This design comes from an exercise in tuning for small area on the open sky130 flow, not from production work.
At most, simulation tests tie the RTL to the original design; equivalence was not proved.
Not every run is shown, and edits may drop behaviour that the tests do not exercise.
For runs 3 to 5 and 15 to 17, only the layout was checked, not whether the RTL still works.

**design/flow/config.mk**
```make
export PLATFORM = sky130hd
export DESIGN_NAME = car_ctrl
export DESIGN_NICKNAME = car_ctrl
export VERILOG_FILES = /design/flow/design.v
export SDC_FILE = /design/flow/constraint.sdc
export NUM_CORES = 4
export LEC_CHECK = 0
export CAP_MARGIN = 20
export CORE_MARGIN = 2
export CORE_UTILIZATION = 40
export SLEW_MARGIN = 20
```
**design/flow/constraint.sdc**
```tcl
create_clock -name core_clock -period 10.0 [get_ports {clk}]
set_input_delay 2.0000 -clock core_clock [delete_from_list [all_inputs] [get_ports {clk}]]
set_output_delay 2.0000 -clock core_clock [all_outputs]
set_load 0.01 [all_outputs]
```
**design/flow/design.v**
```verilog
`timescale 1ns / 1ps
module BCD_to_SEG(
    input [3:0] BCD,
    output reg [7:0] SEG
);
always @* begin
    case (BCD)
        4'b0000: SEG = 8'b1111_1100;
        4'b0001: SEG = 8'b0110_0000;
        4'b0010: SEG = 8'b1101_1010;
        4'b0011: SEG = 8'b1111_0010;
        4'b0100: SEG = 8'b0110_0110;
        4'b0101: SEG = 8'b1011_0110;
        4'b0110: SEG = 8'b1011_1110;
        4'b0111: SEG = 8'b1110_0000;
        4'b1000: SEG = 8'b1111_1110;
        4'b1001: SEG = 8'b1111_0110;
        4'b1010: SEG = 8'b1110_1110;
        4'b1011: SEG = 8'b0011_1110;
        4'b1100: SEG = 8'b1001_1100;
        4'b1101: SEG = 8'b0111_1010;
        4'b1110: SEG = 8'b1001_1110;
        4'b1111: SEG = 8'b1000_1110;
        default: SEG = 8'b0000_0000;
    endcase
end
endmodule
`timescale 1ns / 1ps
module minterm_generator (
    input [1:0] in,
    output reg [3:0] out
);
always @(*) begin
    case (in)
        2'b00 : out = 4'b0001;
        2'b01 : out = 4'b0010;
        2'b10 : out = 4'b0100;
        2'b11 : out = 4'b1000;
    endcase
end
endmodule
`timescale 1ns / 1ps
module mux_2_to_1 (
    input [1:0] in,
    input sel,
    output reg out
);
always @(*) begin
    if (sel == 1'b0) begin
        out = in[0];
    end else begin
        out = in[1];
    end
end
endmodule
`timescale 1ns / 1ps
module mux_4_to_1 (
    input [3:0] in,
    input [1:0] sel,
    output reg out
);
always @(*) begin
    case (sel)
        2'b00 : out = in[0];
        2'b01 : out = in[1];
        2'b10 : out = in[2];
        2'b11 : out = in[3];
    endcase
end
endmodule
`timescale 1ns / 1ps
module auto_turning (
    input clk,  
    input rst,
    input enable,
    input trigger_turn_left,
    input trigger_turn_right,
    input trigger_turn_back,
    output reg turn_left,
    output reg turn_right,
    output reg is_turning
);
parameter TURNING_TIME = 450;  
reg [31:0] max_cnt;
reg [31:0] cnt;
reg is_turning_temp;
reg turn_left_temp;
reg turn_right_temp;
reg [1:0] state;
reg [1:0] next_state;
parameter WAITING = 2'b00, LEFT_TURNING = 2'b01, RIGHT_TURNING = 2'b10, BACK_TURNING = 2'b11;
always @* begin
    case (state)
        WAITING :  {turn_left, turn_right, is_turning} = 3'b000;
        LEFT_TURNING : {turn_left, turn_right, is_turning} = 3'b101;
        RIGHT_TURNING : {turn_left, turn_right, is_turning} = 3'b011;
        BACK_TURNING : {turn_left, turn_right, is_turning} = 3'b011;
    endcase
end
always @* begin
    case (state)
        WAITING : begin
            case ({trigger_turn_left, trigger_turn_right, trigger_turn_back})
                3'b100: next_state = LEFT_TURNING;
                3'b010: next_state = RIGHT_TURNING;
                3'b001: next_state = BACK_TURNING;
                default:  next_state = WAITING;
            endcase
        end
        LEFT_TURNING, RIGHT_TURNING: begin
            if (cnt == TURNING_TIME - 1) begin
                next_state = WAITING;
            end else begin
                next_state = state;
            end
        end 
        BACK_TURNING : begin
            if (cnt == (TURNING_TIME << 1) - 1) begin
                next_state = WAITING;
            end else begin
                next_state = state;
            end
        end
    endcase
end
always @(posedge clk) begin
    if (rst)
        cnt <= 0;
    else
    case (state)
        LEFT_TURNING, RIGHT_TURNING, BACK_TURNING: cnt <= cnt + 1;
        default: cnt <= 0;
    endcase
end
always @(posedge clk) begin
    if (rst) begin
        state <= WAITING;
    end else if (enable) begin
        state <= next_state;
    end else begin
        state <= WAITING;
    end
end
endmodule
`timescale 1ns / 1ps
module start(
    input clk,
    input rst,
    input power,
    input [1:0] mode_selection,
    input brk,
    output reg [1:0] mode
    );
parameter OFF = 2'b00, ON = 2'b01, PRESSING_ON = 2'b10, PRESSING_OFF = 2'b11;
reg [1:0] state;
reg [1:0] next_state;
parameter div = 500;  
reg [31:0] cnt;
always@(*) begin
    case (state)
        OFF, PRESSING_ON: mode = 2'b00;
        ON, PRESSING_OFF: begin
            case (mode_selection)
                2'b00, 2'b10: mode = 2'b01;  
                2'b01: mode = 2'b11;  
                2'b11: mode = 2'b10;  
            endcase
        end
    endcase
end
always @(*) begin
    case (state)
        OFF: begin
            if (power)
                next_state = PRESSING_ON;
            else
                next_state = OFF;
        end
        ON: begin
            if (power)
                next_state = PRESSING_OFF;
            else
                next_state = ON;
        end
        PRESSING_ON: begin
            if (cnt == div - 1)
                next_state = ON;
            else if (power)
                next_state = PRESSING_ON;
            else
                next_state = OFF;
        end
        PRESSING_OFF: begin
            if (cnt == div - 1)
                next_state = OFF;
            else if (power)
                next_state = PRESSING_OFF;
            else
                next_state = ON;
        end
    endcase
end
always @(posedge clk) begin
    if (rst || brk)
        state <= OFF;
    else
        state <= next_state;
end
always @(posedge clk) begin 
    if (rst)
        cnt <= 0;
    else
    case (state)
        PRESSING_ON, PRESSING_OFF: cnt <= cnt + 1;
        default: cnt <= 0;
    endcase
end
endmodule
`timescale 1ns / 1ps
module man(
    input enable,
    input clk,
    input rst,
    input reverse,
    input brake,
    input clutch,
    input throttle,
    input left,
    input right,
    input enable_auto_turing,
    input back,
    output reg brk,
    output reg move_forward,
    output reg move_backward,
    output reg turn_left,
    output reg turn_right,
    output [1:0] out_state
    );
parameter BREAK = 2'b11, NOT_STARTING = 2'b00, STARTING = 2'b01, MOVING = 2'b10;
reg [1:0] state;
reg [1:0] next_state;
assign out_state = state;
always @(*) begin
  case (state)
    MOVING: begin
      if (reverse) begin
        {move_forward, move_backward} = 2'b01;
      end else begin
        {move_forward, move_backward} = 2'b10;
      end
    end
    default: {move_forward, move_backward} = 2'b00;
    endcase
end
wire auto_left, auto_right;
auto_turning auto_inst(
    .clk(clk),
    .rst(rst),
    .enable(enable_auto_turing),
    .trigger_turn_left(left),
    .trigger_turn_right(right),
    .trigger_turn_back(back),
    .turn_left(auto_left),
    .turn_right(auto_right),
    .is_turning()
    );
always @(*) begin
  case (state)
    STARTING, MOVING: begin
      if (enable_auto_turing) {turn_left, turn_right} = {auto_left, auto_right};
      else {turn_left, turn_right} = {left, right};
    end
    default: {turn_left, turn_right} = 2'b00;
  endcase
end
always @(*) begin
  case (state)
    BREAK: brk = 1'b1;
    default: brk = 1'b0;
  endcase
end
reg temp_reverse;
always @(*) begin
  case (state)
    NOT_STARTING: begin
      case ({brake, throttle, clutch})
        3'b010: next_state = BREAK;
        3'b011: next_state = STARTING;
        default: next_state = NOT_STARTING;
      endcase
    end
    STARTING: begin
      case ({brake, throttle, clutch})
        3'b100, 3'b101, 3'b110, 3'b111: next_state = NOT_STARTING;
        3'b010: next_state = MOVING;
        default: next_state = STARTING;
      endcase
    end
    MOVING: begin
      if (temp_reverse != reverse) begin
         next_state = BREAK;
      end else begin
        case ({brake, throttle, clutch})
          3'b100, 3'b101, 3'b110, 3'b111: next_state = NOT_STARTING;
          3'b001, 3'b000, 3'b011: next_state = STARTING;
          3'b010: next_state = MOVING;
        endcase
      end 
    end
    default: next_state = state;
  endcase
end
always@(posedge clk) begin
  temp_reverse <= rst ? 1'b0 : reverse;
  if (rst) begin
    state <= NOT_STARTING;
  end else if (enable) begin
    state <= next_state;
  end else begin
    state <= NOT_STARTING;
  end
end 
endmodule
`timescale 1ns / 1ps
module semi_auto(
    input enable,
    input clk,  
    input rst,
    input move_forward,
    input move_left,
    input move_right,
    input move_backward,
    input [3:0] detector,
    output reg out_move_forward,
    output turn_left,
    output turn_right,
    output [2:0] out_state
    );
parameter WAITING = 3'b001, 
TRIGGER_LEFT = 3'b010, TRIGGER_RIGHT = 3'b011, TRIGGER_BACK = 3'b100, TURNING = 3'b101, 
DIR_MOVING = 3'b110, MOVING = 3'b111, MOVING_END = 3'b000;
reg [2:0] state;
reg [2:0] next_state;
parameter TURNING_TRIGGER = 100;  
parameter MOVING_END_TIME = 50;  
reg [31:0] turn_cnt;
reg [31:0] moving_end_cnt;
assign out_state = state;
reg trigger_turn_left, trigger_turn_right, trigger_turn_back;
wire is_turning;
auto_turning auto_inst(
    .clk(clk),
    .rst(rst),
    .enable(enable),
    .trigger_turn_left(trigger_turn_left),
    .trigger_turn_right(trigger_turn_right),
    .trigger_turn_back(trigger_turn_back),
    .turn_left(turn_left),
    .turn_right(turn_right),
    .is_turning(is_turning)
);
always @* begin
    case (state)
        WAITING, TURNING : begin
            {out_move_forward, trigger_turn_left, trigger_turn_right, trigger_turn_back} = 4'b0000;
        end 
        TRIGGER_LEFT : begin
            {out_move_forward, trigger_turn_left, trigger_turn_right, trigger_turn_back} = 4'b0100;
        end
        TRIGGER_RIGHT : begin
            {out_move_forward, trigger_turn_left, trigger_turn_right, trigger_turn_back} = 4'b0010;
        end
        TRIGGER_BACK : begin
            {out_move_forward, trigger_turn_left, trigger_turn_right, trigger_turn_back} = 4'b0001;
        end
        DIR_MOVING, MOVING, MOVING_END : begin
            {out_move_forward, trigger_turn_left, trigger_turn_right, trigger_turn_back} = 4'b1000;
        end
    endcase
end
always @* begin
    case (state)
        WAITING : begin       
            case ({move_forward, move_left, move_right, move_backward, detector})
                8'b1000_0000, 8'b1000_0001, 8'b1000_0010, 8'b1000_0011, 
                8'b1000_0100, 8'b1000_0101, 8'b1000_0110, 8'b1000_0111: begin
                    next_state = DIR_MOVING;
                end
                8'b0100_0000, 8'b0100_0001, 8'b0100_0100, 8'b0100_0101,
                8'b0100_1000, 8'b0100_1001, 8'b0100_1100, 8'b0100_1101: begin
                    next_state = TRIGGER_LEFT;
                end
                8'b0010_0000, 8'b0010_0010, 8'b0010_0100, 8'b0010_0110,
                8'b0010_1000, 8'b0010_1010, 8'b0010_1100, 8'b0010_1110: begin
                    next_state = TRIGGER_RIGHT;
                end
                8'b0001_0000, 8'b0001_0001, 8'b0001_0010, 8'b0001_0011,
                8'b0001_1000, 8'b0001_1001, 8'b0001_1010, 8'b0001_1011: begin
                    next_state = TRIGGER_BACK;
                end
                default: begin
                    next_state = WAITING;
                end
            endcase
        end
        TRIGGER_LEFT, TRIGGER_RIGHT, TRIGGER_BACK : begin
            if (turn_cnt == TURNING_TRIGGER - 1) begin
                next_state = TURNING;
            end else begin
                next_state = state;
            end
        end
        TURNING : begin
            if (~is_turning) begin
                next_state = DIR_MOVING;
            end else begin
                next_state = TURNING;
            end
        end
        DIR_MOVING : begin
            if (detector == 4'b0011) begin
                next_state = MOVING;
            end else begin
                next_state = DIR_MOVING;
            end
        end
        MOVING : begin
            if (~detector[1] || ~detector[0] || detector[3]) begin 
                next_state = MOVING_END;
            end else begin
                next_state = MOVING;
            end   
        end
        MOVING_END : begin
            if (moving_end_cnt == MOVING_END_TIME - 1) begin
                case (detector)
                    4'b1011: next_state = TRIGGER_BACK;
                    4'b1001: next_state = TRIGGER_LEFT;
                    4'b1010: next_state = TRIGGER_RIGHT;
                    default: next_state = WAITING;
                endcase
            end else begin
                next_state = MOVING_END;
            end
        end
    endcase
end
always @(posedge clk) begin
    if (rst) begin
        state <= WAITING;
    end else if (enable) begin
        state <= next_state;
    end else begin
        state <= WAITING;
    end
end
always @(posedge clk) begin
    if (rst)
        turn_cnt <= 0;
    else
    case (state)
        TRIGGER_LEFT, TRIGGER_RIGHT, TRIGGER_BACK: turn_cnt <= turn_cnt + 1;
        default: turn_cnt <= 0;
    endcase
end
always @(posedge clk) begin
    if (rst)
        moving_end_cnt <= 0;
    else
    case (state)
        MOVING_END: moving_end_cnt <= moving_end_cnt + 1;
        default: moving_end_cnt <= 0;
    endcase
end
endmodule
`timescale 1ns / 1ps
module auto(
    input enable,
    input clk,
    input rst,
    input start,
    input [3:0] detector,
    output move_forward,
    output turn_left,
    output turn_right,
    output reg move_backward,
    output reg place_barrier_signal,
    output destroy_barrier_signal,
    output [3:0] out_state
    ); 
    assign destroy_barrier_signal = 0;
    parameter SEMI_WAITING_STATE = 3'b001, SEMI_DIR_MOVING_STATE = 3'b110,
    SEMI_TRIGGER_TURN_BACK = 3'b100, SEMI_TRIGGER_TURN_LEFT = 3'b010, SEMI_TRIGGER_TURN_RIGHT = 3'b011;
    parameter WAITING = 4'b0000, MAKING_DESICION = 4'b0001, 
    TRIGGER_FRONT = 4'b0010, TRIGGER_LEFT = 4'b0011, TRIGGER_RIGHT = 4'b0100, TRIGGER_BACK = 4'b0101,
    TURNING = 4'b1000, MOVING_FROM_END = 4'b1010, MOVING = 4'b1001, BACKING = 4'b0110, FORWARD = 4'b0111,
    TRIGGER_LOOP = 4'b1100, LOOP_TURN_LEFT = 4'b1101, LOOP_TURN_RIGHT = 4'b1110, LOOP_TURNING = 4'b1111;
    reg [3:0] state;
    reg [3:0] next_state;
    assign out_state = state;
    reg trigger_forward, trigger_left, trigger_right, trigger_back;
    wire semi_turn_left, semi_turn_right;
    reg semi_enable;
    wire semi_forward;
    wire [2:0] semi_state;
    semi_auto semi_inst(
        .enable(semi_enable),
        .clk(clk),
        .rst(rst),
        .move_forward(trigger_forward),
        .move_left(trigger_left),
        .move_right(trigger_right),
        .move_backward(trigger_back),
        .detector(detector),
        .out_move_forward(semi_forward),
        .turn_left(semi_turn_left),
        .turn_right(semi_turn_right),
        .out_state(semi_state)
    );
    reg auto_forward;
    mux_2_to_1 mux_inst(.in({semi_forward, auto_forward}), .sel(semi_enable), .out(move_forward));
    always @(*) begin
        case (state)
            TRIGGER_FRONT: {trigger_forward, trigger_left, trigger_right, trigger_back} = 4'b1000;
            TRIGGER_LEFT: {trigger_forward, trigger_left, trigger_right, trigger_back} = 4'b0100;
            TRIGGER_RIGHT: {trigger_forward, trigger_left, trigger_right, trigger_back} = 4'b0010;
            TRIGGER_BACK: {trigger_forward, trigger_left, trigger_right, trigger_back} = 4'b0001;
            default: {trigger_forward, trigger_left, trigger_right, trigger_back} = 4'b0000;
        endcase
    end
    always @(*) begin
        case (state)
            TRIGGER_FRONT, TRIGGER_LEFT, TRIGGER_RIGHT, TRIGGER_BACK,
            TURNING, MOVING_FROM_END, MOVING: 
                semi_enable = 1'b1;
            default: semi_enable = 1'b0;
        endcase
    end
    wire auto_turn_left, auto_turn_right, auto_is_turning;
    reg auto_turn_trigger_left, auto_turn_trigger_right;
    reg auto_turn_enable;
    auto_turning auto_turn_inst(
        .enable(auto_turn_enable),
        .clk(clk),
        .rst(rst),
        .trigger_turn_left(auto_turn_trigger_left),
        .trigger_turn_right(auto_turn_trigger_right),
        .trigger_turn_back(1'b0),
        .turn_left(auto_turn_left),
        .turn_right(auto_turn_right),
        .is_turning(auto_is_turning)
    );
    mux_4_to_1 mux_turn_left(.in({1'b0, auto_turn_left, semi_turn_left, 1'b0}), 
        .sel({auto_turn_enable, semi_enable}), .out(turn_left));
    mux_4_to_1 mux_turn_right(.in({1'b0, auto_turn_right, semi_turn_right, 1'b0}),
        .sel({auto_turn_enable, semi_enable}), .out(turn_right));
    always @(*) begin
        case (state)
            LOOP_TURN_LEFT: {auto_turn_enable, auto_turn_trigger_left, auto_turn_trigger_right} = 3'b110;
            LOOP_TURN_RIGHT: {auto_turn_enable, auto_turn_trigger_left, auto_turn_trigger_right} = 3'b101;
            LOOP_TURNING: {auto_turn_enable, auto_turn_trigger_left, auto_turn_trigger_right} = 3'b100;
            default: {auto_turn_enable, auto_turn_trigger_left, auto_turn_trigger_right} = 3'b000;
        endcase
    end
    reg [31:0] backward_cnt;
    reg [31:0] forward_cnt;
    parameter BACKWARD_TIME = 750;  
    parameter FORWARD_TIME = 375;  
    reg [15:0] x;
    reg [15:0] y;
    reg [15:0] mark_x;
    reg [15:0] mark_y;
    reg [1:0] dir;
    reg [1:0] mark_dir;
    parameter NORTH = 2'b00, EAST = 2'b01, SOUTH = 2'b10, WEST = 2'b11;
    always @(posedge clk) begin
        if (enable && !rst) begin
            case ({move_forward, move_backward})
                2'b10: begin
                    case (dir)
                        NORTH: x <= x + 1;
                        EAST: y <= y + 1;
                        SOUTH: x <= x - 1;
                        WEST: y <= y - 1;
                    endcase
                end
                2'b01: begin
                    case (dir)
                        NORTH: x <= x - 1;
                        EAST: y <= y - 1;
                        SOUTH: x <= x + 1;
                        WEST: y <= y + 1;
                    endcase
                end
                default: begin
                    x <= x;
                    y <= y;
                end
            endcase
        end else begin
            x <= 0;
            y <= 0;
        end
    end
    reg [3:0] old_state;
    always @(posedge clk) begin
        old_state <= rst ? WAITING : state;
    end
    reg [2:0] old_semi_state;
    always @(posedge clk) begin
        old_semi_state <= rst ? SEMI_WAITING_STATE : semi_state;
    end
    always @(posedge clk) begin
        if (enable && !rst) begin
            if (state == MOVING) begin
                if (old_semi_state != semi_state) begin
                    case (semi_state)
                        SEMI_TRIGGER_TURN_LEFT: dir <= dir - 1;
                        SEMI_TRIGGER_TURN_RIGHT: dir <= dir + 1;
                        default: dir <= dir;
                    endcase
                end else begin
                    dir <= dir;
                end
            end else if (old_state != state && state == TURNING) begin
                case (old_state)
                    TRIGGER_LEFT, LOOP_TURN_LEFT: dir <= dir - 1;
                    TRIGGER_RIGHT, LOOP_TURN_RIGHT: dir <= dir + 1;
                    TRIGGER_BACK, MOVING: dir <= dir + 2;
                    default: dir <= dir;
                endcase
            end else begin
                dir <= dir;
            end
        end else begin
            dir <= NORTH;
        end
    end
    reg remark;
    always @(posedge clk) begin
        if (enable && !rst) begin
            if (old_state != state && state == MAKING_DESICION) begin
                case (old_state)
                    WAITING, FORWARD: remark <= 1'b1;
                    default: remark <= 1'b0;
                endcase
            end else begin
                remark <= remark;
            end
        end else begin
            remark <= 1'b0;
        end
    end
    parameter REMARK_COUNT = 1000;
    reg trigger_remark_delay;
    reg [31:0] remark_count;
    reg [15:0] temp_mark_x;
    reg [15:0] temp_mark_y;
    reg [1:0] temp_mark_dir;
    always @(posedge clk) begin
        if (rst) begin
            temp_mark_x <= 0;
            temp_mark_y <= 0;
            temp_mark_dir <= NORTH;
            trigger_remark_delay <= 1'b0;
        end else if (state != old_state && state == MOVING && remark) begin
            temp_mark_x <= x;
            temp_mark_y <= y;
            temp_mark_dir <= dir;
            trigger_remark_delay <= 1'b1;
        end else begin
            temp_mark_x <= temp_mark_x;
            temp_mark_y <= temp_mark_y;
            temp_mark_dir <= temp_mark_dir;
            trigger_remark_delay <= 1'b0;
        end
    end
    reg trigger_remark;
    always @(posedge clk) begin
        if (enable && !rst) begin 
            if (remark_count != 0 || trigger_remark_delay) begin
                if (remark_count == REMARK_COUNT) begin
                    trigger_remark <= 1'b1;
                    remark_count <= 0;
                end else begin
                    trigger_remark <= 1'b0;
                    remark_count <= remark_count + 1;
                end
            end else begin
                trigger_remark <= 1'b0;
                remark_count <= 0;
            end
        end else begin
            trigger_remark <= 1'b0;
            remark_count <= 0;
        end
    end
    always @(posedge clk) begin
        case ({enable & ~rst, trigger_remark})
            2'b10: begin
                mark_x <= mark_x;
                mark_y <= mark_y;
                mark_dir <= mark_dir;
            end
            2'b11: begin
                mark_x <= temp_mark_x;
                mark_y <= temp_mark_y;
                mark_dir <= temp_mark_dir;
            end
            default: begin
                mark_x <= 1 << 14;
                mark_y <= 1 << 14;
                mark_dir <= NORTH;
            end
        endcase
    end
    wire [15:0] temp_delta_x;
    assign temp_delta_x = x - mark_x;
    wire [15:0] temp_delta_y;
    assign temp_delta_y = y - mark_y;
    reg [15:0] delta_x;
    reg [15:0] delta_y;
    always @(*) begin
        if (temp_delta_x[15]) begin
            delta_x = -temp_delta_x;
        end else begin
            delta_x = temp_delta_x;
        end
    end
    always @(*) begin
        if (temp_delta_y[15]) begin
            delta_y = -temp_delta_y;
        end else begin
            delta_y = temp_delta_y;
        end
    end
    always @(*) begin
        case (state)
            BACKING: {auto_forward, move_backward, place_barrier_signal} = 3'b010;
            FORWARD: {auto_forward, move_backward, place_barrier_signal} = 3'b101;
            default: {auto_forward, move_backward, place_barrier_signal} = 3'b000;
        endcase
    end
    always @(*) begin
        case (state)
            WAITING: begin
                if (start) begin 
                    next_state = MAKING_DESICION;
                end else begin
                    next_state = WAITING;
                end
            end
            MAKING_DESICION : begin
                case (detector)
                    4'b0000, 4'b0010, 4'b0100, 4'b0110, 
                    4'b1100, 4'b1110, 4'b1000, 4'b1010: begin
                        next_state = TRIGGER_RIGHT;
                    end
                    4'b0001, 4'b0011, 4'b0101, 4'b0111: begin
                        next_state = TRIGGER_FRONT;
                    end
                    4'b1101, 4'b1001: begin
                        next_state = TRIGGER_LEFT;
                    end
                    4'b1011: begin
                        next_state = TRIGGER_BACK;
                    end
                    default: next_state = WAITING;
                endcase
            end
            TRIGGER_FRONT, TRIGGER_LEFT, TRIGGER_RIGHT, TRIGGER_BACK: begin
                if (semi_state != SEMI_WAITING_STATE) begin  
                    next_state = TURNING;
                end else begin                                        
                    next_state = state;
                end
            end
            TURNING: begin
                if (semi_state == SEMI_DIR_MOVING_STATE) begin
                    if (detector == 4'b0111) begin
                        next_state = MOVING_FROM_END;
                    end else begin
                        next_state = MOVING;
                    end
                end else begin
                    next_state = TURNING;
                end
            end
            MOVING: begin
                case (semi_state)
                    SEMI_TRIGGER_TURN_BACK: next_state = TURNING; 
                    SEMI_WAITING_STATE: next_state = MAKING_DESICION;
                    default: begin
                        if (delta_x >> 5 == 16'b0 && delta_y >> 5 == 16'b0 && dir == mark_dir) begin
                            next_state = TRIGGER_LOOP;
                        end else begin
                            next_state = MOVING;
                        end
                    end
                endcase
            end
            MOVING_FROM_END: begin
                case (semi_state)
                    SEMI_WAITING_STATE: next_state = BACKING;
                    SEMI_TRIGGER_TURN_BACK: next_state = WAITING;
                    default: next_state = MOVING_FROM_END;
                endcase
            end
            TRIGGER_LOOP: begin
                case (detector)
                    4'b0000, 4'b0010, 4'b0110: next_state = LOOP_TURN_LEFT; 
                    4'b0101: next_state = LOOP_TURN_RIGHT;
                    4'b0001, 4'b0011: next_state = BACKING;
                    default: next_state = WAITING;  
                endcase
            end
            LOOP_TURN_LEFT, LOOP_TURN_RIGHT: begin
                if (auto_is_turning) begin
                    next_state = LOOP_TURNING;
                end else begin
                    next_state = state;
                end
            end
            LOOP_TURNING: begin
                if (auto_is_turning) begin
                    next_state = LOOP_TURNING;
                end else begin
                    next_state = BACKING;
                end
            end
            BACKING: begin
                if (backward_cnt == BACKWARD_TIME) begin
                    next_state = FORWARD;
                end else begin
                    next_state = BACKING;
                end
            end
            FORWARD: begin
                if (forward_cnt == FORWARD_TIME) begin
                    next_state = MAKING_DESICION;
                end else begin
                    next_state = FORWARD;
                end
            end
            default: next_state = WAITING;
        endcase
    end
    always @(posedge clk) begin
        if (rst) begin
            state <= WAITING;
        end else if (enable) begin
            state <= next_state;
        end else begin
            state <= WAITING;
        end
    end
    always @(posedge clk) begin
        if (rst)
            backward_cnt <= 0;
        else
        case (state)
            BACKING: backward_cnt <= backward_cnt + 1;
            default: backward_cnt <= 0;
        endcase
    end
    always @(posedge clk) begin
        if (rst)
            forward_cnt <= 0;
        else
        case (state)
            FORWARD: forward_cnt <= forward_cnt + 1;
            default: forward_cnt <= 0;
        endcase
    end
endmodule
`timescale 1ns / 1ps
module car_LED(
    input clk,
    input rst,
    input stay,
    input twinkle_left,
    input twinkle_right,
    output reg left_light,
    output reg right_light
    );
parameter div = 150;  
reg clk_div;
reg [31:0] cnt;
always @(posedge clk) begin 
    if (rst) begin
        clk_div <= 1'b0;
        cnt <= 0;
    end
    else if (cnt == (div >> 1) - 1) begin
        clk_div <= ~clk_div;
        cnt <= 0;
    end
    else begin
        cnt <= cnt + 1;
    end
end
wire clk_div_rise = (cnt == (div >> 1) - 1) && !clk_div;
always@(posedge clk) begin
  if (rst)
    {left_light, right_light} <= 2'b00;
  else if (clk_div_rise)
  case ({stay, twinkle_left, twinkle_right})
    3'b100, 3'b111: {left_light, right_light} <= 2'b11;
    3'b110, 3'b010: {left_light, right_light} <= {~left_light, 1'b0};
    3'b101, 3'b001: {left_light, right_light} <= {1'b0, ~right_light};
    default: {left_light, right_light} <= 2'b00;
  endcase
end
endmodule
`timescale 1ns / 1ps
module car_mileage(
  input clk,
  input rst,
  input reset,
  input move_forward,
  input move_backward,
  output reg [15:0] mile
  );
parameter FORWARD_COUNT = 46;  
parameter BACKWARD_COUNT = 92;  
reg [1:0] state;
reg [31:0] forward_cnt;
reg [31:0] backward_cnt;
parameter STOP = 2'b00, FORWARD = 2'b01, BACKWARD = 2'b10, CLEAR = 2'b11;
reg [15:0] temp_mile;
always@(*) begin
  case (state)
    CLEAR: temp_mile = 16'b0;
    STOP: temp_mile = mile;
    FORWARD: begin
      if (forward_cnt == FORWARD_COUNT - 1)
        temp_mile = mile + 1;
      else
        temp_mile = mile;
    end
    BACKWARD: begin
      if (backward_cnt == BACKWARD_COUNT - 1)
        temp_mile = mile + 1;
      else
        temp_mile = mile;
    end
  endcase
end
always @(*) begin
  case ({reset, move_forward, move_backward})
    3'b000, 3'b111: state = STOP;
    3'b010: state = FORWARD;
    3'b001: state = BACKWARD;
    default: state = CLEAR;
  endcase
end
always @(posedge clk) begin 
  if (rst) begin
    forward_cnt <= 0;
    backward_cnt <= 0;
  end else
  case (state)
    FORWARD: begin
      backward_cnt <= backward_cnt;
      if (forward_cnt == FORWARD_COUNT - 1)
        forward_cnt <= 0;
      else
        forward_cnt <= forward_cnt + 1;
    end
    BACKWARD: begin
      if (backward_cnt == BACKWARD_COUNT - 1)
        backward_cnt <= 0;
      else
        backward_cnt <= backward_cnt + 1;
    end
    STOP: begin
      forward_cnt <= forward_cnt;
      backward_cnt <= backward_cnt;
    end
    CLEAR: begin
      forward_cnt <= 0;
      backward_cnt <= 0;
    end
  endcase
end
reg [2:0] carry;
wire [3:0] added_mile1;
wire [3:0] added_mile2;
wire [3:0] added_mile3;
assign added_mile1 = temp_mile[7:4] + carry[0];
assign added_mile2 = temp_mile[11:8] + carry[1];
assign added_mile3 = temp_mile[15:12] + carry[2];
always @(posedge clk) begin
  if (rst) begin
    carry <= 3'b0;
    mile <= 16'b0;
  end else begin
  case (temp_mile[3:0]) 
    4'b1010, 4'b1011, 4'b1100, 4'b1101, 
    4'b1110, 4'b1111: {carry[0], mile[3:0]} <= {1'b1, temp_mile[3:0] - 4'b1010};
    default: {carry[0], mile[3:0]} <= {1'b0, temp_mile[3:0]};
  endcase
  case (added_mile1) 
    4'b1010, 4'b1011, 4'b1100, 4'b1101, 
    4'b1110, 4'b1111: {carry[1], mile[7:4]} <= {1'b1, added_mile1 - 4'b1010};
    default: {carry[1], mile[7:4]} <= {1'b0, added_mile1};
  endcase
  case (added_mile2) 
    4'b1010, 4'b1011, 4'b1100, 4'b1101, 
    4'b1110, 4'b1111: {carry[2], mile[11:8]} <= {1'b1, added_mile2 - 4'b1010};
    default: {carry[2], mile[11:8]} <= {1'b0, added_mile2};
  endcase
  case (added_mile3) 
    4'b1010, 4'b1011, 4'b1100, 4'b1101, 
    4'b1110, 4'b1111: mile[15:12] <= added_mile3 - 4'b1010;
    default: mile[15:12] <= added_mile3;
  endcase
  end
end
endmodule
`timescale 1ns / 1ps
module car_seg (
    input clk,  
    input reset,
    input [1:0] mode,
    input [15:0] mile,
    output reg [7:0] seg_en,
    output reg [7:0] seg_out0,
    output reg [7:0] seg_out1
);
parameter 
SEG_null = 8'b0000_0000,
SEG_O = 8'b1111_1100,
SEG_F = 8'b1000_1110,
SEG_H = 8'b0110_1110,
SEG_A = 8'b1110_1110,
SEG_U = 8'b0111_1100,
SEG_S = 8'b1011_0110,
SEG_E = 8'b1001_1110;
reg [31:0] seg0;
wire [31:0] seg1;
reg [3:0] enable;
always @(*) begin
    if (mode == 2'b00) begin
        seg_en = {enable, 4'b0000};
    end else begin
        seg_en = {enable, enable};
    end
end
always@(*) begin
    case(mode)
    2'b00: seg0 = {SEG_null, SEG_O, SEG_F, SEG_F};
    2'b01: seg0 = {SEG_null, SEG_null, SEG_H, SEG_A};
    2'b10: seg0 = {SEG_null, SEG_null, SEG_A, SEG_U};
    2'b11: seg0 = {SEG_null, SEG_null, SEG_S, SEG_E};
    endcase
end
BCD_to_SEG s3(
    .BCD(mile[15:12]),
    .SEG(seg1[31:24])
);
BCD_to_SEG s2(
    .BCD(mile[11:8]),
    .SEG(seg1[23:16])
);
BCD_to_SEG s1(
    .BCD(mile[7:4]),
    .SEG(seg1[15:8])
);
BCD_to_SEG s0(
    .BCD(mile[3:0]),
    .SEG(seg1[7:0])
);
reg[3:0] number_mask;
always@(*) begin
    if (mile >> 12) number_mask = 4'b1111;
    else if (mile >> 8) number_mask = 4'b0111;
    else number_mask = 4'b0011;
end
always@(*) begin
    case (enable)
        4'b1000: begin
            seg_out0 = seg0[31:24];
            if (number_mask[3]) seg_out1 = seg1[31:24];
            else seg_out1 = SEG_null;
        end
        4'b0100: begin
            seg_out0 = seg0[23:16];
            if (number_mask[2]) seg_out1 = seg1[23:16];
            else seg_out1 = SEG_null;
        end
        4'b0010: begin
            seg_out0 = seg0[15:8];
            if (number_mask[1]) seg_out1 = {seg1[15:9], 1'b1};
            else seg_out1 = SEG_null;
        end
        4'b0001: begin
            seg_out0 = seg0[7:0];
            if (number_mask[0]) seg_out1 = seg1[7:0];
            else seg_out1 = SEG_null;
        end
        default: begin
            seg_out0 = SEG_null;
            seg_out1 = SEG_null;
        end
    endcase
end
always@(posedge clk) begin
    if (reset) begin
        enable <= 4'b0000;
    end
    else begin
        if (enable == 4'b0000) enable <= 4'b1000;
        else enable <= enable >> 1;
    end
end
endmodule
`timescale 1ns / 1ps
module car_ctrl(
    input clk,
    input rst,
    input power,
    input [1:0] mode_selection,
    input man_reverse,
    input man_brake,
    input man_clutch,
    input up,
    input right,
    input left,
    input down,
    input middle,
    input middle_click_reverse,
    input [3:0] detector,  
    output left_light,
    output right_light,
    output [3:0] move_signal,  
    output place_barrier,
    output destroy_barrier,
    output [7:0] seg_en,
    output [7:0] seg_out0,
    output [7:0] seg_out1
    );
    wire turn_left, turn_right, move_forward, move_backward;
    assign move_signal = {move_forward, move_backward, turn_left, turn_right};
    wire [1:0] mode;
    parameter MODE_SEMI = 2'b11, MODE_AUTO = 2'b10, MODE_MANUAL = 2'b01, MODE_OFF = 2'b00;
    wire mode_semi, mode_auto, mode_manual, mode_off;
    minterm_generator mode_select(.in(mode), .out({mode_semi, mode_auto, mode_manual, mode_off}));
    wire man_place_barrier, man_destroy_barrier;
    assign man_place_barrier = mode_manual & middle & ~middle_click_reverse;
    assign man_destroy_barrier = mode_manual & middle & middle_click_reverse;
    wire brk;
    start start_inst(
        .clk(clk), 
        .rst(rst),
        .power(~power), 
        .mode_selection(mode_selection), 
        .brk(brk), 
        .mode(mode)
    );
    wire man_move_forward, man_turn_left, man_turn_right, man_move_backward;
    wire [1:0] man_state;
    man man_inst(
        .enable(mode_manual), 
        .clk(clk), 
        .rst(rst),
        .reverse(man_reverse), 
        .brake(man_brake), 
        .clutch(man_clutch), 
        .throttle(up), 
        .left(left), 
        .right(right),
        .back(down),
        .enable_auto_turing(mode_selection[1]),
        .brk(brk), 
        .move_forward(man_move_forward), 
        .move_backward(man_move_backward), 
        .turn_left(man_turn_left), 
        .turn_right(man_turn_right),
        .out_state(man_state)
    );
    wire semi_move_forward, semi_turn_left, semi_turn_right;
    wire [2:0] semi_state;
    semi_auto semi_auto_inst(
        .enable(mode_semi), 
        .clk(clk), 
        .rst(rst),
        .move_forward(up), 
        .move_left(left), 
        .move_right(right), 
        .move_backward(down), 
        .detector(detector),
        .out_move_forward(semi_move_forward), 
        .turn_left(semi_turn_left), 
        .turn_right(semi_turn_right), 
        .out_state(semi_state)
    );
    wire auto_move_forward, auto_turn_left, auto_turn_right, auto_move_backward;
    wire auto_place_barrier, auto_destroy_barrier;
    wire [3:0] auto_state;
    auto auto_inst(
        .enable(mode_auto), 
        .clk(clk), 
        .rst(rst),
        .start(up),
        .detector(detector),
        .move_forward(auto_move_forward),
        .turn_left(auto_turn_left), 
        .turn_right(auto_turn_right), 
        .move_backward(auto_move_backward), 
        .place_barrier_signal(auto_place_barrier), 
        .destroy_barrier_signal(auto_destroy_barrier),
        .out_state(auto_state)
    );
    mux_4_to_1 move_forward_sel(.in({semi_move_forward, auto_move_forward, man_move_forward, 1'b0}), 
        .sel(mode), .out(move_forward));
    mux_4_to_1 turn_left_sel(.in({semi_turn_left, auto_turn_left, man_turn_left, 1'b0}), 
        .sel(mode), .out(turn_left));
    mux_4_to_1 turn_right_sel(.in({semi_turn_right, auto_turn_right, man_turn_right, 1'b0}), 
        .sel(mode), .out(turn_right));
    mux_4_to_1 move_backward_sel(.in({1'b0, auto_move_backward, man_move_backward, 1'b0}), 
        .sel(mode), .out(move_backward));
    mux_4_to_1 place_barrier_sel(.in({1'b0, auto_place_barrier, man_place_barrier, 1'b0}), 
        .sel(mode), .out(place_barrier));
    mux_4_to_1 destroy_barrier_sel(.in({1'b0, auto_destroy_barrier, man_destroy_barrier, 1'b0}), 
        .sel(mode), .out(destroy_barrier));
    wire LED_on;
    assign LED_on = man_state && man_state == 2'b01;
    car_LED LED_inst(
        .clk(clk), 
        .rst(rst),
        .stay(LED_on),
        .twinkle_left(turn_left), 
        .twinkle_right(turn_right), 
        .left_light(left_light), 
        .right_light(right_light)
        );
    wire [15:0] mile;
    car_mileage mileage_inst(
        .clk(clk), 
        .rst(rst),
        .reset(mode_off), 
        .move_forward(move_forward),
        .move_backward(move_backward),
        .mile(mile)
        );
    car_seg seg_inst(
        .clk(clk), 
        .reset(rst),
        .mode(mode), 
        .mile(mile), 
        .seg_en(seg_en), 
        .seg_out0(seg_out0), 
        .seg_out1(seg_out1)
        );
endmodule 
```
**design/flow/run.sh**
```bash
#!/bin/bash
# synth_recipe.tcl (not shown) runs the flow's synth.tcl, then flattens the netlist and writes it again
# the make line also repeats each setting of config.mk as NAME=value (left out here)
make -C /OpenROAD-flow-scripts/flow DESIGN_CONFIG=/design/flow/config.mk WORK_HOME=/design/flow/orfs CLKGATE_MAP_FILE= SYNTH_SCRIPT=/design/flow/synth_recipe.tcl finish
```
Run 1, PDN straps and rails:
Pins as bars on the die edge. Tap cells in grey.
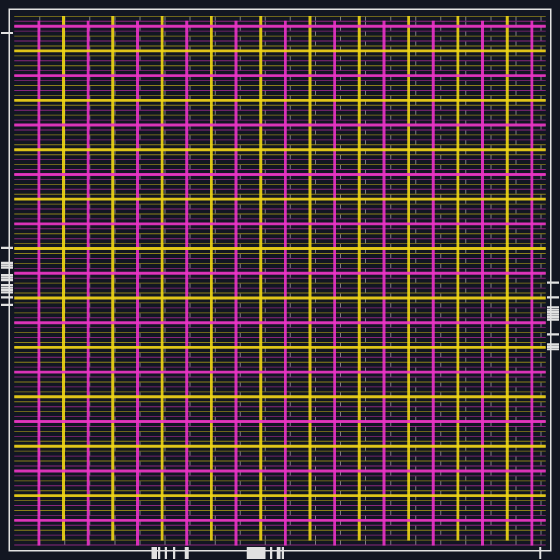
- VSS: magenta
- VDD: yellow
- tap cells: 1144
- met5 straps: 21
Core ar.: 0.0851 mm2
Die W: 297 um
die height: 297 um

Run 1, cells coloured by class:
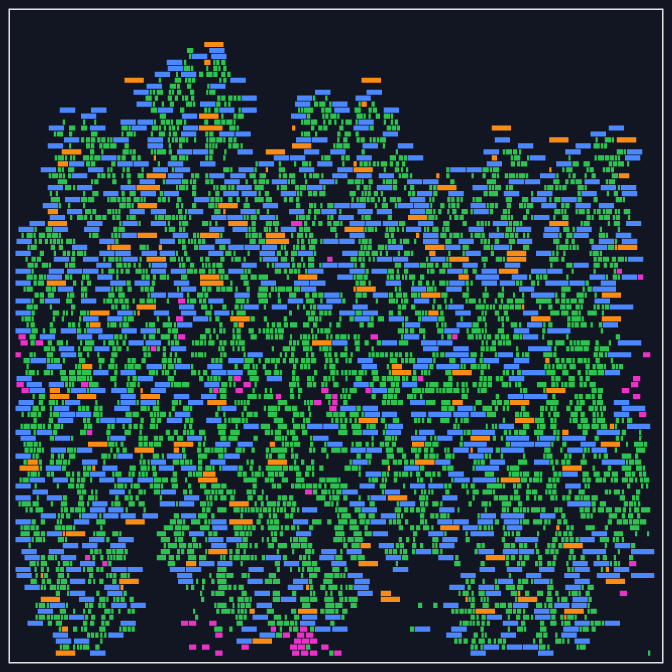
- clock drivers and dummy loads: orange (cells 143)
- other buffers and delay cells: magenta (cells 64)
- flip-flops: blue (cells 677)
- all other logic: green (cells 3340)
fin util: 0.453
site row count: 107
Seq/total area: 0.360
design area: 0.0385 mm2

==> results by group, run 1 <==
Finish
  – Filler cell count in the final layout: 8470
  – Post-layout net count: 4312
  – Most frequent cells in the layout: 643 x dfxtp_1, 639 x nor2_1, 377 x nand2_1
  – Synth-to-Final Area Change: 12.1%
  – Share of cells above drive strength 1: 0.0490

Placement
  – HPWL after detailed placement: 53800 um
  – Area after DPL: 0.0359 mm2
  – IO Port Bufs: 48
  – Routability cong.: 0.874

Drt
  – DRT iter0 DRCs: 1690
  – Final wirelength: 78000 um
  – Mean number of vias per cell: 5.21
  – Vias: 28000
  – Wirelength per Cell: 14.5 um
  – Post-route DRC: 0
  – DRT Pass-1 Iters: 6
  – Final ANT Viol Nets: 0

Timing
  – Hold WS: 0.447 ns
  – # setup viols final: 0
  – Final-report max-slew violation count: 0
  – Worst Tran Pin Value: 1.06 ns
  – Period utilisation layout: 0.697
  – Minimum clock period: 6.97 ns
  – Highest clock rate: 143 MHz
  – Final Hold Vio Count: 0
  – TNS Setup: 0 ns
  – RSZ-0062 raised after global routing: false
  – Slew headroom: 0.292

Worst setup path
  – Startpoint types: primary input
  – Crit path kind: in2reg
  – Crit Path Max Fanout: 12
  – Worst endpoint required time: 10.53 ns
  – Reg2reg end: seg_inst.s1.SEG[2]
  – CP Cell Sequence: clkdlybuf4s50_1 > nand2_1 > nand2_1 > inv_1 > ha_1 > nand2_1 > a2bb2oi_1 > and3b_1 > nand4_1 > and2_1 > o21ai_0 > nand2_1 > o21ai_0 > ha_1 > ha_1 > xor2_1 > ha_1 > a221oi_2 > nand2b_1 > a2bb2oi_1
  – Nature of the critical path endpoint: flop
  – Data arrival time of the critical path: 7.50 ns
  – Reg2Reg Depth: 18
  – Worst-path cell with the longest stage delay: a221oi_2
  – Critical path's largest stage delay: 0.72 ns

Yosys
  – Ys flop type: dfxtp_1
  – Syn Std Cell Area: 0.0344 mm2
  – Avg Inst Size Synth: 8.27 um2
  – Synth unique cells: 100
  – FFs w/ async S/R, synth: 0
  – Mapped Nets: 4309
  – Synthesis Warnings: 12
  – Register area share after synthesis: 0.404
  – Cell count after synthesis: 4159
  – Yosys reg bits: 677
  – Post-synth EDFFs: 34

GRT
  – GRT Util Overall: 0.173
  – Largest net degree at the start of global routing: 71
  – Vias in the first global route: 25900
  – Global-route wire length before repair: 130000 um
  – Initial antenna violation count: 5

Clocking
  – Post-CTS sizing: 0
  – Post-cts hold buffer count: 0
  – Clock buffer depth: 3
  – Clock Pin Slew Worst Setup and Hold Paths: 0.06 ns
  – Clk root buf: clkbuf_16
  – Post-CTS setup buffer count: 0
  – # clock sinks: 677
  – Later-pin clock latency in the skew report: 0.62 ns
  – Htree depth: 3

Die
  – Die area: 0.0884 mm2
  – Starting density of the core: 0.404
  – Io pins: 50

Hold path
  – Hold depth: 2
  – Hold Crit Start: auto_inst.temp_mark_x[5]
  – End of the worst hold path: auto_inst.temp_mark_x[5]
  – Worst Hold Class: reg2reg

Flow run
  – Max Cap Viol: 0

Outcome
  – Outcome: timing/DRC/antenna clean
Run 1, clock distribution:
Scale bar: 100 um.
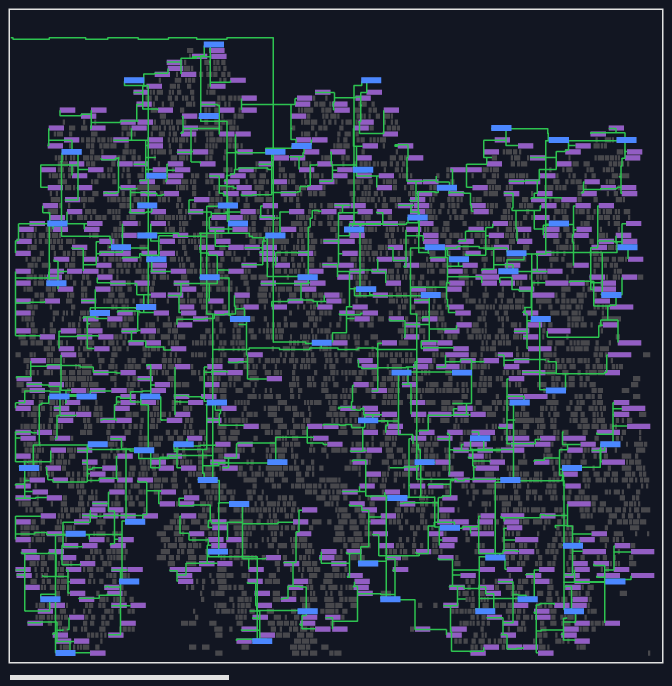
- cells driving clock nets: blue (count 79)
- clock wires: green (length 9220 um)
- flip-flops: purple (count 677)
- flops lie: all over the die
Worst Skew: 0.0205 ns

run 1: area by class of cell:
type | count | area, um2 | share of cell area
multi-input cells | 3177 | 19300 | 0.502
flip-flops and latches | 677 | 13900 | 0.360
clock buffers | 111 | 2320 | 0.0603
well taps | 1144 | 1430 | 0.0371
inverters | 163 | 617 | 0.0160
repair buffers | 64 | 606 | 0.0157
clock inverters | 32 | 338 | 0.00876
diodes | 2 | 5.00 | 0.000130
run 1: stage by stage:
stage	cells	setup WS, ns
2_1_floorplan	4159	4.15
3_5_place_dp	5224	2.51
4_1_cts	5367	3.05
6_report	5370	3.03
3_3_place_gp	5224	2.61
5_1_grt	5368	2.48
run 1: cell usage after synthesis, drive strengths merged, types with 13 or more instances:
cell type | number | share of area
nand3 | 226 | 0.034
and2 | 34 | 0.0063
mux2i | 24 | 0.0070
xnor2 | 154 | 0.039
or3 | 91 | 0.017
a21oi | 189 | 0.027
inv | 161 | 0.018
nor4b | 17 | 0.0043
nor2b | 41 | 0.0075
or2 | 15 | 0.0027
a31oi | 20 | 0.0045
and4 | 32 | 0.0081
nor3b | 13 | 0.0028
nor4 | 108 | 0.020
xor2 | 308 | 0.078
nand3b | 13 | 0.0028
buf | 30 | 0.0047
nand2 | 382 | 0.042
ha | 130 | 0.047
dfxtp | 643 | 0.37
a21o | 15 | 0.0033
clkbuf | 112 | 0.012
nand2b | 25 | 0.0045
nor3 | 81 | 0.012
a22oi | 16 | 0.0036
o21ai | 170 | 0.025
nor2 | 639 | 0.070
nand4 | 106 | 0.019
and3 | 147 | 0.027
edfxtp | 34 | 0.030
run 1: worst max path at each step:
| stage | depth (start not counted) | to | from |
|---|---|---|---|
| 5_1_grt | 20 | seg_inst.s1.SEG[7] | mode_selection[1] |
| 4_1_cts | 8 | move_signal[3] | mode_selection[1] |
| 2_1_floorplan | 19 | seg_inst.s1.SEG[4] | mode_selection[1] |
| 3_5_place_dp | 20 | seg_inst.s1.SEG[7] | mode_selection[1] |
| 6_report | 20 | seg_inst.s1.SEG[2] | mode_selection[1] |
| 3_3_place_gp | 19 | seg_inst.s1.SEG[4] | mode_selection[1] |
run 1: routing by layer:
metal  up-vias  part of all wire  GRT usage
li1      14500                 -          -
met1     13000              0.51      0.249
met3       122             0.041     0.0248
met2       368              0.43      0.267
met5         -           0.00035          0
met4         4             0.027     0.0529
run 1: cells by family after synthesis:
kind of cell | after synthesis | share of synthesized area
adder cells (fa/ha/maj) | 132 | 0.0485
AND/OR/NAND/NOR | 2007 | 0.288
flip-flops | 677 | 0.404
XOR/XNOR | 462 | 0.118
other | 1 | 0.000109
AO/OA/AOI/OAI | 542 | 0.0969
multiplexers | 33 | 0.00993
buffers and inverters | 305 | 0.0349
run 1: critical path, delay by kind of cell:
kind / cells / cell delay [ns]
adders and majority gates: 4 / 1.05
and+or+nand+nor: 8 / 1.75
xor gates and xnor gates: 1 / 0.37
AOI/OAI and AO/OA: 5 / 1.52
buffers and inverters: 2 / 0.79
## Run 2: files that changed since run 1, shown whole
==> design/flow/design.v <==
`timescale 1ns / 1ps
module car_ctrl #(
    parameter K_PWR  = 499,   
    parameter K_MAL  = 449,   
    parameter K_MAB  = 899,   
    parameter K_TRG  = 99,    
    parameter K_MEND = 49,    
    parameter K_TL   = 450,   
    parameter K_TB   = 900,   
    parameter K_BK   = 750,   
    parameter K_FW   = 375,   
    parameter K_RC   = 1000,  
    parameter K_LED  = 74,    
    parameter K_MF   = 45,    
    parameter K_MB   = 91     
    ) (
    input clk,
    input rst,
    input power,
    input [1:0] mode_selection,
    input man_reverse,
    input man_brake,
    input man_clutch,
    input up,
    input right,
    input left,
    input down,
    input middle,
    input middle_click_reverse,
    input [3:0] detector,  
    output left_light,
    output right_light,
    output [3:0] move_signal,  
    output place_barrier,
    output destroy_barrier,
    output [7:0] seg_en,
    output [7:0] seg_out0,
    output [7:0] seg_out1
    );
    localparam W_PWR = 9, W_MA = 10, W_C = 10, W_RC = 10, W_LED = 7, W_MF = 6, W_MB = 7;
    wire [3:0] d = detector;
    reg p_on, p_pr;
    reg [W_PWR-1:0] p_cnt;
    wire brk;
    wire p_done = p_pr & ((p_cnt & K_PWR) == K_PWR);
    always @(posedge clk) begin
        if (rst | brk) begin
            p_on <= 1'b0;
            p_pr <= 1'b0;
        end else begin
            p_on <= p_on ^ p_done;
            p_pr <= ~power & ~p_done;
        end
        p_cnt <= p_pr ? p_cnt + 1'b1 : 1'b0;
    end
    wire ms0 = mode_selection[0], ms1 = mode_selection[1];
    wire mode_manual = p_on & ~ms0;
    wire mode_semi   = p_on & ms0 & ~ms1;
    wire mode_auto   = p_on & ms0 & ms1;
    localparam M_NS = 2'b00, M_ST = 2'b01, M_MV = 2'b10, M_BRK = 2'b11;
    reg [1:0] m_st;
    reg m_trev;
    assign brk = (m_st == M_BRK);
    reg [1:0] m_next;
    always @(*) begin
        case (m_st)
            M_NS: m_next = (~man_brake & up) ? (man_clutch ? M_ST : M_BRK) : M_NS;
            M_ST: m_next = man_brake ? M_NS : (up & ~man_clutch) ? M_MV : M_ST;
            M_MV: m_next = (m_trev != man_reverse) ? M_BRK : man_brake ? M_NS :
                           (up & ~man_clutch) ? M_MV : M_ST;
            default: m_next = M_BRK;
        endcase
    end
    always @(posedge clk) begin
        m_trev <= man_reverse;
        if (rst | ~mode_manual) m_st <= M_NS;
        else m_st <= m_next;
    end
    localparam T_W = 2'b00, T_L = 2'b01, T_R = 2'b10, T_B = 2'b11;
    reg [1:0] ma_st;
    reg [W_MA-1:0] ma_cnt;
    reg [1:0] ma_next;
    always @(*) begin
        case (ma_st)
            T_W: case ({left, right, down})
                    3'b100: ma_next = T_L;
                    3'b010: ma_next = T_R;
                    3'b001: ma_next = T_B;
                    default: ma_next = T_W;
                 endcase
            T_B: ma_next = ((ma_cnt & K_MAB) == K_MAB) ? T_W : T_B;
            default: ma_next = ((ma_cnt & K_MAL) == K_MAL) ? T_W : ma_st;
        endcase
    end
    always @(posedge clk) begin
        if (rst | ~ms1) ma_st <= T_W;
        else ma_st <= ma_next;
        ma_cnt <= (ma_st != T_W) ? ma_cnt + 1'b1 : 1'b0;
    end
    wire m_drive = (m_st == M_ST) | (m_st == M_MV);
    wire man_fwd = (m_st == M_MV) & ~man_reverse;
    wire man_bwd = (m_st == M_MV) & man_reverse;
    wire man_tl = m_drive & (ms1 ? (ma_st == T_L) : left);
    wire man_tr = m_drive & (ms1 ? ma_st[1] : right);
    localparam A_W = 4'b0000, A_MD = 4'b0001, A_TF = 4'b0010, A_TL = 4'b0011,
               A_TR = 4'b0100, A_TB = 4'b0101, A_BK = 4'b0110, A_FW = 4'b0111,
               A_TURN = 4'b1000, A_MOV = 4'b1001, A_MFE = 4'b1010,
               A_LOOP = 4'b1100, A_LTL = 4'b1101, A_LTR = 4'b1110, A_LTURN = 4'b1111;
    reg [3:0] a_st;
    wire a_se = (a_st == A_TF) | (a_st == A_TL) | (a_st == A_TR) | (a_st == A_TB) |
                (a_st == A_TURN) | (a_st == A_MOV) | (a_st == A_MFE);
    wire a_l3 = (a_st == A_LTL) | (a_st == A_LTR) | (a_st == A_LTURN);
    localparam S_W = 3'b001, S_TL = 3'b010, S_TR = 3'b011, S_TB = 3'b100,
               S_TURN = 3'b101, S_DM = 3'b110, S_MV = 3'b111, S_ME = 3'b000;
    reg [2:0] s_st;
    reg [1:0] t_st;
    reg [W_C-1:0] c;
    reg prev_semi;
    wire force_w = mode_semi & ~prev_semi;
    wire [2:0] s_e = force_w ? S_W : s_st;
    wire [1:0] t_e = force_w ? T_W : t_st;
    wire s_en = mode_semi | a_se;
    wire i_f = mode_semi ? up    : (a_st == A_TF);
    wire i_l = mode_semi ? left  : (a_st == A_TL);
    wire i_r = mode_semi ? right : (a_st == A_TR);
    wire i_b = mode_semi ? down  : (a_st == A_TB);
    wire c99  = (c & K_TRG) == K_TRG;
    wire c49  = (c & K_MEND) == K_MEND;
    wire c450 = (c & K_TL) == K_TL;
    wire c900 = (c & K_TB) == K_TB;
    wire c750 = (c & K_BK) == K_BK;
    wire c375 = (c & K_FW) == K_FW;
    reg [2:0] s_next;
    always @(*) begin
        case (s_e)
            S_W: begin
                if (i_f & ~i_l & ~i_r & ~i_b & ~d[3]) s_next = S_DM;
                else if (~i_f & i_l & ~i_r & ~i_b & ~d[1]) s_next = S_TL;
                else if (~i_f & ~i_l & i_r & ~i_b & ~d[0]) s_next = S_TR;
                else if (~i_f & ~i_l & ~i_r & i_b & ~d[2]) s_next = S_TB;
                else s_next = S_W;
            end
            S_TL, S_TR, S_TB: s_next = c99 ? S_TURN : s_e;
            S_TURN: s_next = (t_e == T_W) ? S_DM : S_TURN;
            S_DM: s_next = (d == 4'b0011) ? S_MV : S_DM;
            S_MV: s_next = (~d[1] | ~d[0] | d[3]) ? S_ME : S_MV;
            default: begin  
                if (c49) begin
                    case (d)
                        4'b1011: s_next = S_TB;
                        4'b1001: s_next = S_TL;
                        4'b1010: s_next = S_TR;
                        default: s_next = S_W;
                    endcase
                end else s_next = S_ME;
            end
        endcase
    end
    wire semi_fwd = (s_e == S_DM) | (s_e == S_MV) | (s_e == S_ME);
    wire loop_own = ~mode_semi;
    wire t_trl = (s_e == S_TL) | (loop_own & (a_st == A_LTL));
    wire t_trr = (s_e == S_TR) | (loop_own & (a_st == A_LTR));
    wire t_trb = (s_e == S_TB);
    wire t_en = s_en | a_l3;
    reg [1:0] t_next;
    always @(*) begin
        case (t_e)
            T_W: case ({t_trl, t_trr, t_trb})
                    3'b100: t_next = T_L;
                    3'b010: t_next = T_R;
                    3'b001: t_next = T_B;
                    default: t_next = T_W;
                 endcase
            T_B: t_next = c900 ? T_W : T_B;
            default: t_next = c450 ? T_W : t_e;
        endcase
    end
    wire c_inc = s_en ? ((s_e == S_TL) | (s_e == S_TR) | (s_e == S_TB) | (s_e == S_TURN) |
                         ((s_e == S_ME) & ~c49))
                      : ((a_st == A_LTL) | (a_st == A_LTR) | (a_st == A_FW) |
                         ((a_st == A_LTURN) & (t_st != T_W)) | ((a_st == A_BK) & ~c750));
    always @(posedge clk) begin
        prev_semi <= mode_semi;
        if (rst | ~s_en) s_st <= S_W;
        else s_st <= s_next;
        if (rst | ~t_en) t_st <= T_W;
        else t_st <= t_next;
        c <= c_inc ? c + 1'b1 : 1'b0;
    end
    wire t_tl = (t_e == T_L);
    wire t_tr = t_e[1];
    wire a_act = mode_auto & ~rst;
    reg [3:0] a_next;
    always @(*) begin
        case (a_st)
            A_W: a_next = up ? A_MD : A_W;
            A_MD: begin
                if (~d[0]) a_next = A_TR;
                else if (~d[3]) a_next = A_TF;
                else if (~d[1]) a_next = A_TL;
                else if (~d[2]) a_next = A_TB;
                else a_next = A_W;
            end
            A_TF, A_TL, A_TR, A_TB: a_next = (s_st != S_W) ? A_TURN : a_st;
            A_TURN: a_next = (s_st == S_DM) ? ((d == 4'b0111) ? A_MFE : A_MOV) : A_TURN;
            A_MOV: begin
                if (s_st == S_TB) a_next = A_TURN;
                else if (s_st == S_W) a_next = A_MD;
                else if (near) a_next = A_LOOP;
                else a_next = A_MOV;
            end
            A_MFE: a_next = (s_st == S_W) ? A_BK : (s_st == S_TB) ? A_W : A_MFE;
            A_LOOP: begin
                case (d)
                    4'b0000, 4'b0010, 4'b0110: a_next = A_LTL;
                    4'b0101: a_next = A_LTR;
                    4'b0001, 4'b0011: a_next = A_BK;
                    default: a_next = A_W;
                endcase
            end
            A_LTL, A_LTR: a_next = (t_st != T_W) ? A_LTURN : a_st;
            A_LTURN: a_next = (t_st != T_W) ? A_LTURN : A_BK;
            A_BK: a_next = c750 ? A_FW : A_BK;
            A_FW: a_next = c375 ? A_MD : A_FW;
            default: a_next = A_W;
        endcase
    end
    wire a_fwd = a_se ? semi_fwd : (a_st == A_FW);
    wire a_bwd = (a_st == A_BK);
    wire a_tl = (a_se | a_l3) & t_tl;
    wire a_tr = (a_se | a_l3) & t_tr;
    reg [15:0] x, y, mark_x, mark_y, tmp_x, tmp_y;
    reg [1:0] dir, mark_dir, tmp_dir;
    reg remark, e_mov, trd, trig;
    reg [W_RC-1:0] rc;
    wire [15:0] dx = x - mark_x;
    wire [15:0] dy = y - mark_y;
    wire near_x = (dx[15:5] == 11'd0) | ((&dx[15:5]) & (|dx[4:0]));
    wire near_y = (dy[15:5] == 11'd0) | ((&dy[15:5]) & (|dy[4:0]));
    wire near = near_x & near_y & (dir == mark_dir);
    wire turn_from = (a_st == A_TL) | (a_st == A_TR) | (a_st == A_TB) | (a_st == A_MOV);
    wire dturn = turn_from & (t_st == T_W);
    reg [1:0] dir_next;
    always @(*) begin
        dir_next = dir;
        if (dturn) begin
            case (s_st)
                S_TL: dir_next = dir - 2'd1;
                S_TR: dir_next = dir + 2'd1;
                S_TB: dir_next = dir + 2'd2;
                default: dir_next = dir;
            endcase
        end
    end
    wire step = a_fwd ^ a_bwd;
    wire plus = a_fwd ^ dir[1];
    wire rc1000 = (rc & K_RC) == K_RC;
    wire cap = e_mov & remark;
    always @(posedge clk) begin
        if (a_act) begin
            if (step & ~dir[0]) x <= plus ? x + 16'd1 : x - 16'd1;
            if (step & dir[0])  y <= plus ? y + 16'd1 : y - 16'd1;
        end else begin
            x <= 16'd0;
            y <= 16'd0;
        end
        dir <= a_act ? dir_next : 2'd0;
        if (~a_act) remark <= 1'b0;
        else if (((a_st == A_W) & up) | ((a_st == A_FW) & c375)) remark <= 1'b1;
        else if ((a_st == A_MOV) & (s_st == S_W)) remark <= 1'b0;
        e_mov <= a_act & (a_st == A_TURN) & (s_st == S_DM) & (d != 4'b0111);
        trd <= ~rst & cap;
        if (cap) begin
            tmp_x <= x;
            tmp_y <= y;
            tmp_dir <= dir;
        end
        if (a_act & ((|rc) | trd) & ~rc1000) rc <= rc + 1'b1;
        else rc <= 1'b0;
        trig <= a_act & rc1000;
        if (~a_act) begin
            mark_x <= 16'h4000;
            mark_y <= 16'h4000;
            mark_dir <= 2'd0;
        end else if (trig) begin
            mark_x <= tmp_x;
            mark_y <= tmp_y;
            mark_dir <= tmp_dir;
        end
        if (rst | ~mode_auto) a_st <= A_W;
        else a_st <= a_next;
    end
    wire move_forward  = mode_semi ? semi_fwd : mode_auto ? a_fwd : (mode_manual & man_fwd);
    wire move_backward = mode_auto ? a_bwd : (mode_manual & man_bwd);
    wire turn_left     = mode_semi ? t_tl : mode_auto ? a_tl : (mode_manual & man_tl);
    wire turn_right    = mode_semi ? t_tr : mode_auto ? a_tr : (mode_manual & man_tr);
    assign move_signal = {move_forward, move_backward, turn_left, turn_right};
    assign place_barrier = mode_auto ? (a_st == A_FW) : (mode_manual & middle & ~middle_click_reverse);
    assign destroy_barrier = mode_manual & middle & middle_click_reverse;
    reg [W_LED-1:0] l_cnt;
    reg l_div, l_left, l_right;
    wire l_end = (l_cnt & K_LED) == K_LED;
    wire stay = (m_st == M_ST);
    always @(posedge clk) begin
        if (rst) begin
            l_div <= 1'b0;
            l_cnt <= 1'b0;
        end else if (l_end) begin
            l_div <= ~l_div;
            l_cnt <= 1'b0;
        end else l_cnt <= l_cnt + 1'b1;
        if (rst) {l_left, l_right} <= 2'b00;
        else if (l_end & ~l_div) begin
            case ({stay, turn_left, turn_right})
                3'b100, 3'b111: {l_left, l_right} <= 2'b11;
                3'b110, 3'b010: {l_left, l_right} <= {~l_left, 1'b0};
                3'b101, 3'b001: {l_left, l_right} <= {1'b0, ~l_right};
                default: {l_left, l_right} <= 2'b00;
            endcase
        end
    end
    assign left_light = l_left;
    assign right_light = l_right;
    reg [W_MF-1:0] f_cnt;
    reg [W_MB-1:0] b_cnt;
    reg [15:0] mile;
    reg [2:0] carry;
    wire f45 = (f_cnt & K_MF) == K_MF;
    wire b91 = (b_cnt & K_MB) == K_MB;
    wire off = ~p_on;
    wire m_inc = (move_forward & f45) | (move_backward & b91);
    wire [3:0] k0 = off ? 4'd0 : mile[3:0];
    wire [3:0] k1 = off ? 4'd0 : mile[7:4];
    wire [3:0] k2 = off ? 4'd0 : mile[11:8];
    wire [3:0] k3 = off ? 4'd0 : mile[15:12];
    wire w0 = m_inc & k0[3] & k0[0];
    wire w1 = carry[0] & k1[3] & k1[0];
    wire w2 = carry[1] & k2[3] & k2[0];
    wire w3 = carry[2] & k3[3] & k3[0];
    always @(posedge clk) begin
        if (off) begin
            f_cnt <= 1'b0;
            b_cnt <= 1'b0;
        end else if (move_forward) begin
            f_cnt <= f45 ? 1'b0 : f_cnt + 1'b1;
        end else if (move_backward) begin
            b_cnt <= b91 ? 1'b0 : b_cnt + 1'b1;
        end
        if (rst) begin
            carry <= 3'b0;
            mile <= 16'd0;
        end else begin
            carry <= {w2, w1, w0};
            mile[3:0]   <= w0 ? 4'd0 : k0 + {3'd0, m_inc};
            mile[7:4]   <= w1 ? 4'd0 : k1 + {3'd0, carry[0]};
            mile[11:8]  <= w2 ? 4'd0 : k2 + {3'd0, carry[1]};
            mile[15:12] <= w3 ? 4'd0 : k3 + {3'd0, carry[2]};
        end
    end
    reg [3:0] en;
    always @(posedge clk) begin
        if (rst) en <= 4'b0000;
        else if (en == 4'b0000) en <= 4'b1000;
        else en <= en >> 1;
    end
    assign seg_en = {en, p_on ? en : 4'b0000};
    wire [1:0] mode = {p_on & ms0, p_on & ~(ms1 & ms0)};
    reg [7:0] txt1, txt0;
    always @(*) begin
        case (mode)
            2'b00: begin txt1 = 8'b1000_1110; txt0 = 8'b1000_1110; end  
            2'b01: begin txt1 = 8'b0110_1110; txt0 = 8'b1110_1110; end  
            2'b10: begin txt1 = 8'b1110_1110; txt0 = 8'b0111_1100; end  
            default: begin txt1 = 8'b1011_0110; txt0 = 8'b1001_1110; end  
        endcase
    end
    assign seg_out0 = ({8{en[2] & ~p_on}} & 8'b1111_1100) | ({8{en[1]}} & txt1) | ({8{en[0]}} & txt0);
    wire show3 = en[3] & (|mile[15:12]);
    wire show2 = en[2] & (|mile[15:8]);
    wire [3:0] dig = ({4{en[3]}} & mile[15:12]) | ({4{en[2]}} & mile[11:8]) |
                     ({4{en[1]}} & mile[7:4]) | ({4{en[0]}} & mile[3:0]);
    wire show = show3 | show2 | en[1] | en[0];
    reg [6:0] seg;
    always @(*) begin
        case (dig)
            4'd0: seg = 7'b1111_110;
            4'd1: seg = 7'b0110_000;
            4'd2: seg = 7'b1101_101;
            4'd3: seg = 7'b1111_001;
            4'd4: seg = 7'b0110_011;
            4'd5: seg = 7'b1011_011;
            4'd6: seg = 7'b1011_111;
            4'd7: seg = 7'b1110_000;
            4'd8: seg = 7'b1111_111;
            default: seg = 7'b1111_011;
        endcase
    end
    assign seg_out1 = {{7{show}} & seg, en[1]};
endmodule
Run 2, clock distribution:
Scale bar: 50 um.
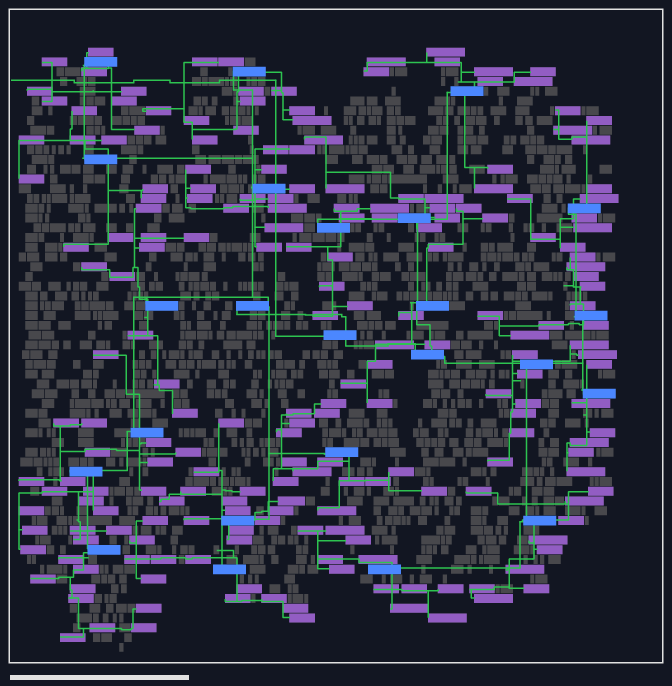
- cells driving clock nets: blue (count 24)
- clock wires: green (length 2870 um)
- flip-flops: purple (count 208)
- routed clock nets: 25
later-pin clock latency in the skew report: 0.53 ns
Worst Skew: 0.0262 ns

Run 2, cells coloured by class:
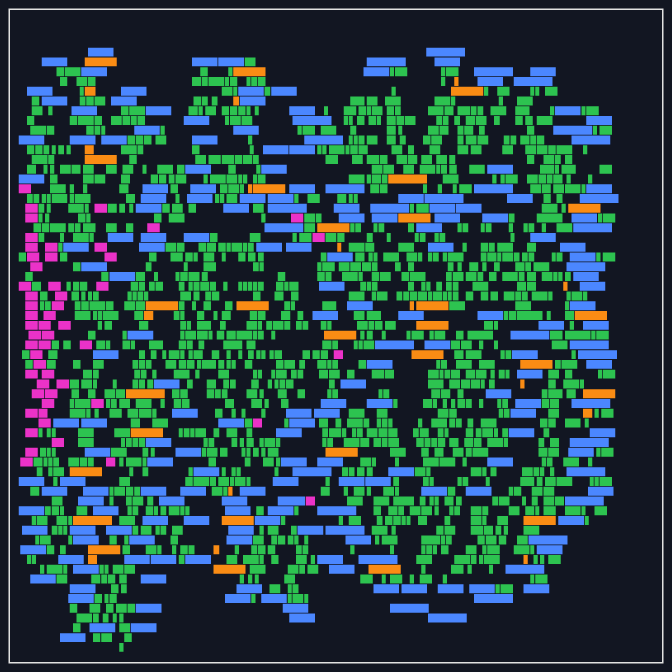
- other buffers and delay cells: magenta (cells 53)
- clock drivers and dummy loads: orange (cells 43)
- flip-flops: blue (cells 208)
- all other logic: green (cells 1224)
Seq/total area: 0.317
fin util: 0.454
design area: 0.0142 mm2
Core ar.: 0.0313 mm2
site row count: 65

==> run 2 against run 1 <==
- still clean
- non-clock buffer count decreased by 11
- via count decreased by 63%
- worst setup slack improved by 0.057 ns
- largest cell class unchanged
- highest routed layer is now met4
==> results by group, run 2 <==
Outcome
  – Outcome: timing/DRC/antenna clean

Timing
  – Final-report max-slew violation count: 0 (unchanged)
  – # setup viols final: 0 (unchanged)
  – Slew headroom: 0.319 (+0.0264)
  – Worst Tran Pin Value: 1.02 ns (-0.0396 ns)
  – TNS Setup: 0 ns (unchanged)
  – RSZ-0062 raised after global routing: false
  – Minimum clock period: 6.92 ns (-0.0567 ns)
  – Fin worst setup slack: 3.08 ns (+0.0567 ns)
  – Final Hold Vio Count: 0 (unchanged)
  – Highest clock rate: 145 MHz (+0.82%)
  – Hold WS: 0.439 ns (-0.00799 ns)
  – Period utilisation layout: 0.692 (-0.00567)

Drt
  – DRT iter0 DRCs: 610 (-64%)
  – Final wirelength: 28000 um (-64%)
  – Final ANT Viol Nets: 0 (unchanged)
  – DRT Pass-1 Iters: 5 (-1)
  – Mean number of vias per cell: 5.36 (+2.9%)
  – Post-route DRC: 0 (unchanged)
  – Wirelength per Cell: 14.5 um (-0.12%)
  – Vias: 10300 (-63%)

Die
  – Io pins: 50 (unchanged)
  – Die area: 0.0330 mm2 (-63%)
  – Starting density of the core: 0.404 (about the same)
  – Die height: 182 um (-39%)
  – Die W: 182 um (-39%)

Clocking
  – # clock sinks: 208 (-69%)
  – CTS tree: built
  – Post-CTS setup buffer count: 0 (unchanged)
  – Post-CTS sizing: 0 (unchanged)
  – Clk root buf: clkbuf_16
  – Clock buffer depth: 3 (unchanged)
  – Clock Pin Slew Worst Setup and Hold Paths: 0.06 ns (about the same)
  – CTS buffer count: 24
  – Htree depth: 1 (-2)
  – Post-cts hold buffer count: 0 (unchanged)

Placement
  – IO Port Bufs: 48 (unchanged)
  – Routability cong.: 0.851 (-2.6%)
  – DP Cell Count: 1887 (-64%)
  – Worst slack, placed: 2.29 ns (-0.223 ns)
  – HPWL after detailed placement: 19800 um (-63%)

Finish
  – Most common cell after layout, fill and taps aside: dfxtp_1
  – Synth-to-Final Area Change: 12.5%
  – Antenna diodes: 0 (-2)
  – Filler cell count in the final layout: 3006 (-65%)
  – Area taken by flip-flops and latches: 0.00451 mm2 (-68%)
  – Share of cells above drive strength 1: 0.0471 (-0.00189)
  – Fin cells: 1930 (-64%)
  – Most frequent cells in the layout: 173 x dfxtp_1, 151 x nand2_1, 142 x nor2_1
  – Post-layout net count: 1626 (-62%)
  – Area taken by multi-input logic gates: 0.00763 mm2 (-61%)

Worst setup path
  – Reg2Reg Depth: 17 (-1)
  – Reg2reg start: p_on
  – Reg2reg end: y[15]
  – Crit path kind: in2reg
  – Crit Path Max Fanout: 31 (+19)
  – Worst setup path start: mode_selection[1]
  – R2R setup slack: 4.65 ns
  – Worst endpoint required time: 10.45 ns (-0.08 ns)
  – Data arrival time of the critical path: 7.37 ns (-0.13 ns)
  – Startpoint types: primary input
  – Nature of the critical path endpoint: flop

GRT
  – Global-route wire length before repair: 48100 um (-63%)
  – Initial antenna violation count: 0 (-5)
  – GRT Util Overall: 0.171 (-0.00186)
  – Vias in the first global route: 9955 (-62%)
  – Largest net degree at the start of global routing: 74 (+4.2%)
  – Overflow after GRT: 0

Hold path
  – Hold Crit Start: l_cnt[0]
  – End of the worst hold path: l_cnt[0]
  – Worst Hold Class: reg2reg
  – Hold depth: 1 (-1)

Yosys
  – FFs w/ async S/R, synth: 0 (unchanged)
  – Cell count after synthesis: 1488 (-64%)
  – Synth unique cells: 80 (-20%)
  – Most numerous cell in the Yosys netlist: dfxtp_1
  – Yosys reg bits: 208 (-69%)
  – Dominant cells by area after synthesis: dfxtp_1 28%, ha_1 9.2%, edfxtp_1 8.1%, nand2_1 4.5%, nor2_1 4.2%
  – Ys flop type: dfxtp_1
  – Synthesis Warnings: 1 (-11)
  – Register area share after synthesis: 0.356 (-0.0475)
  – Largest area contributor in the netlist: dfxtp_1
  – Top cell type's share of synthesized area: 0.276 (-0.0986)
  – Mapped Nets: 1603 (-63%)
  – Synth top cells by count: 174 x dfxtp_1, 151 x nand2_1, 142 x nor2_1
  – Syn Std Cell Area: 0.0126 mm2 (-63%)
  – Avg Inst Size Synth: 8.49 um2 (+2.7%)
  – Post-synth EDFFs: 34 (unchanged)

Flow run
  – Max Cap Viol: 0 (unchanged)
[run 2: how the worst max path moves through the flow]
stage	to	slack, ns	cells after the start
after floorplan	y[15]	4.03	17
after global placement	y[15]	2.35	17
after detailed placement	y[15]	2.29	17
after CTS	y[15]	2.82	17
after global routing	y[15]	2.60	17
final	y[15]	3.08	17
[run 2: kinds of logic after synthesis]
family | after synthesis | synth area share
flops | 208 | 0.356
buf+inv | 127 | 0.0399
simple gates | 599 | 0.236
xor+xnor | 101 | 0.0700
compound gates | 309 | 0.162
other cells | 1 | 0.000297
mux | 46 | 0.0369
fa+ha+maj | 97 | 0.0984
[run 2: routing by layer]
| layer | vias up | routed length, um | global-route usage |
|---|---|---|---|
| met1 | 4783 | 13900 | 0.235 |
| met5 | - | 0 | 0 |
| met3 | 33 | 1190 | 0.0269 |
| met2 | 181 | 12400 | 0.286 |
| met4 | 0 | 482 | 0.0341 |
| li1 | 5351 | - | - |
[run 2: layout make-up]
type,instances,area share
clock inverter,14,0.0108
clock buffer,29,0.0450
inverter,71,0.0187
timing repair buffer,53,0.0364
sequential,208,0.317
multi-input combinational,1153,0.537
tap,402,0.0354
[run 2: worst max-delay path: stages]
cell and delay, ns:
clkdlybuf4s50_1 0.62, nand4bb_1 0.55, a21boi_2 0.33, o2111ai_2 0.28
a21boi_1 0.13, nor2_1 0.45, inv_2 0.43, ha_1 0.41
a211o_1 0.32, a2111oi_0 0.50, or3_1 0.23, a31oi_1 0.15
a211oi_1 0.26, o21bai_1 0.10, xnor2_1 0.13, or3_1 0.33
a21oi_1 0.13
[run 2: metrics by stage]
step                cell area [um2]
floorplan                     12600
global placement              13400
detailed placement            13400
CTS                           14200
global route                  14200
finish                        14200
==> run 3: changes to the inputs <==
--- a/design/flow/design.v
+++ b/design/flow/design.v
@@ -1,18 +1,19 @@
 `timescale 1ns / 1ps
 module car_ctrl #(
-    parameter K_PWR  = 499,   
-    parameter K_MAL  = 449,   
-    parameter K_MAB  = 899,   
-    parameter K_TRG  = 99,    
-    parameter K_MEND = 49,    
-    parameter K_TL   = 450,   
-    parameter K_TB   = 900,   
-    parameter K_BK   = 750,   
-    parameter K_FW   = 375,   
-    parameter K_RC   = 1000,  
-    parameter K_LED  = 74,    
-    parameter K_MF   = 45,    
-    parameter K_MB   = 91     
+    parameter [8:0] E_PWR  = 9'd33,   M_PWR  = 9'd511,    
+    parameter [9:0] E_MAL  = 10'd274, M_MAL  = 10'd755,   
+    parameter [9:0] E_MAB  = 10'd916, M_MAB  = 10'd511,   
+    parameter [9:0] E_TRG  = 10'd761, M_TRG  = 10'd143,   
+    parameter [9:0] E_MEND = 10'd386, M_MEND = 10'd135,   
+    parameter [9:0] E_TL   = 10'd549, M_TL   = 10'd487,   
+    parameter [9:0] E_TB   = 10'd808, M_TB   = 10'd895,   
+    parameter [9:0] E_BK   = 10'd743, M_BK   = 10'd1019,  
+    parameter [9:0] E_FW   = 10'd294, M_FW   = 10'd695,   
+    parameter [9:0] E_RC   = 10'd356, M_RC   = 10'd1023,  
+    parameter [9:0] M_RCNZ = 10'd511,                     
+    parameter [6:0] E_LED  = 7'd108,  M_LED  = 7'd119,    
+    parameter [5:0] E_MF   = 6'd8,    M_MF   = 6'd29,     
+    parameter [6:0] E_MB   = 7'd9,    M_MB   = 7'd111     
     ) (
     input clk,
     input rst,
@@ -37,12 +38,11 @@
     output [7:0] seg_out0,
     output [7:0] seg_out1
     );
-    localparam W_PWR = 9, W_MA = 10, W_C = 10, W_RC = 10, W_LED = 7, W_MF = 6, W_MB = 7;
     wire [3:0] d = detector;
     reg p_on, p_pr;
-    reg [W_PWR-1:0] p_cnt;
+    reg [8:0] p_cnt;
     wire brk;
-    wire p_done = p_pr & ((p_cnt & K_PWR) == K_PWR);
+    wire p_done = p_pr & (((p_cnt ^ E_PWR) & M_PWR) == 9'd0);
     always @(posedge clk) begin
         if (rst | brk) begin
             p_on <= 1'b0;
@@ -51,7 +51,7 @@
             p_on <= p_on ^ p_done;
             p_pr <= ~power & ~p_done;
         end
-        p_cnt <= p_pr ? p_cnt + 1'b1 : 1'b0;
+        p_cnt <= p_pr ? {p_cnt[7:0], ~(p_cnt[8] ^ p_cnt[4])} : 9'd0;
     end
     wire ms0 = mode_selection[0], ms1 = mode_selection[1];
     wire mode_manual = p_on & ~ms0;
@@ -78,7 +78,7 @@
     end
     localparam T_W = 2'b00, T_L = 2'b01, T_R = 2'b10, T_B = 2'b11;
     reg [1:0] ma_st;
-    reg [W_MA-1:0] ma_cnt;
+    reg [9:0] ma_cnt;
     reg [1:0] ma_next;
     always @(*) begin
         case (ma_st)
@@ -88,14 +88,14 @@
                     3'b001: ma_next = T_B;
                     default: ma_next = T_W;
                  endcase
-            T_B: ma_next = ((ma_cnt & K_MAB) == K_MAB) ? T_W : T_B;
-            default: ma_next = ((ma_cnt & K_MAL) == K_MAL) ? T_W : ma_st;
+            T_B: ma_next = (((ma_cnt ^ E_MAB) & M_MAB) == 10'd0) ? T_W : T_B;
+            default: ma_next = (((ma_cnt ^ E_MAL) & M_MAL) == 10'd0) ? T_W : ma_st;
         endcase
     end
     always @(posedge clk) begin
         if (rst | ~ms1) ma_st <= T_W;
         else ma_st <= ma_next;
-        ma_cnt <= (ma_st != T_W) ? ma_cnt + 1'b1 : 1'b0;
+        ma_cnt <= (ma_st != T_W) ? {ma_cnt[8:0], ~(ma_cnt[9] ^ ma_cnt[6])} : 10'd0;
     end
     wire m_drive = (m_st == M_ST) | (m_st == M_MV);
     wire man_fwd = (m_st == M_MV) & ~man_reverse;
@@ -114,7 +114,7 @@
                S_TURN = 3'b101, S_DM = 3'b110, S_MV = 3'b111, S_ME = 3'b000;
     reg [2:0] s_st;
     reg [1:0] t_st;
-    reg [W_C-1:0] c;
+    reg [9:0] c;
     reg prev_semi;
     wire force_w = mode_semi & ~prev_semi;
     wire [2:0] s_e = force_w ? S_W : s_st;
@@ -124,12 +124,12 @@
     wire i_l = mode_semi ? left  : (a_st == A_TL);
     wire i_r = mode_semi ? right : (a_st == A_TR);
     wire i_b = mode_semi ? down  : (a_st == A_TB);
-    wire c99  = (c & K_TRG) == K_TRG;
-    wire c49  = (c & K_MEND) == K_MEND;
-    wire c450 = (c & K_TL) == K_TL;
-    wire c900 = (c & K_TB) == K_TB;
-    wire c750 = (c & K_BK) == K_BK;
-    wire c375 = (c & K_FW) == K_FW;
+    wire c99  = ((c ^ E_TRG) & M_TRG) == 10'd0;
+    wire c49  = ((c ^ E_MEND) & M_MEND) == 10'd0;
+    wire c450 = ((c ^ E_TL) & M_TL) == 10'd0;
+    wire c900 = ((c ^ E_TB) & M_TB) == 10'd0;
+    wire c750 = ((c ^ E_BK) & M_BK) == 10'd0;
+    wire c375 = ((c ^ E_FW) & M_FW) == 10'd0;
     reg [2:0] s_next;
     always @(*) begin
         case (s_e)
@@ -185,7 +185,7 @@
         else s_st <= s_next;
         if (rst | ~t_en) t_st <= T_W;
         else t_st <= t_next;
-        c <= c_inc ? c + 1'b1 : 1'b0;
+        c <= c_inc ? {c[8:0], ~(c[9] ^ c[6])} : 10'd0;
     end
     wire t_tl = (t_e == T_L);
     wire t_tr = t_e[1];
@@ -232,7 +232,7 @@
     reg [15:0] x, y, mark_x, mark_y, tmp_x, tmp_y;
     reg [1:0] dir, mark_dir, tmp_dir;
     reg remark, e_mov, trd, trig;
-    reg [W_RC-1:0] rc;
+    reg [9:0] rc;
     wire [15:0] dx = x - mark_x;
     wire [15:0] dy = y - mark_y;
     wire near_x = (dx[15:5] == 11'd0) | ((&dx[15:5]) & (|dx[4:0]));
@@ -254,12 +254,14 @@
     end
     wire step = a_fwd ^ a_bwd;
     wire plus = a_fwd ^ dir[1];
-    wire rc1000 = (rc & K_RC) == K_RC;
+    wire [15:0] pos = dir[0] ? y : x;
+    wire [15:0] pos_n = pos + {{15{~plus}}, 1'b1};
+    wire rc1000 = ((rc ^ E_RC) & M_RC) == 10'd0;
     wire cap = e_mov & remark;
     always @(posedge clk) begin
         if (a_act) begin
-            if (step & ~dir[0]) x <= plus ? x + 16'd1 : x - 16'd1;
-            if (step & dir[0])  y <= plus ? y + 16'd1 : y - 16'd1;
+            if (step & ~dir[0]) x <= pos_n;
+            if (step & dir[0])  y <= pos_n;
         end else begin
             x <= 16'd0;
             y <= 16'd0;
@@ -275,8 +277,8 @@
             tmp_y <= y;
             tmp_dir <= dir;
         end
-        if (a_act & ((|rc) | trd) & ~rc1000) rc <= rc + 1'b1;
-        else rc <= 1'b0;
+        if (a_act & ((|(rc & M_RCNZ)) | trd) & ~rc1000) rc <= {rc[8:0], ~(rc[9] ^ rc[6])};
+        else rc <= 10'd0;
         trig <= a_act & rc1000;
         if (~a_act) begin
             mark_x <= 16'h4000;
@@ -297,18 +299,18 @@
     assign move_signal = {move_forward, move_backward, turn_left, turn_right};
     assign place_barrier = mode_auto ? (a_st == A_FW) : (mode_manual & middle & ~middle_click_reverse);
     assign destroy_barrier = mode_manual & middle & middle_click_reverse;
-    reg [W_LED-1:0] l_cnt;
+    reg [6:0] l_cnt;
     reg l_div, l_left, l_right;
-    wire l_end = (l_cnt & K_LED) == K_LED;
+    wire l_end = ((l_cnt ^ E_LED) & M_LED) == 7'd0;
     wire stay = (m_st == M_ST);
     always @(posedge clk) begin
         if (rst) begin
             l_div <= 1'b0;
-            l_cnt <= 1'b0;
+            l_cnt <= 7'd0;
         end else if (l_end) begin
             l_div <= ~l_div;
-            l_cnt <= 1'b0;
-        end else l_cnt <= l_cnt + 1'b1;
+            l_cnt <= 7'd0;
+        end else l_cnt <= {l_cnt[5:0], ~(l_cnt[6] ^ l_cnt[5])};
         if (rst) {l_left, l_right} <= 2'b00;
         else if (l_end & ~l_div) begin
             case ({stay, turn_left, turn_right})
@@ -321,12 +323,12 @@
     end
     assign left_light = l_left;
     assign right_light = l_right;
-    reg [W_MF-1:0] f_cnt;
-    reg [W_MB-1:0] b_cnt;
+    reg [5:0] f_cnt;
+    reg [6:0] b_cnt;
     reg [15:0] mile;
     reg [2:0] carry;
-    wire f45 = (f_cnt & K_MF) == K_MF;
-    wire b91 = (b_cnt & K_MB) == K_MB;
+    wire f45 = ((f_cnt ^ E_MF) & M_MF) == 6'd0;
+    wire b91 = ((b_cnt ^ E_MB) & M_MB) == 7'd0;
     wire off = ~p_on;
     wire m_inc = (move_forward & f45) | (move_backward & b91);
     wire [3:0] k0 = off ? 4'd0 : mile[3:0];
@@ -339,12 +341,12 @@
     wire w3 = carry[2] & k3[3] & k3[0];
     always @(posedge clk) begin
         if (off) begin
-            f_cnt <= 1'b0;
-            b_cnt <= 1'b0;
+            f_cnt <= 6'd0;
+            b_cnt <= 7'd0;
         end else if (move_forward) begin
-            f_cnt <= f45 ? 1'b0 : f_cnt + 1'b1;
+            f_cnt <= f45 ? 6'd0 : {f_cnt[4:0], ~(f_cnt[5] ^ f_cnt[4])};
         end else if (move_backward) begin
-            b_cnt <= b91 ? 1'b0 : b_cnt + 1'b1;
+            b_cnt <= b91 ? 7'd0 : {b_cnt[5:0], ~(b_cnt[6] ^ b_cnt[5])};
         end
         if (rst) begin
             carry <= 3'b0;
==> design/flow/flow/run.sh (new file) <==
#!/bin/bash
# Standard ORFS layout (standard.sh) with three changes:
#  - synthesis maps logic with an area-oriented ABC script (flow/abc.script)
#    and without Yosys's full/half-adder extraction (ADDER_MAP_FILE empty);
#  - port buffers are sky130_fd_sc_hd__buf_1.
# Registers, floorplan, power grid, placement, CTS and routing are as in
# the standard flow. Each step's log is under orfs/logs; make's output goes
# to flow_make.log in the work folder.
set -euo pipefail
W=$PWD
rm -rf "$W/scripts_local"
cp -r "$FLOW_HOME/scripts" "$W/scripts_local"
cp "$W/flow/abc.script" "$W/scripts_local/abc_speed.script"
bash "$W/standard.sh" SCRIPTS_DIR="$W/scripts_local" ADDER_MAP_FILE= \
  "BUFFER_PORTS_ARGS=-buffer_cell sky130_fd_sc_hd__buf_1" finish > "$W/flow_make.log" 2>&1
==> design/flow/flow/abc.script (new file) <==
strash
ifraig
scorr
dc2
strash
&get -n
&dch -f
&nf -R 1000
&put
topo
dnsize
==> design/flow/standard.sh (new file) <==
#!/bin/bash
# synth_recipe.tcl (not shown) runs the flow's synth.tcl, then flattens the netlist and writes it again
# the make line also repeats each setting of config.mk as NAME=value (left out here)
make -C /OpenROAD-flow-scripts/flow DESIGN_CONFIG=/design/flow/config.mk WORK_HOME=/design/flow/orfs CLKGATE_MAP_FILE= SYNTH_SCRIPT=/design/flow/synth_recipe.tcl "${@:-finish}"
removed: design/flow/run.sh
Run 3, cells coloured by class:
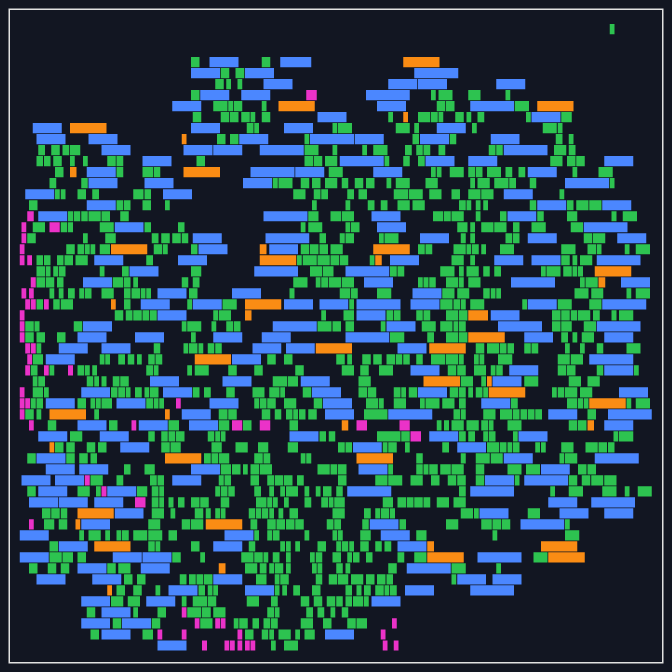
- flip-flops: blue (cells 208)
- all other logic: green (cells 899)
- clock drivers and dummy loads: orange (cells 44)
- other buffers and delay cells: magenta (cells 56)
fin util: 0.464
site row count: 57
Seq/total area: 0.401
design area: 0.0112 mm2

Run 3, the clock network:
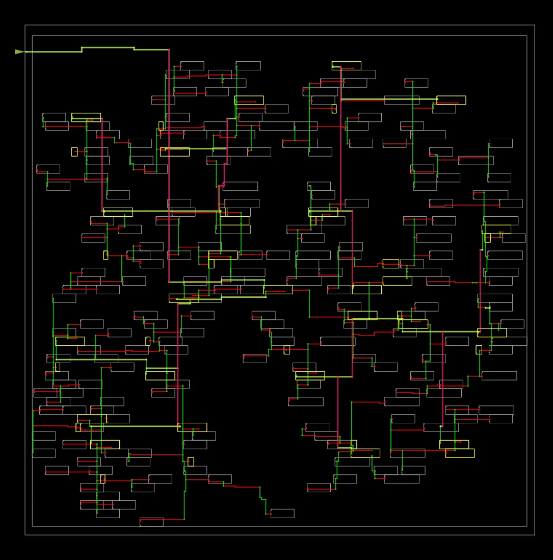
CTS buffer count: 24
clock buf count: 31
# clock sinks: 208
Seq cells: 208

==> run 3 against run 2 <==
- still clean
- wire length decreased by 22%
- die area is 21% lower
- synthesized cell count down 25%
- worst setup slack worse by 0.23 ns
- critical path type unchanged
- largest cell class unchanged
==> results by group, run 3 <==
Outcome
  – Outcome: timing/DRC/antenna clean

Finish
  – Area taken by multi-input logic gates: 0.00525 mm2 (-31%)
  – Share of cells above drive strength 1: 0.0414 (-0.00570)
  – Most common cell after layout, fill and taps aside: dfxtp_1
  – Antenna diodes: 0 (unchanged)
  – Most frequent cells in the layout: 173 x dfxtp_1, 133 x nor2_1, 85 x a21oi_1
  – Area taken by flip-flops and latches: 0.00451 mm2 (unchanged)
  – Synth-to-Final Area Change: 13.8%
  – Post-layout net count: 1207 (-26%)
  – Filler cell count in the final layout: 2400 (-20%)

Yosys
  – Post-synthesis compound-gate area fraction: 0.143 (-0.0186)
  – Avg Inst Size Synth: 8.87 um2 (+4.5%)
  – Adder-Cell Fraction of Synth Area: 0.00405 (-0.0944)
  – Yosys reg bits: 208 (unchanged)
  – Top cell type's share of synthesized area: 0.353 (+0.0771)
  – FFs w/ async S/R, synth: 0 (unchanged)
  – Dominant cells by area after synthesis: dfxtp_1 35%, edfxtp_1 10%, mux2i_1 5.6%, nor2_1 5.1%, xnor2_1 4.5%
  – Post-synthesis mux area share: 0.0557 (+0.0188)
  – Synth unique cells: 56 (-30%)
  – Syn Std Cell Area: 0.00988 mm2 (-22%)
  – Mapped Nets: 1131 (-29%)
  – Cell count after synthesis: 1113 (-25%)
  – Synthesis Warnings: 1 (unchanged)
  – Register area share after synthesis: 0.456 (+0.0997)
  – Largest family of logic cells by synthesized area: simple AND/OR/NAND/NOR gates
  – Post-synth EDFFs: 34 (unchanged)
  – Most numerous cell in the Yosys netlist: dfxtp_1
  – Largest area contributor in the netlist: dfxtp_1
  – Simple-Gate Fraction of Synth Area: 0.254 (+0.0180)
  – Ys flop type: dfxtp_1
  – Post-Synth XOR/XNOR Area: 0.0718 (+0.00184)
  – Synth top cells by count: 174 x dfxtp_1, 134 x nor2_1, 86 x a21oi_1

Drt
  – Wirelength per Cell: 14.3 um (-1.3%)
  – Mean number of vias per cell: 5.18 (-3.5%)
  – Final ANT Viol Nets: 0 (unchanged)
  – Post-route DRC: 0 (unchanged)
  – Final wirelength: 21900 um (-22%)
  – Vias: 7925 (-23%)
  – DRT Pass-1 Iters: 4 (-1)
  – DRT iter0 DRCs: 326 (-47%)

Worst setup path
  – Reg2reg end: y[15]
  – R2R setup slack: 4.28 ns (-0.37 ns)
  – Startpoint types: primary input
  – Nature of the critical path endpoint: flop
  – Reg2reg start: p_on
  – Crit path kind: in2reg
  – Data arrival time of the critical path: 7.54 ns (+0.17 ns)
  – Reg2Reg Depth: 24 (+7)
  – Worst endpoint required time: 10.40 ns (-0.05 ns)

Die
  – Die height: 161 um (-11%)
  – Io pins: 50 (unchanged)
  – Core ar.: 0.0242 mm2 (-23%)
  – Die W: 161 um (-11%)
  – Starting density of the core: 0.407 (+0.00368)
  – Die area: 0.0260 mm2 (-21%)

Hold path
  – End of the worst hold path: l_cnt[4]
  – Hold depth: 1 (unchanged)
  – Worst Hold Class: reg2reg
  – Hold Crit Start: l_cnt[3]

Timing
  – RSZ-0062 raised after global routing: false
  – Hold WS: 0.447 ns (+0.00811 ns)
  – TNS Setup: 0 ns (unchanged)
  – Final-report max-slew violation count: 0 (unchanged)
  – Minimum clock period: 7.14 ns (+0.229 ns)
  – Fin worst setup slack: 2.86 ns (-0.229 ns)
  – Worst Skew: 0.0146 ns (-0.0117 ns)
  – # setup viols final: 0 (unchanged)
  – Highest clock rate: 140 MHz (-3.2%)
  – Worst Tran Pin Value: 0.975 ns (-0.0469 ns)
  – Slew headroom: 0.350 (+0.0313)
  – Period utilisation layout: 0.714 (+0.0229)
  – Final Hold Vio Count: 0 (unchanged)

Clocking
  – Post-CTS setup buffer count: 0 (unchanged)
  – Clock buffer depth: 3 (unchanged)
  – Clock Pin Slew Worst Setup and Hold Paths: 0.05 ns (about the same)
  – Post-cts hold buffer count: 0 (unchanged)
  – CTS tree: built
  – Post-CTS sizing: 0 (unchanged)
  – Later-pin clock latency in the skew report: 0.51 ns (-0.02 ns)
  – Clk root buf: clkbuf_16
  – Htree depth: 1 (unchanged)

Placement
  – Routability cong.: 0.853 (+0.20%)
  – HPWL after detailed placement: 15000 um (-24%)
  – IO Port Bufs: 48 (unchanged)
  – Worst slack, placed: 2.40 ns (+0.113 ns)
  – Area after DPL: 0.0105 mm2 (-22%)

GRT
  – Initial antenna violation count: 0 (unchanged)
  – Overflow after GRT: 0 (unchanged)
  – Largest net degree at the start of global routing: 47 (-36%)
  – Global-route wire length before repair: 37300 um (-22%)
  – Vias in the first global route: 7518 (-24%)
  – GRT Util Overall: 0.170 (-0.000844)

Flow run
  – Max Cap Viol: 0 (unchanged)
==> run 3: cell count changes in the layout (fill, tap and decap cells not counted), sizes merged, moves of 14 or more <==
| cell | before | now |
|---|---|---|
| clkinv | 7 | 39 |
| nand2b | 23 | 42 |
| clkdlybuf4s50 | 48 | 0 |
| nand3 | 66 | 25 |
| or3 | 22 | 3 |
| mux2i | 41 | 55 |
| buf | 5 | 55 |
| nand2 | 151 | 77 |
| nor2b | 22 | 49 |
| inv | 71 | 0 |
| o21ai | 52 | 84 |
| ha | 93 | 0 |
| xor2 | 45 | 30 |
==> run 3: area by class of cell <==
class / instances / area share
Sequential cell: 208 / 0.401
Inverter: 26 / 0.00868
Timing Repair Buffer: 56 / 0.0215
Tap cell: 324 / 0.0361
Clock buffer: 31 / 0.0604
Clock inverter: 13 / 0.00534
Multi-Input combinational cell: 873 / 0.467
==> run 3: how the worst max path moves through the flow <==
stage | startpoint | endpoint | slack [ns] | depth (start not counted)
after detailed placement | mode_selection[0] | y[15] | 2.40 | 25
after global placement | mode_selection[0] | y[15] | 2.55 | 25
after floorplan | mode_selection[0] | y[15] | 1.94 | 23
after CTS | mode_selection[0] | y[15] | 2.93 | 25
final | mode_selection[0] | y[15] | 2.86 | 25
after global routing | mode_selection[0] | y[15] | 2.42 | 25
==> run 3: per-layer routing <==
layer / global-route usage / wire (um) / vias up
met3: 0.0290 / 812 / 31
met4: 0.0438 / 433 / 0
met2: 0.277 / 9750 / 115
met5: 0 / 0 / -
li1: - / - / 4125
met1: 0.236 / 10900 / 3654
==> run 3: through the flow <==
step / std cells / utilization
2_1_floorplan: 1113 / -
3_3_place_gp: 1487 / 0.433
3_5_place_dp: 1487 / 0.433
4_1_cts: 1531 / 0.463
5_1_grt: 1531 / 0.464
6_report: 1531 / 0.464
==> run 3: worst max-delay path, cell delays in order <==
cell and delay, ns:
buf_1 0.21, nand2_1 0.11, or3_1 0.48, nand2_1 0.18
nor3_1 0.07, a31oi_1 0.21, o21a_1 0.33, xnor2_2 0.14
buf_4 0.38, maj3_1 0.27, a21o_1 0.09, o21ai_0 0.14
a311oi_1 0.45, nor2_1 0.10, nor3_1 0.30, and3b_1 0.22
nor3_1 0.24, and3b_1 0.21, or3_1 0.35, a311oi_1 0.44
nor2_1 0.07, o21ai_0 0.21, xnor2_1 0.11, o21ai_0 0.16
nor2_1 0.06
==> run 3: cells by family (layout without fill, tap and decap cells) <==
logic type,count (synthesis),in the layout
AOI/OAI and AO/OA,243,243
buffers and inverters,32,126
and+or+nand+nor,489,489
other,1,1
DFF,208,208
xor gates and xnor gates,81,81
adders and majority gates,4,4
muxes,55,55
==> run 4: changes to the inputs <==
--- a/design/flow/config.mk
+++ b/design/flow/config.mk
@@ -8,4 +8,7 @@
 export CAP_MARGIN = 20
 export CORE_MARGIN = 2
 export CORE_UTILIZATION = 40
+export CTS_BUF_LIST = sky130_fd_sc_hd__clkbuf_8
+export CTS_CLUSTER_DIAMETER = 60
+export CTS_CLUSTER_SIZE = 16
 export SLEW_MARGIN = 20
Run 4, cells coloured by class:
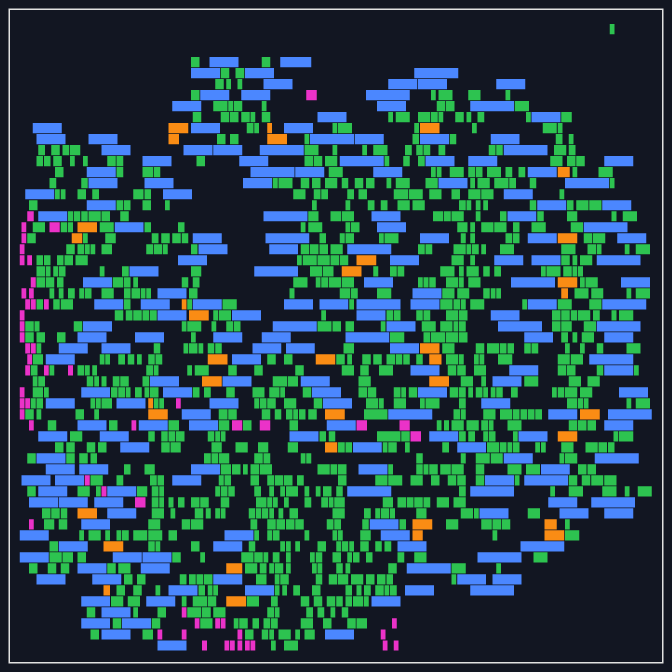
- clock drivers and dummy loads: orange (cells 36)
- all other logic: green (cells 899)
- flip-flops: blue (cells 208)
- other buffers and delay cells: magenta (cells 56)
Core ar.: 0.0242 mm2
fin util: 0.450
design area: 0.0109 mm2
Seq/total area: 0.413

Run 4, routed metal, one colour a layer:
Only two layers are drawn.
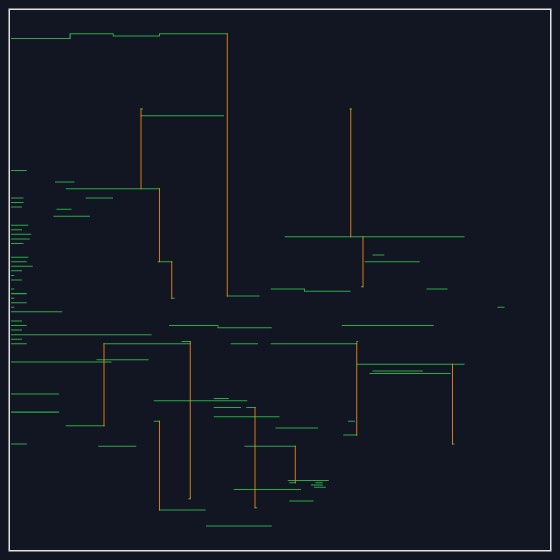
- met3: green (wire length 880 um)
- met4: orange (wire length 377 um)
final wirelength: 21700 um
vias: 7924

==> run 4 against run 3 <==
- cell area decreased by 3.0%
- clock skew increased by 0.0011 ns
- critical path depth unchanged
- critical endpoint unchanged
- worst setup slack improved by 0.048 ns
- maximum frequency increased by 0.68%
- flip-flop and latch count unchanged
- largest cell class unchanged
- area after synthesis unchanged
- critical path type unchanged
==> results by group, run 4 <==
Timing
  – Period utilisation layout: 0.710 (-0.00482)
  – Worst Skew: 0.0156 ns (+0.00109 ns)
  – RSZ-0062 raised after global routing: false
  – Final-report max-slew violation count: 0 (unchanged)
  – Worst Tran Pin Value: 0.970 ns (-0.00479 ns)
  – # setup viols final: 0 (unchanged)
  – Minimum clock period: 7.10 ns (-0.0482 ns)
  – Final Hold Vio Count: 0 (unchanged)
  – Slew headroom: 0.353 (+0.00320)
  – Highest clock rate: 141 MHz (+0.68%)
  – TNS Setup: 0 ns (unchanged)

Yosys
  – Synthesis Warnings: 1 (unchanged)
  – Most numerous cell in the Yosys netlist: dfxtp_1
  – Top cell type's share of synthesized area: 0.353 (unchanged)
  – Post-synth EDFFs: 34 (unchanged)
  – Cell count after synthesis: 1113 (unchanged)
  – FFs w/ async S/R, synth: 0 (unchanged)
  – Mapped Nets: 1131 (unchanged)
  – Largest area contributor in the netlist: dfxtp_1
  – Syn Std Cell Area: 0.00988 mm2 (unchanged)
  – Yosys reg bits: 208 (unchanged)
  – Synth top cells by count: 174 x dfxtp_1, 134 x nor2_1, 86 x a21oi_1
  – Avg Inst Size Synth: 8.87 um2 (unchanged)
  – Synth unique cells: 56 (unchanged)
  – Dominant cells by area after synthesis: dfxtp_1 35%, edfxtp_1 10%, mux2i_1 5.6%, nor2_1 5.1%, xnor2_1 4.5%
  – Ys flop type: dfxtp_1
  – Register area share after synthesis: 0.456 (unchanged)

Die
  – Site row count: 57 (unchanged)
  – Die area: 0.0260 mm2 (unchanged)
  – Die W: 161 um (unchanged)
  – Io pins: 50 (unchanged)
  – Die height: 161 um (unchanged)
  – Starting density of the core: 0.407 (unchanged)

Drt
  – DRT Pass-1 Iters: 5 (+1)
  – Post-route DRC: 0 (unchanged)
  – DRT iter0 DRCs: 318 (-2.5%)
  – Final ANT Viol Nets: 0 (unchanged)
  – Wirelength per Cell: 14.3 um (-0.37%)
  – Mean number of vias per cell: 5.20 (+0.51%)

Clocking
  – Post-CTS setup buffer count: 0 (unchanged)
  – CTS tree: built
  – Post-CTS sizing: 0 (unchanged)
  – Htree depth: 1 (unchanged)
  – Post-cts hold buffer count: 0 (unchanged)
  – Clk root buf: clkbuf_8
  – Later-pin clock latency in the skew report: 0.52 ns (about the same)
  – # clock sinks: 208 (unchanged)
  – CTS buffer count: 20 (-17%)
  – Clock Pin Slew Worst Setup and Hold Paths: 0.10 ns (+0.05 ns)
  – Clock buffer depth: 3 (unchanged)

Worst setup path
  – Crit path kind: in2reg
  – Worst setup path start: mode_selection[0]
  – R2R setup slack: 4.30 ns (+0.02 ns)
  – Reg2reg end: y[15]
  – Nature of the critical path endpoint: flop
  – Startpoint types: primary input
  – Worst-path cell with the longest stage delay: or3_1
  – Critical path's largest stage delay: 0.48 ns (about the same)
  – Reg2Reg Depth: 24 (unchanged)
  – Data arrival time of the critical path: 7.52 ns (-0.02 ns)
  – Reg2reg start: p_on
  – Worst endpoint required time: 10.43 ns (+0.03 ns)
  – Crit Path Max Fanout: 34
  – Setup crit end: y[15]

GRT
  – Global-route wire length before repair: 37000 um (-0.70%)
  – Vias in the first global route: 7474 (-0.59%)
  – Initial antenna violation count: 0 (unchanged)
  – Overflow after GRT: 0 (unchanged)
  – Largest net degree at the start of global routing: 47 (unchanged)
  – GRT Util Overall: 0.170 (-0.000869)

Finish
  – Filler cell count in the final layout: 2445 (+1.9%)
  – Most common cell after layout, fill and taps aside: dfxtp_1
  – Synth-to-Final Area Change: 10.5%
  – Post-layout net count: 1203 (-0.33%)
  – Share of cells above drive strength 1: 0.0392 (-0.00223)
  – Antenna diodes: 0 (unchanged)
  – Most frequent cells in the layout: 173 x dfxtp_1, 133 x nor2_1, 85 x a21oi_1

Placement
  – IO Port Bufs: 48 (unchanged)
  – Routability cong.: 0.853 (unchanged)
  – Area after DPL: 0.0105 mm2 (unchanged)
  – HPWL after detailed placement: 15000 um (unchanged)

Hold path
  – Hold Crit Start: l_cnt[3]
  – Worst Hold Class: reg2reg

Flow run
  – Max Cap Viol: 0 (unchanged)

Outcome
  – Outcome: timing/DRC/antenna clean
-- run 4: final cells by class --
type	count	area, um2	share of cell area
clock buffers	23	317	0.0290
clock inverters	13	90.1	0.00826
inverters	26	97.6	0.00895
multi-input cells	873	5250	0.481
flip-flops and latches	208	4510	0.413
well taps	324	405	0.0372
repair buffers	56	241	0.0221
-- run 4: worst min-delay path by stage --
stage               end  slack [ns]  cells after the start
2_1_floorplan  l_cnt[4]        0.41                      1
3_3_place_gp   l_cnt[4]        0.41                      1
3_5_place_dp   l_cnt[4]        0.44                      1
4_1_cts        l_cnt[4]        0.46                      1
5_1_grt           rc[5]        0.47                      1
6_report       l_cnt[4]        0.45                      1
-- run 4: critical path: cells and delay by family --
| kind | cells | cell delay (ns) |
|---|---|---|
| and+or+nand+nor | 12 | 2.37 |
| AOI/OAI and AO/OA | 8 | 2.04 |
| adders and majority gates | 1 | 0.28 |
| buffers and inverters | 2 | 0.58 |
| xor gates and xnor gates | 2 | 0.25 |
-- run 4: routing by layer --
metal,up-vias,global-route usage,share of wire
li1,4104,-,-
met3,29,0.0280,0.040
met5,-,0,0
met4,0,0.0414,0.017
met1,3670,0.233,0.49
met2,121,0.279,0.45
-- run 4: through the flow --
stage	hold slack (ns)	util	cells	setup slack, ns
2_1_floorplan	0.407	-	1113	1.94
3_3_place_gp	0.415	0.433	1487	2.55
5_1_grt	0.470	0.450	1523	2.46
4_1_cts	0.459	0.450	1523	2.97
6_report	0.454	0.450	1523	2.90
3_5_place_dp	0.437	0.433	1487	2.40
-- run 4: kinds of logic (layout without fill, tap and decap cells) --
logic type | after synthesis | in the layout | synth area share
and+or+nand+nor | 489 | 489 | 0.254
AOI/OAI and AO/OA | 243 | 243 | 0.143
DFF | 208 | 208 | 0.456
xor gates and xnor gates | 81 | 81 | 0.0718
muxes | 55 | 55 | 0.0557
buffers and inverters | 32 | 118 | 0.0144
adders and majority gates | 4 | 4 | 0.00405
other | 1 | 1 | 0.000380
==> run 5: changes to the inputs <==
--- a/design/flow/config.mk
+++ b/design/flow/config.mk
@@ -8,7 +8,7 @@
 export CAP_MARGIN = 20
 export CORE_MARGIN = 2
 export CORE_UTILIZATION = 40
-export CTS_BUF_LIST = sky130_fd_sc_hd__clkbuf_8
-export CTS_CLUSTER_DIAMETER = 60
-export CTS_CLUSTER_SIZE = 16
+export CTS_BUF_LIST = sky130_fd_sc_hd__clkbuf_16
+export CTS_CLUSTER_DIAMETER = 100
+export CTS_CLUSTER_SIZE = 30
 export SLEW_MARGIN = 20
Run 5, cells coloured by class:
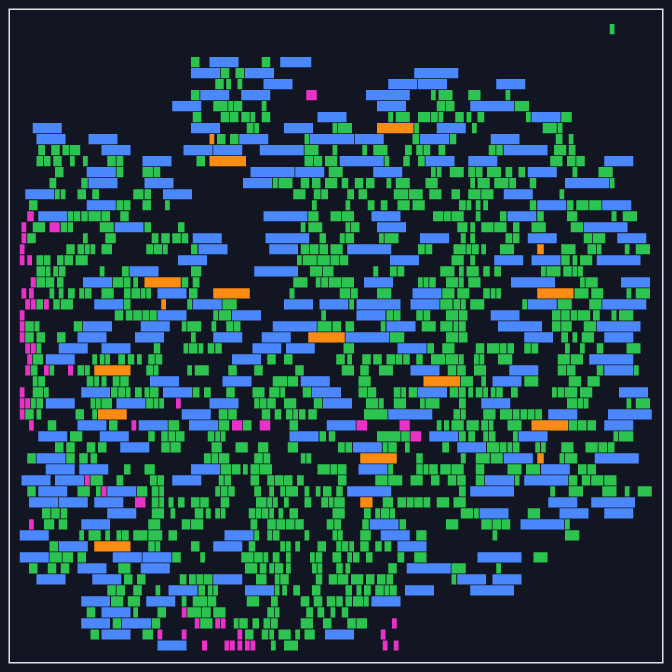
- flip-flops: blue (cells 208)
- all other logic: green (cells 899)
- other buffers and delay cells: magenta (cells 56)
- clock drivers and dummy loads: orange (cells 17)
fin util: 0.446
Seq/total area: 0.416
design area: 0.0108 mm2

Run 5, the clock network:
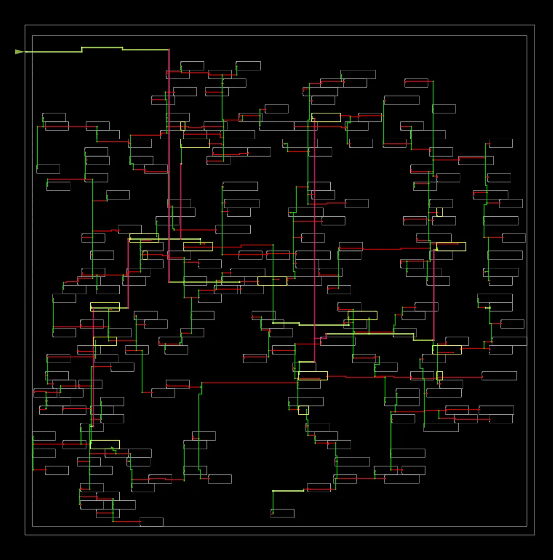
later-pin clock latency in the skew report: 0.47 ns
clock buf count: 11
Worst Skew: 0.0206 ns
CTS buffer count: 11

==> run 5 against run 4 <==
- clock skew up 0.0050 ns
- clock-buffer cell count is 12 lower
- critical path depth stayed put
- first-iteration DRC count down 5.3%
- maximum frequency shrank 0.40%
- utilization shrank 0.35 points
==> results by group, run 5 <==
Finish
  – Area taken by flip-flops and latches: 0.00451 mm2 (unchanged)
  – Area taken by multi-input logic gates: 0.00525 mm2 (unchanged)
  – Share of cells above drive strength 1: 0.0246 (-0.0146)
  – Post-layout net count: 1194 (-0.75%)
  – Antenna diodes: 0 (unchanged)
  – Filler cell count in the final layout: 2442 (-0.12%)
  – Most common cell after layout, fill and taps aside: dfxtp_1
  – Most frequent cells in the layout: 173 x dfxtp_1, 133 x nor2_1, 85 x a21oi_1
  – Synth-to-Final Area Change: 9.59%

Worst setup path
  – Data arrival time of the critical path: 7.50 ns (-0.02 ns)
  – Reg2Reg Depth: 24 (unchanged)
  – Crit path kind: in2reg
  – Startpoint types: primary input
  – Worst endpoint required time: 10.37 ns (-0.06 ns)
  – Nature of the critical path endpoint: flop
  – Crit Path Max Fanout: 34 (unchanged)

Yosys
  – Syn Std Cell Area: 0.00988 mm2 (unchanged)
  – Ys flop type: dfxtp_1
  – Synth unique cells: 56 (unchanged)
  – Post-synthesis mux area share: 0.0557 (unchanged)
  – Adder-Cell Fraction of Synth Area: 0.00405 (unchanged)
  – Simple-Gate Fraction of Synth Area: 0.254 (unchanged)
  – Largest area contributor in the netlist: dfxtp_1
  – Post-synthesis compound-gate area fraction: 0.143 (unchanged)
  – Post-Synth XOR/XNOR Area: 0.0718 (unchanged)
  – Top cell type's share of synthesized area: 0.353 (unchanged)
  – Largest family of logic cells by synthesized area: simple AND/OR/NAND/NOR gates
  – Yosys reg bits: 208 (unchanged)
  – Synth top cells by count: 174 x dfxtp_1, 134 x nor2_1, 86 x a21oi_1
  – Mapped Nets: 1131 (unchanged)
  – Post-synth EDFFs: 34 (unchanged)
  – Avg Inst Size Synth: 8.87 um2 (unchanged)
  – Most numerous cell in the Yosys netlist: dfxtp_1
  – Cell count after synthesis: 1113 (unchanged)
  – Synthesis Warnings: 1 (unchanged)
  – Dominant cells by area after synthesis: dfxtp_1 35%, edfxtp_1 10%, mux2i_1 5.6%, nor2_1 5.1%, xnor2_1 4.5%
  – FFs w/ async S/R, synth: 0 (unchanged)
  – Register area share after synthesis: 0.456 (unchanged)

Clocking
  – Clock Pin Slew Worst Setup and Hold Paths: 0.11 ns (about the same)
  – Clock buffer depth: 3 (unchanged)
  – CTS tree: built
  – Clk root buf: clkbuf_16
  – Post-CTS setup buffer count: 0 (unchanged)
  – Htree depth: 1 (unchanged)
  – # clock sinks: 208 (unchanged)
  – Post-CTS sizing: 0 (unchanged)
  – Post-cts hold buffer count: 0 (unchanged)

Timing
  – Slew headroom: 0.340 (-0.0134)
  – Worst Tran Pin Value: 0.990 ns (+0.0201 ns)
  – Final Hold Vio Count: 0 (unchanged)
  – Final-report max-slew violation count: 0 (unchanged)
  – Highest clock rate: 140 MHz (-0.40%)
  – Hold WS: 0.457 ns (+0.00324 ns)
  – Minimum clock period: 7.12 ns (+0.0283 ns)
  – RSZ-0062 raised after global routing: false
  – Period utilisation layout: 0.712 (+0.00283)
  – TNS Setup: 0 ns (unchanged)
  – # setup viols final: 0 (unchanged)

Drt
  – Mean number of vias per cell: 5.20 (about the same)
  – Final ANT Viol Nets: 0 (unchanged)
  – Wirelength per Cell: 14.2 um (-0.27%)
  – DRT Pass-1 Iters: 4 (-1)
  – DRT iter0 DRCs: 301 (-5.3%)
  – Post-route DRC: 0 (unchanged)
  – Final wirelength: 21400 um (-1.5%)
  – Vias: 7826 (-1.2%)

GRT
  – Met3 Track Usage GR: 0.0223 (-0.00565)
  – Initial antenna violation count: 0 (unchanged)
  – Vias in the first global route: 7357 (-1.6%)
  – Met2 Track Usage GR: 0.275 (-0.00351)
  – Largest net degree at the start of global routing: 47 (unchanged)
  – GRT Util Overall: 0.167 (-0.00259)
  – Global-route wire length before repair: 36600 um (-1.2%)
  – Overflow after GRT: 0 (unchanged)
  – Gr busiest metal: met2
  – Met1 GRT Util: 0.233 (about the same)

Die
  – Core ar.: 0.0242 mm2 (unchanged)
  – Io pins: 50 (unchanged)
  – Starting density of the core: 0.407 (unchanged)
  – Site row count: 57 (unchanged)
  – Die area: 0.0260 mm2 (unchanged)
  – Die height: 161 um (unchanged)
  – Die W: 161 um (unchanged)

Outcome
  – Outcome: timing/DRC/antenna clean

Flow run
  – Max Cap Viol: 0 (unchanged)

Hold path
  – Worst Hold Class: reg2reg
  – Hold depth: 1 (unchanged)

Placement
  – Routability cong.: 0.853 (unchanged)
  – HPWL after detailed placement: 15000 um (unchanged)
  – IO Port Bufs: 48 (unchanged)
==> run 5: final timing paths <==
kind / slack, ns / startpoint / end
min reg2reg: 0.46 / l_cnt[3] / l_cnt[4]
max: 2.88 / mode_selection[0] / y[15]
min: 0.46 / l_cnt[3] / l_cnt[4]
max reg2reg: 4.31 / p_on / y[15]
==> run 5: worst max-delay path: stages <==
cell and delay [ns]:
buf_1 0.21, nand2_1 0.11, or3_1 0.47, nand2_1 0.17
nor3_1 0.07, a31oi_1 0.21, o21a_1 0.33, xnor2_2 0.14
buf_4 0.37, maj3_1 0.27, a21o_1 0.09, o21ai_0 0.14
a311oi_1 0.44, nor2_1 0.09, nor3_1 0.30, and3b_1 0.22
nor3_1 0.22, and3b_1 0.20, or3_1 0.35, a311oi_1 0.44
nor2_1 0.07, o21ai_0 0.21, xnor2_1 0.11, o21ai_0 0.16
nor2_1 0.06
==> run 5: kinds of logic (layout without fill, tap and decap cells) <==
logic type,after synthesis,in the layout
buf+inv,32,99
fa+ha+maj,4,4
xor+xnor,81,81
simple gates,489,489
flops,208,208
mux,55,55
other cells,1,1
compound gates,243,243
==> run 5: metrics by stage <==
stage               instance area, um2  cells  worst slack (ns)
global route                     10800   1504              2.39
CTS                              10800   1504              2.90
detailed placement               10500   1487              2.40
global placement                 10500   1487              2.55
floorplan                         9880   1113              1.94
finish                           10800   1504              2.88
==> run 5: per-layer routing <==
metal | part of all wire | wire length [um] | vias to the layer above
li1 | - | - | 4084
met3 | 0.033 | 706 | 21
met2 | 0.45 | 9570 | 111
met4 | 0.017 | 358 | 0
met5 | 0 | 0 | -
met1 | 0.50 | 10800 | 3610
==> run 5: layout make-up <==
cell class              count  area share
flip-flops and latches    208       0.416
multi-input cells         873       0.485
well taps                 324      0.0375
clock buffers              11      0.0254
repair buffers             56      0.0223
clock inverters             6     0.00428
inverters                  26     0.00902
==> run 6: changes to the inputs <==
--- a/design/flow/design.v
+++ b/design/flow/design.v
@@ -11,7 +11,6 @@
     parameter [9:0] E_FW   = 10'd294, M_FW   = 10'd695,   
     parameter [9:0] E_RC   = 10'd356, M_RC   = 10'd1023,  
     parameter [9:0] M_RCNZ = 10'd511,                     
-    parameter [6:0] E_LED  = 7'd108,  M_LED  = 7'd119,    
     parameter [5:0] E_MF   = 6'd8,    M_MF   = 6'd29,     
     parameter [6:0] E_MB   = 7'd9,    M_MB   = 7'd111     
     ) (
@@ -299,18 +298,24 @@
     assign move_signal = {move_forward, move_backward, turn_left, turn_right};
     assign place_barrier = mode_auto ? (a_st == A_FW) : (mode_manual & middle & ~middle_click_reverse);
     assign destroy_barrier = mode_manual & middle & middle_click_reverse;
-    reg [6:0] l_cnt;
+    reg [3:0] en;
+    always @(posedge clk) begin
+        if (rst) en <= 4'b0000;
+        else if (en == 4'b0000) en <= 4'b1000;
+        else en <= en >> 1;
+    end
+    reg [3:0] l_q;
     reg l_div, l_left, l_right;
-    wire l_end = ((l_cnt ^ E_LED) & M_LED) == 7'd0;
+    wire l_end = en[0] & (l_q == 4'b1000);    
     wire stay = (m_st == M_ST);
     always @(posedge clk) begin
         if (rst) begin
             l_div <= 1'b0;
-            l_cnt <= 7'd0;
-        end else if (l_end) begin
-            l_div <= ~l_div;
-            l_cnt <= 7'd0;
-        end else l_cnt <= {l_cnt[5:0], ~(l_cnt[6] ^ l_cnt[5])};
+            l_q <= 4'd0;
+        end else begin
+            if (l_end) l_div <= ~l_div;
+            if (en[0]) l_q <= {l_q[2:0], ~(l_q[3] ^ l_q[2])};
+        end
         if (rst) {l_left, l_right} <= 2'b00;
         else if (l_end & ~l_div) begin
             case ({stay, turn_left, turn_right})
@@ -359,12 +364,6 @@
             mile[15:12] <= w3 ? 4'd0 : k3 + {3'd0, carry[2]};
         end
     end
-    reg [3:0] en;
-    always @(posedge clk) begin
-        if (rst) en <= 4'b0000;
-        else if (en == 4'b0000) en <= 4'b1000;
-        else en <= en >> 1;
-    end
     assign seg_en = {en, p_on ? en : 4'b0000};
     wire [1:0] mode = {p_on & ms0, p_on & ~(ms1 & ms0)};
     reg [7:0] txt1, txt0;
Run 6, PDN straps and rails:
Pins as bars on the die edge. Tap cells in grey.
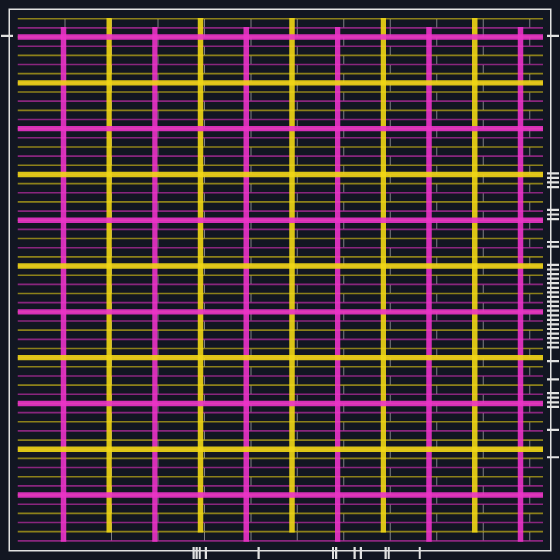
- VSS: magenta
- VDD: yellow
- tap cells: 324
- met5 straps: 11
- signal pins: 50
- rows: 57
- met1 rails: 58
die height: 160 um
Core ar.: 0.0242 mm2
Die W: 160 um

Run 6, cells coloured by class:
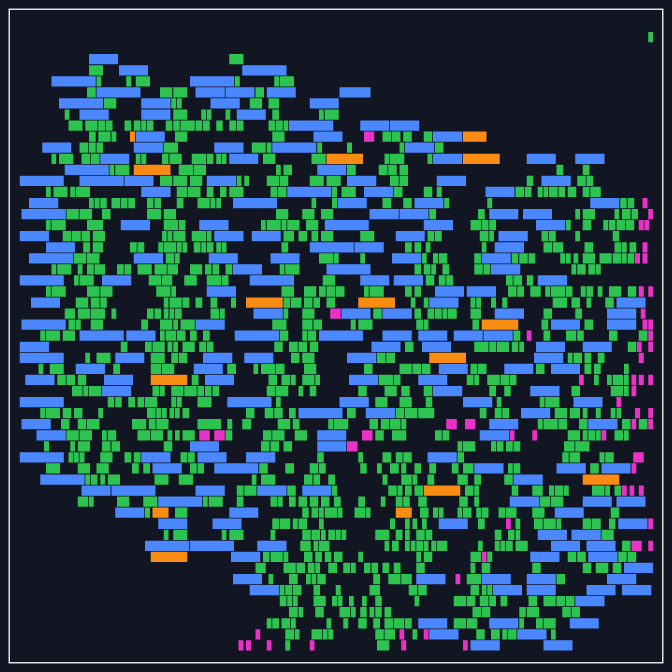
- clock drivers and dummy loads: orange (cells 15)
- all other logic: green (cells 895)
- other buffers and delay cells: magenta (cells 58)
- flip-flops: blue (cells 205)
Seq/total area: 0.415
fin util: 0.444
design area: 0.0107 mm2

==> run 6 against run 5 <==
- wire length shrank 2.2%
- hold slack lost 0.017 ns
- global-route usage shrank 0.42 points
- worst setup slack gained 0.027 ns
- maximum frequency grew 0.38%
- first-iteration DRC count grew 94%
- sequential share of layout area shrank 0.18 points
- register-to-register slack lost 0.33 ns
- clock-buffer cell count is the same
==> results by group, run 6 <==
Clocking
  – Clock buffer depth: 3 (unchanged)
  – Post-CTS setup buffer count: 0 (unchanged)
  – Clock Pin Slew Worst Setup and Hold Paths: 0.11 ns (about the same)
  – Later-pin clock latency in the skew report: 0.48 ns (about the same)
  – Post-cts hold buffer count: 0 (unchanged)
  – Post-CTS sizing: 0 (unchanged)
  – Htree depth: 1 (unchanged)
  – Clk root buf: clkbuf_16
  – CTS buffer count: 11 (unchanged)
  – CTS tree: built
  – # clock sinks: 205 (-1.4%)

Worst setup path
  – Startpoint types: primary input
  – Crit Path Max Fanout: 34 (unchanged)
  – Nature of the critical path endpoint: flop
  – Crit path kind: in2reg
  – CP Cell Sequence: buf_1 > or2_0 > nor2_1 > nor4_1 > a21oi_1 > o21a_1 > xnor2_2 > buf_4 > maj3_1 > maj3_1 > maj3_1 > a21o_1 > o21ai_0 > a311o_1 > a211oi_1 > o31ai_1 > nor2_1 > nor3b_1 > nor3_1 > nand2b_1 > o21ai_0 > xnor2_1 > a21oi_1
  – Critical path's largest stage delay: 0.55 ns (+0.08 ns)
  – Data arrival time of the critical path: 7.43 ns (-0.07 ns)
  – Worst endpoint required time: 10.33 ns (-0.04 ns)
  – Reg2reg start: p_on
  – Worst setup path start: mode_selection[1]
  – Worst path most repeated cell: maj3_1
  – Worst-path cell with the longest stage delay: or2_0

Yosys
  – Avg Inst Size Synth: 8.84 um2 (-0.36%)
  – Yosys reg bits: 205 (-1.4%)
  – Post-synth EDFFs: 34 (unchanged)
  – Synth top cells by count: 171 x dfxtp_1, 133 x nor2_1, 92 x o21ai_0
  – Syn Std Cell Area: 0.00978 mm2 (-0.99%)
  – Largest area contributor in the netlist: dfxtp_1
  – Ys flop type: dfxtp_1
  – Most numerous cell in the Yosys netlist: dfxtp_1
  – Register area share after synthesis: 0.455 (-0.00159)
  – Synth unique cells: 54 (-3.6%)
  – Dominant cells by area after synthesis: dfxtp_1 35%, edfxtp_1 10%, mux2i_1 5.3%, nor2_1 5.1%, o21ai_0 4.7%
  – Cell count after synthesis: 1106 (-0.63%)
  – Synthesis Warnings: 1 (unchanged)
  – FFs w/ async S/R, synth: 0 (unchanged)
  – Top cell type's share of synthesized area: 0.350 (-0.00262)
  – Mapped Nets: 1124 (-0.62%)

GRT
  – Vias in the first global route: 7367 (+0.14%)
  – Largest net degree at the start of global routing: 48 (+2.1%)
  – GRT Util Overall: 0.163 (-0.00416)
  – Initial antenna violation count: 0 (unchanged)
  – Overflow after GRT: 0 (unchanged)
  – Global-route wire length before repair: 35500 um (-2.8%)

Timing
  – TNS Setup: 0 ns (unchanged)
  – Worst Tran Pin Value: 0.895 ns (-0.0951 ns)
  – Worst Skew: 0.0250 ns (+0.00437 ns)
  – Final-report max-slew violation count: 0 (unchanged)
  – # setup viols final: 0 (unchanged)
  – Minimum clock period: 7.10 ns (-0.0269 ns)
  – Final Hold Vio Count: 0 (unchanged)
  – Period utilisation layout: 0.710 (-0.00269)
  – Slew headroom: 0.403 (+0.0634)
  – Highest clock rate: 141 MHz (+0.38%)
  – RSZ-0062 raised after global routing: false

Die
  – Starting density of the core: 0.404 (-0.00284)
  – Site row count: 57 (unchanged)
  – Die area: 0.0257 mm2 (-0.97%)
  – Io pins: 50 (unchanged)

Placement
  – DP Cell Count: 1482 (-0.34%)
  – HPWL after detailed placement: 14700 um (-1.6%)
  – Routability cong.: 0.902 (+5.8%)
  – IO Port Bufs: 48 (unchanged)

Outcome
  – Outcome: timing/DRC/antenna clean

Drt
  – DRT iter0 DRCs: 585 (+94%)
  – Post-route DRC: 0 (unchanged)
  – Final wirelength: 20900 um (-2.2%)
  – Vias: 7842 (+0.20%)
  – Mean number of vias per cell: 5.24 (+0.67%)
  – DRT Pass-1 Iters: 5 (+1)
  – Wirelength per Cell: 14.0 um (-1.8%)
  – Final ANT Viol Nets: 0 (unchanged)

Flow run
  – Max Cap Viol: 0 (unchanged)

Finish
  – Share of cells above drive strength 1: 0.0239 (-0.000706)
  – Post-layout net count: 1189 (-0.42%)
  – Synth-to-Final Area Change: 9.67% (about the same)
  – Filler cell count in the final layout: 2400 (-1.7%)
  – Most frequent cells in the layout: 170 x dfxtp_1, 132 x nor2_1, 92 x o21ai_0
  – Antenna diodes: 0 (unchanged)
  – Most common cell after layout, fill and taps aside: dfxtp_1
  – Fin cells: 1497 (-0.47%)

Hold path
  – Hold Crit Start: b_cnt[2]
  – Worst Hold Class: reg2reg
## run 6: cell types whose count changed in the layout (fill, tap and decap cells not counted), moves of 5 or more
cell | before | now
nand3_1 | 25 | 20
and3_1 | 16 | 11
nor3_1 | 38 | 30
maj3_1 | 4 | 9
o21ai_0 | 84 | 92
clkinv_1 | 26 | 37
nor2b_1 | 49 | 44
a31oi_1 | 13 | 23
## run 6: path summary, 6_finish.rpt
kind         endpoint  cells after the start  slack [ns]
max             y[15]                     23        2.90
min          b_cnt[3]                      2        0.44
max reg2reg     y[15]                     24        3.98
min reg2reg  b_cnt[3]                      2        0.44
## run 6: cells by family after synthesis
| logic type | share of synthesized area |
|---|---|
| DFF | 0.455 |
| buffers and inverters | 0.0188 |
| and+or+nand+nor | 0.241 |
| muxes | 0.0532 |
| xor gates and xnor gates | 0.0726 |
| AOI/OAI and AO/OA | 0.150 |
| other | 0.000384 |
| adders and majority gates | 0.00921 |
## run 6: stage by stage
| stage | instance area [um2] | hold slack, ns | worst slack [ns] | util |
|---|---|---|---|---|
| after floorplan | 9780 | 0.422 | 2.08 | - |
| after global placement | 10400 | 0.441 | 2.55 | 0.430 |
| after detailed placement | 10400 | 0.445 | 2.41 | 0.430 |
| after CTS | 10700 | 0.443 | 2.89 | 0.444 |
| after global routing | 10700 | 0.476 | 2.37 | 0.444 |
| final | 10700 | 0.440 | 2.90 | 0.444 |
## run 6: layer usage
metal	wire [um]	share of wire	vias to the layer above	global-route usage
li1	-	-	4050	-
met1	10500	0.50	3645	0.227
met2	9380	0.45	121	0.273
met3	619	0.030	26	0.0201
met4	379	0.018	0	0.0336
met5	0	0	-	0
## run 6: layout make-up
| class | count | area (um2) | share of cell area |
|---|---|---|---|
| Multi-Input combinational cell | 858 | 5160 | 0.481 |
| Sequential cell | 205 | 4450 | 0.415 |
| Timing Repair Buffer | 58 | 255 | 0.0238 |
| Clock buffer | 11 | 275 | 0.0257 |
| Inverter | 37 | 139 | 0.0130 |
| Tap cell | 324 | 405 | 0.0378 |
| Clock inverter | 4 | 42.5 | 0.00397 |
## run 6: critical path, delay by kind of cell
kind / cells / cell delay [ns]
compound gates: 9 / 1.68
buf+inv: 2 / 0.48
simple gates: 7 / 1.68
fa+ha+maj: 3 / 1.23
xor+xnor: 2 / 0.33
==> run 7: changes to the inputs <==
--- a/design/flow/flow/run.sh
+++ b/design/flow/flow/run.sh
@@ -1,6 +1,7 @@
 #!/bin/bash
 # Standard ORFS layout (standard.sh) with three changes:
-#  - synthesis maps logic with an area-oriented ABC script (flow/abc.script)
+#  - synthesis restructures and maps logic with an area-oriented ABC script
+#    (flow/abc.script: &deepsyn, then &nf area recovery)
 #    and without Yosys's full/half-adder extraction (ADDER_MAP_FILE empty);
 #  - port buffers are sky130_fd_sc_hd__buf_1.
 # Registers, floorplan, power grid, placement, CTS and routing are as in
==> design/flow/flow/abc.script (replaced) <==
strash
&get -n
&deepsyn -I 4 -J 50
&put
strash
&get -n
&dch -f
&nf -R 1000
&put
topo
dnsize
--- a/design/flow/config.mk
+++ b/design/flow/config.mk
@@ -10,5 +10,5 @@
 export CORE_UTILIZATION = 40
 export CTS_BUF_LIST = sky130_fd_sc_hd__clkbuf_16
 export CTS_CLUSTER_DIAMETER = 100
-export CTS_CLUSTER_SIZE = 30
+export CTS_CLUSTER_SIZE = 24
 export SLEW_MARGIN = 20
Run 7, cells coloured by class:
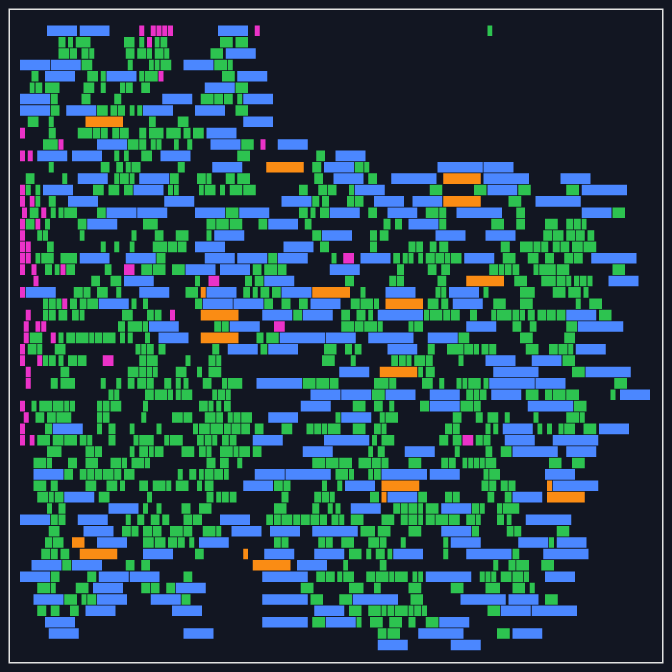
- all other logic: green (cells 803)
- flip-flops: blue (cells 205)
- clock drivers and dummy loads: orange (cells 19)
- other buffers and delay cells: magenta (cells 54)
Core ar.: 0.0226 mm2
site row count: 55
fin util: 0.448
design area: 0.0102 mm2

Run 7, routed metal, one colour a layer:
Only two layers are drawn.
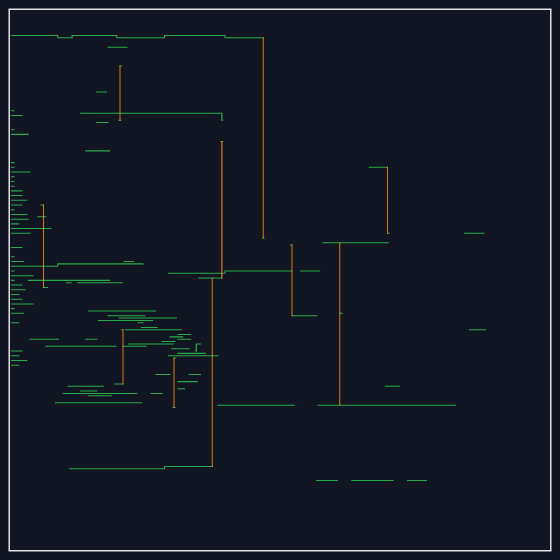
- met3: green (wire length 823 um)
- met4: orange (wire length 307 um)
GRT Util Overall: 0.174
Wirelength per Cell: 15.4 um
vias: 7591

==> run 7 against run 6 <==
- hold slack gained 0.014 ns
- via count fell by 3.2%
- first-iteration DRC count shrank 22%
- still clean
==> results by group, run 7 <==
Outcome
  – Outcome: timing/DRC/antenna clean

Yosys
  – Largest area contributor in the netlist: dfxtp_1
  – Synth unique cells: 64 (+19%)
  – FFs w/ async S/R, synth: 0 (unchanged)
  – Synth top cells by count: 171 x dfxtp_1, 108 x nor2_1, 79 x nand2_1
  – Ys flop type: dfxtp_1
  – Syn Std Cell Area: 0.00923 mm2 (-5.6%)
  – Cell count after synthesis: 1014 (-8.3%)
  – Post-synth EDFFs: 34 (unchanged)
  – Most numerous cell in the Yosys netlist: dfxtp_1
  – Top cell type's share of synthesized area: 0.371 (+0.0206)
  – Avg Inst Size Synth: 9.11 um2 (+3.0%)
  – Synthesis Warnings: 1 (unchanged)
  – Register area share after synthesis: 0.481 (+0.0268)
  – Mapped Nets: 1032 (-8.2%)
  – Dominant cells by area after synthesis: dfxtp_1 37%, edfxtp_1 11%, a22o_1 4.6%, nor2_1 4.4%, a21oi_1 4.0%
  – Yosys reg bits: 205 (unchanged)

Die
  – Die area: 0.0243 mm2 (-5.4%)
  – Die W: 156 um (-2.8%)
  – Starting density of the core: 0.408 (+0.00341)
  – Io pins: 50 (unchanged)
  – Die height: 156 um (-2.8%)

Finish
  – Most frequent cells in the layout: 171 x dfxtp_1, 106 x nor2_1, 79 x nand2_1
  – Antenna diodes: 0 (unchanged)
  – Most common cell after layout, fill and taps aside: dfxtp_1
  – Fin cells: 1366 (-8.8%)
  – Post-layout net count: 1094 (-8.0%)
  – Share of cells above drive strength 1: 0.0222 (-0.00167)

Clocking
  – Htree depth: 1 (unchanged)
  – # clock sinks: 205 (unchanged)
  – Clock Pin Slew Worst Setup and Hold Paths: 0.09 ns (-0.02 ns)
  – Clock buffer depth: 3 (unchanged)
  – Post-CTS setup buffer count: 0 (unchanged)
  – Clk root buf: clkbuf_16
  – Post-CTS sizing: 0 (unchanged)
  – Later-pin clock latency in the skew report: 0.47 ns (about the same)
  – CTS buffer count: 12 (+1)
  – CTS tree: built

Placement
  – HPWL after detailed placement: 14700 um (-0.58%)
  – IO Port Bufs: 48 (unchanged)
  – Routability cong.: 0.908 (+0.58%)
  – Worst slack, placed: 3.52 ns (+1.11 ns)

Timing
  – Final-report max-slew violation count: 0 (unchanged)
  – Highest clock rate: 156 MHz (+11%)
  – Final Hold Vio Count: 0 (unchanged)
  – Period utilisation layout: 0.640 (-0.0702)
  – Worst Tran Pin Value: 0.961 ns (+0.0661 ns)
  – Worst Skew: 0.0211 ns (-0.00384 ns)
  – Slew headroom: 0.359 (-0.0441)
  – Minimum clock period: 6.40 ns (-0.702 ns)
  – # setup viols final: 0 (unchanged)
  – Fin worst setup slack: 3.60 ns (+0.702 ns)
  – TNS Setup: 0 ns (unchanged)

Drt
  – Mean number of vias per cell: 5.56 (+6.1%)
  – DRT iter0 DRCs: 455 (-22%)
  – DRT Pass-1 Iters: 5 (unchanged)
  – Final wirelength: 21000 um (+0.48%)
  – Post-route DRC: 0 (unchanged)
  – Final ANT Viol Nets: 0 (unchanged)

GRT
  – Largest net degree at the start of global routing: 36 (-25%)
  – Initial antenna violation count: 0 (unchanged)
  – Vias in the first global route: 7180 (-2.5%)
  – Overflow after GRT: 0 (unchanged)
  – Global-route wire length before repair: 35100 um (-1.3%)

Flow run
  – Max Cap Viol: 0 (unchanged)

Worst setup path
  – Worst endpoint required time: 8.00 ns (-2.33 ns)
  – Startpoint types: primary input
  – Reg2reg start: p_on
  – R2R setup slack: 5.24 ns (+1.26 ns)
  – Crit Path Max Fanout: 10 (-71%)
  – Crit path kind: in2out
  – Nature of the critical path endpoint: primary output

Hold path
  – Worst Hold Class: reg2reg
[run 7: kinds of logic after synthesis]
logic type | Yosys count | synth area share
compound gates | 295 | 0.214
xor+xnor | 50 | 0.0474
fa+ha+maj | 4 | 0.00434
buf+inv | 46 | 0.0211
flops | 205 | 0.481
mux | 4 | 0.00447
other cells | 1 | 0.000406
simple gates | 409 | 0.227
[run 7: area by class of cell]
type	count	area, um2
Clock inverter	5	23.8
Clock buffer	14	350
Multi-Input combinational cell	763	4600
Timing Repair Buffer	54	225
Tap cell	285	357
Sequential cell	205	4440
Inverter	40	150
Fill cell	2216	12500
[run 7: stage by stage]
| step | hold WS [ns] | utilization | area (um2) |
|---|---|---|---|
| after global placement | 0.436 | 0.432 | 9780 |
| after floorplan | 0.422 | - | 9230 |
| final | 0.454 | 0.448 | 10200 |
| after detailed placement | 0.444 | 0.432 | 9780 |
| after CTS | 0.460 | 0.448 | 10200 |
| after global routing | 0.463 | 0.448 | 10200 |
[run 7: critical path, cell delays in order]
cell,delay (ns)
buf_1,0.32
nand2_1,0.18
or2_0,0.37
nor2_1,0.28
a21oi_1,0.13
o21ai_0,0.15
nor2_1,0.12
a221o_1,0.40
and2_0,0.25
buf_1,0.18
[run 7: routing by layer]
| metal | track usage | vias to the layer above | share of wire |
|---|---|---|---|
| li1 | - | 3856 | - |
| met1 | 0.236 | 3549 | 0.48 |
| met2 | 0.296 | 163 | 0.46 |
| met3 | 0.0219 | 23 | 0.039 |
| met4 | 0.0393 | 0 | 0.015 |
| met5 | 0 | - | 0 |
[run 7: worst max-delay path by stage]
stage | from | to | slack [ns] | cells after the start
3_3_place_gp | mode_selection[0] | x[15] | 3.68 | 20
4_1_cts | mode_selection[0] | move_signal[3] | 3.57 | 10
2_1_floorplan | mode_selection[0] | move_signal[3] | 4.38 | 8
3_5_place_dp | mode_selection[0] | x[15] | 3.52 | 20
5_1_grt | mode_selection[0] | move_signal[3] | 3.35 | 10
6_report | mode_selection[0] | move_signal[3] | 3.60 | 10
==> run 8: changes to the inputs <==
--- a/design/flow/config.mk
+++ b/design/flow/config.mk
@@ -10,5 +10,5 @@
 export CORE_UTILIZATION = 40
 export CTS_BUF_LIST = sky130_fd_sc_hd__clkbuf_16
 export CTS_CLUSTER_DIAMETER = 100
-export CTS_CLUSTER_SIZE = 24
+export CTS_CLUSTER_SIZE = 30
 export SLEW_MARGIN = 20
Run 8, cells coloured by class:
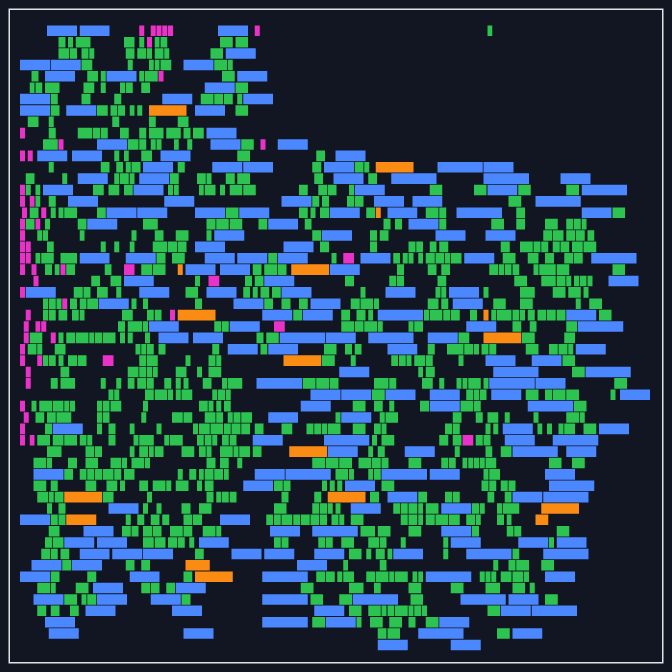
- other buffers and delay cells: magenta (cells 54)
- all other logic: green (cells 803)
- clock drivers and dummy loads: orange (cells 17)
- flip-flops: blue (cells 205)
fin util: 0.446
design area: 0.0101 mm2

Run 8, clock distribution:
Scale bar: 50 um.
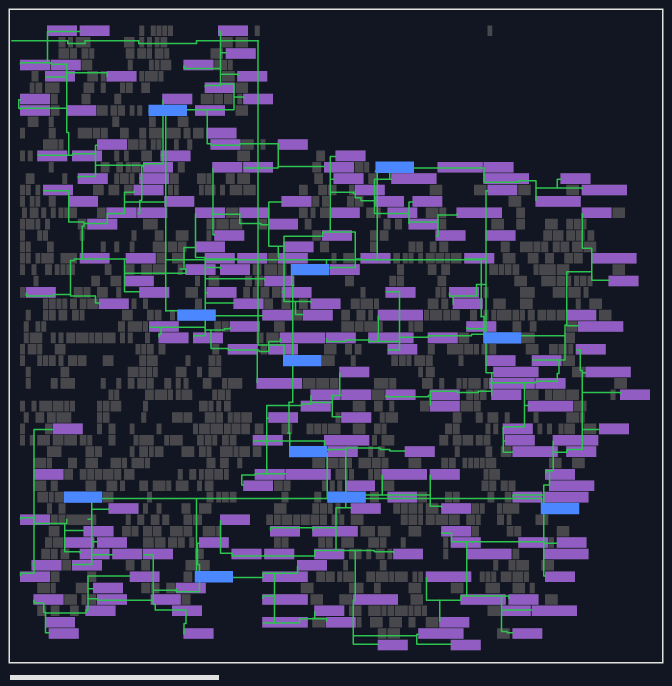
- flip-flops: purple (count 205)
- cells driving clock nets: blue (count 11)
- clock wires: green (length 2350 um)
- flops lie: all over the die
- routed clock nets: 12
Worst Skew: 0.0297 ns

==> run 8 against run 7 <==
- highest routed layer unchanged
- synthesized cell count stayed put
- non-clock buffer count unchanged
- cell count is 0.15% lower
==> results by group, run 8 <==
Yosys
  – Adder-Cell Fraction of Synth Area: 0.00434 (unchanged)
  – Dominant cells by area after synthesis: dfxtp_1 37%, edfxtp_1 11%, a22o_1 4.6%, nor2_1 4.4%, a21oi_1 4.0%
  – Post-synthesis mux area share: 0.00447 (unchanged)
  – Register area share after synthesis: 0.481 (unchanged)
  – FFs w/ async S/R, synth: 0 (unchanged)
  – Post-Synth XOR/XNOR Area: 0.0474 (unchanged)
  – Largest area contributor in the netlist: dfxtp_1
  – Post-synth EDFFs: 34 (unchanged)
  – Most numerous cell in the Yosys netlist: dfxtp_1
  – Cell count after synthesis: 1014 (unchanged)
  – Yosys reg bits: 205 (unchanged)
  – Syn Std Cell Area: 0.00923 mm2 (unchanged)
  – Top cell type's share of synthesized area: 0.371 (unchanged)
  – Mapped Nets: 1032 (unchanged)
  – Ys flop type: dfxtp_1
  – Synthesis Warnings: 1 (unchanged)
  – Avg Inst Size Synth: 9.11 um2 (unchanged)
  – Synth unique cells: 64 (unchanged)

Worst setup path
  – Worst Path Buf+Inv: 2 (unchanged)
  – CP Cell Sequence: buf_1 > nand2_1 > or2_0 > nor2_1 > a21oi_1 > o21ai_0 > nor2_1 > a221o_1 > and2_0 > buf_1
  – Worst endpoint required time: 8.00 ns (about the same)
  – Worst-path cell with the longest stage delay: a221o_1
  – Crit path kind: in2out
  – Worst path top cell family by delay: simple AND/OR/NAND/NOR gates
  – Crit Path Max Fanout: 10 (unchanged)

Finish
  – Filler cell count in the final layout: 2221 (+0.23%)
  – Share of cells above drive strength 1: 0.0213 (-0.000886)
  – Antenna diodes: 0 (unchanged)
  – Most frequent cells in the layout: 171 x dfxtp_1, 106 x nor2_1, 79 x nand2_1
  – Post-layout net count: 1093 (-0.091%)

Placement
  – Routability cong.: 0.908 (unchanged)
  – Worst slack, placed: 3.52 ns (unchanged)
  – IO Port Bufs: 48 (unchanged)

Drt
  – Vias: 7569 (-0.29%)
  – DRT iter0 DRCs: 429 (-5.7%)
  – DRT Pass-1 Iters: 6 (+1)
  – Top sig layer: met4

GRT
  – Vias in the first global route: 7170 (-0.14%)
  – Initial antenna violation count: 0 (unchanged)
  – Global-route wire length before repair: 35200 um (+0.31%)
  – GRT Util Overall: 0.173 (about the same)
  – Overflow after GRT: 0 (unchanged)

Die
  – Die area: 0.0243 mm2 (unchanged)
  – Site row count: 55 (unchanged)
  – Die height: 156 um (unchanged)
  – Core ar.: 0.0226 mm2 (unchanged)

Timing
  – TNS Setup: 0 ns (unchanged)
  – Slew headroom: 0.366 (+0.00692)
  – Minimum clock period: 6.41 ns (+0.0190 ns)
  – # setup viols final: 0 (unchanged)
  – Final-report max-slew violation count: 0 (unchanged)
  – Period utilisation layout: 0.641 (+0.00190)
  – Highest clock rate: 156 MHz (-0.30%)

Clocking
  – Post-CTS sizing: 0 (unchanged)
  – # clock sinks: 205 (unchanged)
  – Post-CTS setup buffer count: 0 (unchanged)
  – CTS tree: built
  – CTS buffer count: 11 (-1)
  – Clk root buf: clkbuf_16
  – Clock buffer depth: 3 (unchanged)
  – Later-pin clock latency in the skew report: 0.47 ns (about the same)

Hold path
  – Worst Hold Class: reg2reg

Outcome
  – Outcome: timing/DRC/antenna clean
==> run 8: cell types whose count changed in the layout (fill, tap and decap cells not counted), sizes merged <==
| cell | change |
|---|---|
| clkbuf | -3 |
| clkinv | +2 |
| inv | -1 |
==> run 8: cell type report <==
type	count	area [um2]	share of cell area
Clock inverter	6	56.3	0.00557
Sequential cell	205	4440	0.440
Clock buffer	11	275	0.0272
Tap cell	285	357	0.0353
Timing Repair Buffer	54	225	0.0223
Multi-Input combinational cell	763	4600	0.455
Inverter	40	150	0.0149
==> run 8: metal layers <==
| layer | vias to the layer above | track usage |
|---|---|---|
| met5 | - | 0 |
| met4 | 0 | 0.0406 |
| met3 | 28 | 0.0186 |
| met2 | 149 | 0.295 |
| met1 | 3539 | 0.238 |
| li1 | 3853 | - |
==> run 8: cells by family (layout without fill, tap and decap cells) <==
logic type                 after synthesis  count (layout)
other                                    1               1
xor gates and xnor gates                50              50
AOI/OAI and AO/OA                      295             295
adders and majority gates                4               4
muxes                                    4               4
buffers and inverters                   46             111
DFF                                    205             205
and+or+nand+nor                        409             409
==> run 8: final timing paths <==
| kind | slack [ns] | from | depth (start not counted) | to |
|---|---|---|---|---|
| setup / recovery | 3.59 | mode_selection[0] | 10 | move_signal[3] |
| hold / removal | 0.46 | ma_cnt[4] | 1 | ma_cnt[5] |
| setup reg to reg | 5.21 | a_st[2] | 17 | x[15] |
| hold reg to reg | 0.46 | ma_cnt[4] | 1 | ma_cnt[5] |
==> run 8: metrics by stage <==
stage               hold slack, ns  instance area [um2]
floorplan                    0.422                 9230
global placement             0.436                 9780
detailed placement           0.444                 9780
CTS                          0.463                10100
global route                 0.472                10100
finish                       0.460                10100
==> run 9: changes to the inputs <==
--- a/design/flow/config.mk
+++ b/design/flow/config.mk
@@ -11,4 +11,6 @@
 export CTS_BUF_LIST = sky130_fd_sc_hd__clkbuf_16
 export CTS_CLUSTER_DIAMETER = 100
 export CTS_CLUSTER_SIZE = 30
+export GPL_ROUTABILITY_DRIVEN = 0
+export GPL_TIMING_DRIVEN = 0
 export SLEW_MARGIN = 20
Run 9, clock distribution:
Scale bar: 50 um.
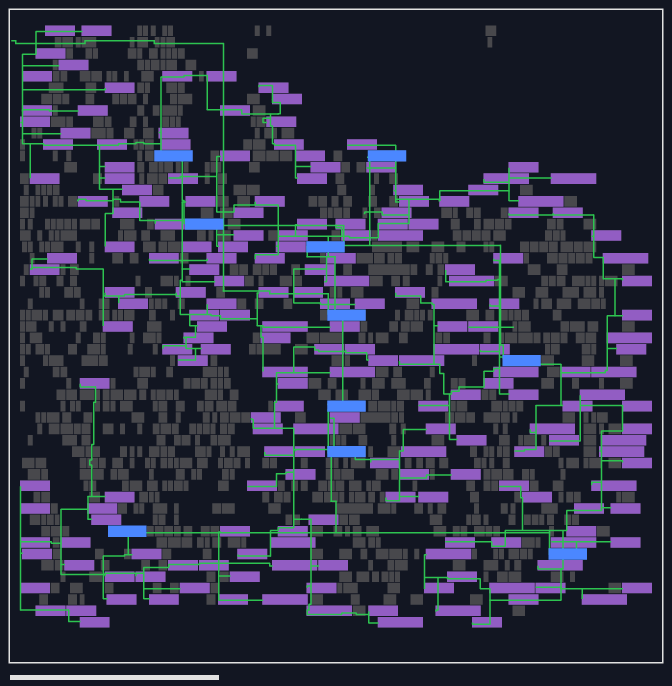
- flip-flops: purple (count 205)
- clock wires: green (length 2340 um)
- cells driving clock nets: blue (count 10)
- routed clock nets: 11
Worst Skew: 0.00965 ns

Run 9, PDN straps and rails:
Pins as bars on the die edge. Tap cells in grey.
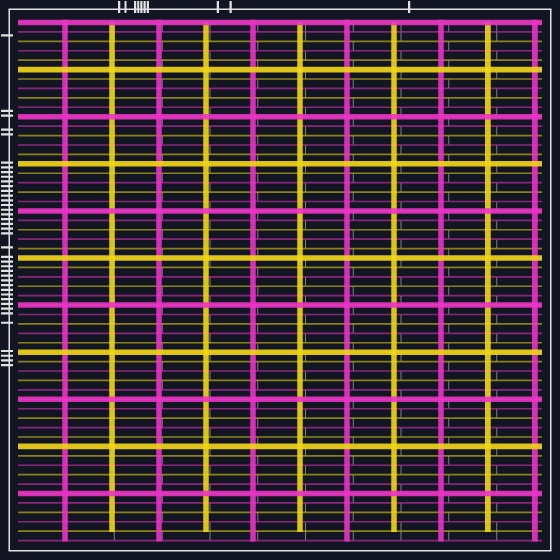
- VDD: yellow
- VSS: magenta
- tap cells: 285
- met4 straps: 11
- signal pins: 50
Die W: 156 um
die height: 156 um

==> run 9 against run 8 <==
- largest cell class unchanged
- wire length down 1.8%
- still clean
- critical endpoint unchanged
- die area unchanged
==> results by group, run 9 <==
Yosys
  – Synth unique cells: 64 (unchanged)
  – Yosys reg bits: 205 (unchanged)
  – Mapped Nets: 1032 (unchanged)
  – Ys flop type: dfxtp_1
  – Largest area contributor in the netlist: dfxtp_1
  – Top cell type's share of synthesized area: 0.371 (unchanged)
  – Synthesis Warnings: 1 (unchanged)
  – Post-synth EDFFs: 34 (unchanged)
  – Register area share after synthesis: 0.481 (unchanged)
  – Most numerous cell in the Yosys netlist: dfxtp_1
  – FFs w/ async S/R, synth: 0 (unchanged)
  – Synth top cells by count: 171 x dfxtp_1, 108 x nor2_1, 79 x nand2_1
  – Dominant cells by area after synthesis: dfxtp_1 37%, edfxtp_1 11%, a22o_1 4.6%, nor2_1 4.4%, a21oi_1 4.0%
  – Cell count after synthesis: 1014 (unchanged)
  – Syn Std Cell Area: 0.00923 mm2 (unchanged)
  – Avg Inst Size Synth: 9.11 um2 (unchanged)

Finish
  – Antenna diodes: 0 (unchanged)
  – Most common cell after layout, fill and taps aside: dfxtp_1
  – Synth-to-Final Area Change: 10.2%
  – Share of cells above drive strength 1: 0.0250 (+0.00364)
  – Post-layout net count: 1096 (+0.27%)
  – Design area: 0.0102 mm2 (+0.64%)
  – Most frequent cells in the layout: 171 x dfxtp_1, 106 x nor2_1, 79 x nand2_1

Drt
  – Final wirelength: 20600 um
  – Mean number of vias per cell: 5.53
  – Vias: 7561 (-0.11%)
  – Wirelength per Cell: 15.1 um
  – Post-route DRC: 0
  – DRT Pass-1 Iters: 5 (-1)
  – DRT iter0 DRCs: 594 (+38%)
  – Final ANT Viol Nets: 0

Clocking
  – Post-CTS sizing: 0 (unchanged)
  – CTS tree: built
  – # clock sinks: 205 (unchanged)
  – Post-CTS setup buffer count: 0 (unchanged)
  – Htree depth: 1
  – Clk root buf: clkbuf_16
  – Clock Pin Slew Worst Setup and Hold Paths: 0.11 ns
  – Later-pin clock latency in the skew report: 0.47 ns (about the same)
  – Post-cts hold buffer count: 0
  – CTS buffer count: 10 (-1)
  – Clock buffer depth: 3 (unchanged)

GRT
  – Initial antenna violation count: 0 (unchanged)
  – Global-route wire length before repair: 35000 um (-0.53%)
  – Vias in the first global route: 7121 (-0.68%)
  – GRT Util Overall: 0.171 (-0.00228)
  – Overflow after GRT: 0 (unchanged)
  – Largest net degree at the start of global routing: 34

Worst setup path
  – Crit Path Max Fanout: 10 (unchanged)
  – Worst-path cell with the longest stage delay: or2_0
  – Critical path's largest stage delay: 0.44 ns
  – Data arrival time of the critical path: 4.86 ns
  – R2R setup slack: 4.72 ns (-0.49 ns)
  – Nature of the critical path endpoint: primary output
  – Worst Path Buf+Inv: 3 (+1)
  – Startpoint types: primary input
  – Reg2Reg Depth: 19 (+2)
  – Worst setup path start: mode_selection[0]
  – CP Cell Sequence: buf_1 > nand2_1 > or2_0 > nor2_1 > a21oi_1 > o21ai_0 > nor2_1 > a221o_1 > and2_0 > buf_4 > buf_1
  – CP Depth: 11 (+1)
  – Reg2reg start: p_on
  – Setup crit end: move_signal[3]
  – Reg2reg end: x[15]
  – Worst endpoint required time: 8.00 ns (about the same)
  – Worst path top cell family by delay: simple AND/OR/NAND/NOR gates
  – Crit path kind: in2out

Die
  – Site row count: 55 (unchanged)
  – Starting density of the core: 0.408
  – Die area: 0.0243 mm2 (unchanged)
  – Io pins: 50
  – Core ar.: 0.0226 mm2 (unchanged)

Timing
  – # setup viols final: 0 (unchanged)
  – Final-report max-slew violation count: 0 (unchanged)
  – TNS Setup: 0 ns (unchanged)
  – Final Hold Vio Count: 0
  – Slew headroom: 0.337 (-0.0287)
  – Highest clock rate: 146 MHz (-6.5%)
  – Worst Tran Pin Value: 0.991 ns
  – Fin worst setup slack: 3.14 ns
  – Period utilisation layout: 0.686 (+0.0444)
  – Minimum clock period: 6.86 ns (+0.444 ns)
  – RSZ-0062 raised after global routing: false
  – Hold WS: 0.466 ns (+0.00583 ns)

Outcome
  – Outcome: timing/DRC/antenna clean

Placement
  – Area after DPL: 0.00988 mm2 (+1.0%)
  – HPWL after detailed placement: 14500 um
  – IO Port Bufs: 48 (unchanged)
  – Worst slack, placed: 3.02 ns (-0.499 ns)

Hold path
  – Hold depth: 1 (unchanged)
  – Worst Hold Class: reg2reg

Flow run
  – Max Cap Viol: 0
==> run 9: area by class of cell <==
type	count	area [um2]
Fill cell	2158	12500
Multi-Input combinational cell	763	4620
Sequential cell	205	4440
Tap cell	285	357
Clock buffer	11	275
Timing Repair Buffer	52	263
Inverter	40	150
Buffer	6	45.0
Clock inverter	5	20.0
==> run 9: worst reg2reg max path, cell delays in order (launching register included) <==
cell	delay, ns
dfxtp_1	0.50
nand2_1	0.27
or2_0	0.44
nor2_1	0.20
a21oi_1	0.31
o21ai_0	0.21
nor2_1	0.27
a21o_1	0.20
nor2b_1	0.42
o21a_1	0.23
nand2_1	0.13
a2111o_1	0.38
or3_1	0.39
or2_0	0.25
nor4_1	0.31
nor2_1	0.07
a21oi_1	0.19
nor2b_1	0.19
o21ai_0	0.09
a21oi_1	0.16
==> run 9: through the flow <==
step	instances	utilization
after floorplan	1014	-
after global placement	1347	0.432
after detailed placement	1351	0.436
after CTS	1367	0.449
after global routing	1367	0.449
final	1367	0.449
==> run 9: worst min path at each step <==
stage	start	endpoint	slack [ns]
finish	ma_cnt[3]	ma_cnt[4]	0.47
global route	ma_cnt[3]	ma_cnt[4]	0.48
CTS	ma_cnt[3]	ma_cnt[4]	0.47
detailed placement	ma_cnt[3]	ma_cnt[4]	0.44
global placement	p_cnt[5]	p_cnt[6]	0.44
floorplan	p_cnt[5]	p_cnt[6]	0.42
==> run 9: logic make-up (layout without fill, tap and decap cells) <==
logic type | Yosys count | count (layout) | synth area share
AOI/OAI and AO/OA | 295 | 295 | 0.214
xor gates and xnor gates | 50 | 50 | 0.0474
adders and majority gates | 4 | 4 | 0.00434
buffers and inverters | 46 | 114 | 0.0211
DFF | 205 | 205 | 0.481
muxes | 4 | 4 | 0.00447
other | 1 | 1 | 0.000406
and+or+nand+nor | 409 | 409 | 0.227
==> run 9: layer usage <==
metal  up-vias  track usage  wire length (um)
li1       3845            -                 -
met2       147        0.278              9290
met1      3547        0.243             10300
met5         -            0                 0
met4         0       0.0424               228
met3        22       0.0211               812
==> run 10: changes to the inputs <==
--- a/design/flow/config.mk
+++ b/design/flow/config.mk
@@ -7,10 +7,9 @@
 export LEC_CHECK = 0
 export CAP_MARGIN = 20
 export CORE_MARGIN = 2
-export CORE_UTILIZATION = 40
+export CORE_UTILIZATION = 65
 export CTS_BUF_LIST = sky130_fd_sc_hd__clkbuf_16
 export CTS_CLUSTER_DIAMETER = 100
 export CTS_CLUSTER_SIZE = 30
-export GPL_ROUTABILITY_DRIVEN = 0
-export GPL_TIMING_DRIVEN = 0
+export PLACE_DENSITY = 0.75
 export SLEW_MARGIN = 20
Run 10, routed metal, one colour a layer:
Only two layers are drawn.
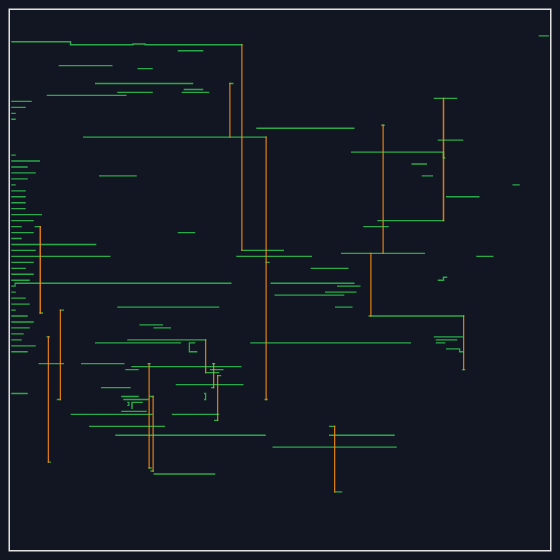
- met4: orange (wire length 350 um)
- met3: green (wire length 987 um)
vias: 7640
Wirelength per Cell: 15.8 um
GRT Util Overall: 0.262
final wirelength: 19900 um

Run 10, PDN straps and rails:
Pins as bars on the die edge. Tap cells in grey.
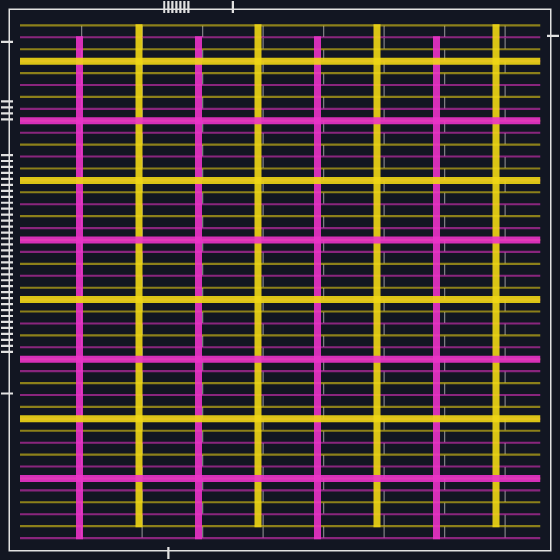
- VSS: magenta
- VDD: yellow
- met5 straps: 8
- rows: 43
- met4 straps: 8
- signal pins: 50
- met1 rails: 44
die height: 123 um
Die W: 123 um
Core ar.: 0.0139 mm2

==> run 10 against run 9 <==
- still clean
- utilization increased by 27 points
- cell count decreased by 7.9%
- maximum frequency increased by 6.8%
- hold slack got worse by 0.0045 ns
- clock-buffer cell count unchanged
- global-route usage increased by 9.1 points
- area after synthesis unchanged
- worst setup slack improved by 0.44 ns
- clock skew increased by 0.011 ns
==> results by group, run 10 <==
Outcome
  – Outcome: timing/DRC/antenna clean

Timing
  – Slew headroom: 0.408 (+0.0704)
  – Worst Tran Pin Value: 0.888 ns (-0.103 ns)
  – Highest clock rate: 156 MHz (+6.8%)
  – Period utilisation layout: 0.642 (-0.0437)
  – RSZ-0062 raised after global routing: false
  – Hold WS: 0.461 ns (-0.00453 ns)
  – Worst Skew: 0.0204 ns (+0.0108 ns)
  – # setup viols final: 0 (unchanged)
  – Final Hold Vio Count: 0 (unchanged)
  – TNS Setup: 0 ns (unchanged)
  – Final-report max-slew violation count: 0 (unchanged)
  – Minimum clock period: 6.42 ns (-0.437 ns)

Clocking
  – Htree depth: 1 (unchanged)
  – CTS buffer count: 10 (unchanged)
  – Clock buffer depth: 3 (unchanged)
  – Post-CTS setup buffer count: 0 (unchanged)
  – Post-cts hold buffer count: 0 (unchanged)
  – CTS tree: built
  – Post-CTS sizing: 0 (unchanged)
  – Clk root buf: clkbuf_16
  – Clock Pin Slew Worst Setup and Hold Paths: 0.10 ns (about the same)
  – # clock sinks: 205 (unchanged)
  – Later-pin clock latency in the skew report: 0.47 ns (about the same)

Worst setup path
  – R2R setup slack: 5.20 ns (+0.48 ns)
  – Worst path top cell family by delay: simple AND/OR/NAND/NOR gates
  – CP Cell Sequence: buf_1 > nand2_1 > or2_0 > nor2_1 > a21oi_1 > o21ai_0 > nor2_1 > a221o_1 > and2_0 > buf_1
  – Reg2Reg Depth: 20 (+1)
  – Worst-path cell with the longest stage delay: a221o_1
  – Critical path's largest stage delay: 0.38 ns (-0.06 ns)
  – CP Depth: 10 (-1)
  – Worst endpoint required time: 8.00 ns (about the same)
  – Data arrival time of the critical path: 4.42 ns (-0.44 ns)
  – Crit Path Max Fanout: 10 (unchanged)
  – Nature of the critical path endpoint: primary output
  – Worst Path Buf+Inv: 2 (-1)
  – Crit path kind: in2out
  – Startpoint types: primary input

GRT
  – Vias in the first global route: 6801 (-4.5%)
  – Global-route wire length before repair: 32400 um (-7.4%)
  – Overflow after GRT: 0 (unchanged)
  – Initial antenna violation count: 1 (+1)
  – Largest net degree at the start of global routing: 36 (+5.9%)

Finish
  – Fin cells: 1259 (-7.9%)
  – Most frequent cells in the layout: 171 x dfxtp_1, 106 x nor2_1, 79 x nand2_1
  – Fin util: 0.717 (+0.267)
  – Most common cell after layout, fill and taps aside: dfxtp_1
  – Post-layout net count: 1092 (-0.36%)
  – Synth-to-Final Area Change: 7.71%
  – Share of cells above drive strength 1: 0.0195 (-0.00547)

Yosys
  – Synth top cells by count: 171 x dfxtp_1, 108 x nor2_1, 79 x nand2_1
  – Post-synthesis mux area share: 0.00447 (unchanged)
  – Cell count after synthesis: 1014 (unchanged)
  – Post-synth EDFFs: 34 (unchanged)
  – Synth unique cells: 64 (unchanged)
  – Mapped Nets: 1032 (unchanged)
  – Largest family of logic cells by synthesized area: simple AND/OR/NAND/NOR gates
  – Synthesis Warnings: 1 (unchanged)
  – Adder-Cell Fraction of Synth Area: 0.00434 (unchanged)
  – Post-synthesis compound-gate area fraction: 0.214 (unchanged)
  – Register area share after synthesis: 0.481 (unchanged)
  – Top cell type's share of synthesized area: 0.371 (unchanged)
  – Yosys reg bits: 205 (unchanged)
  – Most numerous cell in the Yosys netlist: dfxtp_1
  – Avg Inst Size Synth: 9.11 um2 (unchanged)
  – Simple-Gate Fraction of Synth Area: 0.227 (unchanged)
  – Syn Std Cell Area: 0.00923 mm2 (unchanged)
  – FFs w/ async S/R, synth: 0 (unchanged)
  – Dominant cells by area after synthesis: dfxtp_1 37%, edfxtp_1 11%, a22o_1 4.6%, nor2_1 4.4%, a21oi_1 4.0%
  – Ys flop type: dfxtp_1
  – Post-Synth XOR/XNOR Area: 0.0474 (unchanged)
  – Largest area contributor in the netlist: dfxtp_1

Die
  – Die area: 0.0152 mm2 (-38%)
  – Starting density of the core: 0.665 (+0.257)
  – Io pins: 50 (unchanged)
  – Site row count: 43 (-22%)

Hold path
  – Hold depth: 1 (unchanged)
  – Worst Hold Class: reg2reg

Drt
  – Final ANT Viol Nets: 0 (unchanged)
  – DRT Pass-1 Iters: 5 (unchanged)
  – Post-route DRC: 0 (unchanged)
  – DRT iter0 DRCs: 690 (+16%)
  – Mean number of vias per cell: 6.07 (+9.7%)

Placement
  – Routability cong.: 0.951
  – IO Port Bufs: 48 (unchanged)
  – HPWL after detailed placement: 14000 um (-3.4%)
  – DP Cell Count: 1242 (-8.1%)

Flow run
  – Max Cap Viol: 0 (unchanged)
-- run 10: cell counts after synthesis --
No cell type changed its count.
-- run 10: layer usage --
layer  global-route usage  wire [um]  up-vias
met5                    0          0        -
met4               0.0582        350        0
met3               0.0364        987       33
met2                0.438       9340      197
met1                0.362       9250     3564
li1                     -          -     3846
-- run 10: path summary, 6_finish.rpt --
kind,startpoint,endpoint
min reg2reg,rc[3],rc[4]
max,mode_selection[0],move_signal[3]
max reg2reg,p_on,x[15]
min,rc[3],rc[4]
-- run 10: cells by family (layout without fill, tap and decap cells) --
logic type	Yosys count	in the layout
other	1	2
buffers and inverters	46	110
adders and majority gates	4	4
xor gates and xnor gates	50	50
and+or+nand+nor	409	409
muxes	4	4
DFF	205	205
AOI/OAI and AO/OA	295	295
-- run 10: per-stage QoR --
step           setup slack, ns  area (um2)
6_report                  3.58        9950
2_1_floorplan             4.38        9230
3_5_place_dp              3.59        9650
5_1_grt                   3.34        9940
3_3_place_gp              3.72        9650
4_1_cts                   3.66        9940
-- run 10: worst register-to-register path, delay by kind of cell (launching register included) --
kind | cells | cell delay, ns
AO/OA/AOI/OAI | 8 | 1.62
buffers and inverters | 1 | 0.18
flip-flops | 1 | 0.32
AND/OR/NAND/NOR | 11 | 2.63
-- run 10: final cells by class --
type	count	area, um2
repair buffers	54	225
diodes	1	2.50
fillers	1120	3940
inverters	40	150
clock buffers	11	275
flip-flops and latches	205	4440
well taps	180	225
multi-input cells	763	4600
clock inverters	5	22.5
==> run 11: changes to the inputs <==
--- a/design/flow/flow/run.sh
+++ b/design/flow/flow/run.sh
@@ -13,4 +13,5 @@
 cp -r "$FLOW_HOME/scripts" "$W/scripts_local"
 cp "$W/flow/abc.script" "$W/scripts_local/abc_speed.script"
 bash "$W/standard.sh" SCRIPTS_DIR="$W/scripts_local" ADDER_MAP_FILE= \
-  "BUFFER_PORTS_ARGS=-buffer_cell sky130_fd_sc_hd__buf_1" finish > "$W/flow_make.log" 2>&1
+  "BUFFER_PORTS_ARGS=-buffer_cell sky130_fd_sc_hd__buf_1" \
+  "CTS_ARGS=-sink_clustering_enable -repair_clock_nets -sink_clustering_size 30 -sink_clustering_max_diameter 100 -buf_list sky130_fd_sc_hd__clkbuf_16 -dont_use_dummy_load" finish > "$W/flow_make.log" 2>&1
--- a/design/flow/config.mk
+++ b/design/flow/config.mk
@@ -7,9 +7,8 @@
 export LEC_CHECK = 0
 export CAP_MARGIN = 20
 export CORE_MARGIN = 2
-export CORE_UTILIZATION = 65
+export CORE_UTILIZATION = 40
 export CTS_BUF_LIST = sky130_fd_sc_hd__clkbuf_16
 export CTS_CLUSTER_DIAMETER = 100
 export CTS_CLUSTER_SIZE = 30
-export PLACE_DENSITY = 0.75
 export SLEW_MARGIN = 20
Run 11, the clock network:
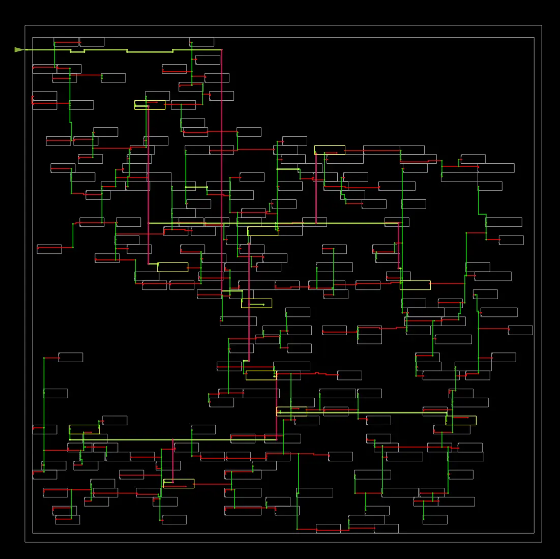
# clock sinks: 205
Seq cells: 205
Worst Skew: 0.0534 ns

Run 11, clock distribution:
Scale bar: 50 um.
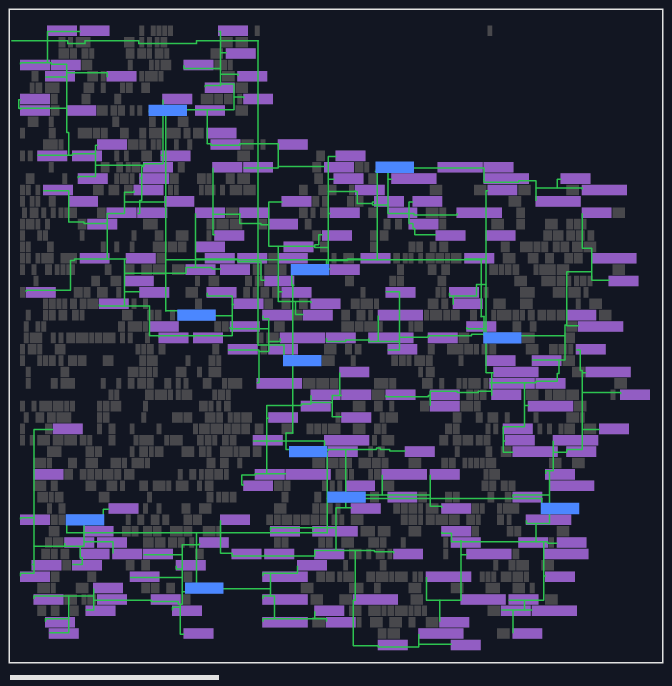
- flip-flops: purple (count 205)
- cells driving clock nets: blue (count 11)
- clock wires: green (length 2340 um)
- routed clock nets: 12

==> run 11 against run 10 <==
- still clean
- largest cell class unchanged
- critical path depth is the same
- wire length grew 5.1%
- die area grew 60%
==> results by group, run 11 <==
Clocking
  – Clk root buf: clkbuf_16
  – CTS buffer count: 11 (+1)
  – Later-pin clock latency in the skew report: 0.47 ns (about the same)
  – Post-cts hold buffer count: 0 (unchanged)
  – Htree depth: 1 (unchanged)
  – Post-CTS sizing: 0 (unchanged)
  – Clock buffer depth: 3 (unchanged)
  – Clock Pin Slew Worst Setup and Hold Paths: 0.08 ns (-0.02 ns)
  – Post-CTS setup buffer count: 0 (unchanged)

Placement
  – IO Port Bufs: 48 (unchanged)
  – HPWL after detailed placement: 14700 um (+4.7%)
  – Area after DPL: 0.00978 mm2 (+1.4%)
  – Routability cong.: 0.908 (-4.5%)

Finish
  – Design area: 0.0101 mm2 (+1.1%)
  – Share of cells above drive strength 1: 0.0186 (-0.000841)
  – Most frequent cells in the layout: 171 x dfxtp_1, 106 x nor2_1, 79 x nand2_1
  – Post-layout net count: 1093 (+0.092%)
  – Antenna diodes: 0 (-1)

Yosys
  – Most numerous cell in the Yosys netlist: dfxtp_1
  – Syn Std Cell Area: 0.00923 mm2 (unchanged)
  – Largest area contributor in the netlist: dfxtp_1
  – Yosys reg bits: 205 (unchanged)
  – Synth top cells by count: 171 x dfxtp_1, 108 x nor2_1, 79 x nand2_1
  – Dominant cells by area after synthesis: dfxtp_1 37%, edfxtp_1 11%, a22o_1 4.6%, nor2_1 4.4%, a21oi_1 4.0%
  – Avg Inst Size Synth: 9.11 um2 (unchanged)
  – Mapped Nets: 1032 (unchanged)
  – Register area share after synthesis: 0.481 (unchanged)
  – Ys flop type: dfxtp_1
  – Post-synth EDFFs: 34 (unchanged)
  – Top cell type's share of synthesized area: 0.371 (unchanged)
  – FFs w/ async S/R, synth: 0 (unchanged)
  – Cell count after synthesis: 1014 (unchanged)

Timing
  – Final-report max-slew violation count: 0 (unchanged)
  – Highest clock rate: 156 MHz (+0.28%)
  – Period utilisation layout: 0.640 (-0.00182)
  – RSZ-0062 raised after global routing: false
  – Hold WS: 0.436 ns (-0.0249 ns)
  – TNS Setup: 0 ns (unchanged)
  – Minimum clock period: 6.40 ns (-0.0182 ns)
  – Final Hold Vio Count: 0 (unchanged)

Die
  – Starting density of the core: 0.408 (-0.257)
  – Site row count: 55 (+28%)
  – Core ar.: 0.0226 mm2 (+63%)
  – Die area: 0.0243 mm2 (+60%)
  – Io pins: 50 (unchanged)
  – Die W: 156 um (+27%)

Drt
  – Final wirelength: 21000 um (+5.1%)
  – DRT Pass-1 Iters: 5 (unchanged)
  – Post-route DRC: 0 (unchanged)
  – Wirelength per Cell: 15.4 um (-2.5%)
  – Vias: 7576 (-0.84%)
  – Final ANT Viol Nets: 0 (unchanged)

Hold path
  – Worst Hold Class: reg2reg

GRT
  – Largest net degree at the start of global routing: 36 (unchanged)
  – GRT Util Overall: 0.173 (-0.0884)
  – Vias in the first global route: 7161 (+5.3%)
  – Overflow after GRT: 0 (unchanged)
  – Global-route wire length before repair: 35200 um (+8.5%)

Worst setup path
  – Crit path kind: in2out
  – Worst endpoint required time: 8.00 ns (about the same)
  – Startpoint types: primary input
  – Data arrival time of the critical path: 4.40 ns (-0.02 ns)
  – Crit Path Max Fanout: 10 (unchanged)

Flow run
  – Max Cap Viol: 0 (unchanged)

Outcome
  – Outcome: timing/DRC/antenna clean
## run 11: critical path: stages
cell,delay [ns]
buf_1,0.32
nand2_1,0.18
or2_0,0.37
nor2_1,0.28
a21oi_1,0.13
o21ai_0,0.15
nor2_1,0.13
a221o_1,0.40
and2_0,0.25
buf_1,0.18
## run 11: per-stage QoR
step	utilization	std cells	setup slack, ns
4_1_cts	0.444	1358	3.57
5_1_grt	0.444	1358	3.35
6_report	0.444	1358	3.60
2_1_floorplan	-	1014	4.38
3_3_place_gp	0.432	1347	3.68
3_5_place_dp	0.432	1347	3.52
## run 11: final cells by class
type                    count  area (um2)  area share
multi-input cells         763        4600       0.458
well taps                 285         357      0.0355
flip-flops and latches    205        4440       0.442
clock buffers              11         275      0.0274
repair buffers             54         225      0.0224
inverters                  40         150      0.0149
## run 11: kinds of logic after synthesis
kind of cell	synth area share
AO/OA/AOI/OAI	0.214
buffers and inverters	0.0211
multiplexers	0.00447
XOR/XNOR	0.0474
AND/OR/NAND/NOR	0.227
adder cells (fa/ha/maj)	0.00434
flip-flops	0.481
other	0.000406
## run 11: final timing paths
path / startpoint / to / slack (ns) / depth (start not counted)
setup / recovery: mode_selection[0] / move_signal[3] / 3.60 / 10
hold / removal: ma_cnt[4] / ma_cnt[5] / 0.44 / 1
setup reg to reg: p_on / x[15] / 5.23 / 20
hold reg to reg: ma_cnt[4] / ma_cnt[5] / 0.44 / 1
## run 11: routing by layer
metal | global-route usage | vias to the layer above | routed length, um
li1 | - | 3849 | -
met1 | 0.238 | 3543 | 10100
met2 | 0.295 | 155 | 9660
met3 | 0.0186 | 29 | 854
met4 | 0.0406 | 0 | 299
met5 | 0 | - | 0
==> run 12: changes to the inputs <==
--- a/design/flow/flow/run.sh
+++ b/design/flow/flow/run.sh
@@ -14,4 +14,4 @@
 cp "$W/flow/abc.script" "$W/scripts_local/abc_speed.script"
 bash "$W/standard.sh" SCRIPTS_DIR="$W/scripts_local" ADDER_MAP_FILE= \
   "BUFFER_PORTS_ARGS=-buffer_cell sky130_fd_sc_hd__buf_1" \
-  "CTS_ARGS=-sink_clustering_enable -repair_clock_nets -sink_clustering_size 30 -sink_clustering_max_diameter 100 -buf_list sky130_fd_sc_hd__clkbuf_16 -dont_use_dummy_load" finish > "$W/flow_make.log" 2>&1
+  "CTS_ARGS=-sink_clustering_enable -repair_clock_nets -sink_clustering_size 30 -sink_clustering_max_diameter 100 -buf_list sky130_fd_sc_hd__clkbuf_16 -dont_use_dummy_load -root_buf sky130_fd_sc_hd__clkbuf_4 -tree_buf sky130_fd_sc_hd__clkbuf_4" finish > "$W/flow_make.log" 2>&1
Run 12, cells coloured by class:
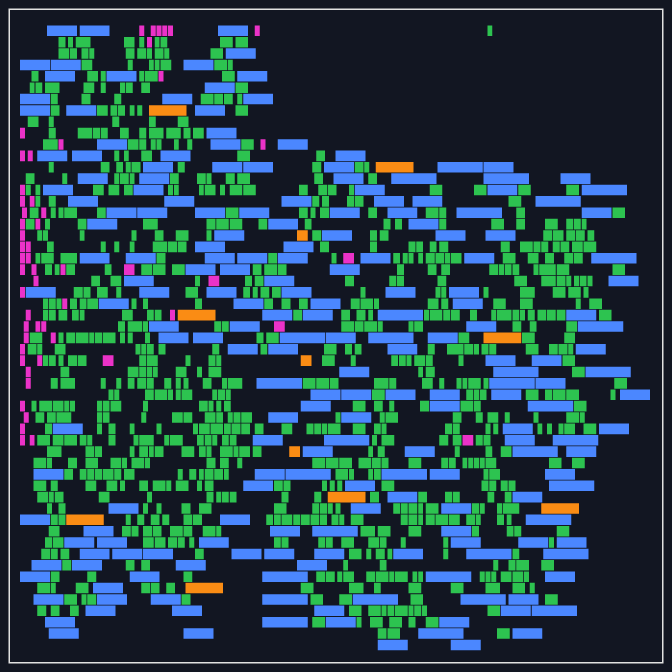
- all other logic: green (cells 803)
- cells driving clock nets: orange (cells 11)
- other buffers and delay cells: magenta (cells 54)
- flip-flops: blue (cells 205)
design area: 0.0100 mm2
fin util: 0.442
Seq/total area: 0.444
Core ar.: 0.0226 mm2

Run 12, routed metal, one colour a layer:
Only two layers are drawn.
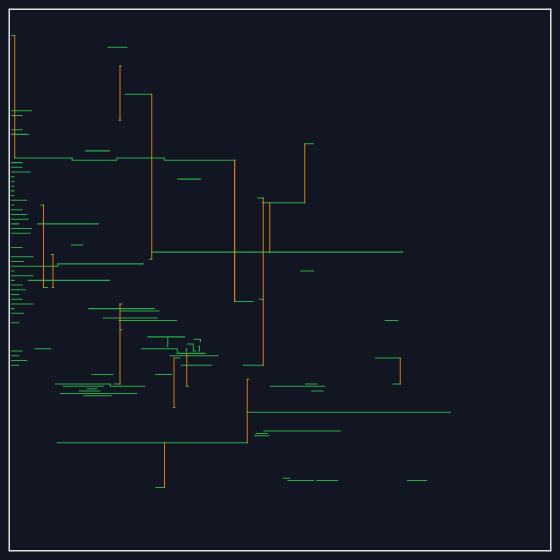
- met3: green (wire length 828 um)
- met4: orange (wire length 338 um)
vias: 7580
Wirelength per Cell: 15.4 um
final wirelength: 21000 um
GRT Util Overall: 0.174

==> run 12 against run 11 <==
- register-to-register slack barely moved
- via count barely moved
- cell count barely moved
- hold slack improved by 0.0038 ns
- clock-buffer cell count did not move
- cell area fell by 0.50%
- sequential share of layout area rose by 0.22 points
- critical path type unchanged
- wire length barely moved
- synthesized cell count did not move
==> results by group, run 12 <==
Clocking
  – Clk root buf: clkbuf_4
  – CTS tree: built
  – Post-CTS setup buffer count: 0 (unchanged)
  – CTS buffer count: 11 (unchanged)
  – Later-pin clock latency in the skew report: 0.61 ns (+0.14 ns)
  – Post-cts hold buffer count: 0 (unchanged)
  – Clock Pin Slew Worst Setup and Hold Paths: 0.08 ns (about the same)
  – # clock sinks: 205 (unchanged)
  – Htree depth: 1 (unchanged)
  – Clock buffer depth: 3 (unchanged)
  – Post-CTS sizing: 0 (unchanged)

Yosys
  – Yosys reg bits: 205 (unchanged)
  – Mapped Nets: 1032 (unchanged)
  – Synth unique cells: 64
  – Register area share after synthesis: 0.481 (unchanged)
  – Most numerous cell in the Yosys netlist: dfxtp_1
  – Synthesis Warnings: 1
  – Syn Std Cell Area: 0.00923 mm2 (unchanged)
  – Cell count after synthesis: 1014 (unchanged)
  – FFs w/ async S/R, synth: 0 (unchanged)
  – Top cell type's share of synthesized area: 0.371 (unchanged)
  – Post-synth EDFFs: 34 (unchanged)
  – Ys flop type: dfxtp_1
  – Dominant cells by area after synthesis: dfxtp_1 37%, edfxtp_1 11%, a22o_1 4.6%, nor2_1 4.4%, a21oi_1 4.0%
  – Largest area contributor in the netlist: dfxtp_1
  – Avg Inst Size Synth: 9.11 um2 (unchanged)
  – Synth top cells by count: 171 x dfxtp_1, 108 x nor2_1, 79 x nand2_1

Timing
  – Final Hold Vio Count: 0 (unchanged)
  – RSZ-0062 raised after global routing: false
  – Worst Skew: 0.0658 ns (+0.0124 ns)
  – TNS Setup: 0 ns (unchanged)
  – Highest clock rate: 156 MHz (about the same)
  – Minimum clock period: 6.41 ns (+0.00503 ns)
  – Slew headroom: 0.356
  – Period utilisation layout: 0.641 (about the same)
  – Worst Tran Pin Value: 0.967 ns
  – Fin worst setup slack: 3.59 ns (-0.00503 ns)
  – Final-report max-slew violation count: 0 (unchanged)
  – # setup viols final: 0

Finish
  – Post-layout net count: 1093 (unchanged)
  – Synth-to-Final Area Change: 8.32%
  – Fin cells: 1359 (+0.074%)
  – Most common cell after layout, fill and taps aside: dfxtp_1
  – Share of cells above drive strength 1: 0.0186 (unchanged)
  – Most frequent cells in the layout: 171 x dfxtp_1, 106 x nor2_1, 79 x nand2_1

Die
  – Site row count: 55 (unchanged)
  – Starting density of the core: 0.408 (unchanged)
  – Die height: 156 um
  – Die area: 0.0243 mm2 (unchanged)
  – Io pins: 50 (unchanged)
  – Die W: 156 um (unchanged)

GRT
  – Overflow after GRT: 0 (unchanged)
  – Vias in the first global route: 7159 (-0.028%)
  – Initial antenna violation count: 1
  – Largest net degree at the start of global routing: 36 (unchanged)
  – Global-route wire length before repair: 35200 um (about the same)

Drt
  – Routed wl met2: 9690 um (+0.33%)
  – Post-route DRC: 0 (unchanged)
  – Final ANT Viol Nets: 0 (unchanged)
  – Mean number of vias per cell: 5.58
  – DRT iter0 DRCs: 426
  – DRT met1 WL: 10100 um (-0.34%)
  – Top sig layer: met4
  – DR WL met3: 827 um (-3.2%)
  – DRT Pass-1 Iters: 5 (unchanged)

Placement
  – DP Cell Count: 1347 (unchanged)
  – Routability cong.: 0.908 (unchanged)
  – Worst slack, placed: 3.52 ns (unchanged)
  – IO Port Bufs: 48 (unchanged)
  – HPWL after detailed placement: 14700 um (unchanged)
  – Area after DPL: 0.00978 mm2 (unchanged)

Worst setup path
  – Worst endpoint required time: 8.00 ns (about the same)
  – Crit Path Max Fanout: 10 (unchanged)
  – Nature of the critical path endpoint: primary output
  – Startpoint types: primary input
  – Crit path kind: in2out
  – Data arrival time of the critical path: 4.41 ns (about the same)

Flow run
  – Max Cap Viol: 0 (unchanged)

Outcome
  – Outcome: timing/DRC/antenna clean

Hold path
  – Worst Hold Class: reg2reg
-- run 12: cell counts after synthesis --
Identical to the previous run, type by type.
-- run 12: final timing paths --
| kind | from | to | slack, ns | cells past startpoint |
|---|---|---|---|---|
| worst max register to register | p_on | x[15] | 5.23 | 20 |
| worst min register to register | ma_cnt[4] | ma_cnt[5] | 0.44 | 1 |
| worst max-delay path | mode_selection[0] | move_signal[3] | 3.59 | 10 |
| worst min-delay path | ma_cnt[4] | ma_cnt[5] | 0.44 | 1 |
-- run 12: through the flow --
stage	hold slack (ns)
global route	0.461
finish	0.440
floorplan	0.422
detailed placement	0.444
CTS	0.445
global placement	0.436
-- run 12: final cells by class --
| class | instances | area [um2] |
|---|---|---|
| antenna | 1 | 2.50 |
| tap | 285 | 357 |
| multi-input combinational | 763 | 4600 |
| inverter | 40 | 150 |
| clock buffer | 11 | 223 |
| timing repair buffer | 54 | 225 |
| sequential | 205 | 4440 |
| fill | 2237 | 12600 |
-- run 12: cells by family after synthesis --
| logic type | share of synthesized area |
|---|---|
| other | 0.000406 |
| XOR/XNOR | 0.0474 |
| AND/OR/NAND/NOR | 0.227 |
| multiplexers | 0.00447 |
| adder cells (fa/ha/maj) | 0.00434 |
| flip-flops | 0.481 |
| buffers and inverters | 0.0211 |
| AO/OA/AOI/OAI | 0.214 |
-- run 12: critical path, cell delays in order --
cell and delay [ns]:
buf_1 0.32, nand2_1 0.18, or2_0 0.38, nor2_1 0.28, a21oi_1 0.13, o21ai_0 0.15
nor2_1 0.13, a221o_1 0.40, and2_0 0.25, buf_1 0.18
-- run 12: metal layers --
layer  vias to the layer above  GRT usage
met1                      3539      0.237
li1                       3855          -
met4                         0     0.0419
met3                        34     0.0200
met5                         -          0
met2                       152      0.295
==> run 13: changes to the inputs <==
--- a/design/flow/flow/run.sh
+++ b/design/flow/flow/run.sh
@@ -1,11 +1,13 @@
 #!/bin/bash
-# Standard ORFS layout (standard.sh) with three changes:
+# Standard ORFS layout (standard.sh) with these changes:
 #  - synthesis restructures and maps logic with an area-oriented ABC script
 #    (flow/abc.script: &deepsyn, then &nf area recovery)
 #    and without Yosys's full/half-adder extraction (ADDER_MAP_FILE empty);
-#  - port buffers are sky130_fd_sc_hd__buf_1.
-# Registers, floorplan, power grid, placement, CTS and routing are as in
-# the standard flow. Each step's log is under orfs/logs; make's output goes
+#  - port buffers are sky130_fd_sc_hd__buf_1;
+#  - clock tree: clkbuf_16 at the leaves (up to 30 flip-flops within 100 um),
+#    clkbuf_4 above them, no dummy loads.
+# Registers, floorplan, power grid, placement and routing are as in the
+# standard flow. Each step's log is under orfs/logs; make's output goes
 # to flow_make.log in the work folder.
 set -euo pipefail
 W=$PWD
==> design/flow/config.mk (replaced) <==
export PLATFORM = sky130hd
export DESIGN_NAME = car_ctrl
export DESIGN_NICKNAME = car_ctrl
export VERILOG_FILES = /design/flow/design.v
export SDC_FILE = /design/flow/constraint.sdc
export NUM_CORES = 4
export LEC_CHECK = 0
export CAP_MARGIN = 20
export CORE_MARGIN = 2
export CORE_UTILIZATION = 80
export PLACE_DENSITY = 0.88
export SLEW_MARGIN = 20
Run 13, PDN straps and rails:
Pins as bars on the die edge. Tap cells in grey.
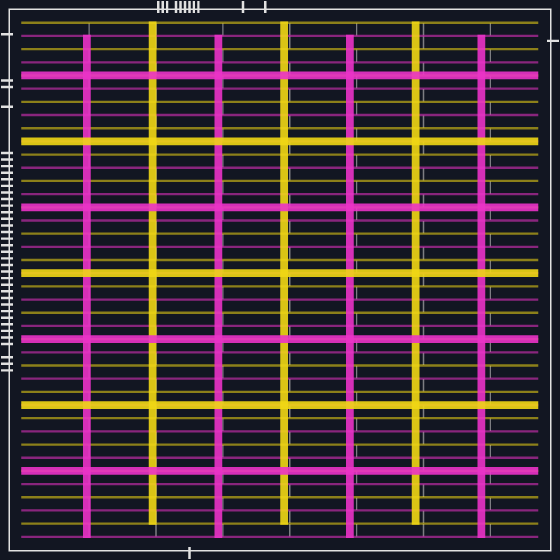
- VDD: yellow
- VSS: magenta
- met4 straps: 7
- met5 straps: 7
- tap cells: 143
Core ar.: 0.0113 mm2
die height: 111 um

Run 13, routed metal, one colour a layer:
Only two layers are drawn.
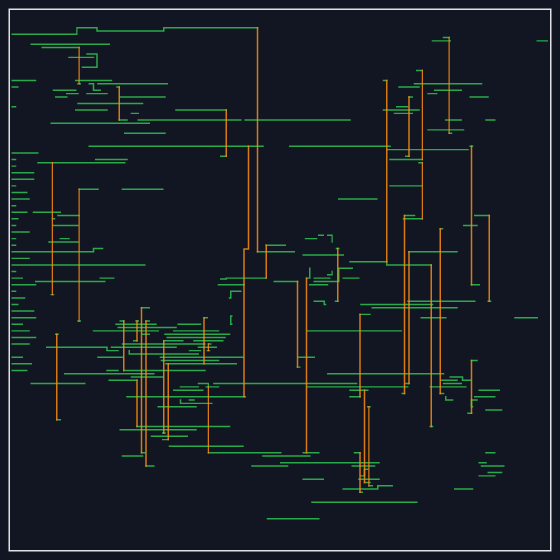
- met4: orange (wire length 757 um)
- met3: green (wire length 1450 um)
Wirelength per Cell: 17.6 um
GRT Util Overall: 0.338

==> run 13 against run 12 <==
- critical endpoint unchanged
- cell count fell by 11%
- maximum frequency barely moved
- wire length rose by 1.8%
==> results by group, run 13 <==
Outcome
  – Outcome: timing/DRC/antenna clean

Drt
  – Post-route DRC: 0 (unchanged)
  – Final ANT Viol Nets: 0 (unchanged)
  – Final wirelength: 21300 um (+1.8%)
  – DRT Pass-1 Iters: 8 (+3)
  – Mean number of vias per cell: 6.63 (+19%)
  – Vias: 8055 (+6.3%)
  – DRT iter0 DRCs: 812 (+91%)

Yosys
  – FFs w/ async S/R, synth: 0 (unchanged)
  – Most numerous cell in the Yosys netlist: dfxtp_1
  – Post-synthesis compound-gate area fraction: 0.214 (unchanged)
  – Largest family of logic cells by synthesized area: simple AND/OR/NAND/NOR gates
  – Simple-Gate Fraction of Synth Area: 0.227 (unchanged)
  – Ys flop type: dfxtp_1
  – Synth top cells by count: 171 x dfxtp_1, 108 x nor2_1, 79 x nand2_1
  – Synth unique cells: 64 (unchanged)
  – Mapped Nets: 1032 (unchanged)
  – Top cell type's share of synthesized area: 0.371 (unchanged)
  – Adder-Cell Fraction of Synth Area: 0.00434 (unchanged)
  – Post-synth EDFFs: 34 (unchanged)
  – Post-Synth XOR/XNOR Area: 0.0474 (unchanged)
  – Post-synthesis mux area share: 0.00447 (unchanged)
  – Register area share after synthesis: 0.481 (unchanged)
  – Synthesis Warnings: 1 (unchanged)
  – Avg Inst Size Synth: 9.11 um2 (unchanged)
  – Largest area contributor in the netlist: dfxtp_1
  – Dominant cells by area after synthesis: dfxtp_1 37%, edfxtp_1 11%, a22o_1 4.6%, nor2_1 4.4%, a21oi_1 4.0%
  – Yosys reg bits: 205 (unchanged)
  – Cell count after synthesis: 1014 (unchanged)
  – Syn Std Cell Area: 0.00923 mm2 (unchanged)

Worst setup path
  – Reg2Reg Depth: 19 (-5.0%)
  – Worst-path cell with the longest stage delay: a221o_1
  – Crit path kind: in2out
  – Reg2reg end: x[15]
  – Nature of the critical path endpoint: primary output
  – CP Cell Sequence: buf_1 > nand2_1 > or2_0 > nor2_1 > a21oi_1 > o21ai_0 > nor2_1 > a221o_1 > and2_0 > buf_1
  – Crit Path Max Fanout: 10 (unchanged)
  – Reg2reg start: p_on
  – Data arrival time of the critical path: 4.41 ns (about the same)
  – Critical path's largest stage delay: 0.39 ns (about the same)
  – Startpoint types: primary input
  – Worst endpoint required time: 8.00 ns (about the same)
  – R2R setup slack: 5.20 ns (-0.03 ns)

Hold path
  – Hold depth: 1 (unchanged)
  – Hold Crit Start: ma_cnt[0]
  – End of the worst hold path: ma_cnt[1]
  – Worst Hold Class: reg2reg

Finish
  – Synth-to-Final Area Change: 6.08%
  – Post-layout net count: 1092 (-0.091%)
  – Most frequent cells in the layout: 171 x dfxtp_1, 106 x nor2_1, 79 x nand2_1
  – Antenna diodes: 0 (-1)
  – Share of cells above drive strength 1: 0.0168 (-0.00185)
  – Most common cell after layout, fill and taps aside: dfxtp_1

Timing
  – Slew headroom: 0.449 (+0.0939)
  – Worst Tran Pin Value: 0.825 ns (-0.141 ns)
  – # setup viols final: 0 (unchanged)
  – RSZ-0062 raised after global routing: false
  – Final-report max-slew violation count: 0 (unchanged)
  – Highest clock rate: 156 MHz (about the same)
  – Minimum clock period: 6.41 ns (-0.000460 ns)
  – Final Hold Vio Count: 0 (unchanged)
  – TNS Setup: 0 ns (unchanged)
  – Period utilisation layout: 0.641 (about the same)
  – Worst Skew: 0.0371 ns (-0.0287 ns)

Die
  – Site row count: 39 (-29%)
  – Die area: 0.0124 mm2 (-49%)
  – Die W: 111 um (-29%)
  – Io pins: 50 (unchanged)
  – Starting density of the core: 0.816 (+0.408)

GRT
  – Met3 Track Usage GR: 0.0441 (+0.0241)
  – Overflow after GRT: 0 (unchanged)
  – Largest net degree at the start of global routing: 36 (unchanged)
  – Met2 Track Usage GR: 0.598 (+0.303)
  – Vias in the first global route: 7614 (+6.4%)
  – Gr busiest metal: met2
  – Global-route wire length before repair: 35500 um (+0.98%)
  – Initial antenna violation count: 0 (-1)
  – Met1 GRT Util: 0.430 (+0.193)

Placement
  – HPWL after detailed placement: 14700 um (+0.61%)
  – IO Port Bufs: 48 (unchanged)
  – Routability cong.: 0.983 (+8.3%)

Clocking
  – Htree depth: 1 (unchanged)
  – CTS tree: built
  – CTS buffer count: 10 (-1)
  – Post-CTS sizing: 0 (unchanged)
  – # clock sinks: 205 (unchanged)
  – Clock Pin Slew Worst Setup and Hold Paths: 0.11 ns (+0.03 ns)
  – Later-pin clock latency in the skew report: 0.57 ns (-0.04 ns)
  – Clock buffer depth: 3 (unchanged)
  – Post-CTS setup buffer count: 0 (unchanged)
  – Post-cts hold buffer count: 0 (unchanged)
  – Clk root buf: clkbuf_4

Flow run
  – Max Cap Viol: 0 (unchanged)
-- run 13: worst max path at each step --
stage	startpoint	end	cells after the start
2_1_floorplan	mode_selection[0]	move_signal[3]	8
3_3_place_gp	mode_selection[0]	move_signal[3]	10
3_5_place_dp	mode_selection[0]	x[15]	20
4_1_cts	mode_selection[0]	move_signal[3]	10
5_1_grt	mode_selection[0]	move_signal[3]	10
6_report	mode_selection[0]	move_signal[3]	10
-- run 13: final cells by class --
| cell class | count | area, um2 |
|---|---|---|
| inverter | 40 | 150 |
| fill | 627 | 1530 |
| timing repair buffer | 54 | 225 |
| tap | 143 | 179 |
| sequential | 205 | 4440 |
| multi-input combinational | 763 | 4600 |
| clock buffer | 10 | 198 |
-- run 13: metal layers --
metal	vias to the layer above	wire length [um]
met1	3755	8670
li1	3833	-
met3	80	1450
met4	0	757
met5	-	0
met2	387	10500
-- run 13: cell families (layout without fill, tap and decap cells) --
logic type | after synthesis | after routing
buf+inv | 46 | 104
xor+xnor | 50 | 50
other cells | 1 | 1
flops | 205 | 205
compound gates | 295 | 295
fa+ha+maj | 4 | 4
simple gates | 409 | 409
mux | 4 | 4
-- run 13: stage by stage --
step	std cells	utilization	worst slack (ns)	cell area [um2]	hold WS, ns
after global placement	1205	0.848	3.78	9600	0.436
after floorplan	1014	-	4.38	9230	0.422
after global routing	1215	0.865	3.43	9800	0.477
final	1215	0.865	3.59	9800	0.463
after CTS	1215	0.865	3.63	9800	0.468
after detailed placement	1205	0.848	3.63	9600	0.446
-- run 13: critical path: cells and delay by family --
kind	cells	cell delay, ns
AOI/OAI and AO/OA	3	0.66
and+or+nand+nor	5	1.23
buffers and inverters	2	0.51
==> run 14: changes to the inputs <==
--- a/design/flow/config.mk
+++ b/design/flow/config.mk
@@ -7,6 +7,6 @@
 export LEC_CHECK = 0
 export CAP_MARGIN = 20
 export CORE_MARGIN = 2
-export CORE_UTILIZATION = 80
-export PLACE_DENSITY = 0.88
+export CORE_UTILIZATION = 65
+export PLACE_DENSITY = 0.75
 export SLEW_MARGIN = 20
Run 14, clock distribution:
Scale bar: 20 um.
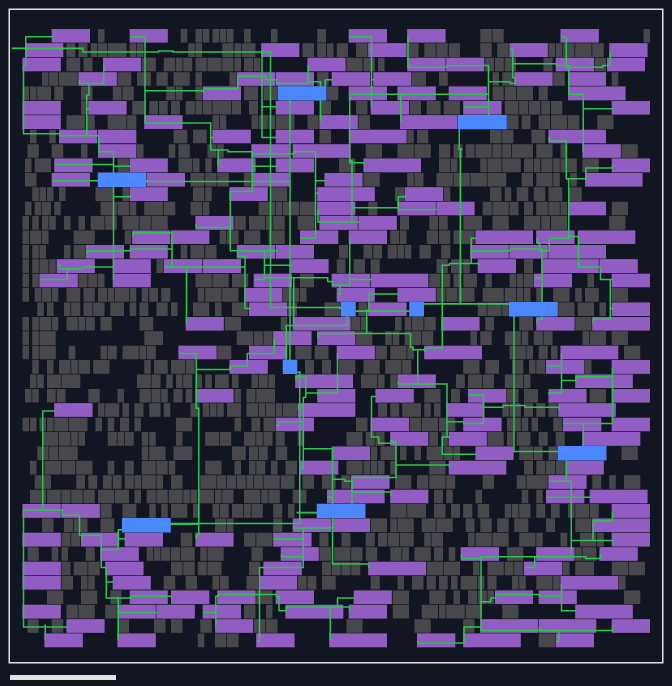
- flip-flops: purple (count 205)
- cells driving clock nets: blue (count 10)
- clock wires: green (length 1970 um)
- flops lie: all over the die
- routed clock nets: 11
later-pin clock latency in the skew report: 0.57 ns

Run 14, cells coloured by class:
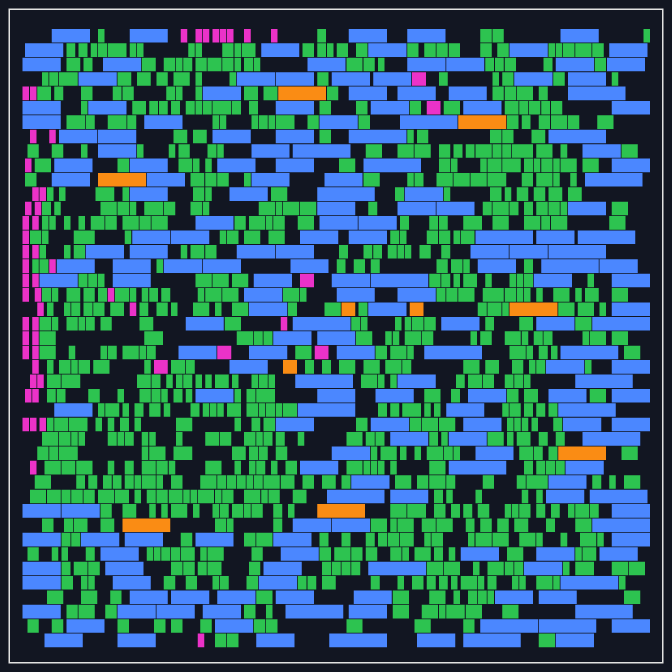
- cells driving clock nets: orange (cells 10)
- other buffers and delay cells: magenta (cells 54)
- all other logic: green (cells 803)
- flip-flops: blue (cells 205)
site row count: 43
Core ar.: 0.0139 mm2

==> run 14 against run 13 <==
- critical path depth stayed put
- die area is 22% higher
- global-route usage is 7.7 points lower
- worst setup slack better by 0.017 ns
- utilization is 16 points lower
- first-iteration DRC count is 22% lower
- critical endpoint unchanged
- largest cell class unchanged
==> results by group, run 14 <==
Die
  – Die area: 0.0152 mm2 (+22%)
  – Io pins: 50 (unchanged)
  – Die height: 123 um (+11%)
  – Starting density of the core: 0.665 (-0.150)
  – Die W: 123 um (+11%)

Clocking
  – Post-cts hold buffer count: 0 (unchanged)
  – Clk root buf: clkbuf_4
  – Clock Pin Slew Worst Setup and Hold Paths: 0.11 ns (about the same)
  – CTS tree: built
  – Post-CTS setup buffer count: 0 (unchanged)
  – # clock sinks: 205 (unchanged)
  – CTS buffer count: 10 (unchanged)
  – Post-CTS sizing: 0 (unchanged)
  – Clock buffer depth: 3 (unchanged)
  – Htree depth: 1 (unchanged)

Worst setup path
  – Setup crit end: move_signal[3]
  – Worst setup path start: mode_selection[0]
  – Reg2reg end: x[15]
  – Data arrival time of the critical path: 4.39 ns (-0.02 ns)
  – CP Cell Sequence: buf_1 > nand2_1 > or2_0 > nor2_1 > a21oi_1 > o21ai_0 > nor2_1 > a221o_1 > and2_0 > buf_1
  – Reg2Reg Depth: 20 (+1)
  – Startpoint types: primary input
  – R2R setup slack: 5.20 ns (about the same)
  – Worst path top cell family by delay: simple AND/OR/NAND/NOR gates
  – Worst-path cell with the longest stage delay: a221o_1
  – Crit Path Max Fanout: 10 (unchanged)
  – Worst endpoint required time: 8.00 ns (about the same)
  – Crit path kind: in2out
  – Worst Path Buf+Inv: 2 (unchanged)
  – Reg2reg start: p_on
  – CP Depth: 10 (unchanged)
  – Nature of the critical path endpoint: primary output
  – Critical path's largest stage delay: 0.38 ns (about the same)

Drt
  – Final wirelength: 19800 um (-7.1%)
  – DRT Pass-1 Iters: 7 (-1)
  – Post-route DRC: 0 (unchanged)
  – Mean number of vias per cell: 6.13 (-7.5%)
  – Wirelength per Cell: 15.8 um (-10%)
  – Vias: 7681 (-4.6%)
  – DRT iter0 DRCs: 630 (-22%)
  – Final ANT Viol Nets: 0 (unchanged)

Yosys
  – Dominant cells by area after synthesis: dfxtp_1 37%, edfxtp_1 11%, a22o_1 4.6%, nor2_1 4.4%, a21oi_1 4.0%
  – Cell count after synthesis: 1014 (unchanged)
  – Mapped Nets: 1032 (unchanged)
  – Post-synth EDFFs: 34 (unchanged)
  – Synthesis Warnings: 1 (unchanged)
  – Most numerous cell in the Yosys netlist: dfxtp_1
  – Synth top cells by count: 171 x dfxtp_1, 108 x nor2_1, 79 x nand2_1
  – Avg Inst Size Synth: 9.11 um2 (unchanged)
  – Register area share after synthesis: 0.481 (unchanged)
  – FFs w/ async S/R, synth: 0 (unchanged)
  – Largest area contributor in the netlist: dfxtp_1
  – Top cell type's share of synthesized area: 0.371 (unchanged)
  – Synth unique cells: 64 (unchanged)
  – Yosys reg bits: 205 (unchanged)
  – Syn Std Cell Area: 0.00923 mm2 (unchanged)
  – Ys flop type: dfxtp_1

Timing
  – Final Hold Vio Count: 0 (unchanged)
  – RSZ-0062 raised after global routing: false
  – Period utilisation layout: 0.639 (-0.00168)
  – Minimum clock period: 6.39 ns (-0.0168 ns)
  – TNS Setup: 0 ns (unchanged)
  – Slew headroom: 0.406 (-0.0431)
  – Highest clock rate: 156 MHz (+0.26%)
  – # setup viols final: 0 (unchanged)
  – Hold WS: 0.439 ns (-0.0247 ns)
  – Final-report max-slew violation count: 0 (unchanged)
  – Worst Tran Pin Value: 0.891 ns (+0.0651 ns)
  – Worst Skew: 0.0540 ns (+0.0170 ns)

Outcome
  – Outcome: timing/DRC/antenna clean

Finish
  – Post-layout net count: 1092 (unchanged)
  – Share of cells above drive strength 1: 0.0177 (+0.000933)
  – Fin cells: 1253 (+3.1%)
  – Most frequent cells in the layout: 171 x dfxtp_1, 106 x nor2_1, 79 x nand2_1
  – Most common cell after layout, fill and taps aside: dfxtp_1
  – Synth-to-Final Area Change: 6.63%

GRT
  – Largest net degree at the start of global routing: 36 (unchanged)
  – Global-route wire length before repair: 32300 um (-9.0%)
  – Vias in the first global route: 6792 (-11%)
  – GRT Util Overall: 0.261 (-0.0773)
  – Initial antenna violation count: 1 (+1)
  – Overflow after GRT: 0 (unchanged)

Flow run
  – Max Cap Viol: 0 (unchanged)

Hold path
  – Worst Hold Class: reg2reg

Placement
  – IO Port Bufs: 48 (unchanged)
  – HPWL after detailed placement: 14000 um (-5.0%)
  – DP Cell Count: 1242 (+3.1%)
  – Routability cong.: 0.951 (-3.3%)
==> run 14: cell counts after synthesis <==
No cell type changed its count.
==> run 14: worst register-to-register path, delay by kind of cell, from the launching register on <==
| family | cells | cell delay [ns] |
|---|---|---|
| AOI/OAI and AO/OA | 8 | 1.63 |
| DFF | 1 | 0.32 |
| and+or+nand+nor | 11 | 2.61 |
| buffers and inverters | 1 | 0.18 |
==> run 14: worst min path at each step <==
stage,startpoint,endpoint,slack [ns],depth (start not counted)
after floorplan,p_cnt[5],p_cnt[6],0.42,1
after global placement,p_cnt[5],p_cnt[6],0.43,1
after detailed placement,rc[3],rc[4],0.44,1
after CTS,p_cnt[8],p_cnt[0],0.42,1
after global routing,p_cnt[8],p_cnt[0],0.45,1
final,p_cnt[8],p_cnt[0],0.44,1
==> run 14: cell type report <==
class,instances,area (um2)
Inverter,40,150
Multi-Input combinational cell,763,4600
Timing Repair Buffer,54,225
Fill cell,1132,4040
Tap cell,180,225
Sequential cell,205,4440
Clock buffer,10,198
Antenna cell,1,2.50
==> run 14: per-layer routing <==
metal | share of wire | routed length, um | vias to the layer above | global-route usage
li1 | - | - | 3836 | -
met1 | 0.46 | 9100 | 3589 | 0.362
met2 | 0.47 | 9300 | 230 | 0.433
met3 | 0.054 | 1080 | 26 | 0.0341
met4 | 0.018 | 349 | 0 | 0.0618
met5 | 0 | 0 | - | 0
==> run 14: cell families after synthesis <==
group,count (synthesis),synth area share
adders and majority gates,4,0.00434
xor gates and xnor gates,50,0.0474
AOI/OAI and AO/OA,295,0.214
other,1,0.000406
muxes,4,0.00447
and+or+nand+nor,409,0.227
buffers and inverters,46,0.0211
DFF,205,0.481
==> run 14: stage by stage <==
stage	setup WS (ns)	instance area [um2]	util
after floorplan	4.38	9230	-
after global placement	3.72	9650	0.695
after detailed placement	3.59	9650	0.695
after CTS	3.66	9840	0.709
after global routing	3.35	9840	0.709
final	3.61	9850	0.709
==> run 15: changes to the inputs <==
--- a/design/flow/design.v
+++ b/design/flow/design.v
@@ -11,6 +11,7 @@
     parameter [9:0] E_FW   = 10'd294, M_FW   = 10'd695,   
     parameter [9:0] E_RC   = 10'd356, M_RC   = 10'd1023,  
     parameter [9:0] M_RCNZ = 10'd511,                     
+    parameter [6:0] E_LED  = 7'd108,  M_LED  = 7'd119,    
     parameter [5:0] E_MF   = 6'd8,    M_MF   = 6'd29,     
     parameter [6:0] E_MB   = 7'd9,    M_MB   = 7'd111     
     ) (
@@ -298,24 +299,18 @@
     assign move_signal = {move_forward, move_backward, turn_left, turn_right};
     assign place_barrier = mode_auto ? (a_st == A_FW) : (mode_manual & middle & ~middle_click_reverse);
     assign destroy_barrier = mode_manual & middle & middle_click_reverse;
-    reg [3:0] en;
-    always @(posedge clk) begin
-        if (rst) en <= 4'b0000;
-        else if (en == 4'b0000) en <= 4'b1000;
-        else en <= en >> 1;
-    end
-    reg [3:0] l_q;
+    reg [6:0] l_cnt;
     reg l_div, l_left, l_right;
-    wire l_end = en[0] & (l_q == 4'b1000);    
+    wire l_end = ((l_cnt ^ E_LED) & M_LED) == 7'd0;
     wire stay = (m_st == M_ST);
     always @(posedge clk) begin
         if (rst) begin
             l_div <= 1'b0;
-            l_q <= 4'd0;
-        end else begin
-            if (l_end) l_div <= ~l_div;
-            if (en[0]) l_q <= {l_q[2:0], ~(l_q[3] ^ l_q[2])};
-        end
+            l_cnt <= 7'd0;
+        end else if (l_end) begin
+            l_div <= ~l_div;
+            l_cnt <= 7'd0;
+        end else l_cnt <= {l_cnt[5:0], ~(l_cnt[6] ^ l_cnt[5])};
         if (rst) {l_left, l_right} <= 2'b00;
         else if (l_end & ~l_div) begin
             case ({stay, turn_left, turn_right})
@@ -364,6 +359,12 @@
             mile[15:12] <= w3 ? 4'd0 : k3 + {3'd0, carry[2]};
         end
     end
+    reg [3:0] en;
+    always @(posedge clk) begin
+        if (rst) en <= 4'b0000;
+        else if (en == 4'b0000) en <= 4'b1000;
+        else en <= en >> 1;
+    end
     assign seg_en = {en, p_on ? en : 4'b0000};
     wire [1:0] mode = {p_on & ms0, p_on & ~(ms1 & ms0)};
     reg [7:0] txt1, txt0;
==> design/flow/run.sh (new file) <==
#!/bin/bash
# synth_recipe.tcl (not shown) runs the flow's synth.tcl, then flattens the netlist and writes it again
# the make line also repeats each setting of config.mk as NAME=value (left out here)
make -C /OpenROAD-flow-scripts/flow DESIGN_CONFIG=/design/flow/config.mk WORK_HOME=/design/flow/orfs CLKGATE_MAP_FILE= SYNTH_SCRIPT=/design/flow/synth_recipe.tcl finish
==> design/flow/config.mk (replaced) <==
export PLATFORM = sky130hd
export DESIGN_NAME = car_ctrl
export DESIGN_NICKNAME = car_ctrl
export VERILOG_FILES = /design/flow/design.v
export SDC_FILE = /design/flow/constraint.sdc
export NUM_CORES = 4
export LEC_CHECK = 0
export ABC_AREA = 1
export CAP_MARGIN = 20
export CORE_MARGIN = 2
export CORE_UTILIZATION = 40
export SLEW_MARGIN = 20
removed: design/flow/flow/run.sh
removed: design/flow/flow/abc.script
removed: design/flow/standard.sh
Run 15, PDN straps and rails:
Pins as bars on the die edge. Tap cells in grey.
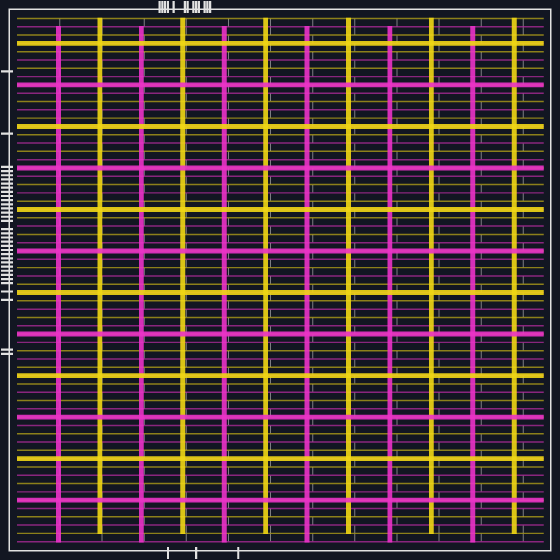
- VSS: magenta
- VDD: yellow
- met1 rails: 64
- tap cells: 390
- met4 straps: 12
- met5 straps: 12
- signal pins: 50
die height: 177 um
Die W: 177 um
Core ar.: 0.0296 mm2

Run 15, the clock network:
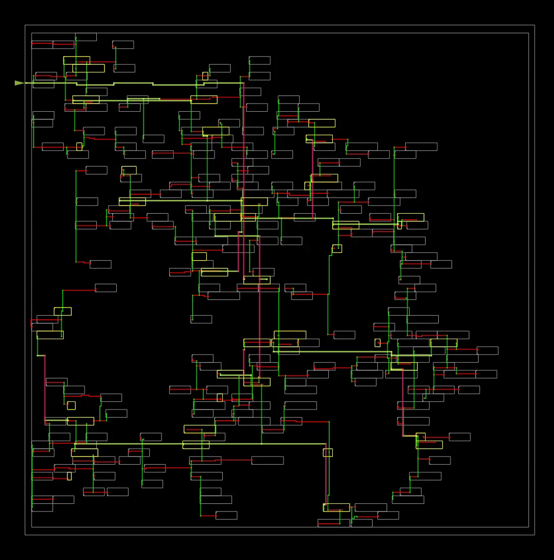
Seq cells: 208
CTS buffer count: 24
# clock sinks: 208

==> run 15 against run 14 <==
- area after synthesis rose by 29%
- non-clock buffer count did not move
- wire length rose by 44%
- clock-buffer cell count rose by 20
- register-to-register slack improved by 0.64 ns
- cell count rose by 74%
- still clean on timing, DRC and antenna
- hold slack got worse by 0.025 ns
- utilization fell by 25 points
- cell area rose by 39%
==> results by group, run 15 <==
Outcome
  – Outcome: timing/DRC/antenna clean

Timing
  – Worst Tran Pin Value: 0.962 ns (+0.0718 ns)
  – Final Hold Vio Count: 0 (unchanged)
  – RSZ-0062 raised after global routing: false
  – Final-report max-slew violation count: 0 (unchanged)
  – # setup viols final: 0 (unchanged)
  – Minimum clock period: 6.24 ns (-0.152 ns)
  – TNS Setup: 0 ns (unchanged)
  – Worst Skew: 0.0196 ns (-0.0344 ns)
  – Slew headroom: 0.358 (-0.0479)
  – Highest clock rate: 160 MHz (+2.4%)
  – Period utilisation layout: 0.624 (-0.0152)
  – Hold WS: 0.414 ns (-0.0247 ns)

Drt
  – DRT Pass-1 Iters: 5 (-2)
  – DRT iter0 DRCs: 595 (-5.6%)
  – Vias: 10600 (+39%)
  – Final wirelength: 28500 um (+44%)
  – Post-route DRC: 0 (unchanged)
  – Wirelength per Cell: 13.1 um (-17%)
  – Final ANT Viol Nets: 0 (unchanged)
  – Mean number of vias per cell: 4.89 (-20%)

Yosys
  – Synth unique cells: 61 (-4.7%)
  – Synth top cells by count: 409 x nand2_1, 276 x inv_1, 250 x nor2_1
  – Register area share after synthesis: 0.377 (-0.104)
  – Yosys reg bits: 208 (+1.5%)
  – Post-synth EDFFs: 34 (unchanged)
  – Mapped Nets: 1824 (+77%)
  – Cell count after synthesis: 1730 (+71%)
  – Avg Inst Size Synth: 6.91 um2 (-24%)
  – Largest area contributor in the netlist: dfxtp_1
  – Ys flop type: dfxtp_1
  – Dominant cells by area after synthesis: dfxtp_1 29%, nand2_1 13%, inv_1 8.7%, edfxtp_1 8.5%, nor2_1 7.9%
  – Most numerous cell in the Yosys netlist: nand2_1
  – Synthesis Warnings: 1 (unchanged)
  – Top cell type's share of synthesized area: 0.291 (-0.0793)
  – Syn Std Cell Area: 0.0120 mm2 (+29%)
  – FFs w/ async S/R, synth: 0 (unchanged)

Clocking
  – Post-cts hold buffer count: 0 (unchanged)
  – Post-CTS setup buffer count: 0 (unchanged)
  – Clk root buf: clkbuf_16
  – CTS tree: built
  – Htree depth: 1 (unchanged)
  – Clock buffer depth: 3 (unchanged)
  – Clock Pin Slew Worst Setup and Hold Paths: 0.06 ns (-0.05 ns)
  – Post-CTS sizing: 0 (unchanged)
  – Later-pin clock latency in the skew report: 0.52 ns (-0.05 ns)

Placement
  – Routability cong.: 0.933 (-1.9%)
  – HPWL after detailed placement: 21300 um (+52%)
  – IO Port Bufs: 48 (unchanged)
  – Area after DPL: 0.0128 mm2 (+32%)

GRT
  – Overflow after GRT: 0 (unchanged)
  – Global-route wire length before repair: 47200 um (+46%)
  – Initial antenna violation count: 0 (-1)
  – GRT Util Overall: 0.183 (-0.0775)
  – Vias in the first global route: 9815 (+45%)
  – Largest net degree at the start of global routing: 47 (+31%)

Die
  – Site row count: 63 (+47%)
  – Io pins: 50 (unchanged)
  – Die area: 0.0313 mm2 (+110%)
  – Starting density of the core: 0.404 (-0.261)

Finish
  – Area taken by flip-flops and latches: 0.00451 mm2 (+1.4%)
  – Most common cell after layout, fill and taps aside: nand2_1
  – Fin util: 0.462 (-0.248)
  – Share of cells above drive strength 1: 0.0509 (+0.0332)
  – Area taken by multi-input logic gates: 0.00618 mm2 (+34%)
  – Post-layout net count: 1863 (+71%)
  – Filler cell count in the final layout: 3031 (+170%)
  – Synth-to-Final Area Change: 14.1%
  – Design area: 0.0136 mm2 (+39%)
  – Antenna diodes: 0 (-1)
  – Most frequent cells in the layout: 409 x nand2_1, 276 x inv_1, 249 x nor2_1

Worst setup path
  – Startpoint types: primary input
  – Setup crit end: move_signal[1]
  – R2R setup slack: 5.84 ns (+0.64 ns)
  – Crit Path Max Fanout: 8 (-2)
  – Crit path kind: in2out
  – Data arrival time of the critical path: 4.24 ns (-0.15 ns)
  – Reg2Reg Depth: 21 (+5.0%)
  – Nature of the critical path endpoint: primary output
  – Worst endpoint required time: 8.00 ns (about the same)
  – Reg2reg end: y[11]
  – Reg2reg start: p_on
  – Worst setup path start: mode_selection[0]

Hold path
  – Worst Hold Class: reg2reg

Flow run
  – Max Cap Viol: 0 (unchanged)
==> run 15: through the flow <==
stage / cells / setup slack [ns]
2_1_floorplan: 1730 / 4.93
3_3_place_gp: 2133 / 3.83
3_5_place_dp: 2133 / 3.78
4_1_cts: 2177 / 3.77
5_1_grt: 2177 / 3.63
6_report: 2177 / 3.76
==> run 15: logic make-up (layout without fill, tap and decap cells) <==
| group | Yosys count | after routing | synth area share |
|---|---|---|---|
| simple gates | 831 | 831 | 0.292 |
| buf+inv | 327 | 384 | 0.106 |
| compound gates | 261 | 261 | 0.123 |
| flops | 208 | 208 | 0.377 |
| fa+ha+maj | 76 | 76 | 0.0814 |
| xor+xnor | 26 | 26 | 0.0206 |
| other cells | 1 | 1 | 0.000314 |
==> run 15: routing by layer <==
layer  global-route usage  vias to the layer above  routed length (um)
li1                     -                     5616                   -
met1                0.247                     4777               13500
met2                0.307                      217               13200
met3               0.0251                       38                1260
met4               0.0479                        0                 504
met5                    0                        -                   0
==> run 15: worst min-delay path by stage <==
stage | startpoint | endpoint | depth (start not counted)
after floorplan | l_cnt[3] | l_cnt[4] | 2
after detailed placement | l_cnt[3] | l_cnt[4] | 2
after CTS | l_cnt[3] | l_cnt[4] | 2
final | l_cnt[3] | l_cnt[4] | 2
after global routing | ma_cnt[4] | ma_cnt[5] | 2
after global placement | l_cnt[3] | l_cnt[4] | 2
==> run 15: layout make-up <==
| class | count | area share |
|---|---|---|
| tap | 390 | 0.0358 |
| clock buffer | 30 | 0.0510 |
| clock inverter | 14 | 0.0124 |
| multi-input combinational | 1195 | 0.453 |
| inverter | 286 | 0.0789 |
| timing repair buffer | 54 | 0.0385 |
| sequential | 208 | 0.330 |
==> run 15: worst max-delay path, cell delays in order <==
cell             delay, ns
clkdlybuf4s50_1       0.49
nand2_2               0.13
nor2_4                0.23
nand2_4               0.10
inv_1                 0.18
nor2_1                0.10
inv_1                 0.13
ha_1                  0.18
nand2_2               0.06
nand2_2               0.08
clkdlybuf4s50_1       0.56
==> run 16: changes to the inputs <==
--- a/design/flow/config.mk
+++ b/design/flow/config.mk
@@ -5,8 +5,8 @@
 export SDC_FILE = /design/flow/constraint.sdc
 export NUM_CORES = 4
 export LEC_CHECK = 0
-export ABC_AREA = 1
 export CAP_MARGIN = 20
 export CORE_MARGIN = 2
-export CORE_UTILIZATION = 40
+export CORE_UTILIZATION = 70
+export PLACE_DENSITY = 0.8
 export SLEW_MARGIN = 20
Run 16, clock distribution:
Scale bar: 50 um.
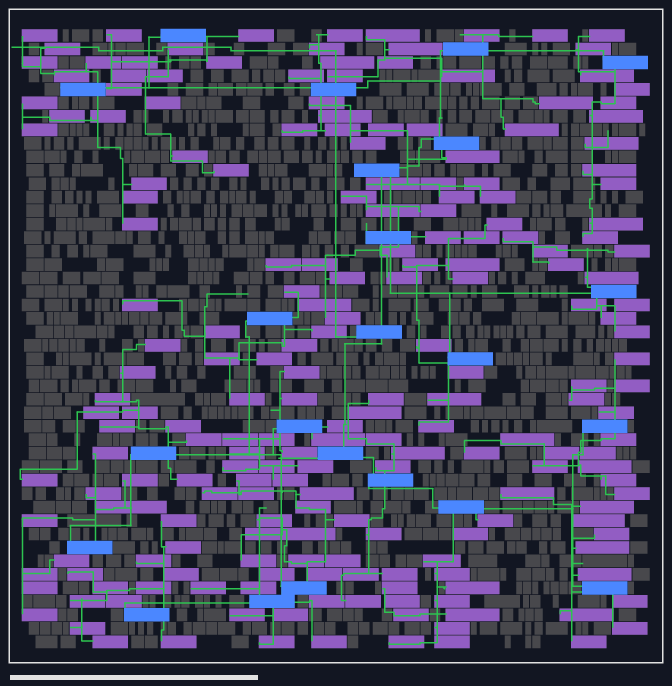
- flip-flops: purple (count 208)
- clock wires: green (length 2350 um)
- cells driving clock nets: blue (count 23)
- flops lie: all over the die
- routed clock nets: 24
Worst Skew: 0.0152 ns

Run 16, routed metal, one colour a layer:
Only two layers are drawn.
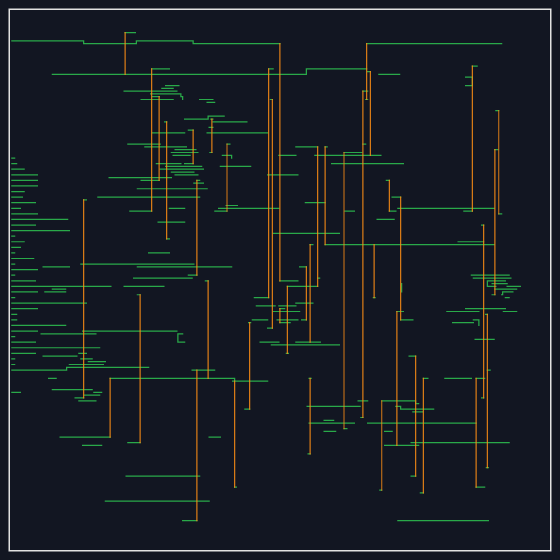
- met3: green (wire length 1500 um)
- met4: orange (wire length 1200 um)
GRT Util Overall: 0.298
final wirelength: 26000 um
Wirelength per Cell: 16.6 um
vias: 9431

==> run 16 against run 15 <==
- via count shrank 11%
- critical path depth shrank 3
- clock-buffer cell count grew 1
- area after synthesis shrank 4.6%
- first-iteration DRC count grew 12%
- synthesized cell count shrank 25%
- sequential share of layout area grew 2.3 points
- still clean
- critical endpoint is now move_signal[3]
- utilization grew 34 points
==> results by group, run 16 <==
GRT
  – Global-route wire length before repair: 43400 um (-8.1%)
  – Initial antenna violation count: 0 (unchanged)
  – Vias in the first global route: 9178 (-6.5%)
  – Overflow after GRT: 0 (unchanged)
  – Largest net degree at the start of global routing: 72 (+53%)

Timing
  – TNS Setup: 0 ns (unchanged)
  – Slew headroom: 0.360 (+0.00161)
  – Minimum clock period: 6.71 ns (+0.473 ns)
  – RSZ-0062 raised after global routing: false
  – Final-report max-slew violation count: 0 (unchanged)
  – Worst Tran Pin Value: 0.947 ns (-0.0157 ns)
  – # setup viols final: 0 (unchanged)
  – Period utilisation layout: 0.671 (+0.0473)
  – Highest clock rate: 149 MHz (-7.1%)
  – Final Hold Vio Count: 0 (unchanged)

Worst setup path
  – Nature of the critical path endpoint: primary output
  – Worst endpoint required time: 8.00 ns (about the same)
  – Data arrival time of the critical path: 4.71 ns (+0.47 ns)
  – Startpoint types: primary input
  – Crit Path Max Fanout: 9 (+1)
  – Crit path kind: in2out
  – Reg2Reg Depth: 16 (-24%)

Drt
  – Post-route DRC: 0 (unchanged)
  – DRT iter0 DRCs: 666 (+12%)
  – Final ANT Viol Nets: 0 (unchanged)
  – DRT Pass-1 Iters: 6 (+1)
  – Mean number of vias per cell: 6.04 (+24%)

Yosys
  – Register area share after synthesis: 0.395 (+0.0181)
  – FFs w/ async S/R, synth: 0 (unchanged)
  – Synth top cells by count: 174 x dfxtp_1, 137 x nand2_1, 109 x nor2_1
  – Dominant cells by area after synthesis: dfxtp_1 31%, edfxtp_1 9.0%, ha_1 8.0%, nand2_1 4.5%, a21oi_1 4.2%
  – Synth unique cells: 77 (+26%)
  – Cell count after synthesis: 1301 (-25%)
  – Avg Inst Size Synth: 8.77 um2 (+27%)
  – Syn Std Cell Area: 0.0114 mm2 (-4.6%)
  – Largest area contributor in the netlist: dfxtp_1
  – Yosys reg bits: 208 (unchanged)
  – Mapped Nets: 1395 (-24%)
  – Post-synth EDFFs: 34 (unchanged)
  – Synthesis Warnings: 1 (unchanged)
  – Top cell type's share of synthesized area: 0.305 (+0.0140)
  – Most numerous cell in the Yosys netlist: dfxtp_1
  – Ys flop type: dfxtp_1

Clocking
  – CTS buffer count: 23 (-4.2%)
  – Post-CTS sizing: 0 (unchanged)
  – Later-pin clock latency in the skew report: 0.51 ns (about the same)
  – CTS tree: built
  – Clock Pin Slew Worst Setup and Hold Paths: 0.06 ns (about the same)
  – Post-cts hold buffer count: 0 (unchanged)
  – Post-CTS setup buffer count: 0 (unchanged)
  – # clock sinks: 208 (unchanged)
  – Htree depth: 1 (unchanged)
  – Clk root buf: clkbuf_16
  – Clock buffer depth: 3 (unchanged)

Finish
  – Antenna diodes: 0 (unchanged)
  – Post-layout net count: 1422 (-24%)
  – Design area: 0.0127 mm2 (-6.6%)
  – Synth-to-Final Area Change: 11.8%
  – Most common cell after layout, fill and taps aside: dfxtp_1
  – Most frequent cells in the layout: 173 x dfxtp_1, 137 x nand2_1, 109 x nor2_1
  – Share of cells above drive strength 1: 0.0654 (+0.0145)

Die
  – Die height: 132 um (-26%)
  – Die area: 0.0173 mm2 (-45%)
  – Die W: 132 um (-26%)
  – Core ar.: 0.0159 mm2 (-46%)
  – Io pins: 50 (unchanged)
  – Site row count: 46 (-27%)
  – Starting density of the core: 0.718 (+0.314)

Placement
  – IO Port Bufs: 48 (unchanged)
  – HPWL after detailed placement: 17900 um (-16%)
  – Area after DPL: 0.0120 mm2 (-6.4%)
  – Routability cong.: 0.916 (-1.8%)

Hold path
  – Hold depth: 1 (-1)
  – Worst Hold Class: reg2reg

Outcome
  – Outcome: timing/DRC/antenna clean

Flow run
  – Max Cap Viol: 0 (unchanged)
[run 16: per-stage QoR]
step	worst slack, ns	instances	util	hold slack [ns]
after floorplan	4.16	1301	-	0.406
after global placement	3.40	1518	0.753	0.417
after detailed placement	3.33	1518	0.753	0.437
after CTS	3.32	1560	0.802	0.446
after global routing	3.15	1561	0.802	0.474
final	3.29	1561	0.802	0.445
[run 16: final cells by class]
cell class	count	area (um2)
clock buffers	31	657
clock inverters	11	118
fillers	1158	3140
inverters	67	251
multi-input cells	970	6390
flip-flops and latches	208	4510
well taps	216	270
repair buffers	58	553
[run 16: cell families (layout without fill, tap and decap cells)]
logic type	Yosys count	count (layout)	share of synthesized area
AO/OA/AOI/OAI	276	276	0.154
XOR/XNOR	61	61	0.0469
adder cells (fa/ha/maj)	76	76	0.0854
buffers and inverters	123	167	0.0453
flip-flops	208	208	0.395
multiplexers	54	54	0.0489
other	1	1	0.000329
AND/OR/NAND/NOR	502	502	0.225
[run 16: per-layer routing]
layer	wire, um	part of all wire	vias to the layer above	track usage
met5	0	0	-	0
met4	1200	0.046	0	0.143
met3	1500	0.058	92	0.0409
met2	12400	0.48	348	0.512
met1	10900	0.42	4365	0.369
li1	-	-	4626	-
[run 16: path summary, 6_finish.rpt]
kind	from	end	slack, ns
setup / recovery	mode_selection[1]	move_signal[3]	3.29
hold / removal	rc[1]	trig	0.45
setup reg to reg	a_st[1]	y[14]	5.15
hold reg to reg	rc[1]	trig	0.45
[run 16: worst max-delay path: stages]
cell and delay [ns]:
clkdlybuf4s50_1 0.67, and4bb_2 0.30, a21oi_1 0.16, o2bb2ai_1 0.25, mux2_2 0.23, a22oi_1 0.14, nor2_2 0.34, clkdlybuf4s50_1 0.62
==> run 17: changes to the inputs <==
--- a/design/flow/config.mk
+++ b/design/flow/config.mk
@@ -7,6 +7,8 @@
 export LEC_CHECK = 0
 export CAP_MARGIN = 20
 export CORE_MARGIN = 2
-export CORE_UTILIZATION = 70
-export PLACE_DENSITY = 0.8
+export CORE_UTILIZATION = 40
+export CTS_BUF_LIST = sky130_fd_sc_hd__clkbuf_8
+export CTS_CLUSTER_DIAMETER = 60
+export CTS_CLUSTER_SIZE = 20
 export SLEW_MARGIN = 20
Run 17, routed metal, one colour a layer:
Only two layers are drawn.
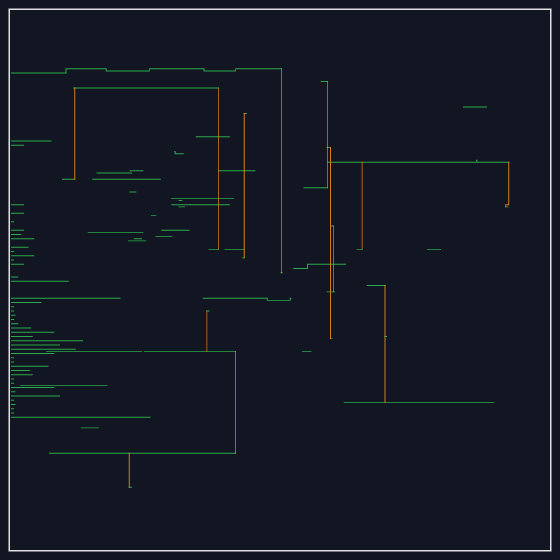
- met3: green (wire length 971 um)
- met4: orange (wire length 446 um)
final wirelength: 25000 um
vias: 8975
Wirelength per Cell: 14.6 um
GRT Util Overall: 0.166

Run 17, clock distribution:
Scale bar: 50 um.
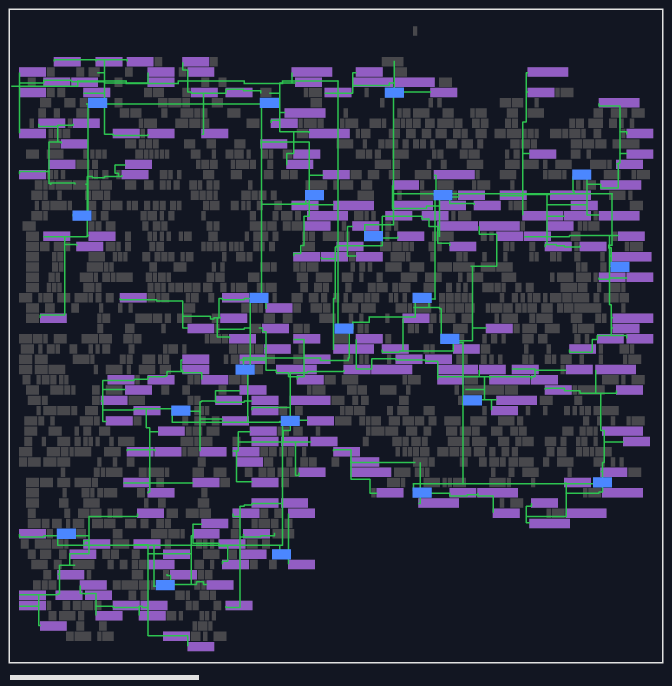
- clock wires: green (length 2690 um)
- flip-flops: purple (count 208)
- cells driving clock nets: blue (count 22)
- flops lie: all over the die
later-pin clock latency in the skew report: 0.56 ns
Worst Skew: 0.0440 ns

==> run 17 against run 16 <==
- still clean on timing, DRC and antenna
- global-route usage shrank 13 points
- hold slack improved by 0.012 ns
- cell count increased by 10%
- first-iteration DRC count shrank 40%
- die area increased by 72%
- worst setup slack better by 0.0042 ns
- wire length is 3.6% lower
- utilization is 35 points lower
- sequential share of layout area up 0.14 points
- synthesized cell count unchanged
==> results by group, run 17 <==
GRT
  – Initial antenna violation count: 0 (unchanged)
  – Largest net degree at the start of global routing: 72 (unchanged)
  – Vias in the first global route: 8818 (-3.9%)
  – Overflow after GRT: 0 (unchanged)
  – Global-route wire length before repair: 42300 um (-2.6%)

Yosys
  – Most numerous cell in the Yosys netlist: dfxtp_1
  – Avg Inst Size Synth: 8.77 um2 (unchanged)
  – Cell count after synthesis: 1301 (unchanged)
  – Dominant cells by area after synthesis: dfxtp_1 31%, edfxtp_1 9.0%, ha_1 8.0%, nand2_1 4.5%, a21oi_1 4.2%
  – Mapped Nets: 1395 (unchanged)
  – Simple-Gate Fraction of Synth Area: 0.225 (unchanged)
  – Top cell type's share of synthesized area: 0.305 (unchanged)
  – Post-synthesis mux area share: 0.0489 (unchanged)
  – Synth unique cells: 77 (unchanged)
  – Post-Synth XOR/XNOR Area: 0.0469 (unchanged)
  – Post-synth EDFFs: 34 (unchanged)
  – Synthesis Warnings: 1 (unchanged)
  – Yosys reg bits: 208 (unchanged)
  – FFs w/ async S/R, synth: 0 (unchanged)
  – Register area share after synthesis: 0.395 (unchanged)
  – Ys flop type: dfxtp_1
  – Largest family of logic cells by synthesized area: simple AND/OR/NAND/NOR gates
  – Synth top cells by count: 174 x dfxtp_1, 137 x nand2_1, 109 x nor2_1
  – Largest area contributor in the netlist: dfxtp_1
  – Syn Std Cell Area: 0.0114 mm2 (unchanged)
  – Post-synthesis compound-gate area fraction: 0.154 (unchanged)
  – Adder-Cell Fraction of Synth Area: 0.0854 (unchanged)

Clocking
  – Post-cts hold buffer count: 0 (unchanged)
  – Clock buffer depth: 3 (unchanged)
  – CTS tree: built
  – Post-CTS sizing: 0 (unchanged)
  – CTS buffer count: 22 (-4.3%)
  – Post-CTS setup buffer count: 0 (unchanged)
  – Clk root buf: clkbuf_8
  – # clock sinks: 208 (unchanged)
  – Htree depth: 1 (unchanged)
  – Clock Pin Slew Worst Setup and Hold Paths: 0.10 ns (+0.04 ns)

Finish
  – Share of cells above drive strength 1: 0.0671 (+0.00169)
  – Most common cell after layout, fill and taps aside: dfxtp_1
  – Fin util: 0.454 (-0.348)
  – Most frequent cells in the layout: 173 x dfxtp_1, 137 x nand2_1, 108 x nor2_1
  – Synth-to-Final Area Change: 11.3%
  – Antenna diodes: 0 (unchanged)
  – Design area: 0.0127 mm2 (-0.40%)
  – Post-layout net count: 1419 (-0.21%)

Worst setup path
  – Critical path's largest stage delay: 0.68 ns (about the same)
  – Worst path top cell family by delay: buffers and inverters
  – Reg2Reg Depth: 16 (unchanged)
  – Crit path kind: in2out
  – Worst Path Buf+Inv: 2 (unchanged)
  – Startpoint types: primary input
  – Worst-path cell with the longest stage delay: clkdlybuf4s50_1
  – Worst endpoint required time: 8.00 ns (about the same)
  – Data arrival time of the critical path: 4.71 ns (about the same)
  – CP Depth: 8 (unchanged)
  – Crit Path Max Fanout: 9 (unchanged)
  – CP Cell Sequence: clkdlybuf4s50_1 > and4bb_2 > a21oi_1 > o2bb2ai_1 > mux2_2 > a22oi_1 > nor2_2 > clkdlybuf4s50_1
  – Worst path most repeated cell: clkdlybuf4s50_1
  – Nature of the critical path endpoint: primary output

Timing
  – Period utilisation layout: 0.671 (about the same)
  – RSZ-0062 raised after global routing: false
  – Minimum clock period: 6.71 ns (-0.00424 ns)
  – Fin worst setup slack: 3.29 ns (+0.00424 ns)
  – Final-report max-slew violation count: 0 (unchanged)
  – Highest clock rate: 149 MHz (about the same)
  – TNS Setup: 0 ns (unchanged)
  – Final Hold Vio Count: 0 (unchanged)
  – Slew headroom: 0.297 (-0.0635)
  – # setup viols final: 0 (unchanged)
  – Worst Tran Pin Value: 1.06 ns (+0.109 ns)

Drt
  – DRT iter0 DRCs: 397 (-40%)
  – Post-route DRC: 0 (unchanged)
  – DR WL met3: 970 um (-35%)
  – Mean number of vias per cell: 5.22 (-14%)
  – Routed wl met2: 11600 um (-6.6%)
  – Top sig layer: met4
  – DRT met1 WL: 12100 um (+11%)
  – Final ANT Viol Nets: 0 (unchanged)
  – DRT Pass-1 Iters: 5 (-1)

Die
  – Site row count: 61 (+33%)
  – Core ar.: 0.0279 mm2 (+76%)
  – Die W: 173 um (+31%)
  – Die area: 0.0299 mm2 (+72%)
  – Io pins: 50 (unchanged)
  – Die height: 173 um (+31%)
  – Starting density of the core: 0.408 (-0.310)

Outcome
  – Outcome: timing/DRC/antenna clean

Placement
  – HPWL after detailed placement: 17700 um (-1.1%)
  – Worst slack, placed: 3.30 ns (-0.0234 ns)
  – IO Port Bufs: 48 (unchanged)
  – Routability cong.: 0.829 (-9.5%)
  – Area after DPL: 0.0122 mm2 (+1.6%)

Hold path
  – Hold depth: 2 (+1)
  – Worst Hold Class: reg2reg

Flow run
  – Max Cap Viol: 0 (unchanged)
## run 17: cell counts after synthesis
Identical to the previous run, type by type.
## run 17: layout make-up
type                    instances  area [um2]
fillers                      2810       15200
clock buffers                  23         317
flip-flops and latches        208        4510
clock inverters                17         216
well taps                     378         473
multi-input cells             970        6390
repair buffers                 56         541
inverters                      67         251
## run 17: through the flow
step | hold WS [ns] | cells
after floorplan | 0.406 | 1301
after global placement | 0.419 | 1678
after detailed placement | 0.426 | 1679
after CTS | 0.459 | 1719
after global routing | 0.475 | 1719
final | 0.457 | 1719
## run 17: cell families (layout without fill, tap and decap cells)
group                      count (synthesis)  in the layout
muxes                                     54             54
DFF                                      208            208
buffers and inverters                    123            163
other                                      1              1
xor gates and xnor gates                  61             61
AOI/OAI and AO/OA                        276            276
and+or+nand+nor                          502            502
adders and majority gates                 76             76
## run 17: metal layers
| metal | vias up | GRT usage |
|---|---|---|
| li1 | 4623 | - |
| met1 | 4198 | 0.219 |
| met2 | 124 | 0.283 |
| met3 | 30 | 0.0295 |
| met4 | 0 | 0.0353 |
| met5 | - | 0 |
## run 17: final timing paths
kind	from	end	slack, ns
worst min register to register	tmp_x[14]	mark_x[14]	0.46
worst max register to register	a_st[1]	x[14]	5.23
worst min-delay path	tmp_x[14]	mark_x[14]	0.46
worst max-delay path	mode_selection[1]	move_signal[3]	3.29
## run 17: worst min-delay path, delay by kind of cell (launching register included)
kind,cells,cell delay [ns]
compound gates,1,0.06
simple gates,1,0.05
flops,1,0.33
==> run 18: changes to the inputs <==
--- a/design/flow/design.v
+++ b/design/flow/design.v
@@ -11,7 +11,6 @@
     parameter [9:0] E_FW   = 10'd294, M_FW   = 10'd695,   
     parameter [9:0] E_RC   = 10'd356, M_RC   = 10'd1023,  
     parameter [9:0] M_RCNZ = 10'd511,                     
-    parameter [6:0] E_LED  = 7'd108,  M_LED  = 7'd119,    
     parameter [5:0] E_MF   = 6'd8,    M_MF   = 6'd29,     
     parameter [6:0] E_MB   = 7'd9,    M_MB   = 7'd111     
     ) (
@@ -299,18 +298,24 @@
     assign move_signal = {move_forward, move_backward, turn_left, turn_right};
     assign place_barrier = mode_auto ? (a_st == A_FW) : (mode_manual & middle & ~middle_click_reverse);
     assign destroy_barrier = mode_manual & middle & middle_click_reverse;
-    reg [6:0] l_cnt;
+    reg [3:0] en;
+    always @(posedge clk) begin
+        if (rst) en <= 4'b0000;
+        else if (en == 4'b0000) en <= 4'b1000;
+        else en <= en >> 1;
+    end
+    reg [3:0] l_q;
     reg l_div, l_left, l_right;
-    wire l_end = ((l_cnt ^ E_LED) & M_LED) == 7'd0;
+    wire l_end = en[0] & (l_q == 4'b1000);    
     wire stay = (m_st == M_ST);
     always @(posedge clk) begin
         if (rst) begin
             l_div <= 1'b0;
-            l_cnt <= 7'd0;
-        end else if (l_end) begin
-            l_div <= ~l_div;
-            l_cnt <= 7'd0;
-        end else l_cnt <= {l_cnt[5:0], ~(l_cnt[6] ^ l_cnt[5])};
+            l_q <= 4'd0;
+        end else begin
+            if (l_end) l_div <= ~l_div;
+            if (en[0]) l_q <= {l_q[2:0], ~(l_q[3] ^ l_q[2])};
+        end
         if (rst) {l_left, l_right} <= 2'b00;
         else if (l_end & ~l_div) begin
             case ({stay, turn_left, turn_right})
@@ -359,12 +364,6 @@
             mile[15:12] <= w3 ? 4'd0 : k3 + {3'd0, carry[2]};
         end
     end
-    reg [3:0] en;
-    always @(posedge clk) begin
-        if (rst) en <= 4'b0000;
-        else if (en == 4'b0000) en <= 4'b1000;
-        else en <= en >> 1;
-    end
     assign seg_en = {en, p_on ? en : 4'b0000};
     wire [1:0] mode = {p_on & ms0, p_on & ~(ms1 & ms0)};
     reg [7:0] txt1, txt0;
--- a/design/flow/config.mk
+++ b/design/flow/config.mk
@@ -8,7 +8,7 @@
 export CAP_MARGIN = 20
 export CORE_MARGIN = 2
 export CORE_UTILIZATION = 40
-export CTS_BUF_LIST = sky130_fd_sc_hd__clkbuf_8
-export CTS_CLUSTER_DIAMETER = 60
-export CTS_CLUSTER_SIZE = 20
+export CTS_BUF_LIST = sky130_fd_sc_hd__clkbuf_16
+export CTS_CLUSTER_DIAMETER = 100
+export CTS_CLUSTER_SIZE = 30
 export SLEW_MARGIN = 20
Run 18, cells coloured by class:
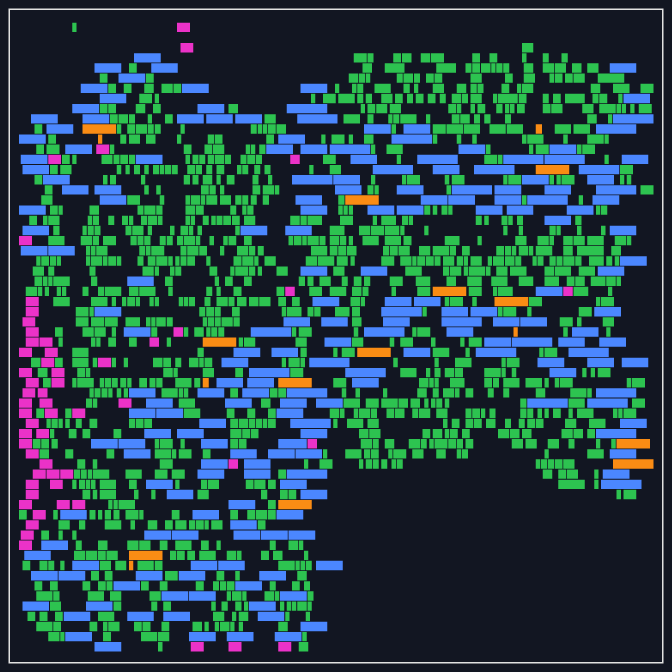
- other buffers and delay cells: magenta (cells 56)
- all other logic: green (cells 1085)
- clock drivers and dummy loads: orange (cells 17)
- flip-flops: blue (cells 205)
site row count: 62
Core ar.: 0.0287 mm2

Run 18, PDN straps and rails:
Pins as bars on the die edge. Tap cells in grey.
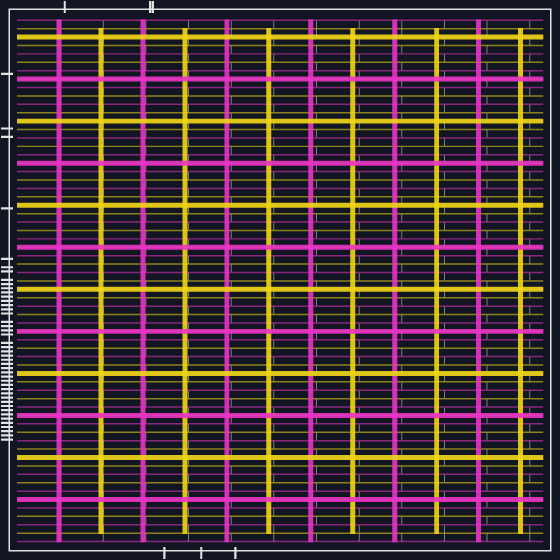
- VDD: yellow
- VSS: magenta
- met4 straps: 12
- rows: 62
- tap cells: 384
- signal pins: 50
die height: 175 um
Die W: 175 um

==> run 18 against run 17 <==
- die area up 2.1%
- hold slack worse by 0.0072 ns
- register-to-register slack worse by 0.08 ns
- first-iteration DRC count up 36%
- still clean
- critical path depth up 1
- wire length up 1.2%
- worst setup slack worse by 0.48 ns
- critical path type unchanged
- global-route usage about the same
==> results by group, run 18 <==
Drt
  – Mean number of vias per cell: 5.34 (+2.2%)
  – DRT Pass-1 Iters: 5 (unchanged)
  – Wirelength per Cell: 14.5 um (-0.41%)
  – Final wirelength: 25300 um (+1.2%)
  – Post-route DRC: 0 (unchanged)
  – DRT iter0 DRCs: 539 (+36%)
  – Vias: 9325 (+3.9%)
  – Final ANT Viol Nets: 0 (unchanged)

Worst setup path
  – Startpoint types: primary input
  – Data arrival time of the critical path: 5.19 ns (+0.48 ns)
  – Reg2reg start: p_on
  – Crit Path Max Fanout: 10 (+1)
  – Worst endpoint required time: 8.00 ns (about the same)
  – Reg2Reg Depth: 18 (+2)
  – Reg2reg end: y[14]
  – Nature of the critical path endpoint: primary output
  – R2R setup slack: 5.15 ns (-0.08 ns)
  – Crit path kind: in2out

GRT
  – Met2 Track Usage GR: 0.276 (-0.00681)
  – Gr busiest metal: met2
  – Initial antenna violation count: 0 (unchanged)
  – Overflow after GRT: 0 (unchanged)
  – Met3 Track Usage GR: 0.0231 (-0.00640)
  – Met1 GRT Util: 0.229 (+0.0100)
  – Vias in the first global route: 8763 (-0.62%)
  – Largest net degree at the start of global routing: 68 (-5.6%)
  – Global-route wire length before repair: 42900 um (+1.5%)
  – GRT Util Overall: 0.166 (about the same)

Timing
  – Final-report max-slew violation count: 0 (unchanged)
  – Period utilisation layout: 0.719 (+0.0479)
  – Final Hold Vio Count: 0 (unchanged)
  – Highest clock rate: 139 MHz (-6.7%)
  – Worst Tran Pin Value: 0.998 ns (-0.0569 ns)
  – Worst Skew: 0.0348 ns (-0.00920 ns)
  – Minimum clock period: 7.19 ns (+0.479 ns)
  – RSZ-0062 raised after global routing: false
  – Slew headroom: 0.334 (+0.0379)
  – # setup viols final: 0 (unchanged)
  – TNS Setup: 0 ns (unchanged)

Finish
  – Most common cell after layout, fill and taps aside: dfxtp_1
  – Synth-to-Final Area Change: 9.65%
  – Antenna diodes: 0 (unchanged)
  – Share of cells above drive strength 1: 0.0470 (-0.0202)
  – Most frequent cells in the layout: 170 x dfxtp_1, 127 x nor2_1, 118 x nand2_1
  – Fin cells: 1747 (+1.6%)
  – Post-layout net count: 1453 (+2.4%)

Yosys
  – Most numerous cell in the Yosys netlist: dfxtp_1
  – FFs w/ async S/R, synth: 0 (unchanged)
  – Synthesis Warnings: 1 (unchanged)
  – Mapped Nets: 1440 (+3.2%)
  – Largest area contributor in the netlist: dfxtp_1
  – Register area share after synthesis: 0.381 (-0.0136)
  – Dominant cells by area after synthesis: dfxtp_1 29%, edfxtp_1 8.8%, ha_1 7.8%, mux2i_1 4.5%, nor2_1 4.2%
  – Cell count after synthesis: 1346 (+3.5%)
  – Post-synth EDFFs: 34 (unchanged)
  – Top cell type's share of synthesized area: 0.294 (-0.0116)
  – Avg Inst Size Synth: 8.66 um2 (-1.2%)
  – Synth unique cells: 83 (+7.8%)
  – Yosys reg bits: 205 (-1.4%)
  – Syn Std Cell Area: 0.0117 mm2 (+2.2%)
  – Ys flop type: dfxtp_1
  – Synth top cells by count: 171 x dfxtp_1, 129 x nor2_1, 118 x nand2_1

Die
  – Starting density of the core: 0.406 (-0.00230)
  – Io pins: 50 (unchanged)
  – Die area: 0.0305 mm2 (+2.1%)

Clocking
  – Post-CTS setup buffer count: 0 (unchanged)
  – Clock Pin Slew Worst Setup and Hold Paths: 0.10 ns (about the same)
  – # clock sinks: 205 (-1.4%)
  – CTS buffer count: 11 (-50%)
  – Post-cts hold buffer count: 0 (unchanged)
  – Htree depth: 1 (unchanged)
  – Clock buffer depth: 3 (unchanged)
  – CTS tree: built
  – Post-CTS sizing: 0 (unchanged)
  – Clk root buf: clkbuf_16
  – Later-pin clock latency in the skew report: 0.47 ns (-0.09 ns)

Outcome
  – Outcome: timing/DRC/antenna clean

Flow run
  – Max Cap Viol: 0 (unchanged)

Placement
  – DP Cell Count: 1730 (+3.0%)
  – Routability cong.: 0.851 (+2.7%)
  – IO Port Bufs: 48 (unchanged)
  – HPWL after detailed placement: 18200 um (+3.1%)

Hold path
  – End of the worst hold path: trig
  – Hold depth: 1 (-1)
  – Hold Crit Start: rc[1]
  – Worst Hold Class: reg2reg
-- run 18: cell families (layout without fill, tap and decap cells) --
group | after synthesis | after routing | share of synthesized area
buffers and inverters | 128 | 145 | 0.0434
flip-flops | 205 | 205 | 0.381
other | 1 | 1 | 0.000322
multiplexers | 67 | 67 | 0.0595
AND/OR/NAND/NOR | 518 | 518 | 0.225
adder cells (fa/ha/maj) | 77 | 77 | 0.0844
XOR/XNOR | 62 | 62 | 0.0466
AO/OA/AOI/OAI | 288 | 288 | 0.159
-- run 18: worst max-delay path by stage --
stage,startpoint,to,slack [ns],cells past startpoint
6_report,mode_selection[1],move_signal[3],2.81,9
5_1_grt,mode_selection[1],move_signal[3],2.47,9
4_1_cts,mode_selection[1],move_signal[3],2.79,9
3_5_place_dp,mode_selection[1],move_signal[3],2.80,9
3_3_place_gp,mode_selection[1],move_signal[3],2.87,9
2_1_floorplan,mode_selection[1],y[14],3.82,18
-- run 18: final cells by class --
class,instances,area [um2]
clock buffer,11,275
multi-input combinational,1013,6710
inverter,72,270
sequential,205,4450
tap,384,480
timing repair buffer,56,541
fill,2877,15900
clock inverter,6,51.3
-- run 18: routing by layer --
layer	share of wire	up-vias
met4	0.017	0
met2	0.46	152
li1	-	4787
met1	0.49	4361
met5	0	-
met3	0.034	25
-- run 18: critical path: stages --
cell	delay, ns
clkdlybuf4s50_1	0.61
nand4bb_1	0.53
o21ai_1	0.34
nor3_1	0.09
o21ai_0	0.20
a21boi_1	0.08
o21ai_1	0.57
inv_1	0.24
clkdlybuf4s50_1	0.53
-- run 18: per-stage QoR --
step           area [um2]   util  setup slack, ns  hold slack [ns]
6_report            12800  0.445             2.81            0.450
5_1_grt             12800  0.445             2.47            0.483
4_1_cts             12800  0.445             2.79            0.457
3_5_place_dp        12400  0.433             2.80            0.430
3_3_place_gp        12400  0.433             2.87            0.433
2_1_floorplan       11700      -             3.82            0.406

==> layout pictures side by side <==
Clock distribution.
shot_01.png
Scale bar: 50 um.
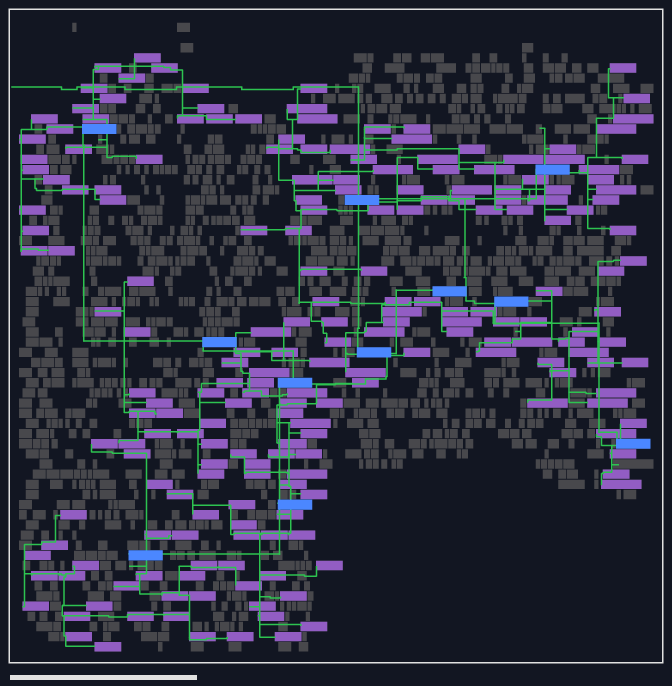
shot_02.png
Scale bar: 20 um.
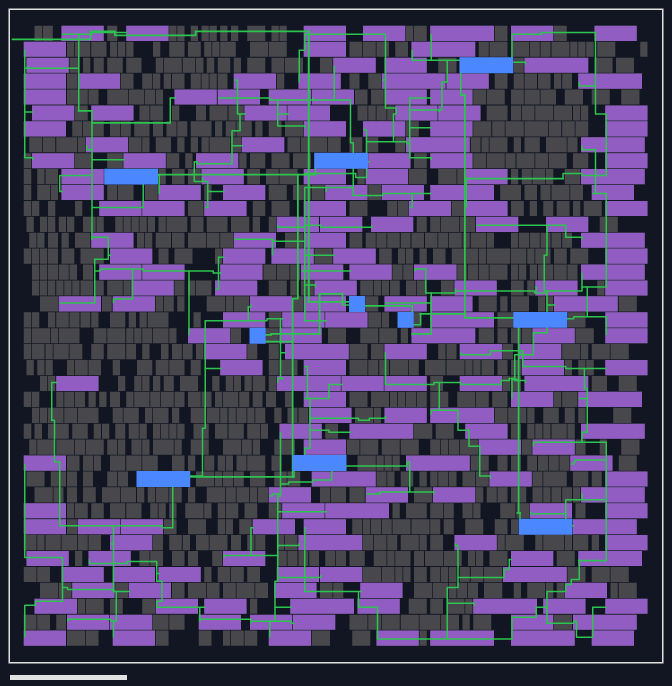
shot_03.png
Scale bar: 50 um.
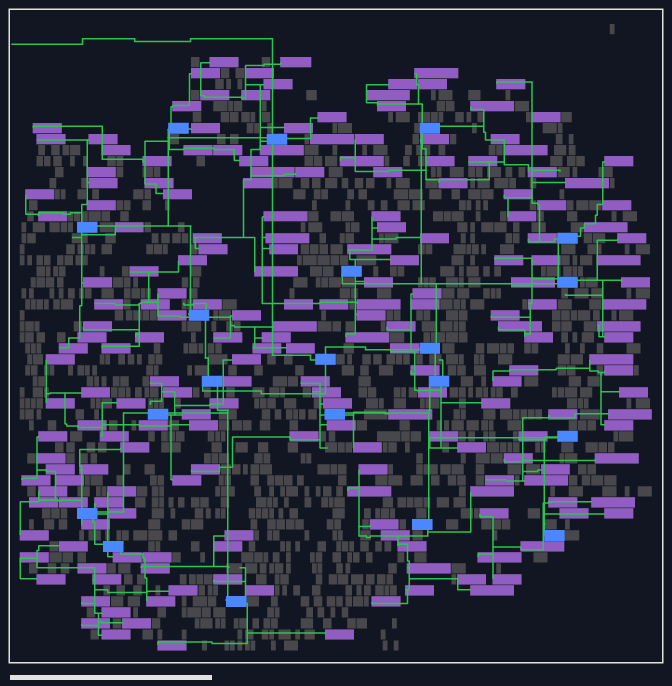
shot_04.png
Scale bar: 50 um.
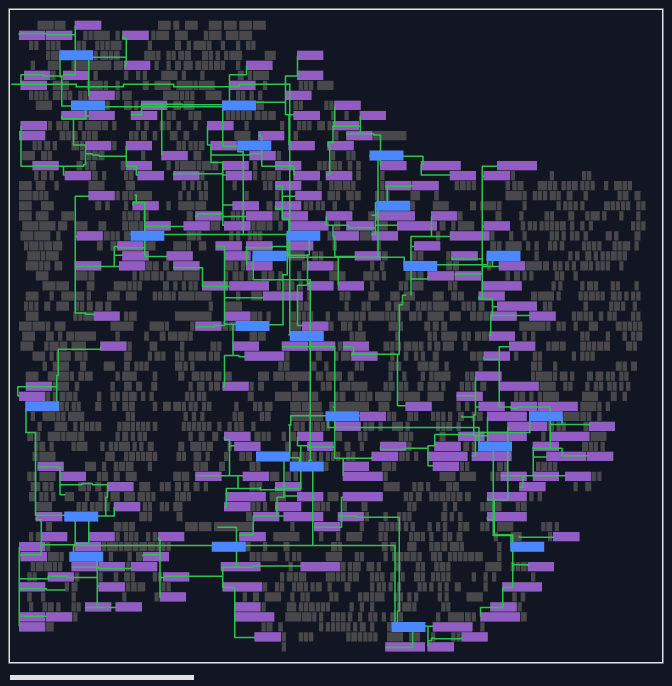
shot_05.png
Scale bar: 50 um.
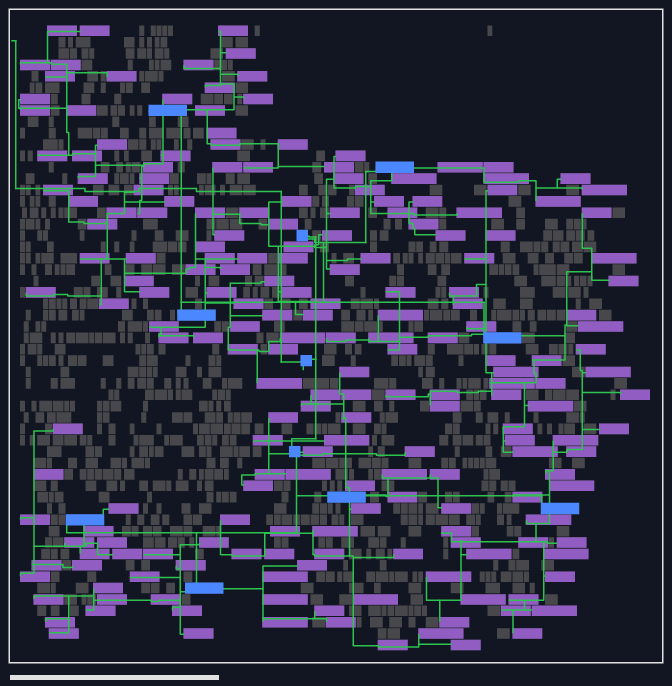
shot_06.png
Scale bar: 50 um.
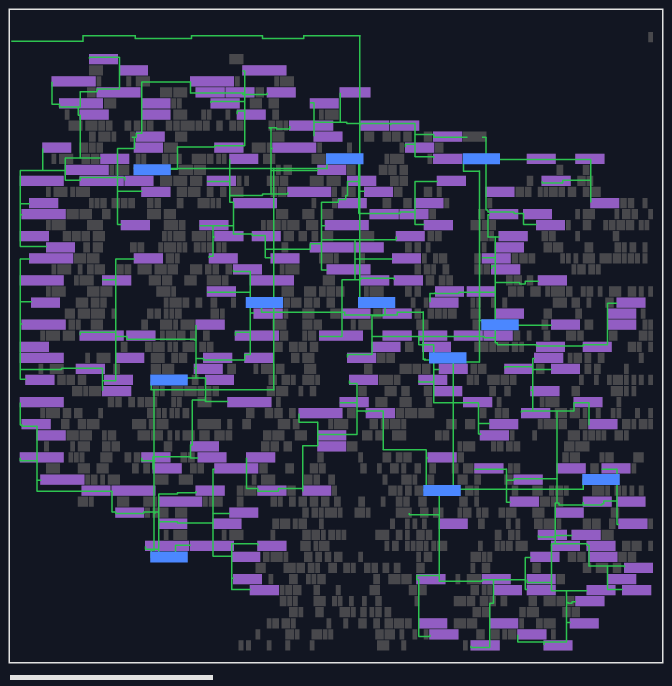
The one with the smallest die is shot_02.png.
- shot_01.png = run 18
- shot_03.png = run 4
- shot_04.png = run 15
- shot_02.png = run 13
- shot_05.png = run 12
- shot_06.png = run 6

Key to shot_05.png:
- cells driving clock nets: blue (count 11)
- flip-flops: purple (count 205)
- clock wires: green (length 2360 um)
- routed clock nets: 12


## Gallery

Routed metal, one colour a layer.
Only two layers are drawn.
image #1
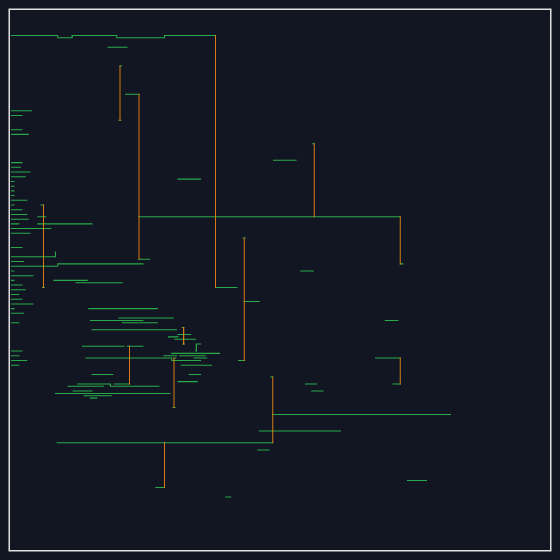
image #2
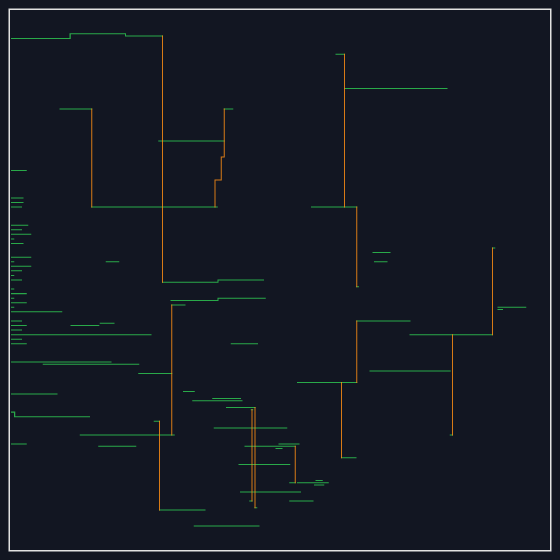
image #3
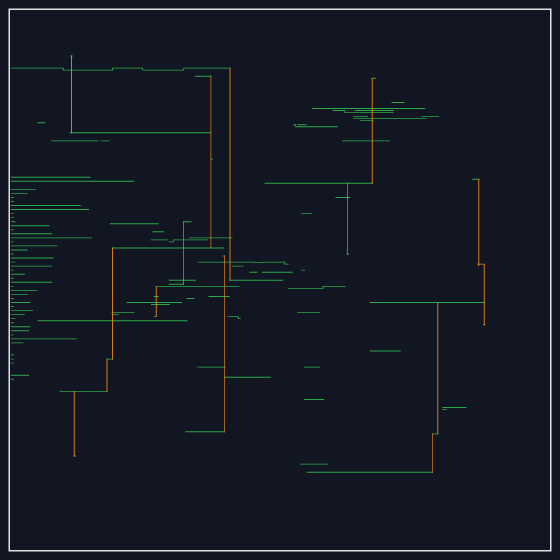
image #4
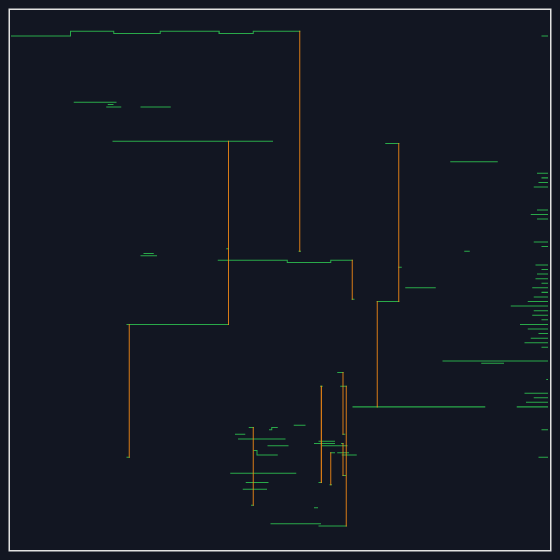
image #5
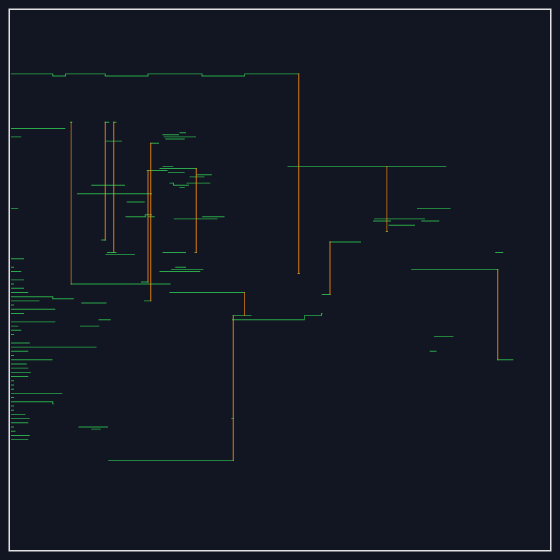
image #6
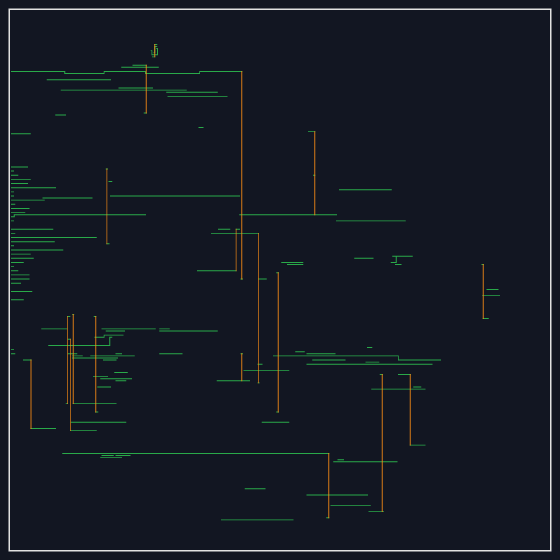
image #5 -> run 18
image #2 -> run 3
image #1 -> run 11
image #6 -> run 15
image #3 -> run 2
image #4 -> run 6

Key to image #6:
- met4: orange (wire length 505 um)
- met3: green (wire length 1260 um)

[separate check: timing with driven ports]
The flow's constraints put no driver on any port. The routed layouts listed below were extracted and timed again, unchanged, in two steps. Step 1 sets driving cells, clkbuf_16 on the clock port and buf_2 on the other inputs (assumed; they add their load-dependent delay and slew). Step 2 adds t to the input delays and takes it off the output delays; t is the mean of the earliest and latest rising clock arrival at the registers after step 1. Input paths then give back, and output paths get back, about the clock's delay inside the block. Slacks: ideal / step 1 / step 2; pairs: ideal / step 1.
| run | t (ns) | setup slack, ns | latest minus earliest clock arrival (ns) | worst data-port slew with drivers (ns) | pins driven straight from the clock port |
|---|---|---|---|---|---|
| run 1 | 0.673 | 3.027 / 3.033 / 2.379 | 0.021 / 0.021 | 0.17 | 1 |
| run 2 | 0.561 | 3.084 / 3.068 / 2.548 | 0.026 / 0.027 | 0.06 | 1 |
| run 3 | 0.552 | 2.856 / 2.878 / 2.327 | 0.015 / 0.015 | 0.05 | 1 |
| run 4 | 0.557 | 2.904 / 2.921 / 2.363 | 0.017 / 0.017 | 0.05 | 1 |
| run 5 | 0.506 | 2.876 / 2.897 / 2.391 | 0.020 / 0.021 | 0.05 | 1 |
| run 6 | 0.508 | 2.902 / 2.911 / 2.403 | 0.029 / 0.028 | 0.05 | 1 |
| run 7 | 0.508 | 3.604 / 3.581 / 3.468 | 0.021 / 0.021 | 0.05 | 1 |
| run 8 | 0.504 | 3.585 / 3.562 / 3.478 | 0.030 / 0.029 | 0.05 | 1 |
| run 9 | 0.509 | 3.141 / 3.120 / 2.997 | 0.012 / 0.012 | 0.05 | 1 |
| run 10 | 0.501 | 3.578 / 3.554 / 3.457 | 0.021 / 0.020 | 0.07 | 1 |
| run 11 | 0.491 | 3.596 / 3.573 / 3.493 | 0.053 / 0.053 | 0.05 | 1 |
| run 12 | 0.621 | 3.591 / 3.568 / 3.493 | 0.066 / 0.066 | 0.05 | 1 |
| run 13 | 0.583 | 3.592 / 3.568 / 3.510 | 0.038 / 0.038 | 0.05 | 1 |
| run 14 | 0.584 | 3.609 / 3.584 / 3.485 | 0.054 / 0.055 | 0.06 | 1 |
| run 15 | 0.558 | 3.761 / 3.736 / 3.736 | 0.021 / 0.021 | 0.06 | 1 |
| run 16 | 0.550 | 3.288 / 3.255 / 3.255 | 0.015 / 0.015 | 0.05 | 1 |
| run 17 | 0.586 | 3.292 / 3.259 / 3.259 | 0.045 / 0.044 | 0.06 | 1 |
| run 18 | 0.508 | 2.813 / 2.792 / 2.792 | 0.042 / 0.041 | 0.05 | 1 |
After both steps every run listed still meets setup and hold. The setup slack of run 1, which loses most, moves by +0.006 ns with the drivers and by -0.648 ns with both steps.
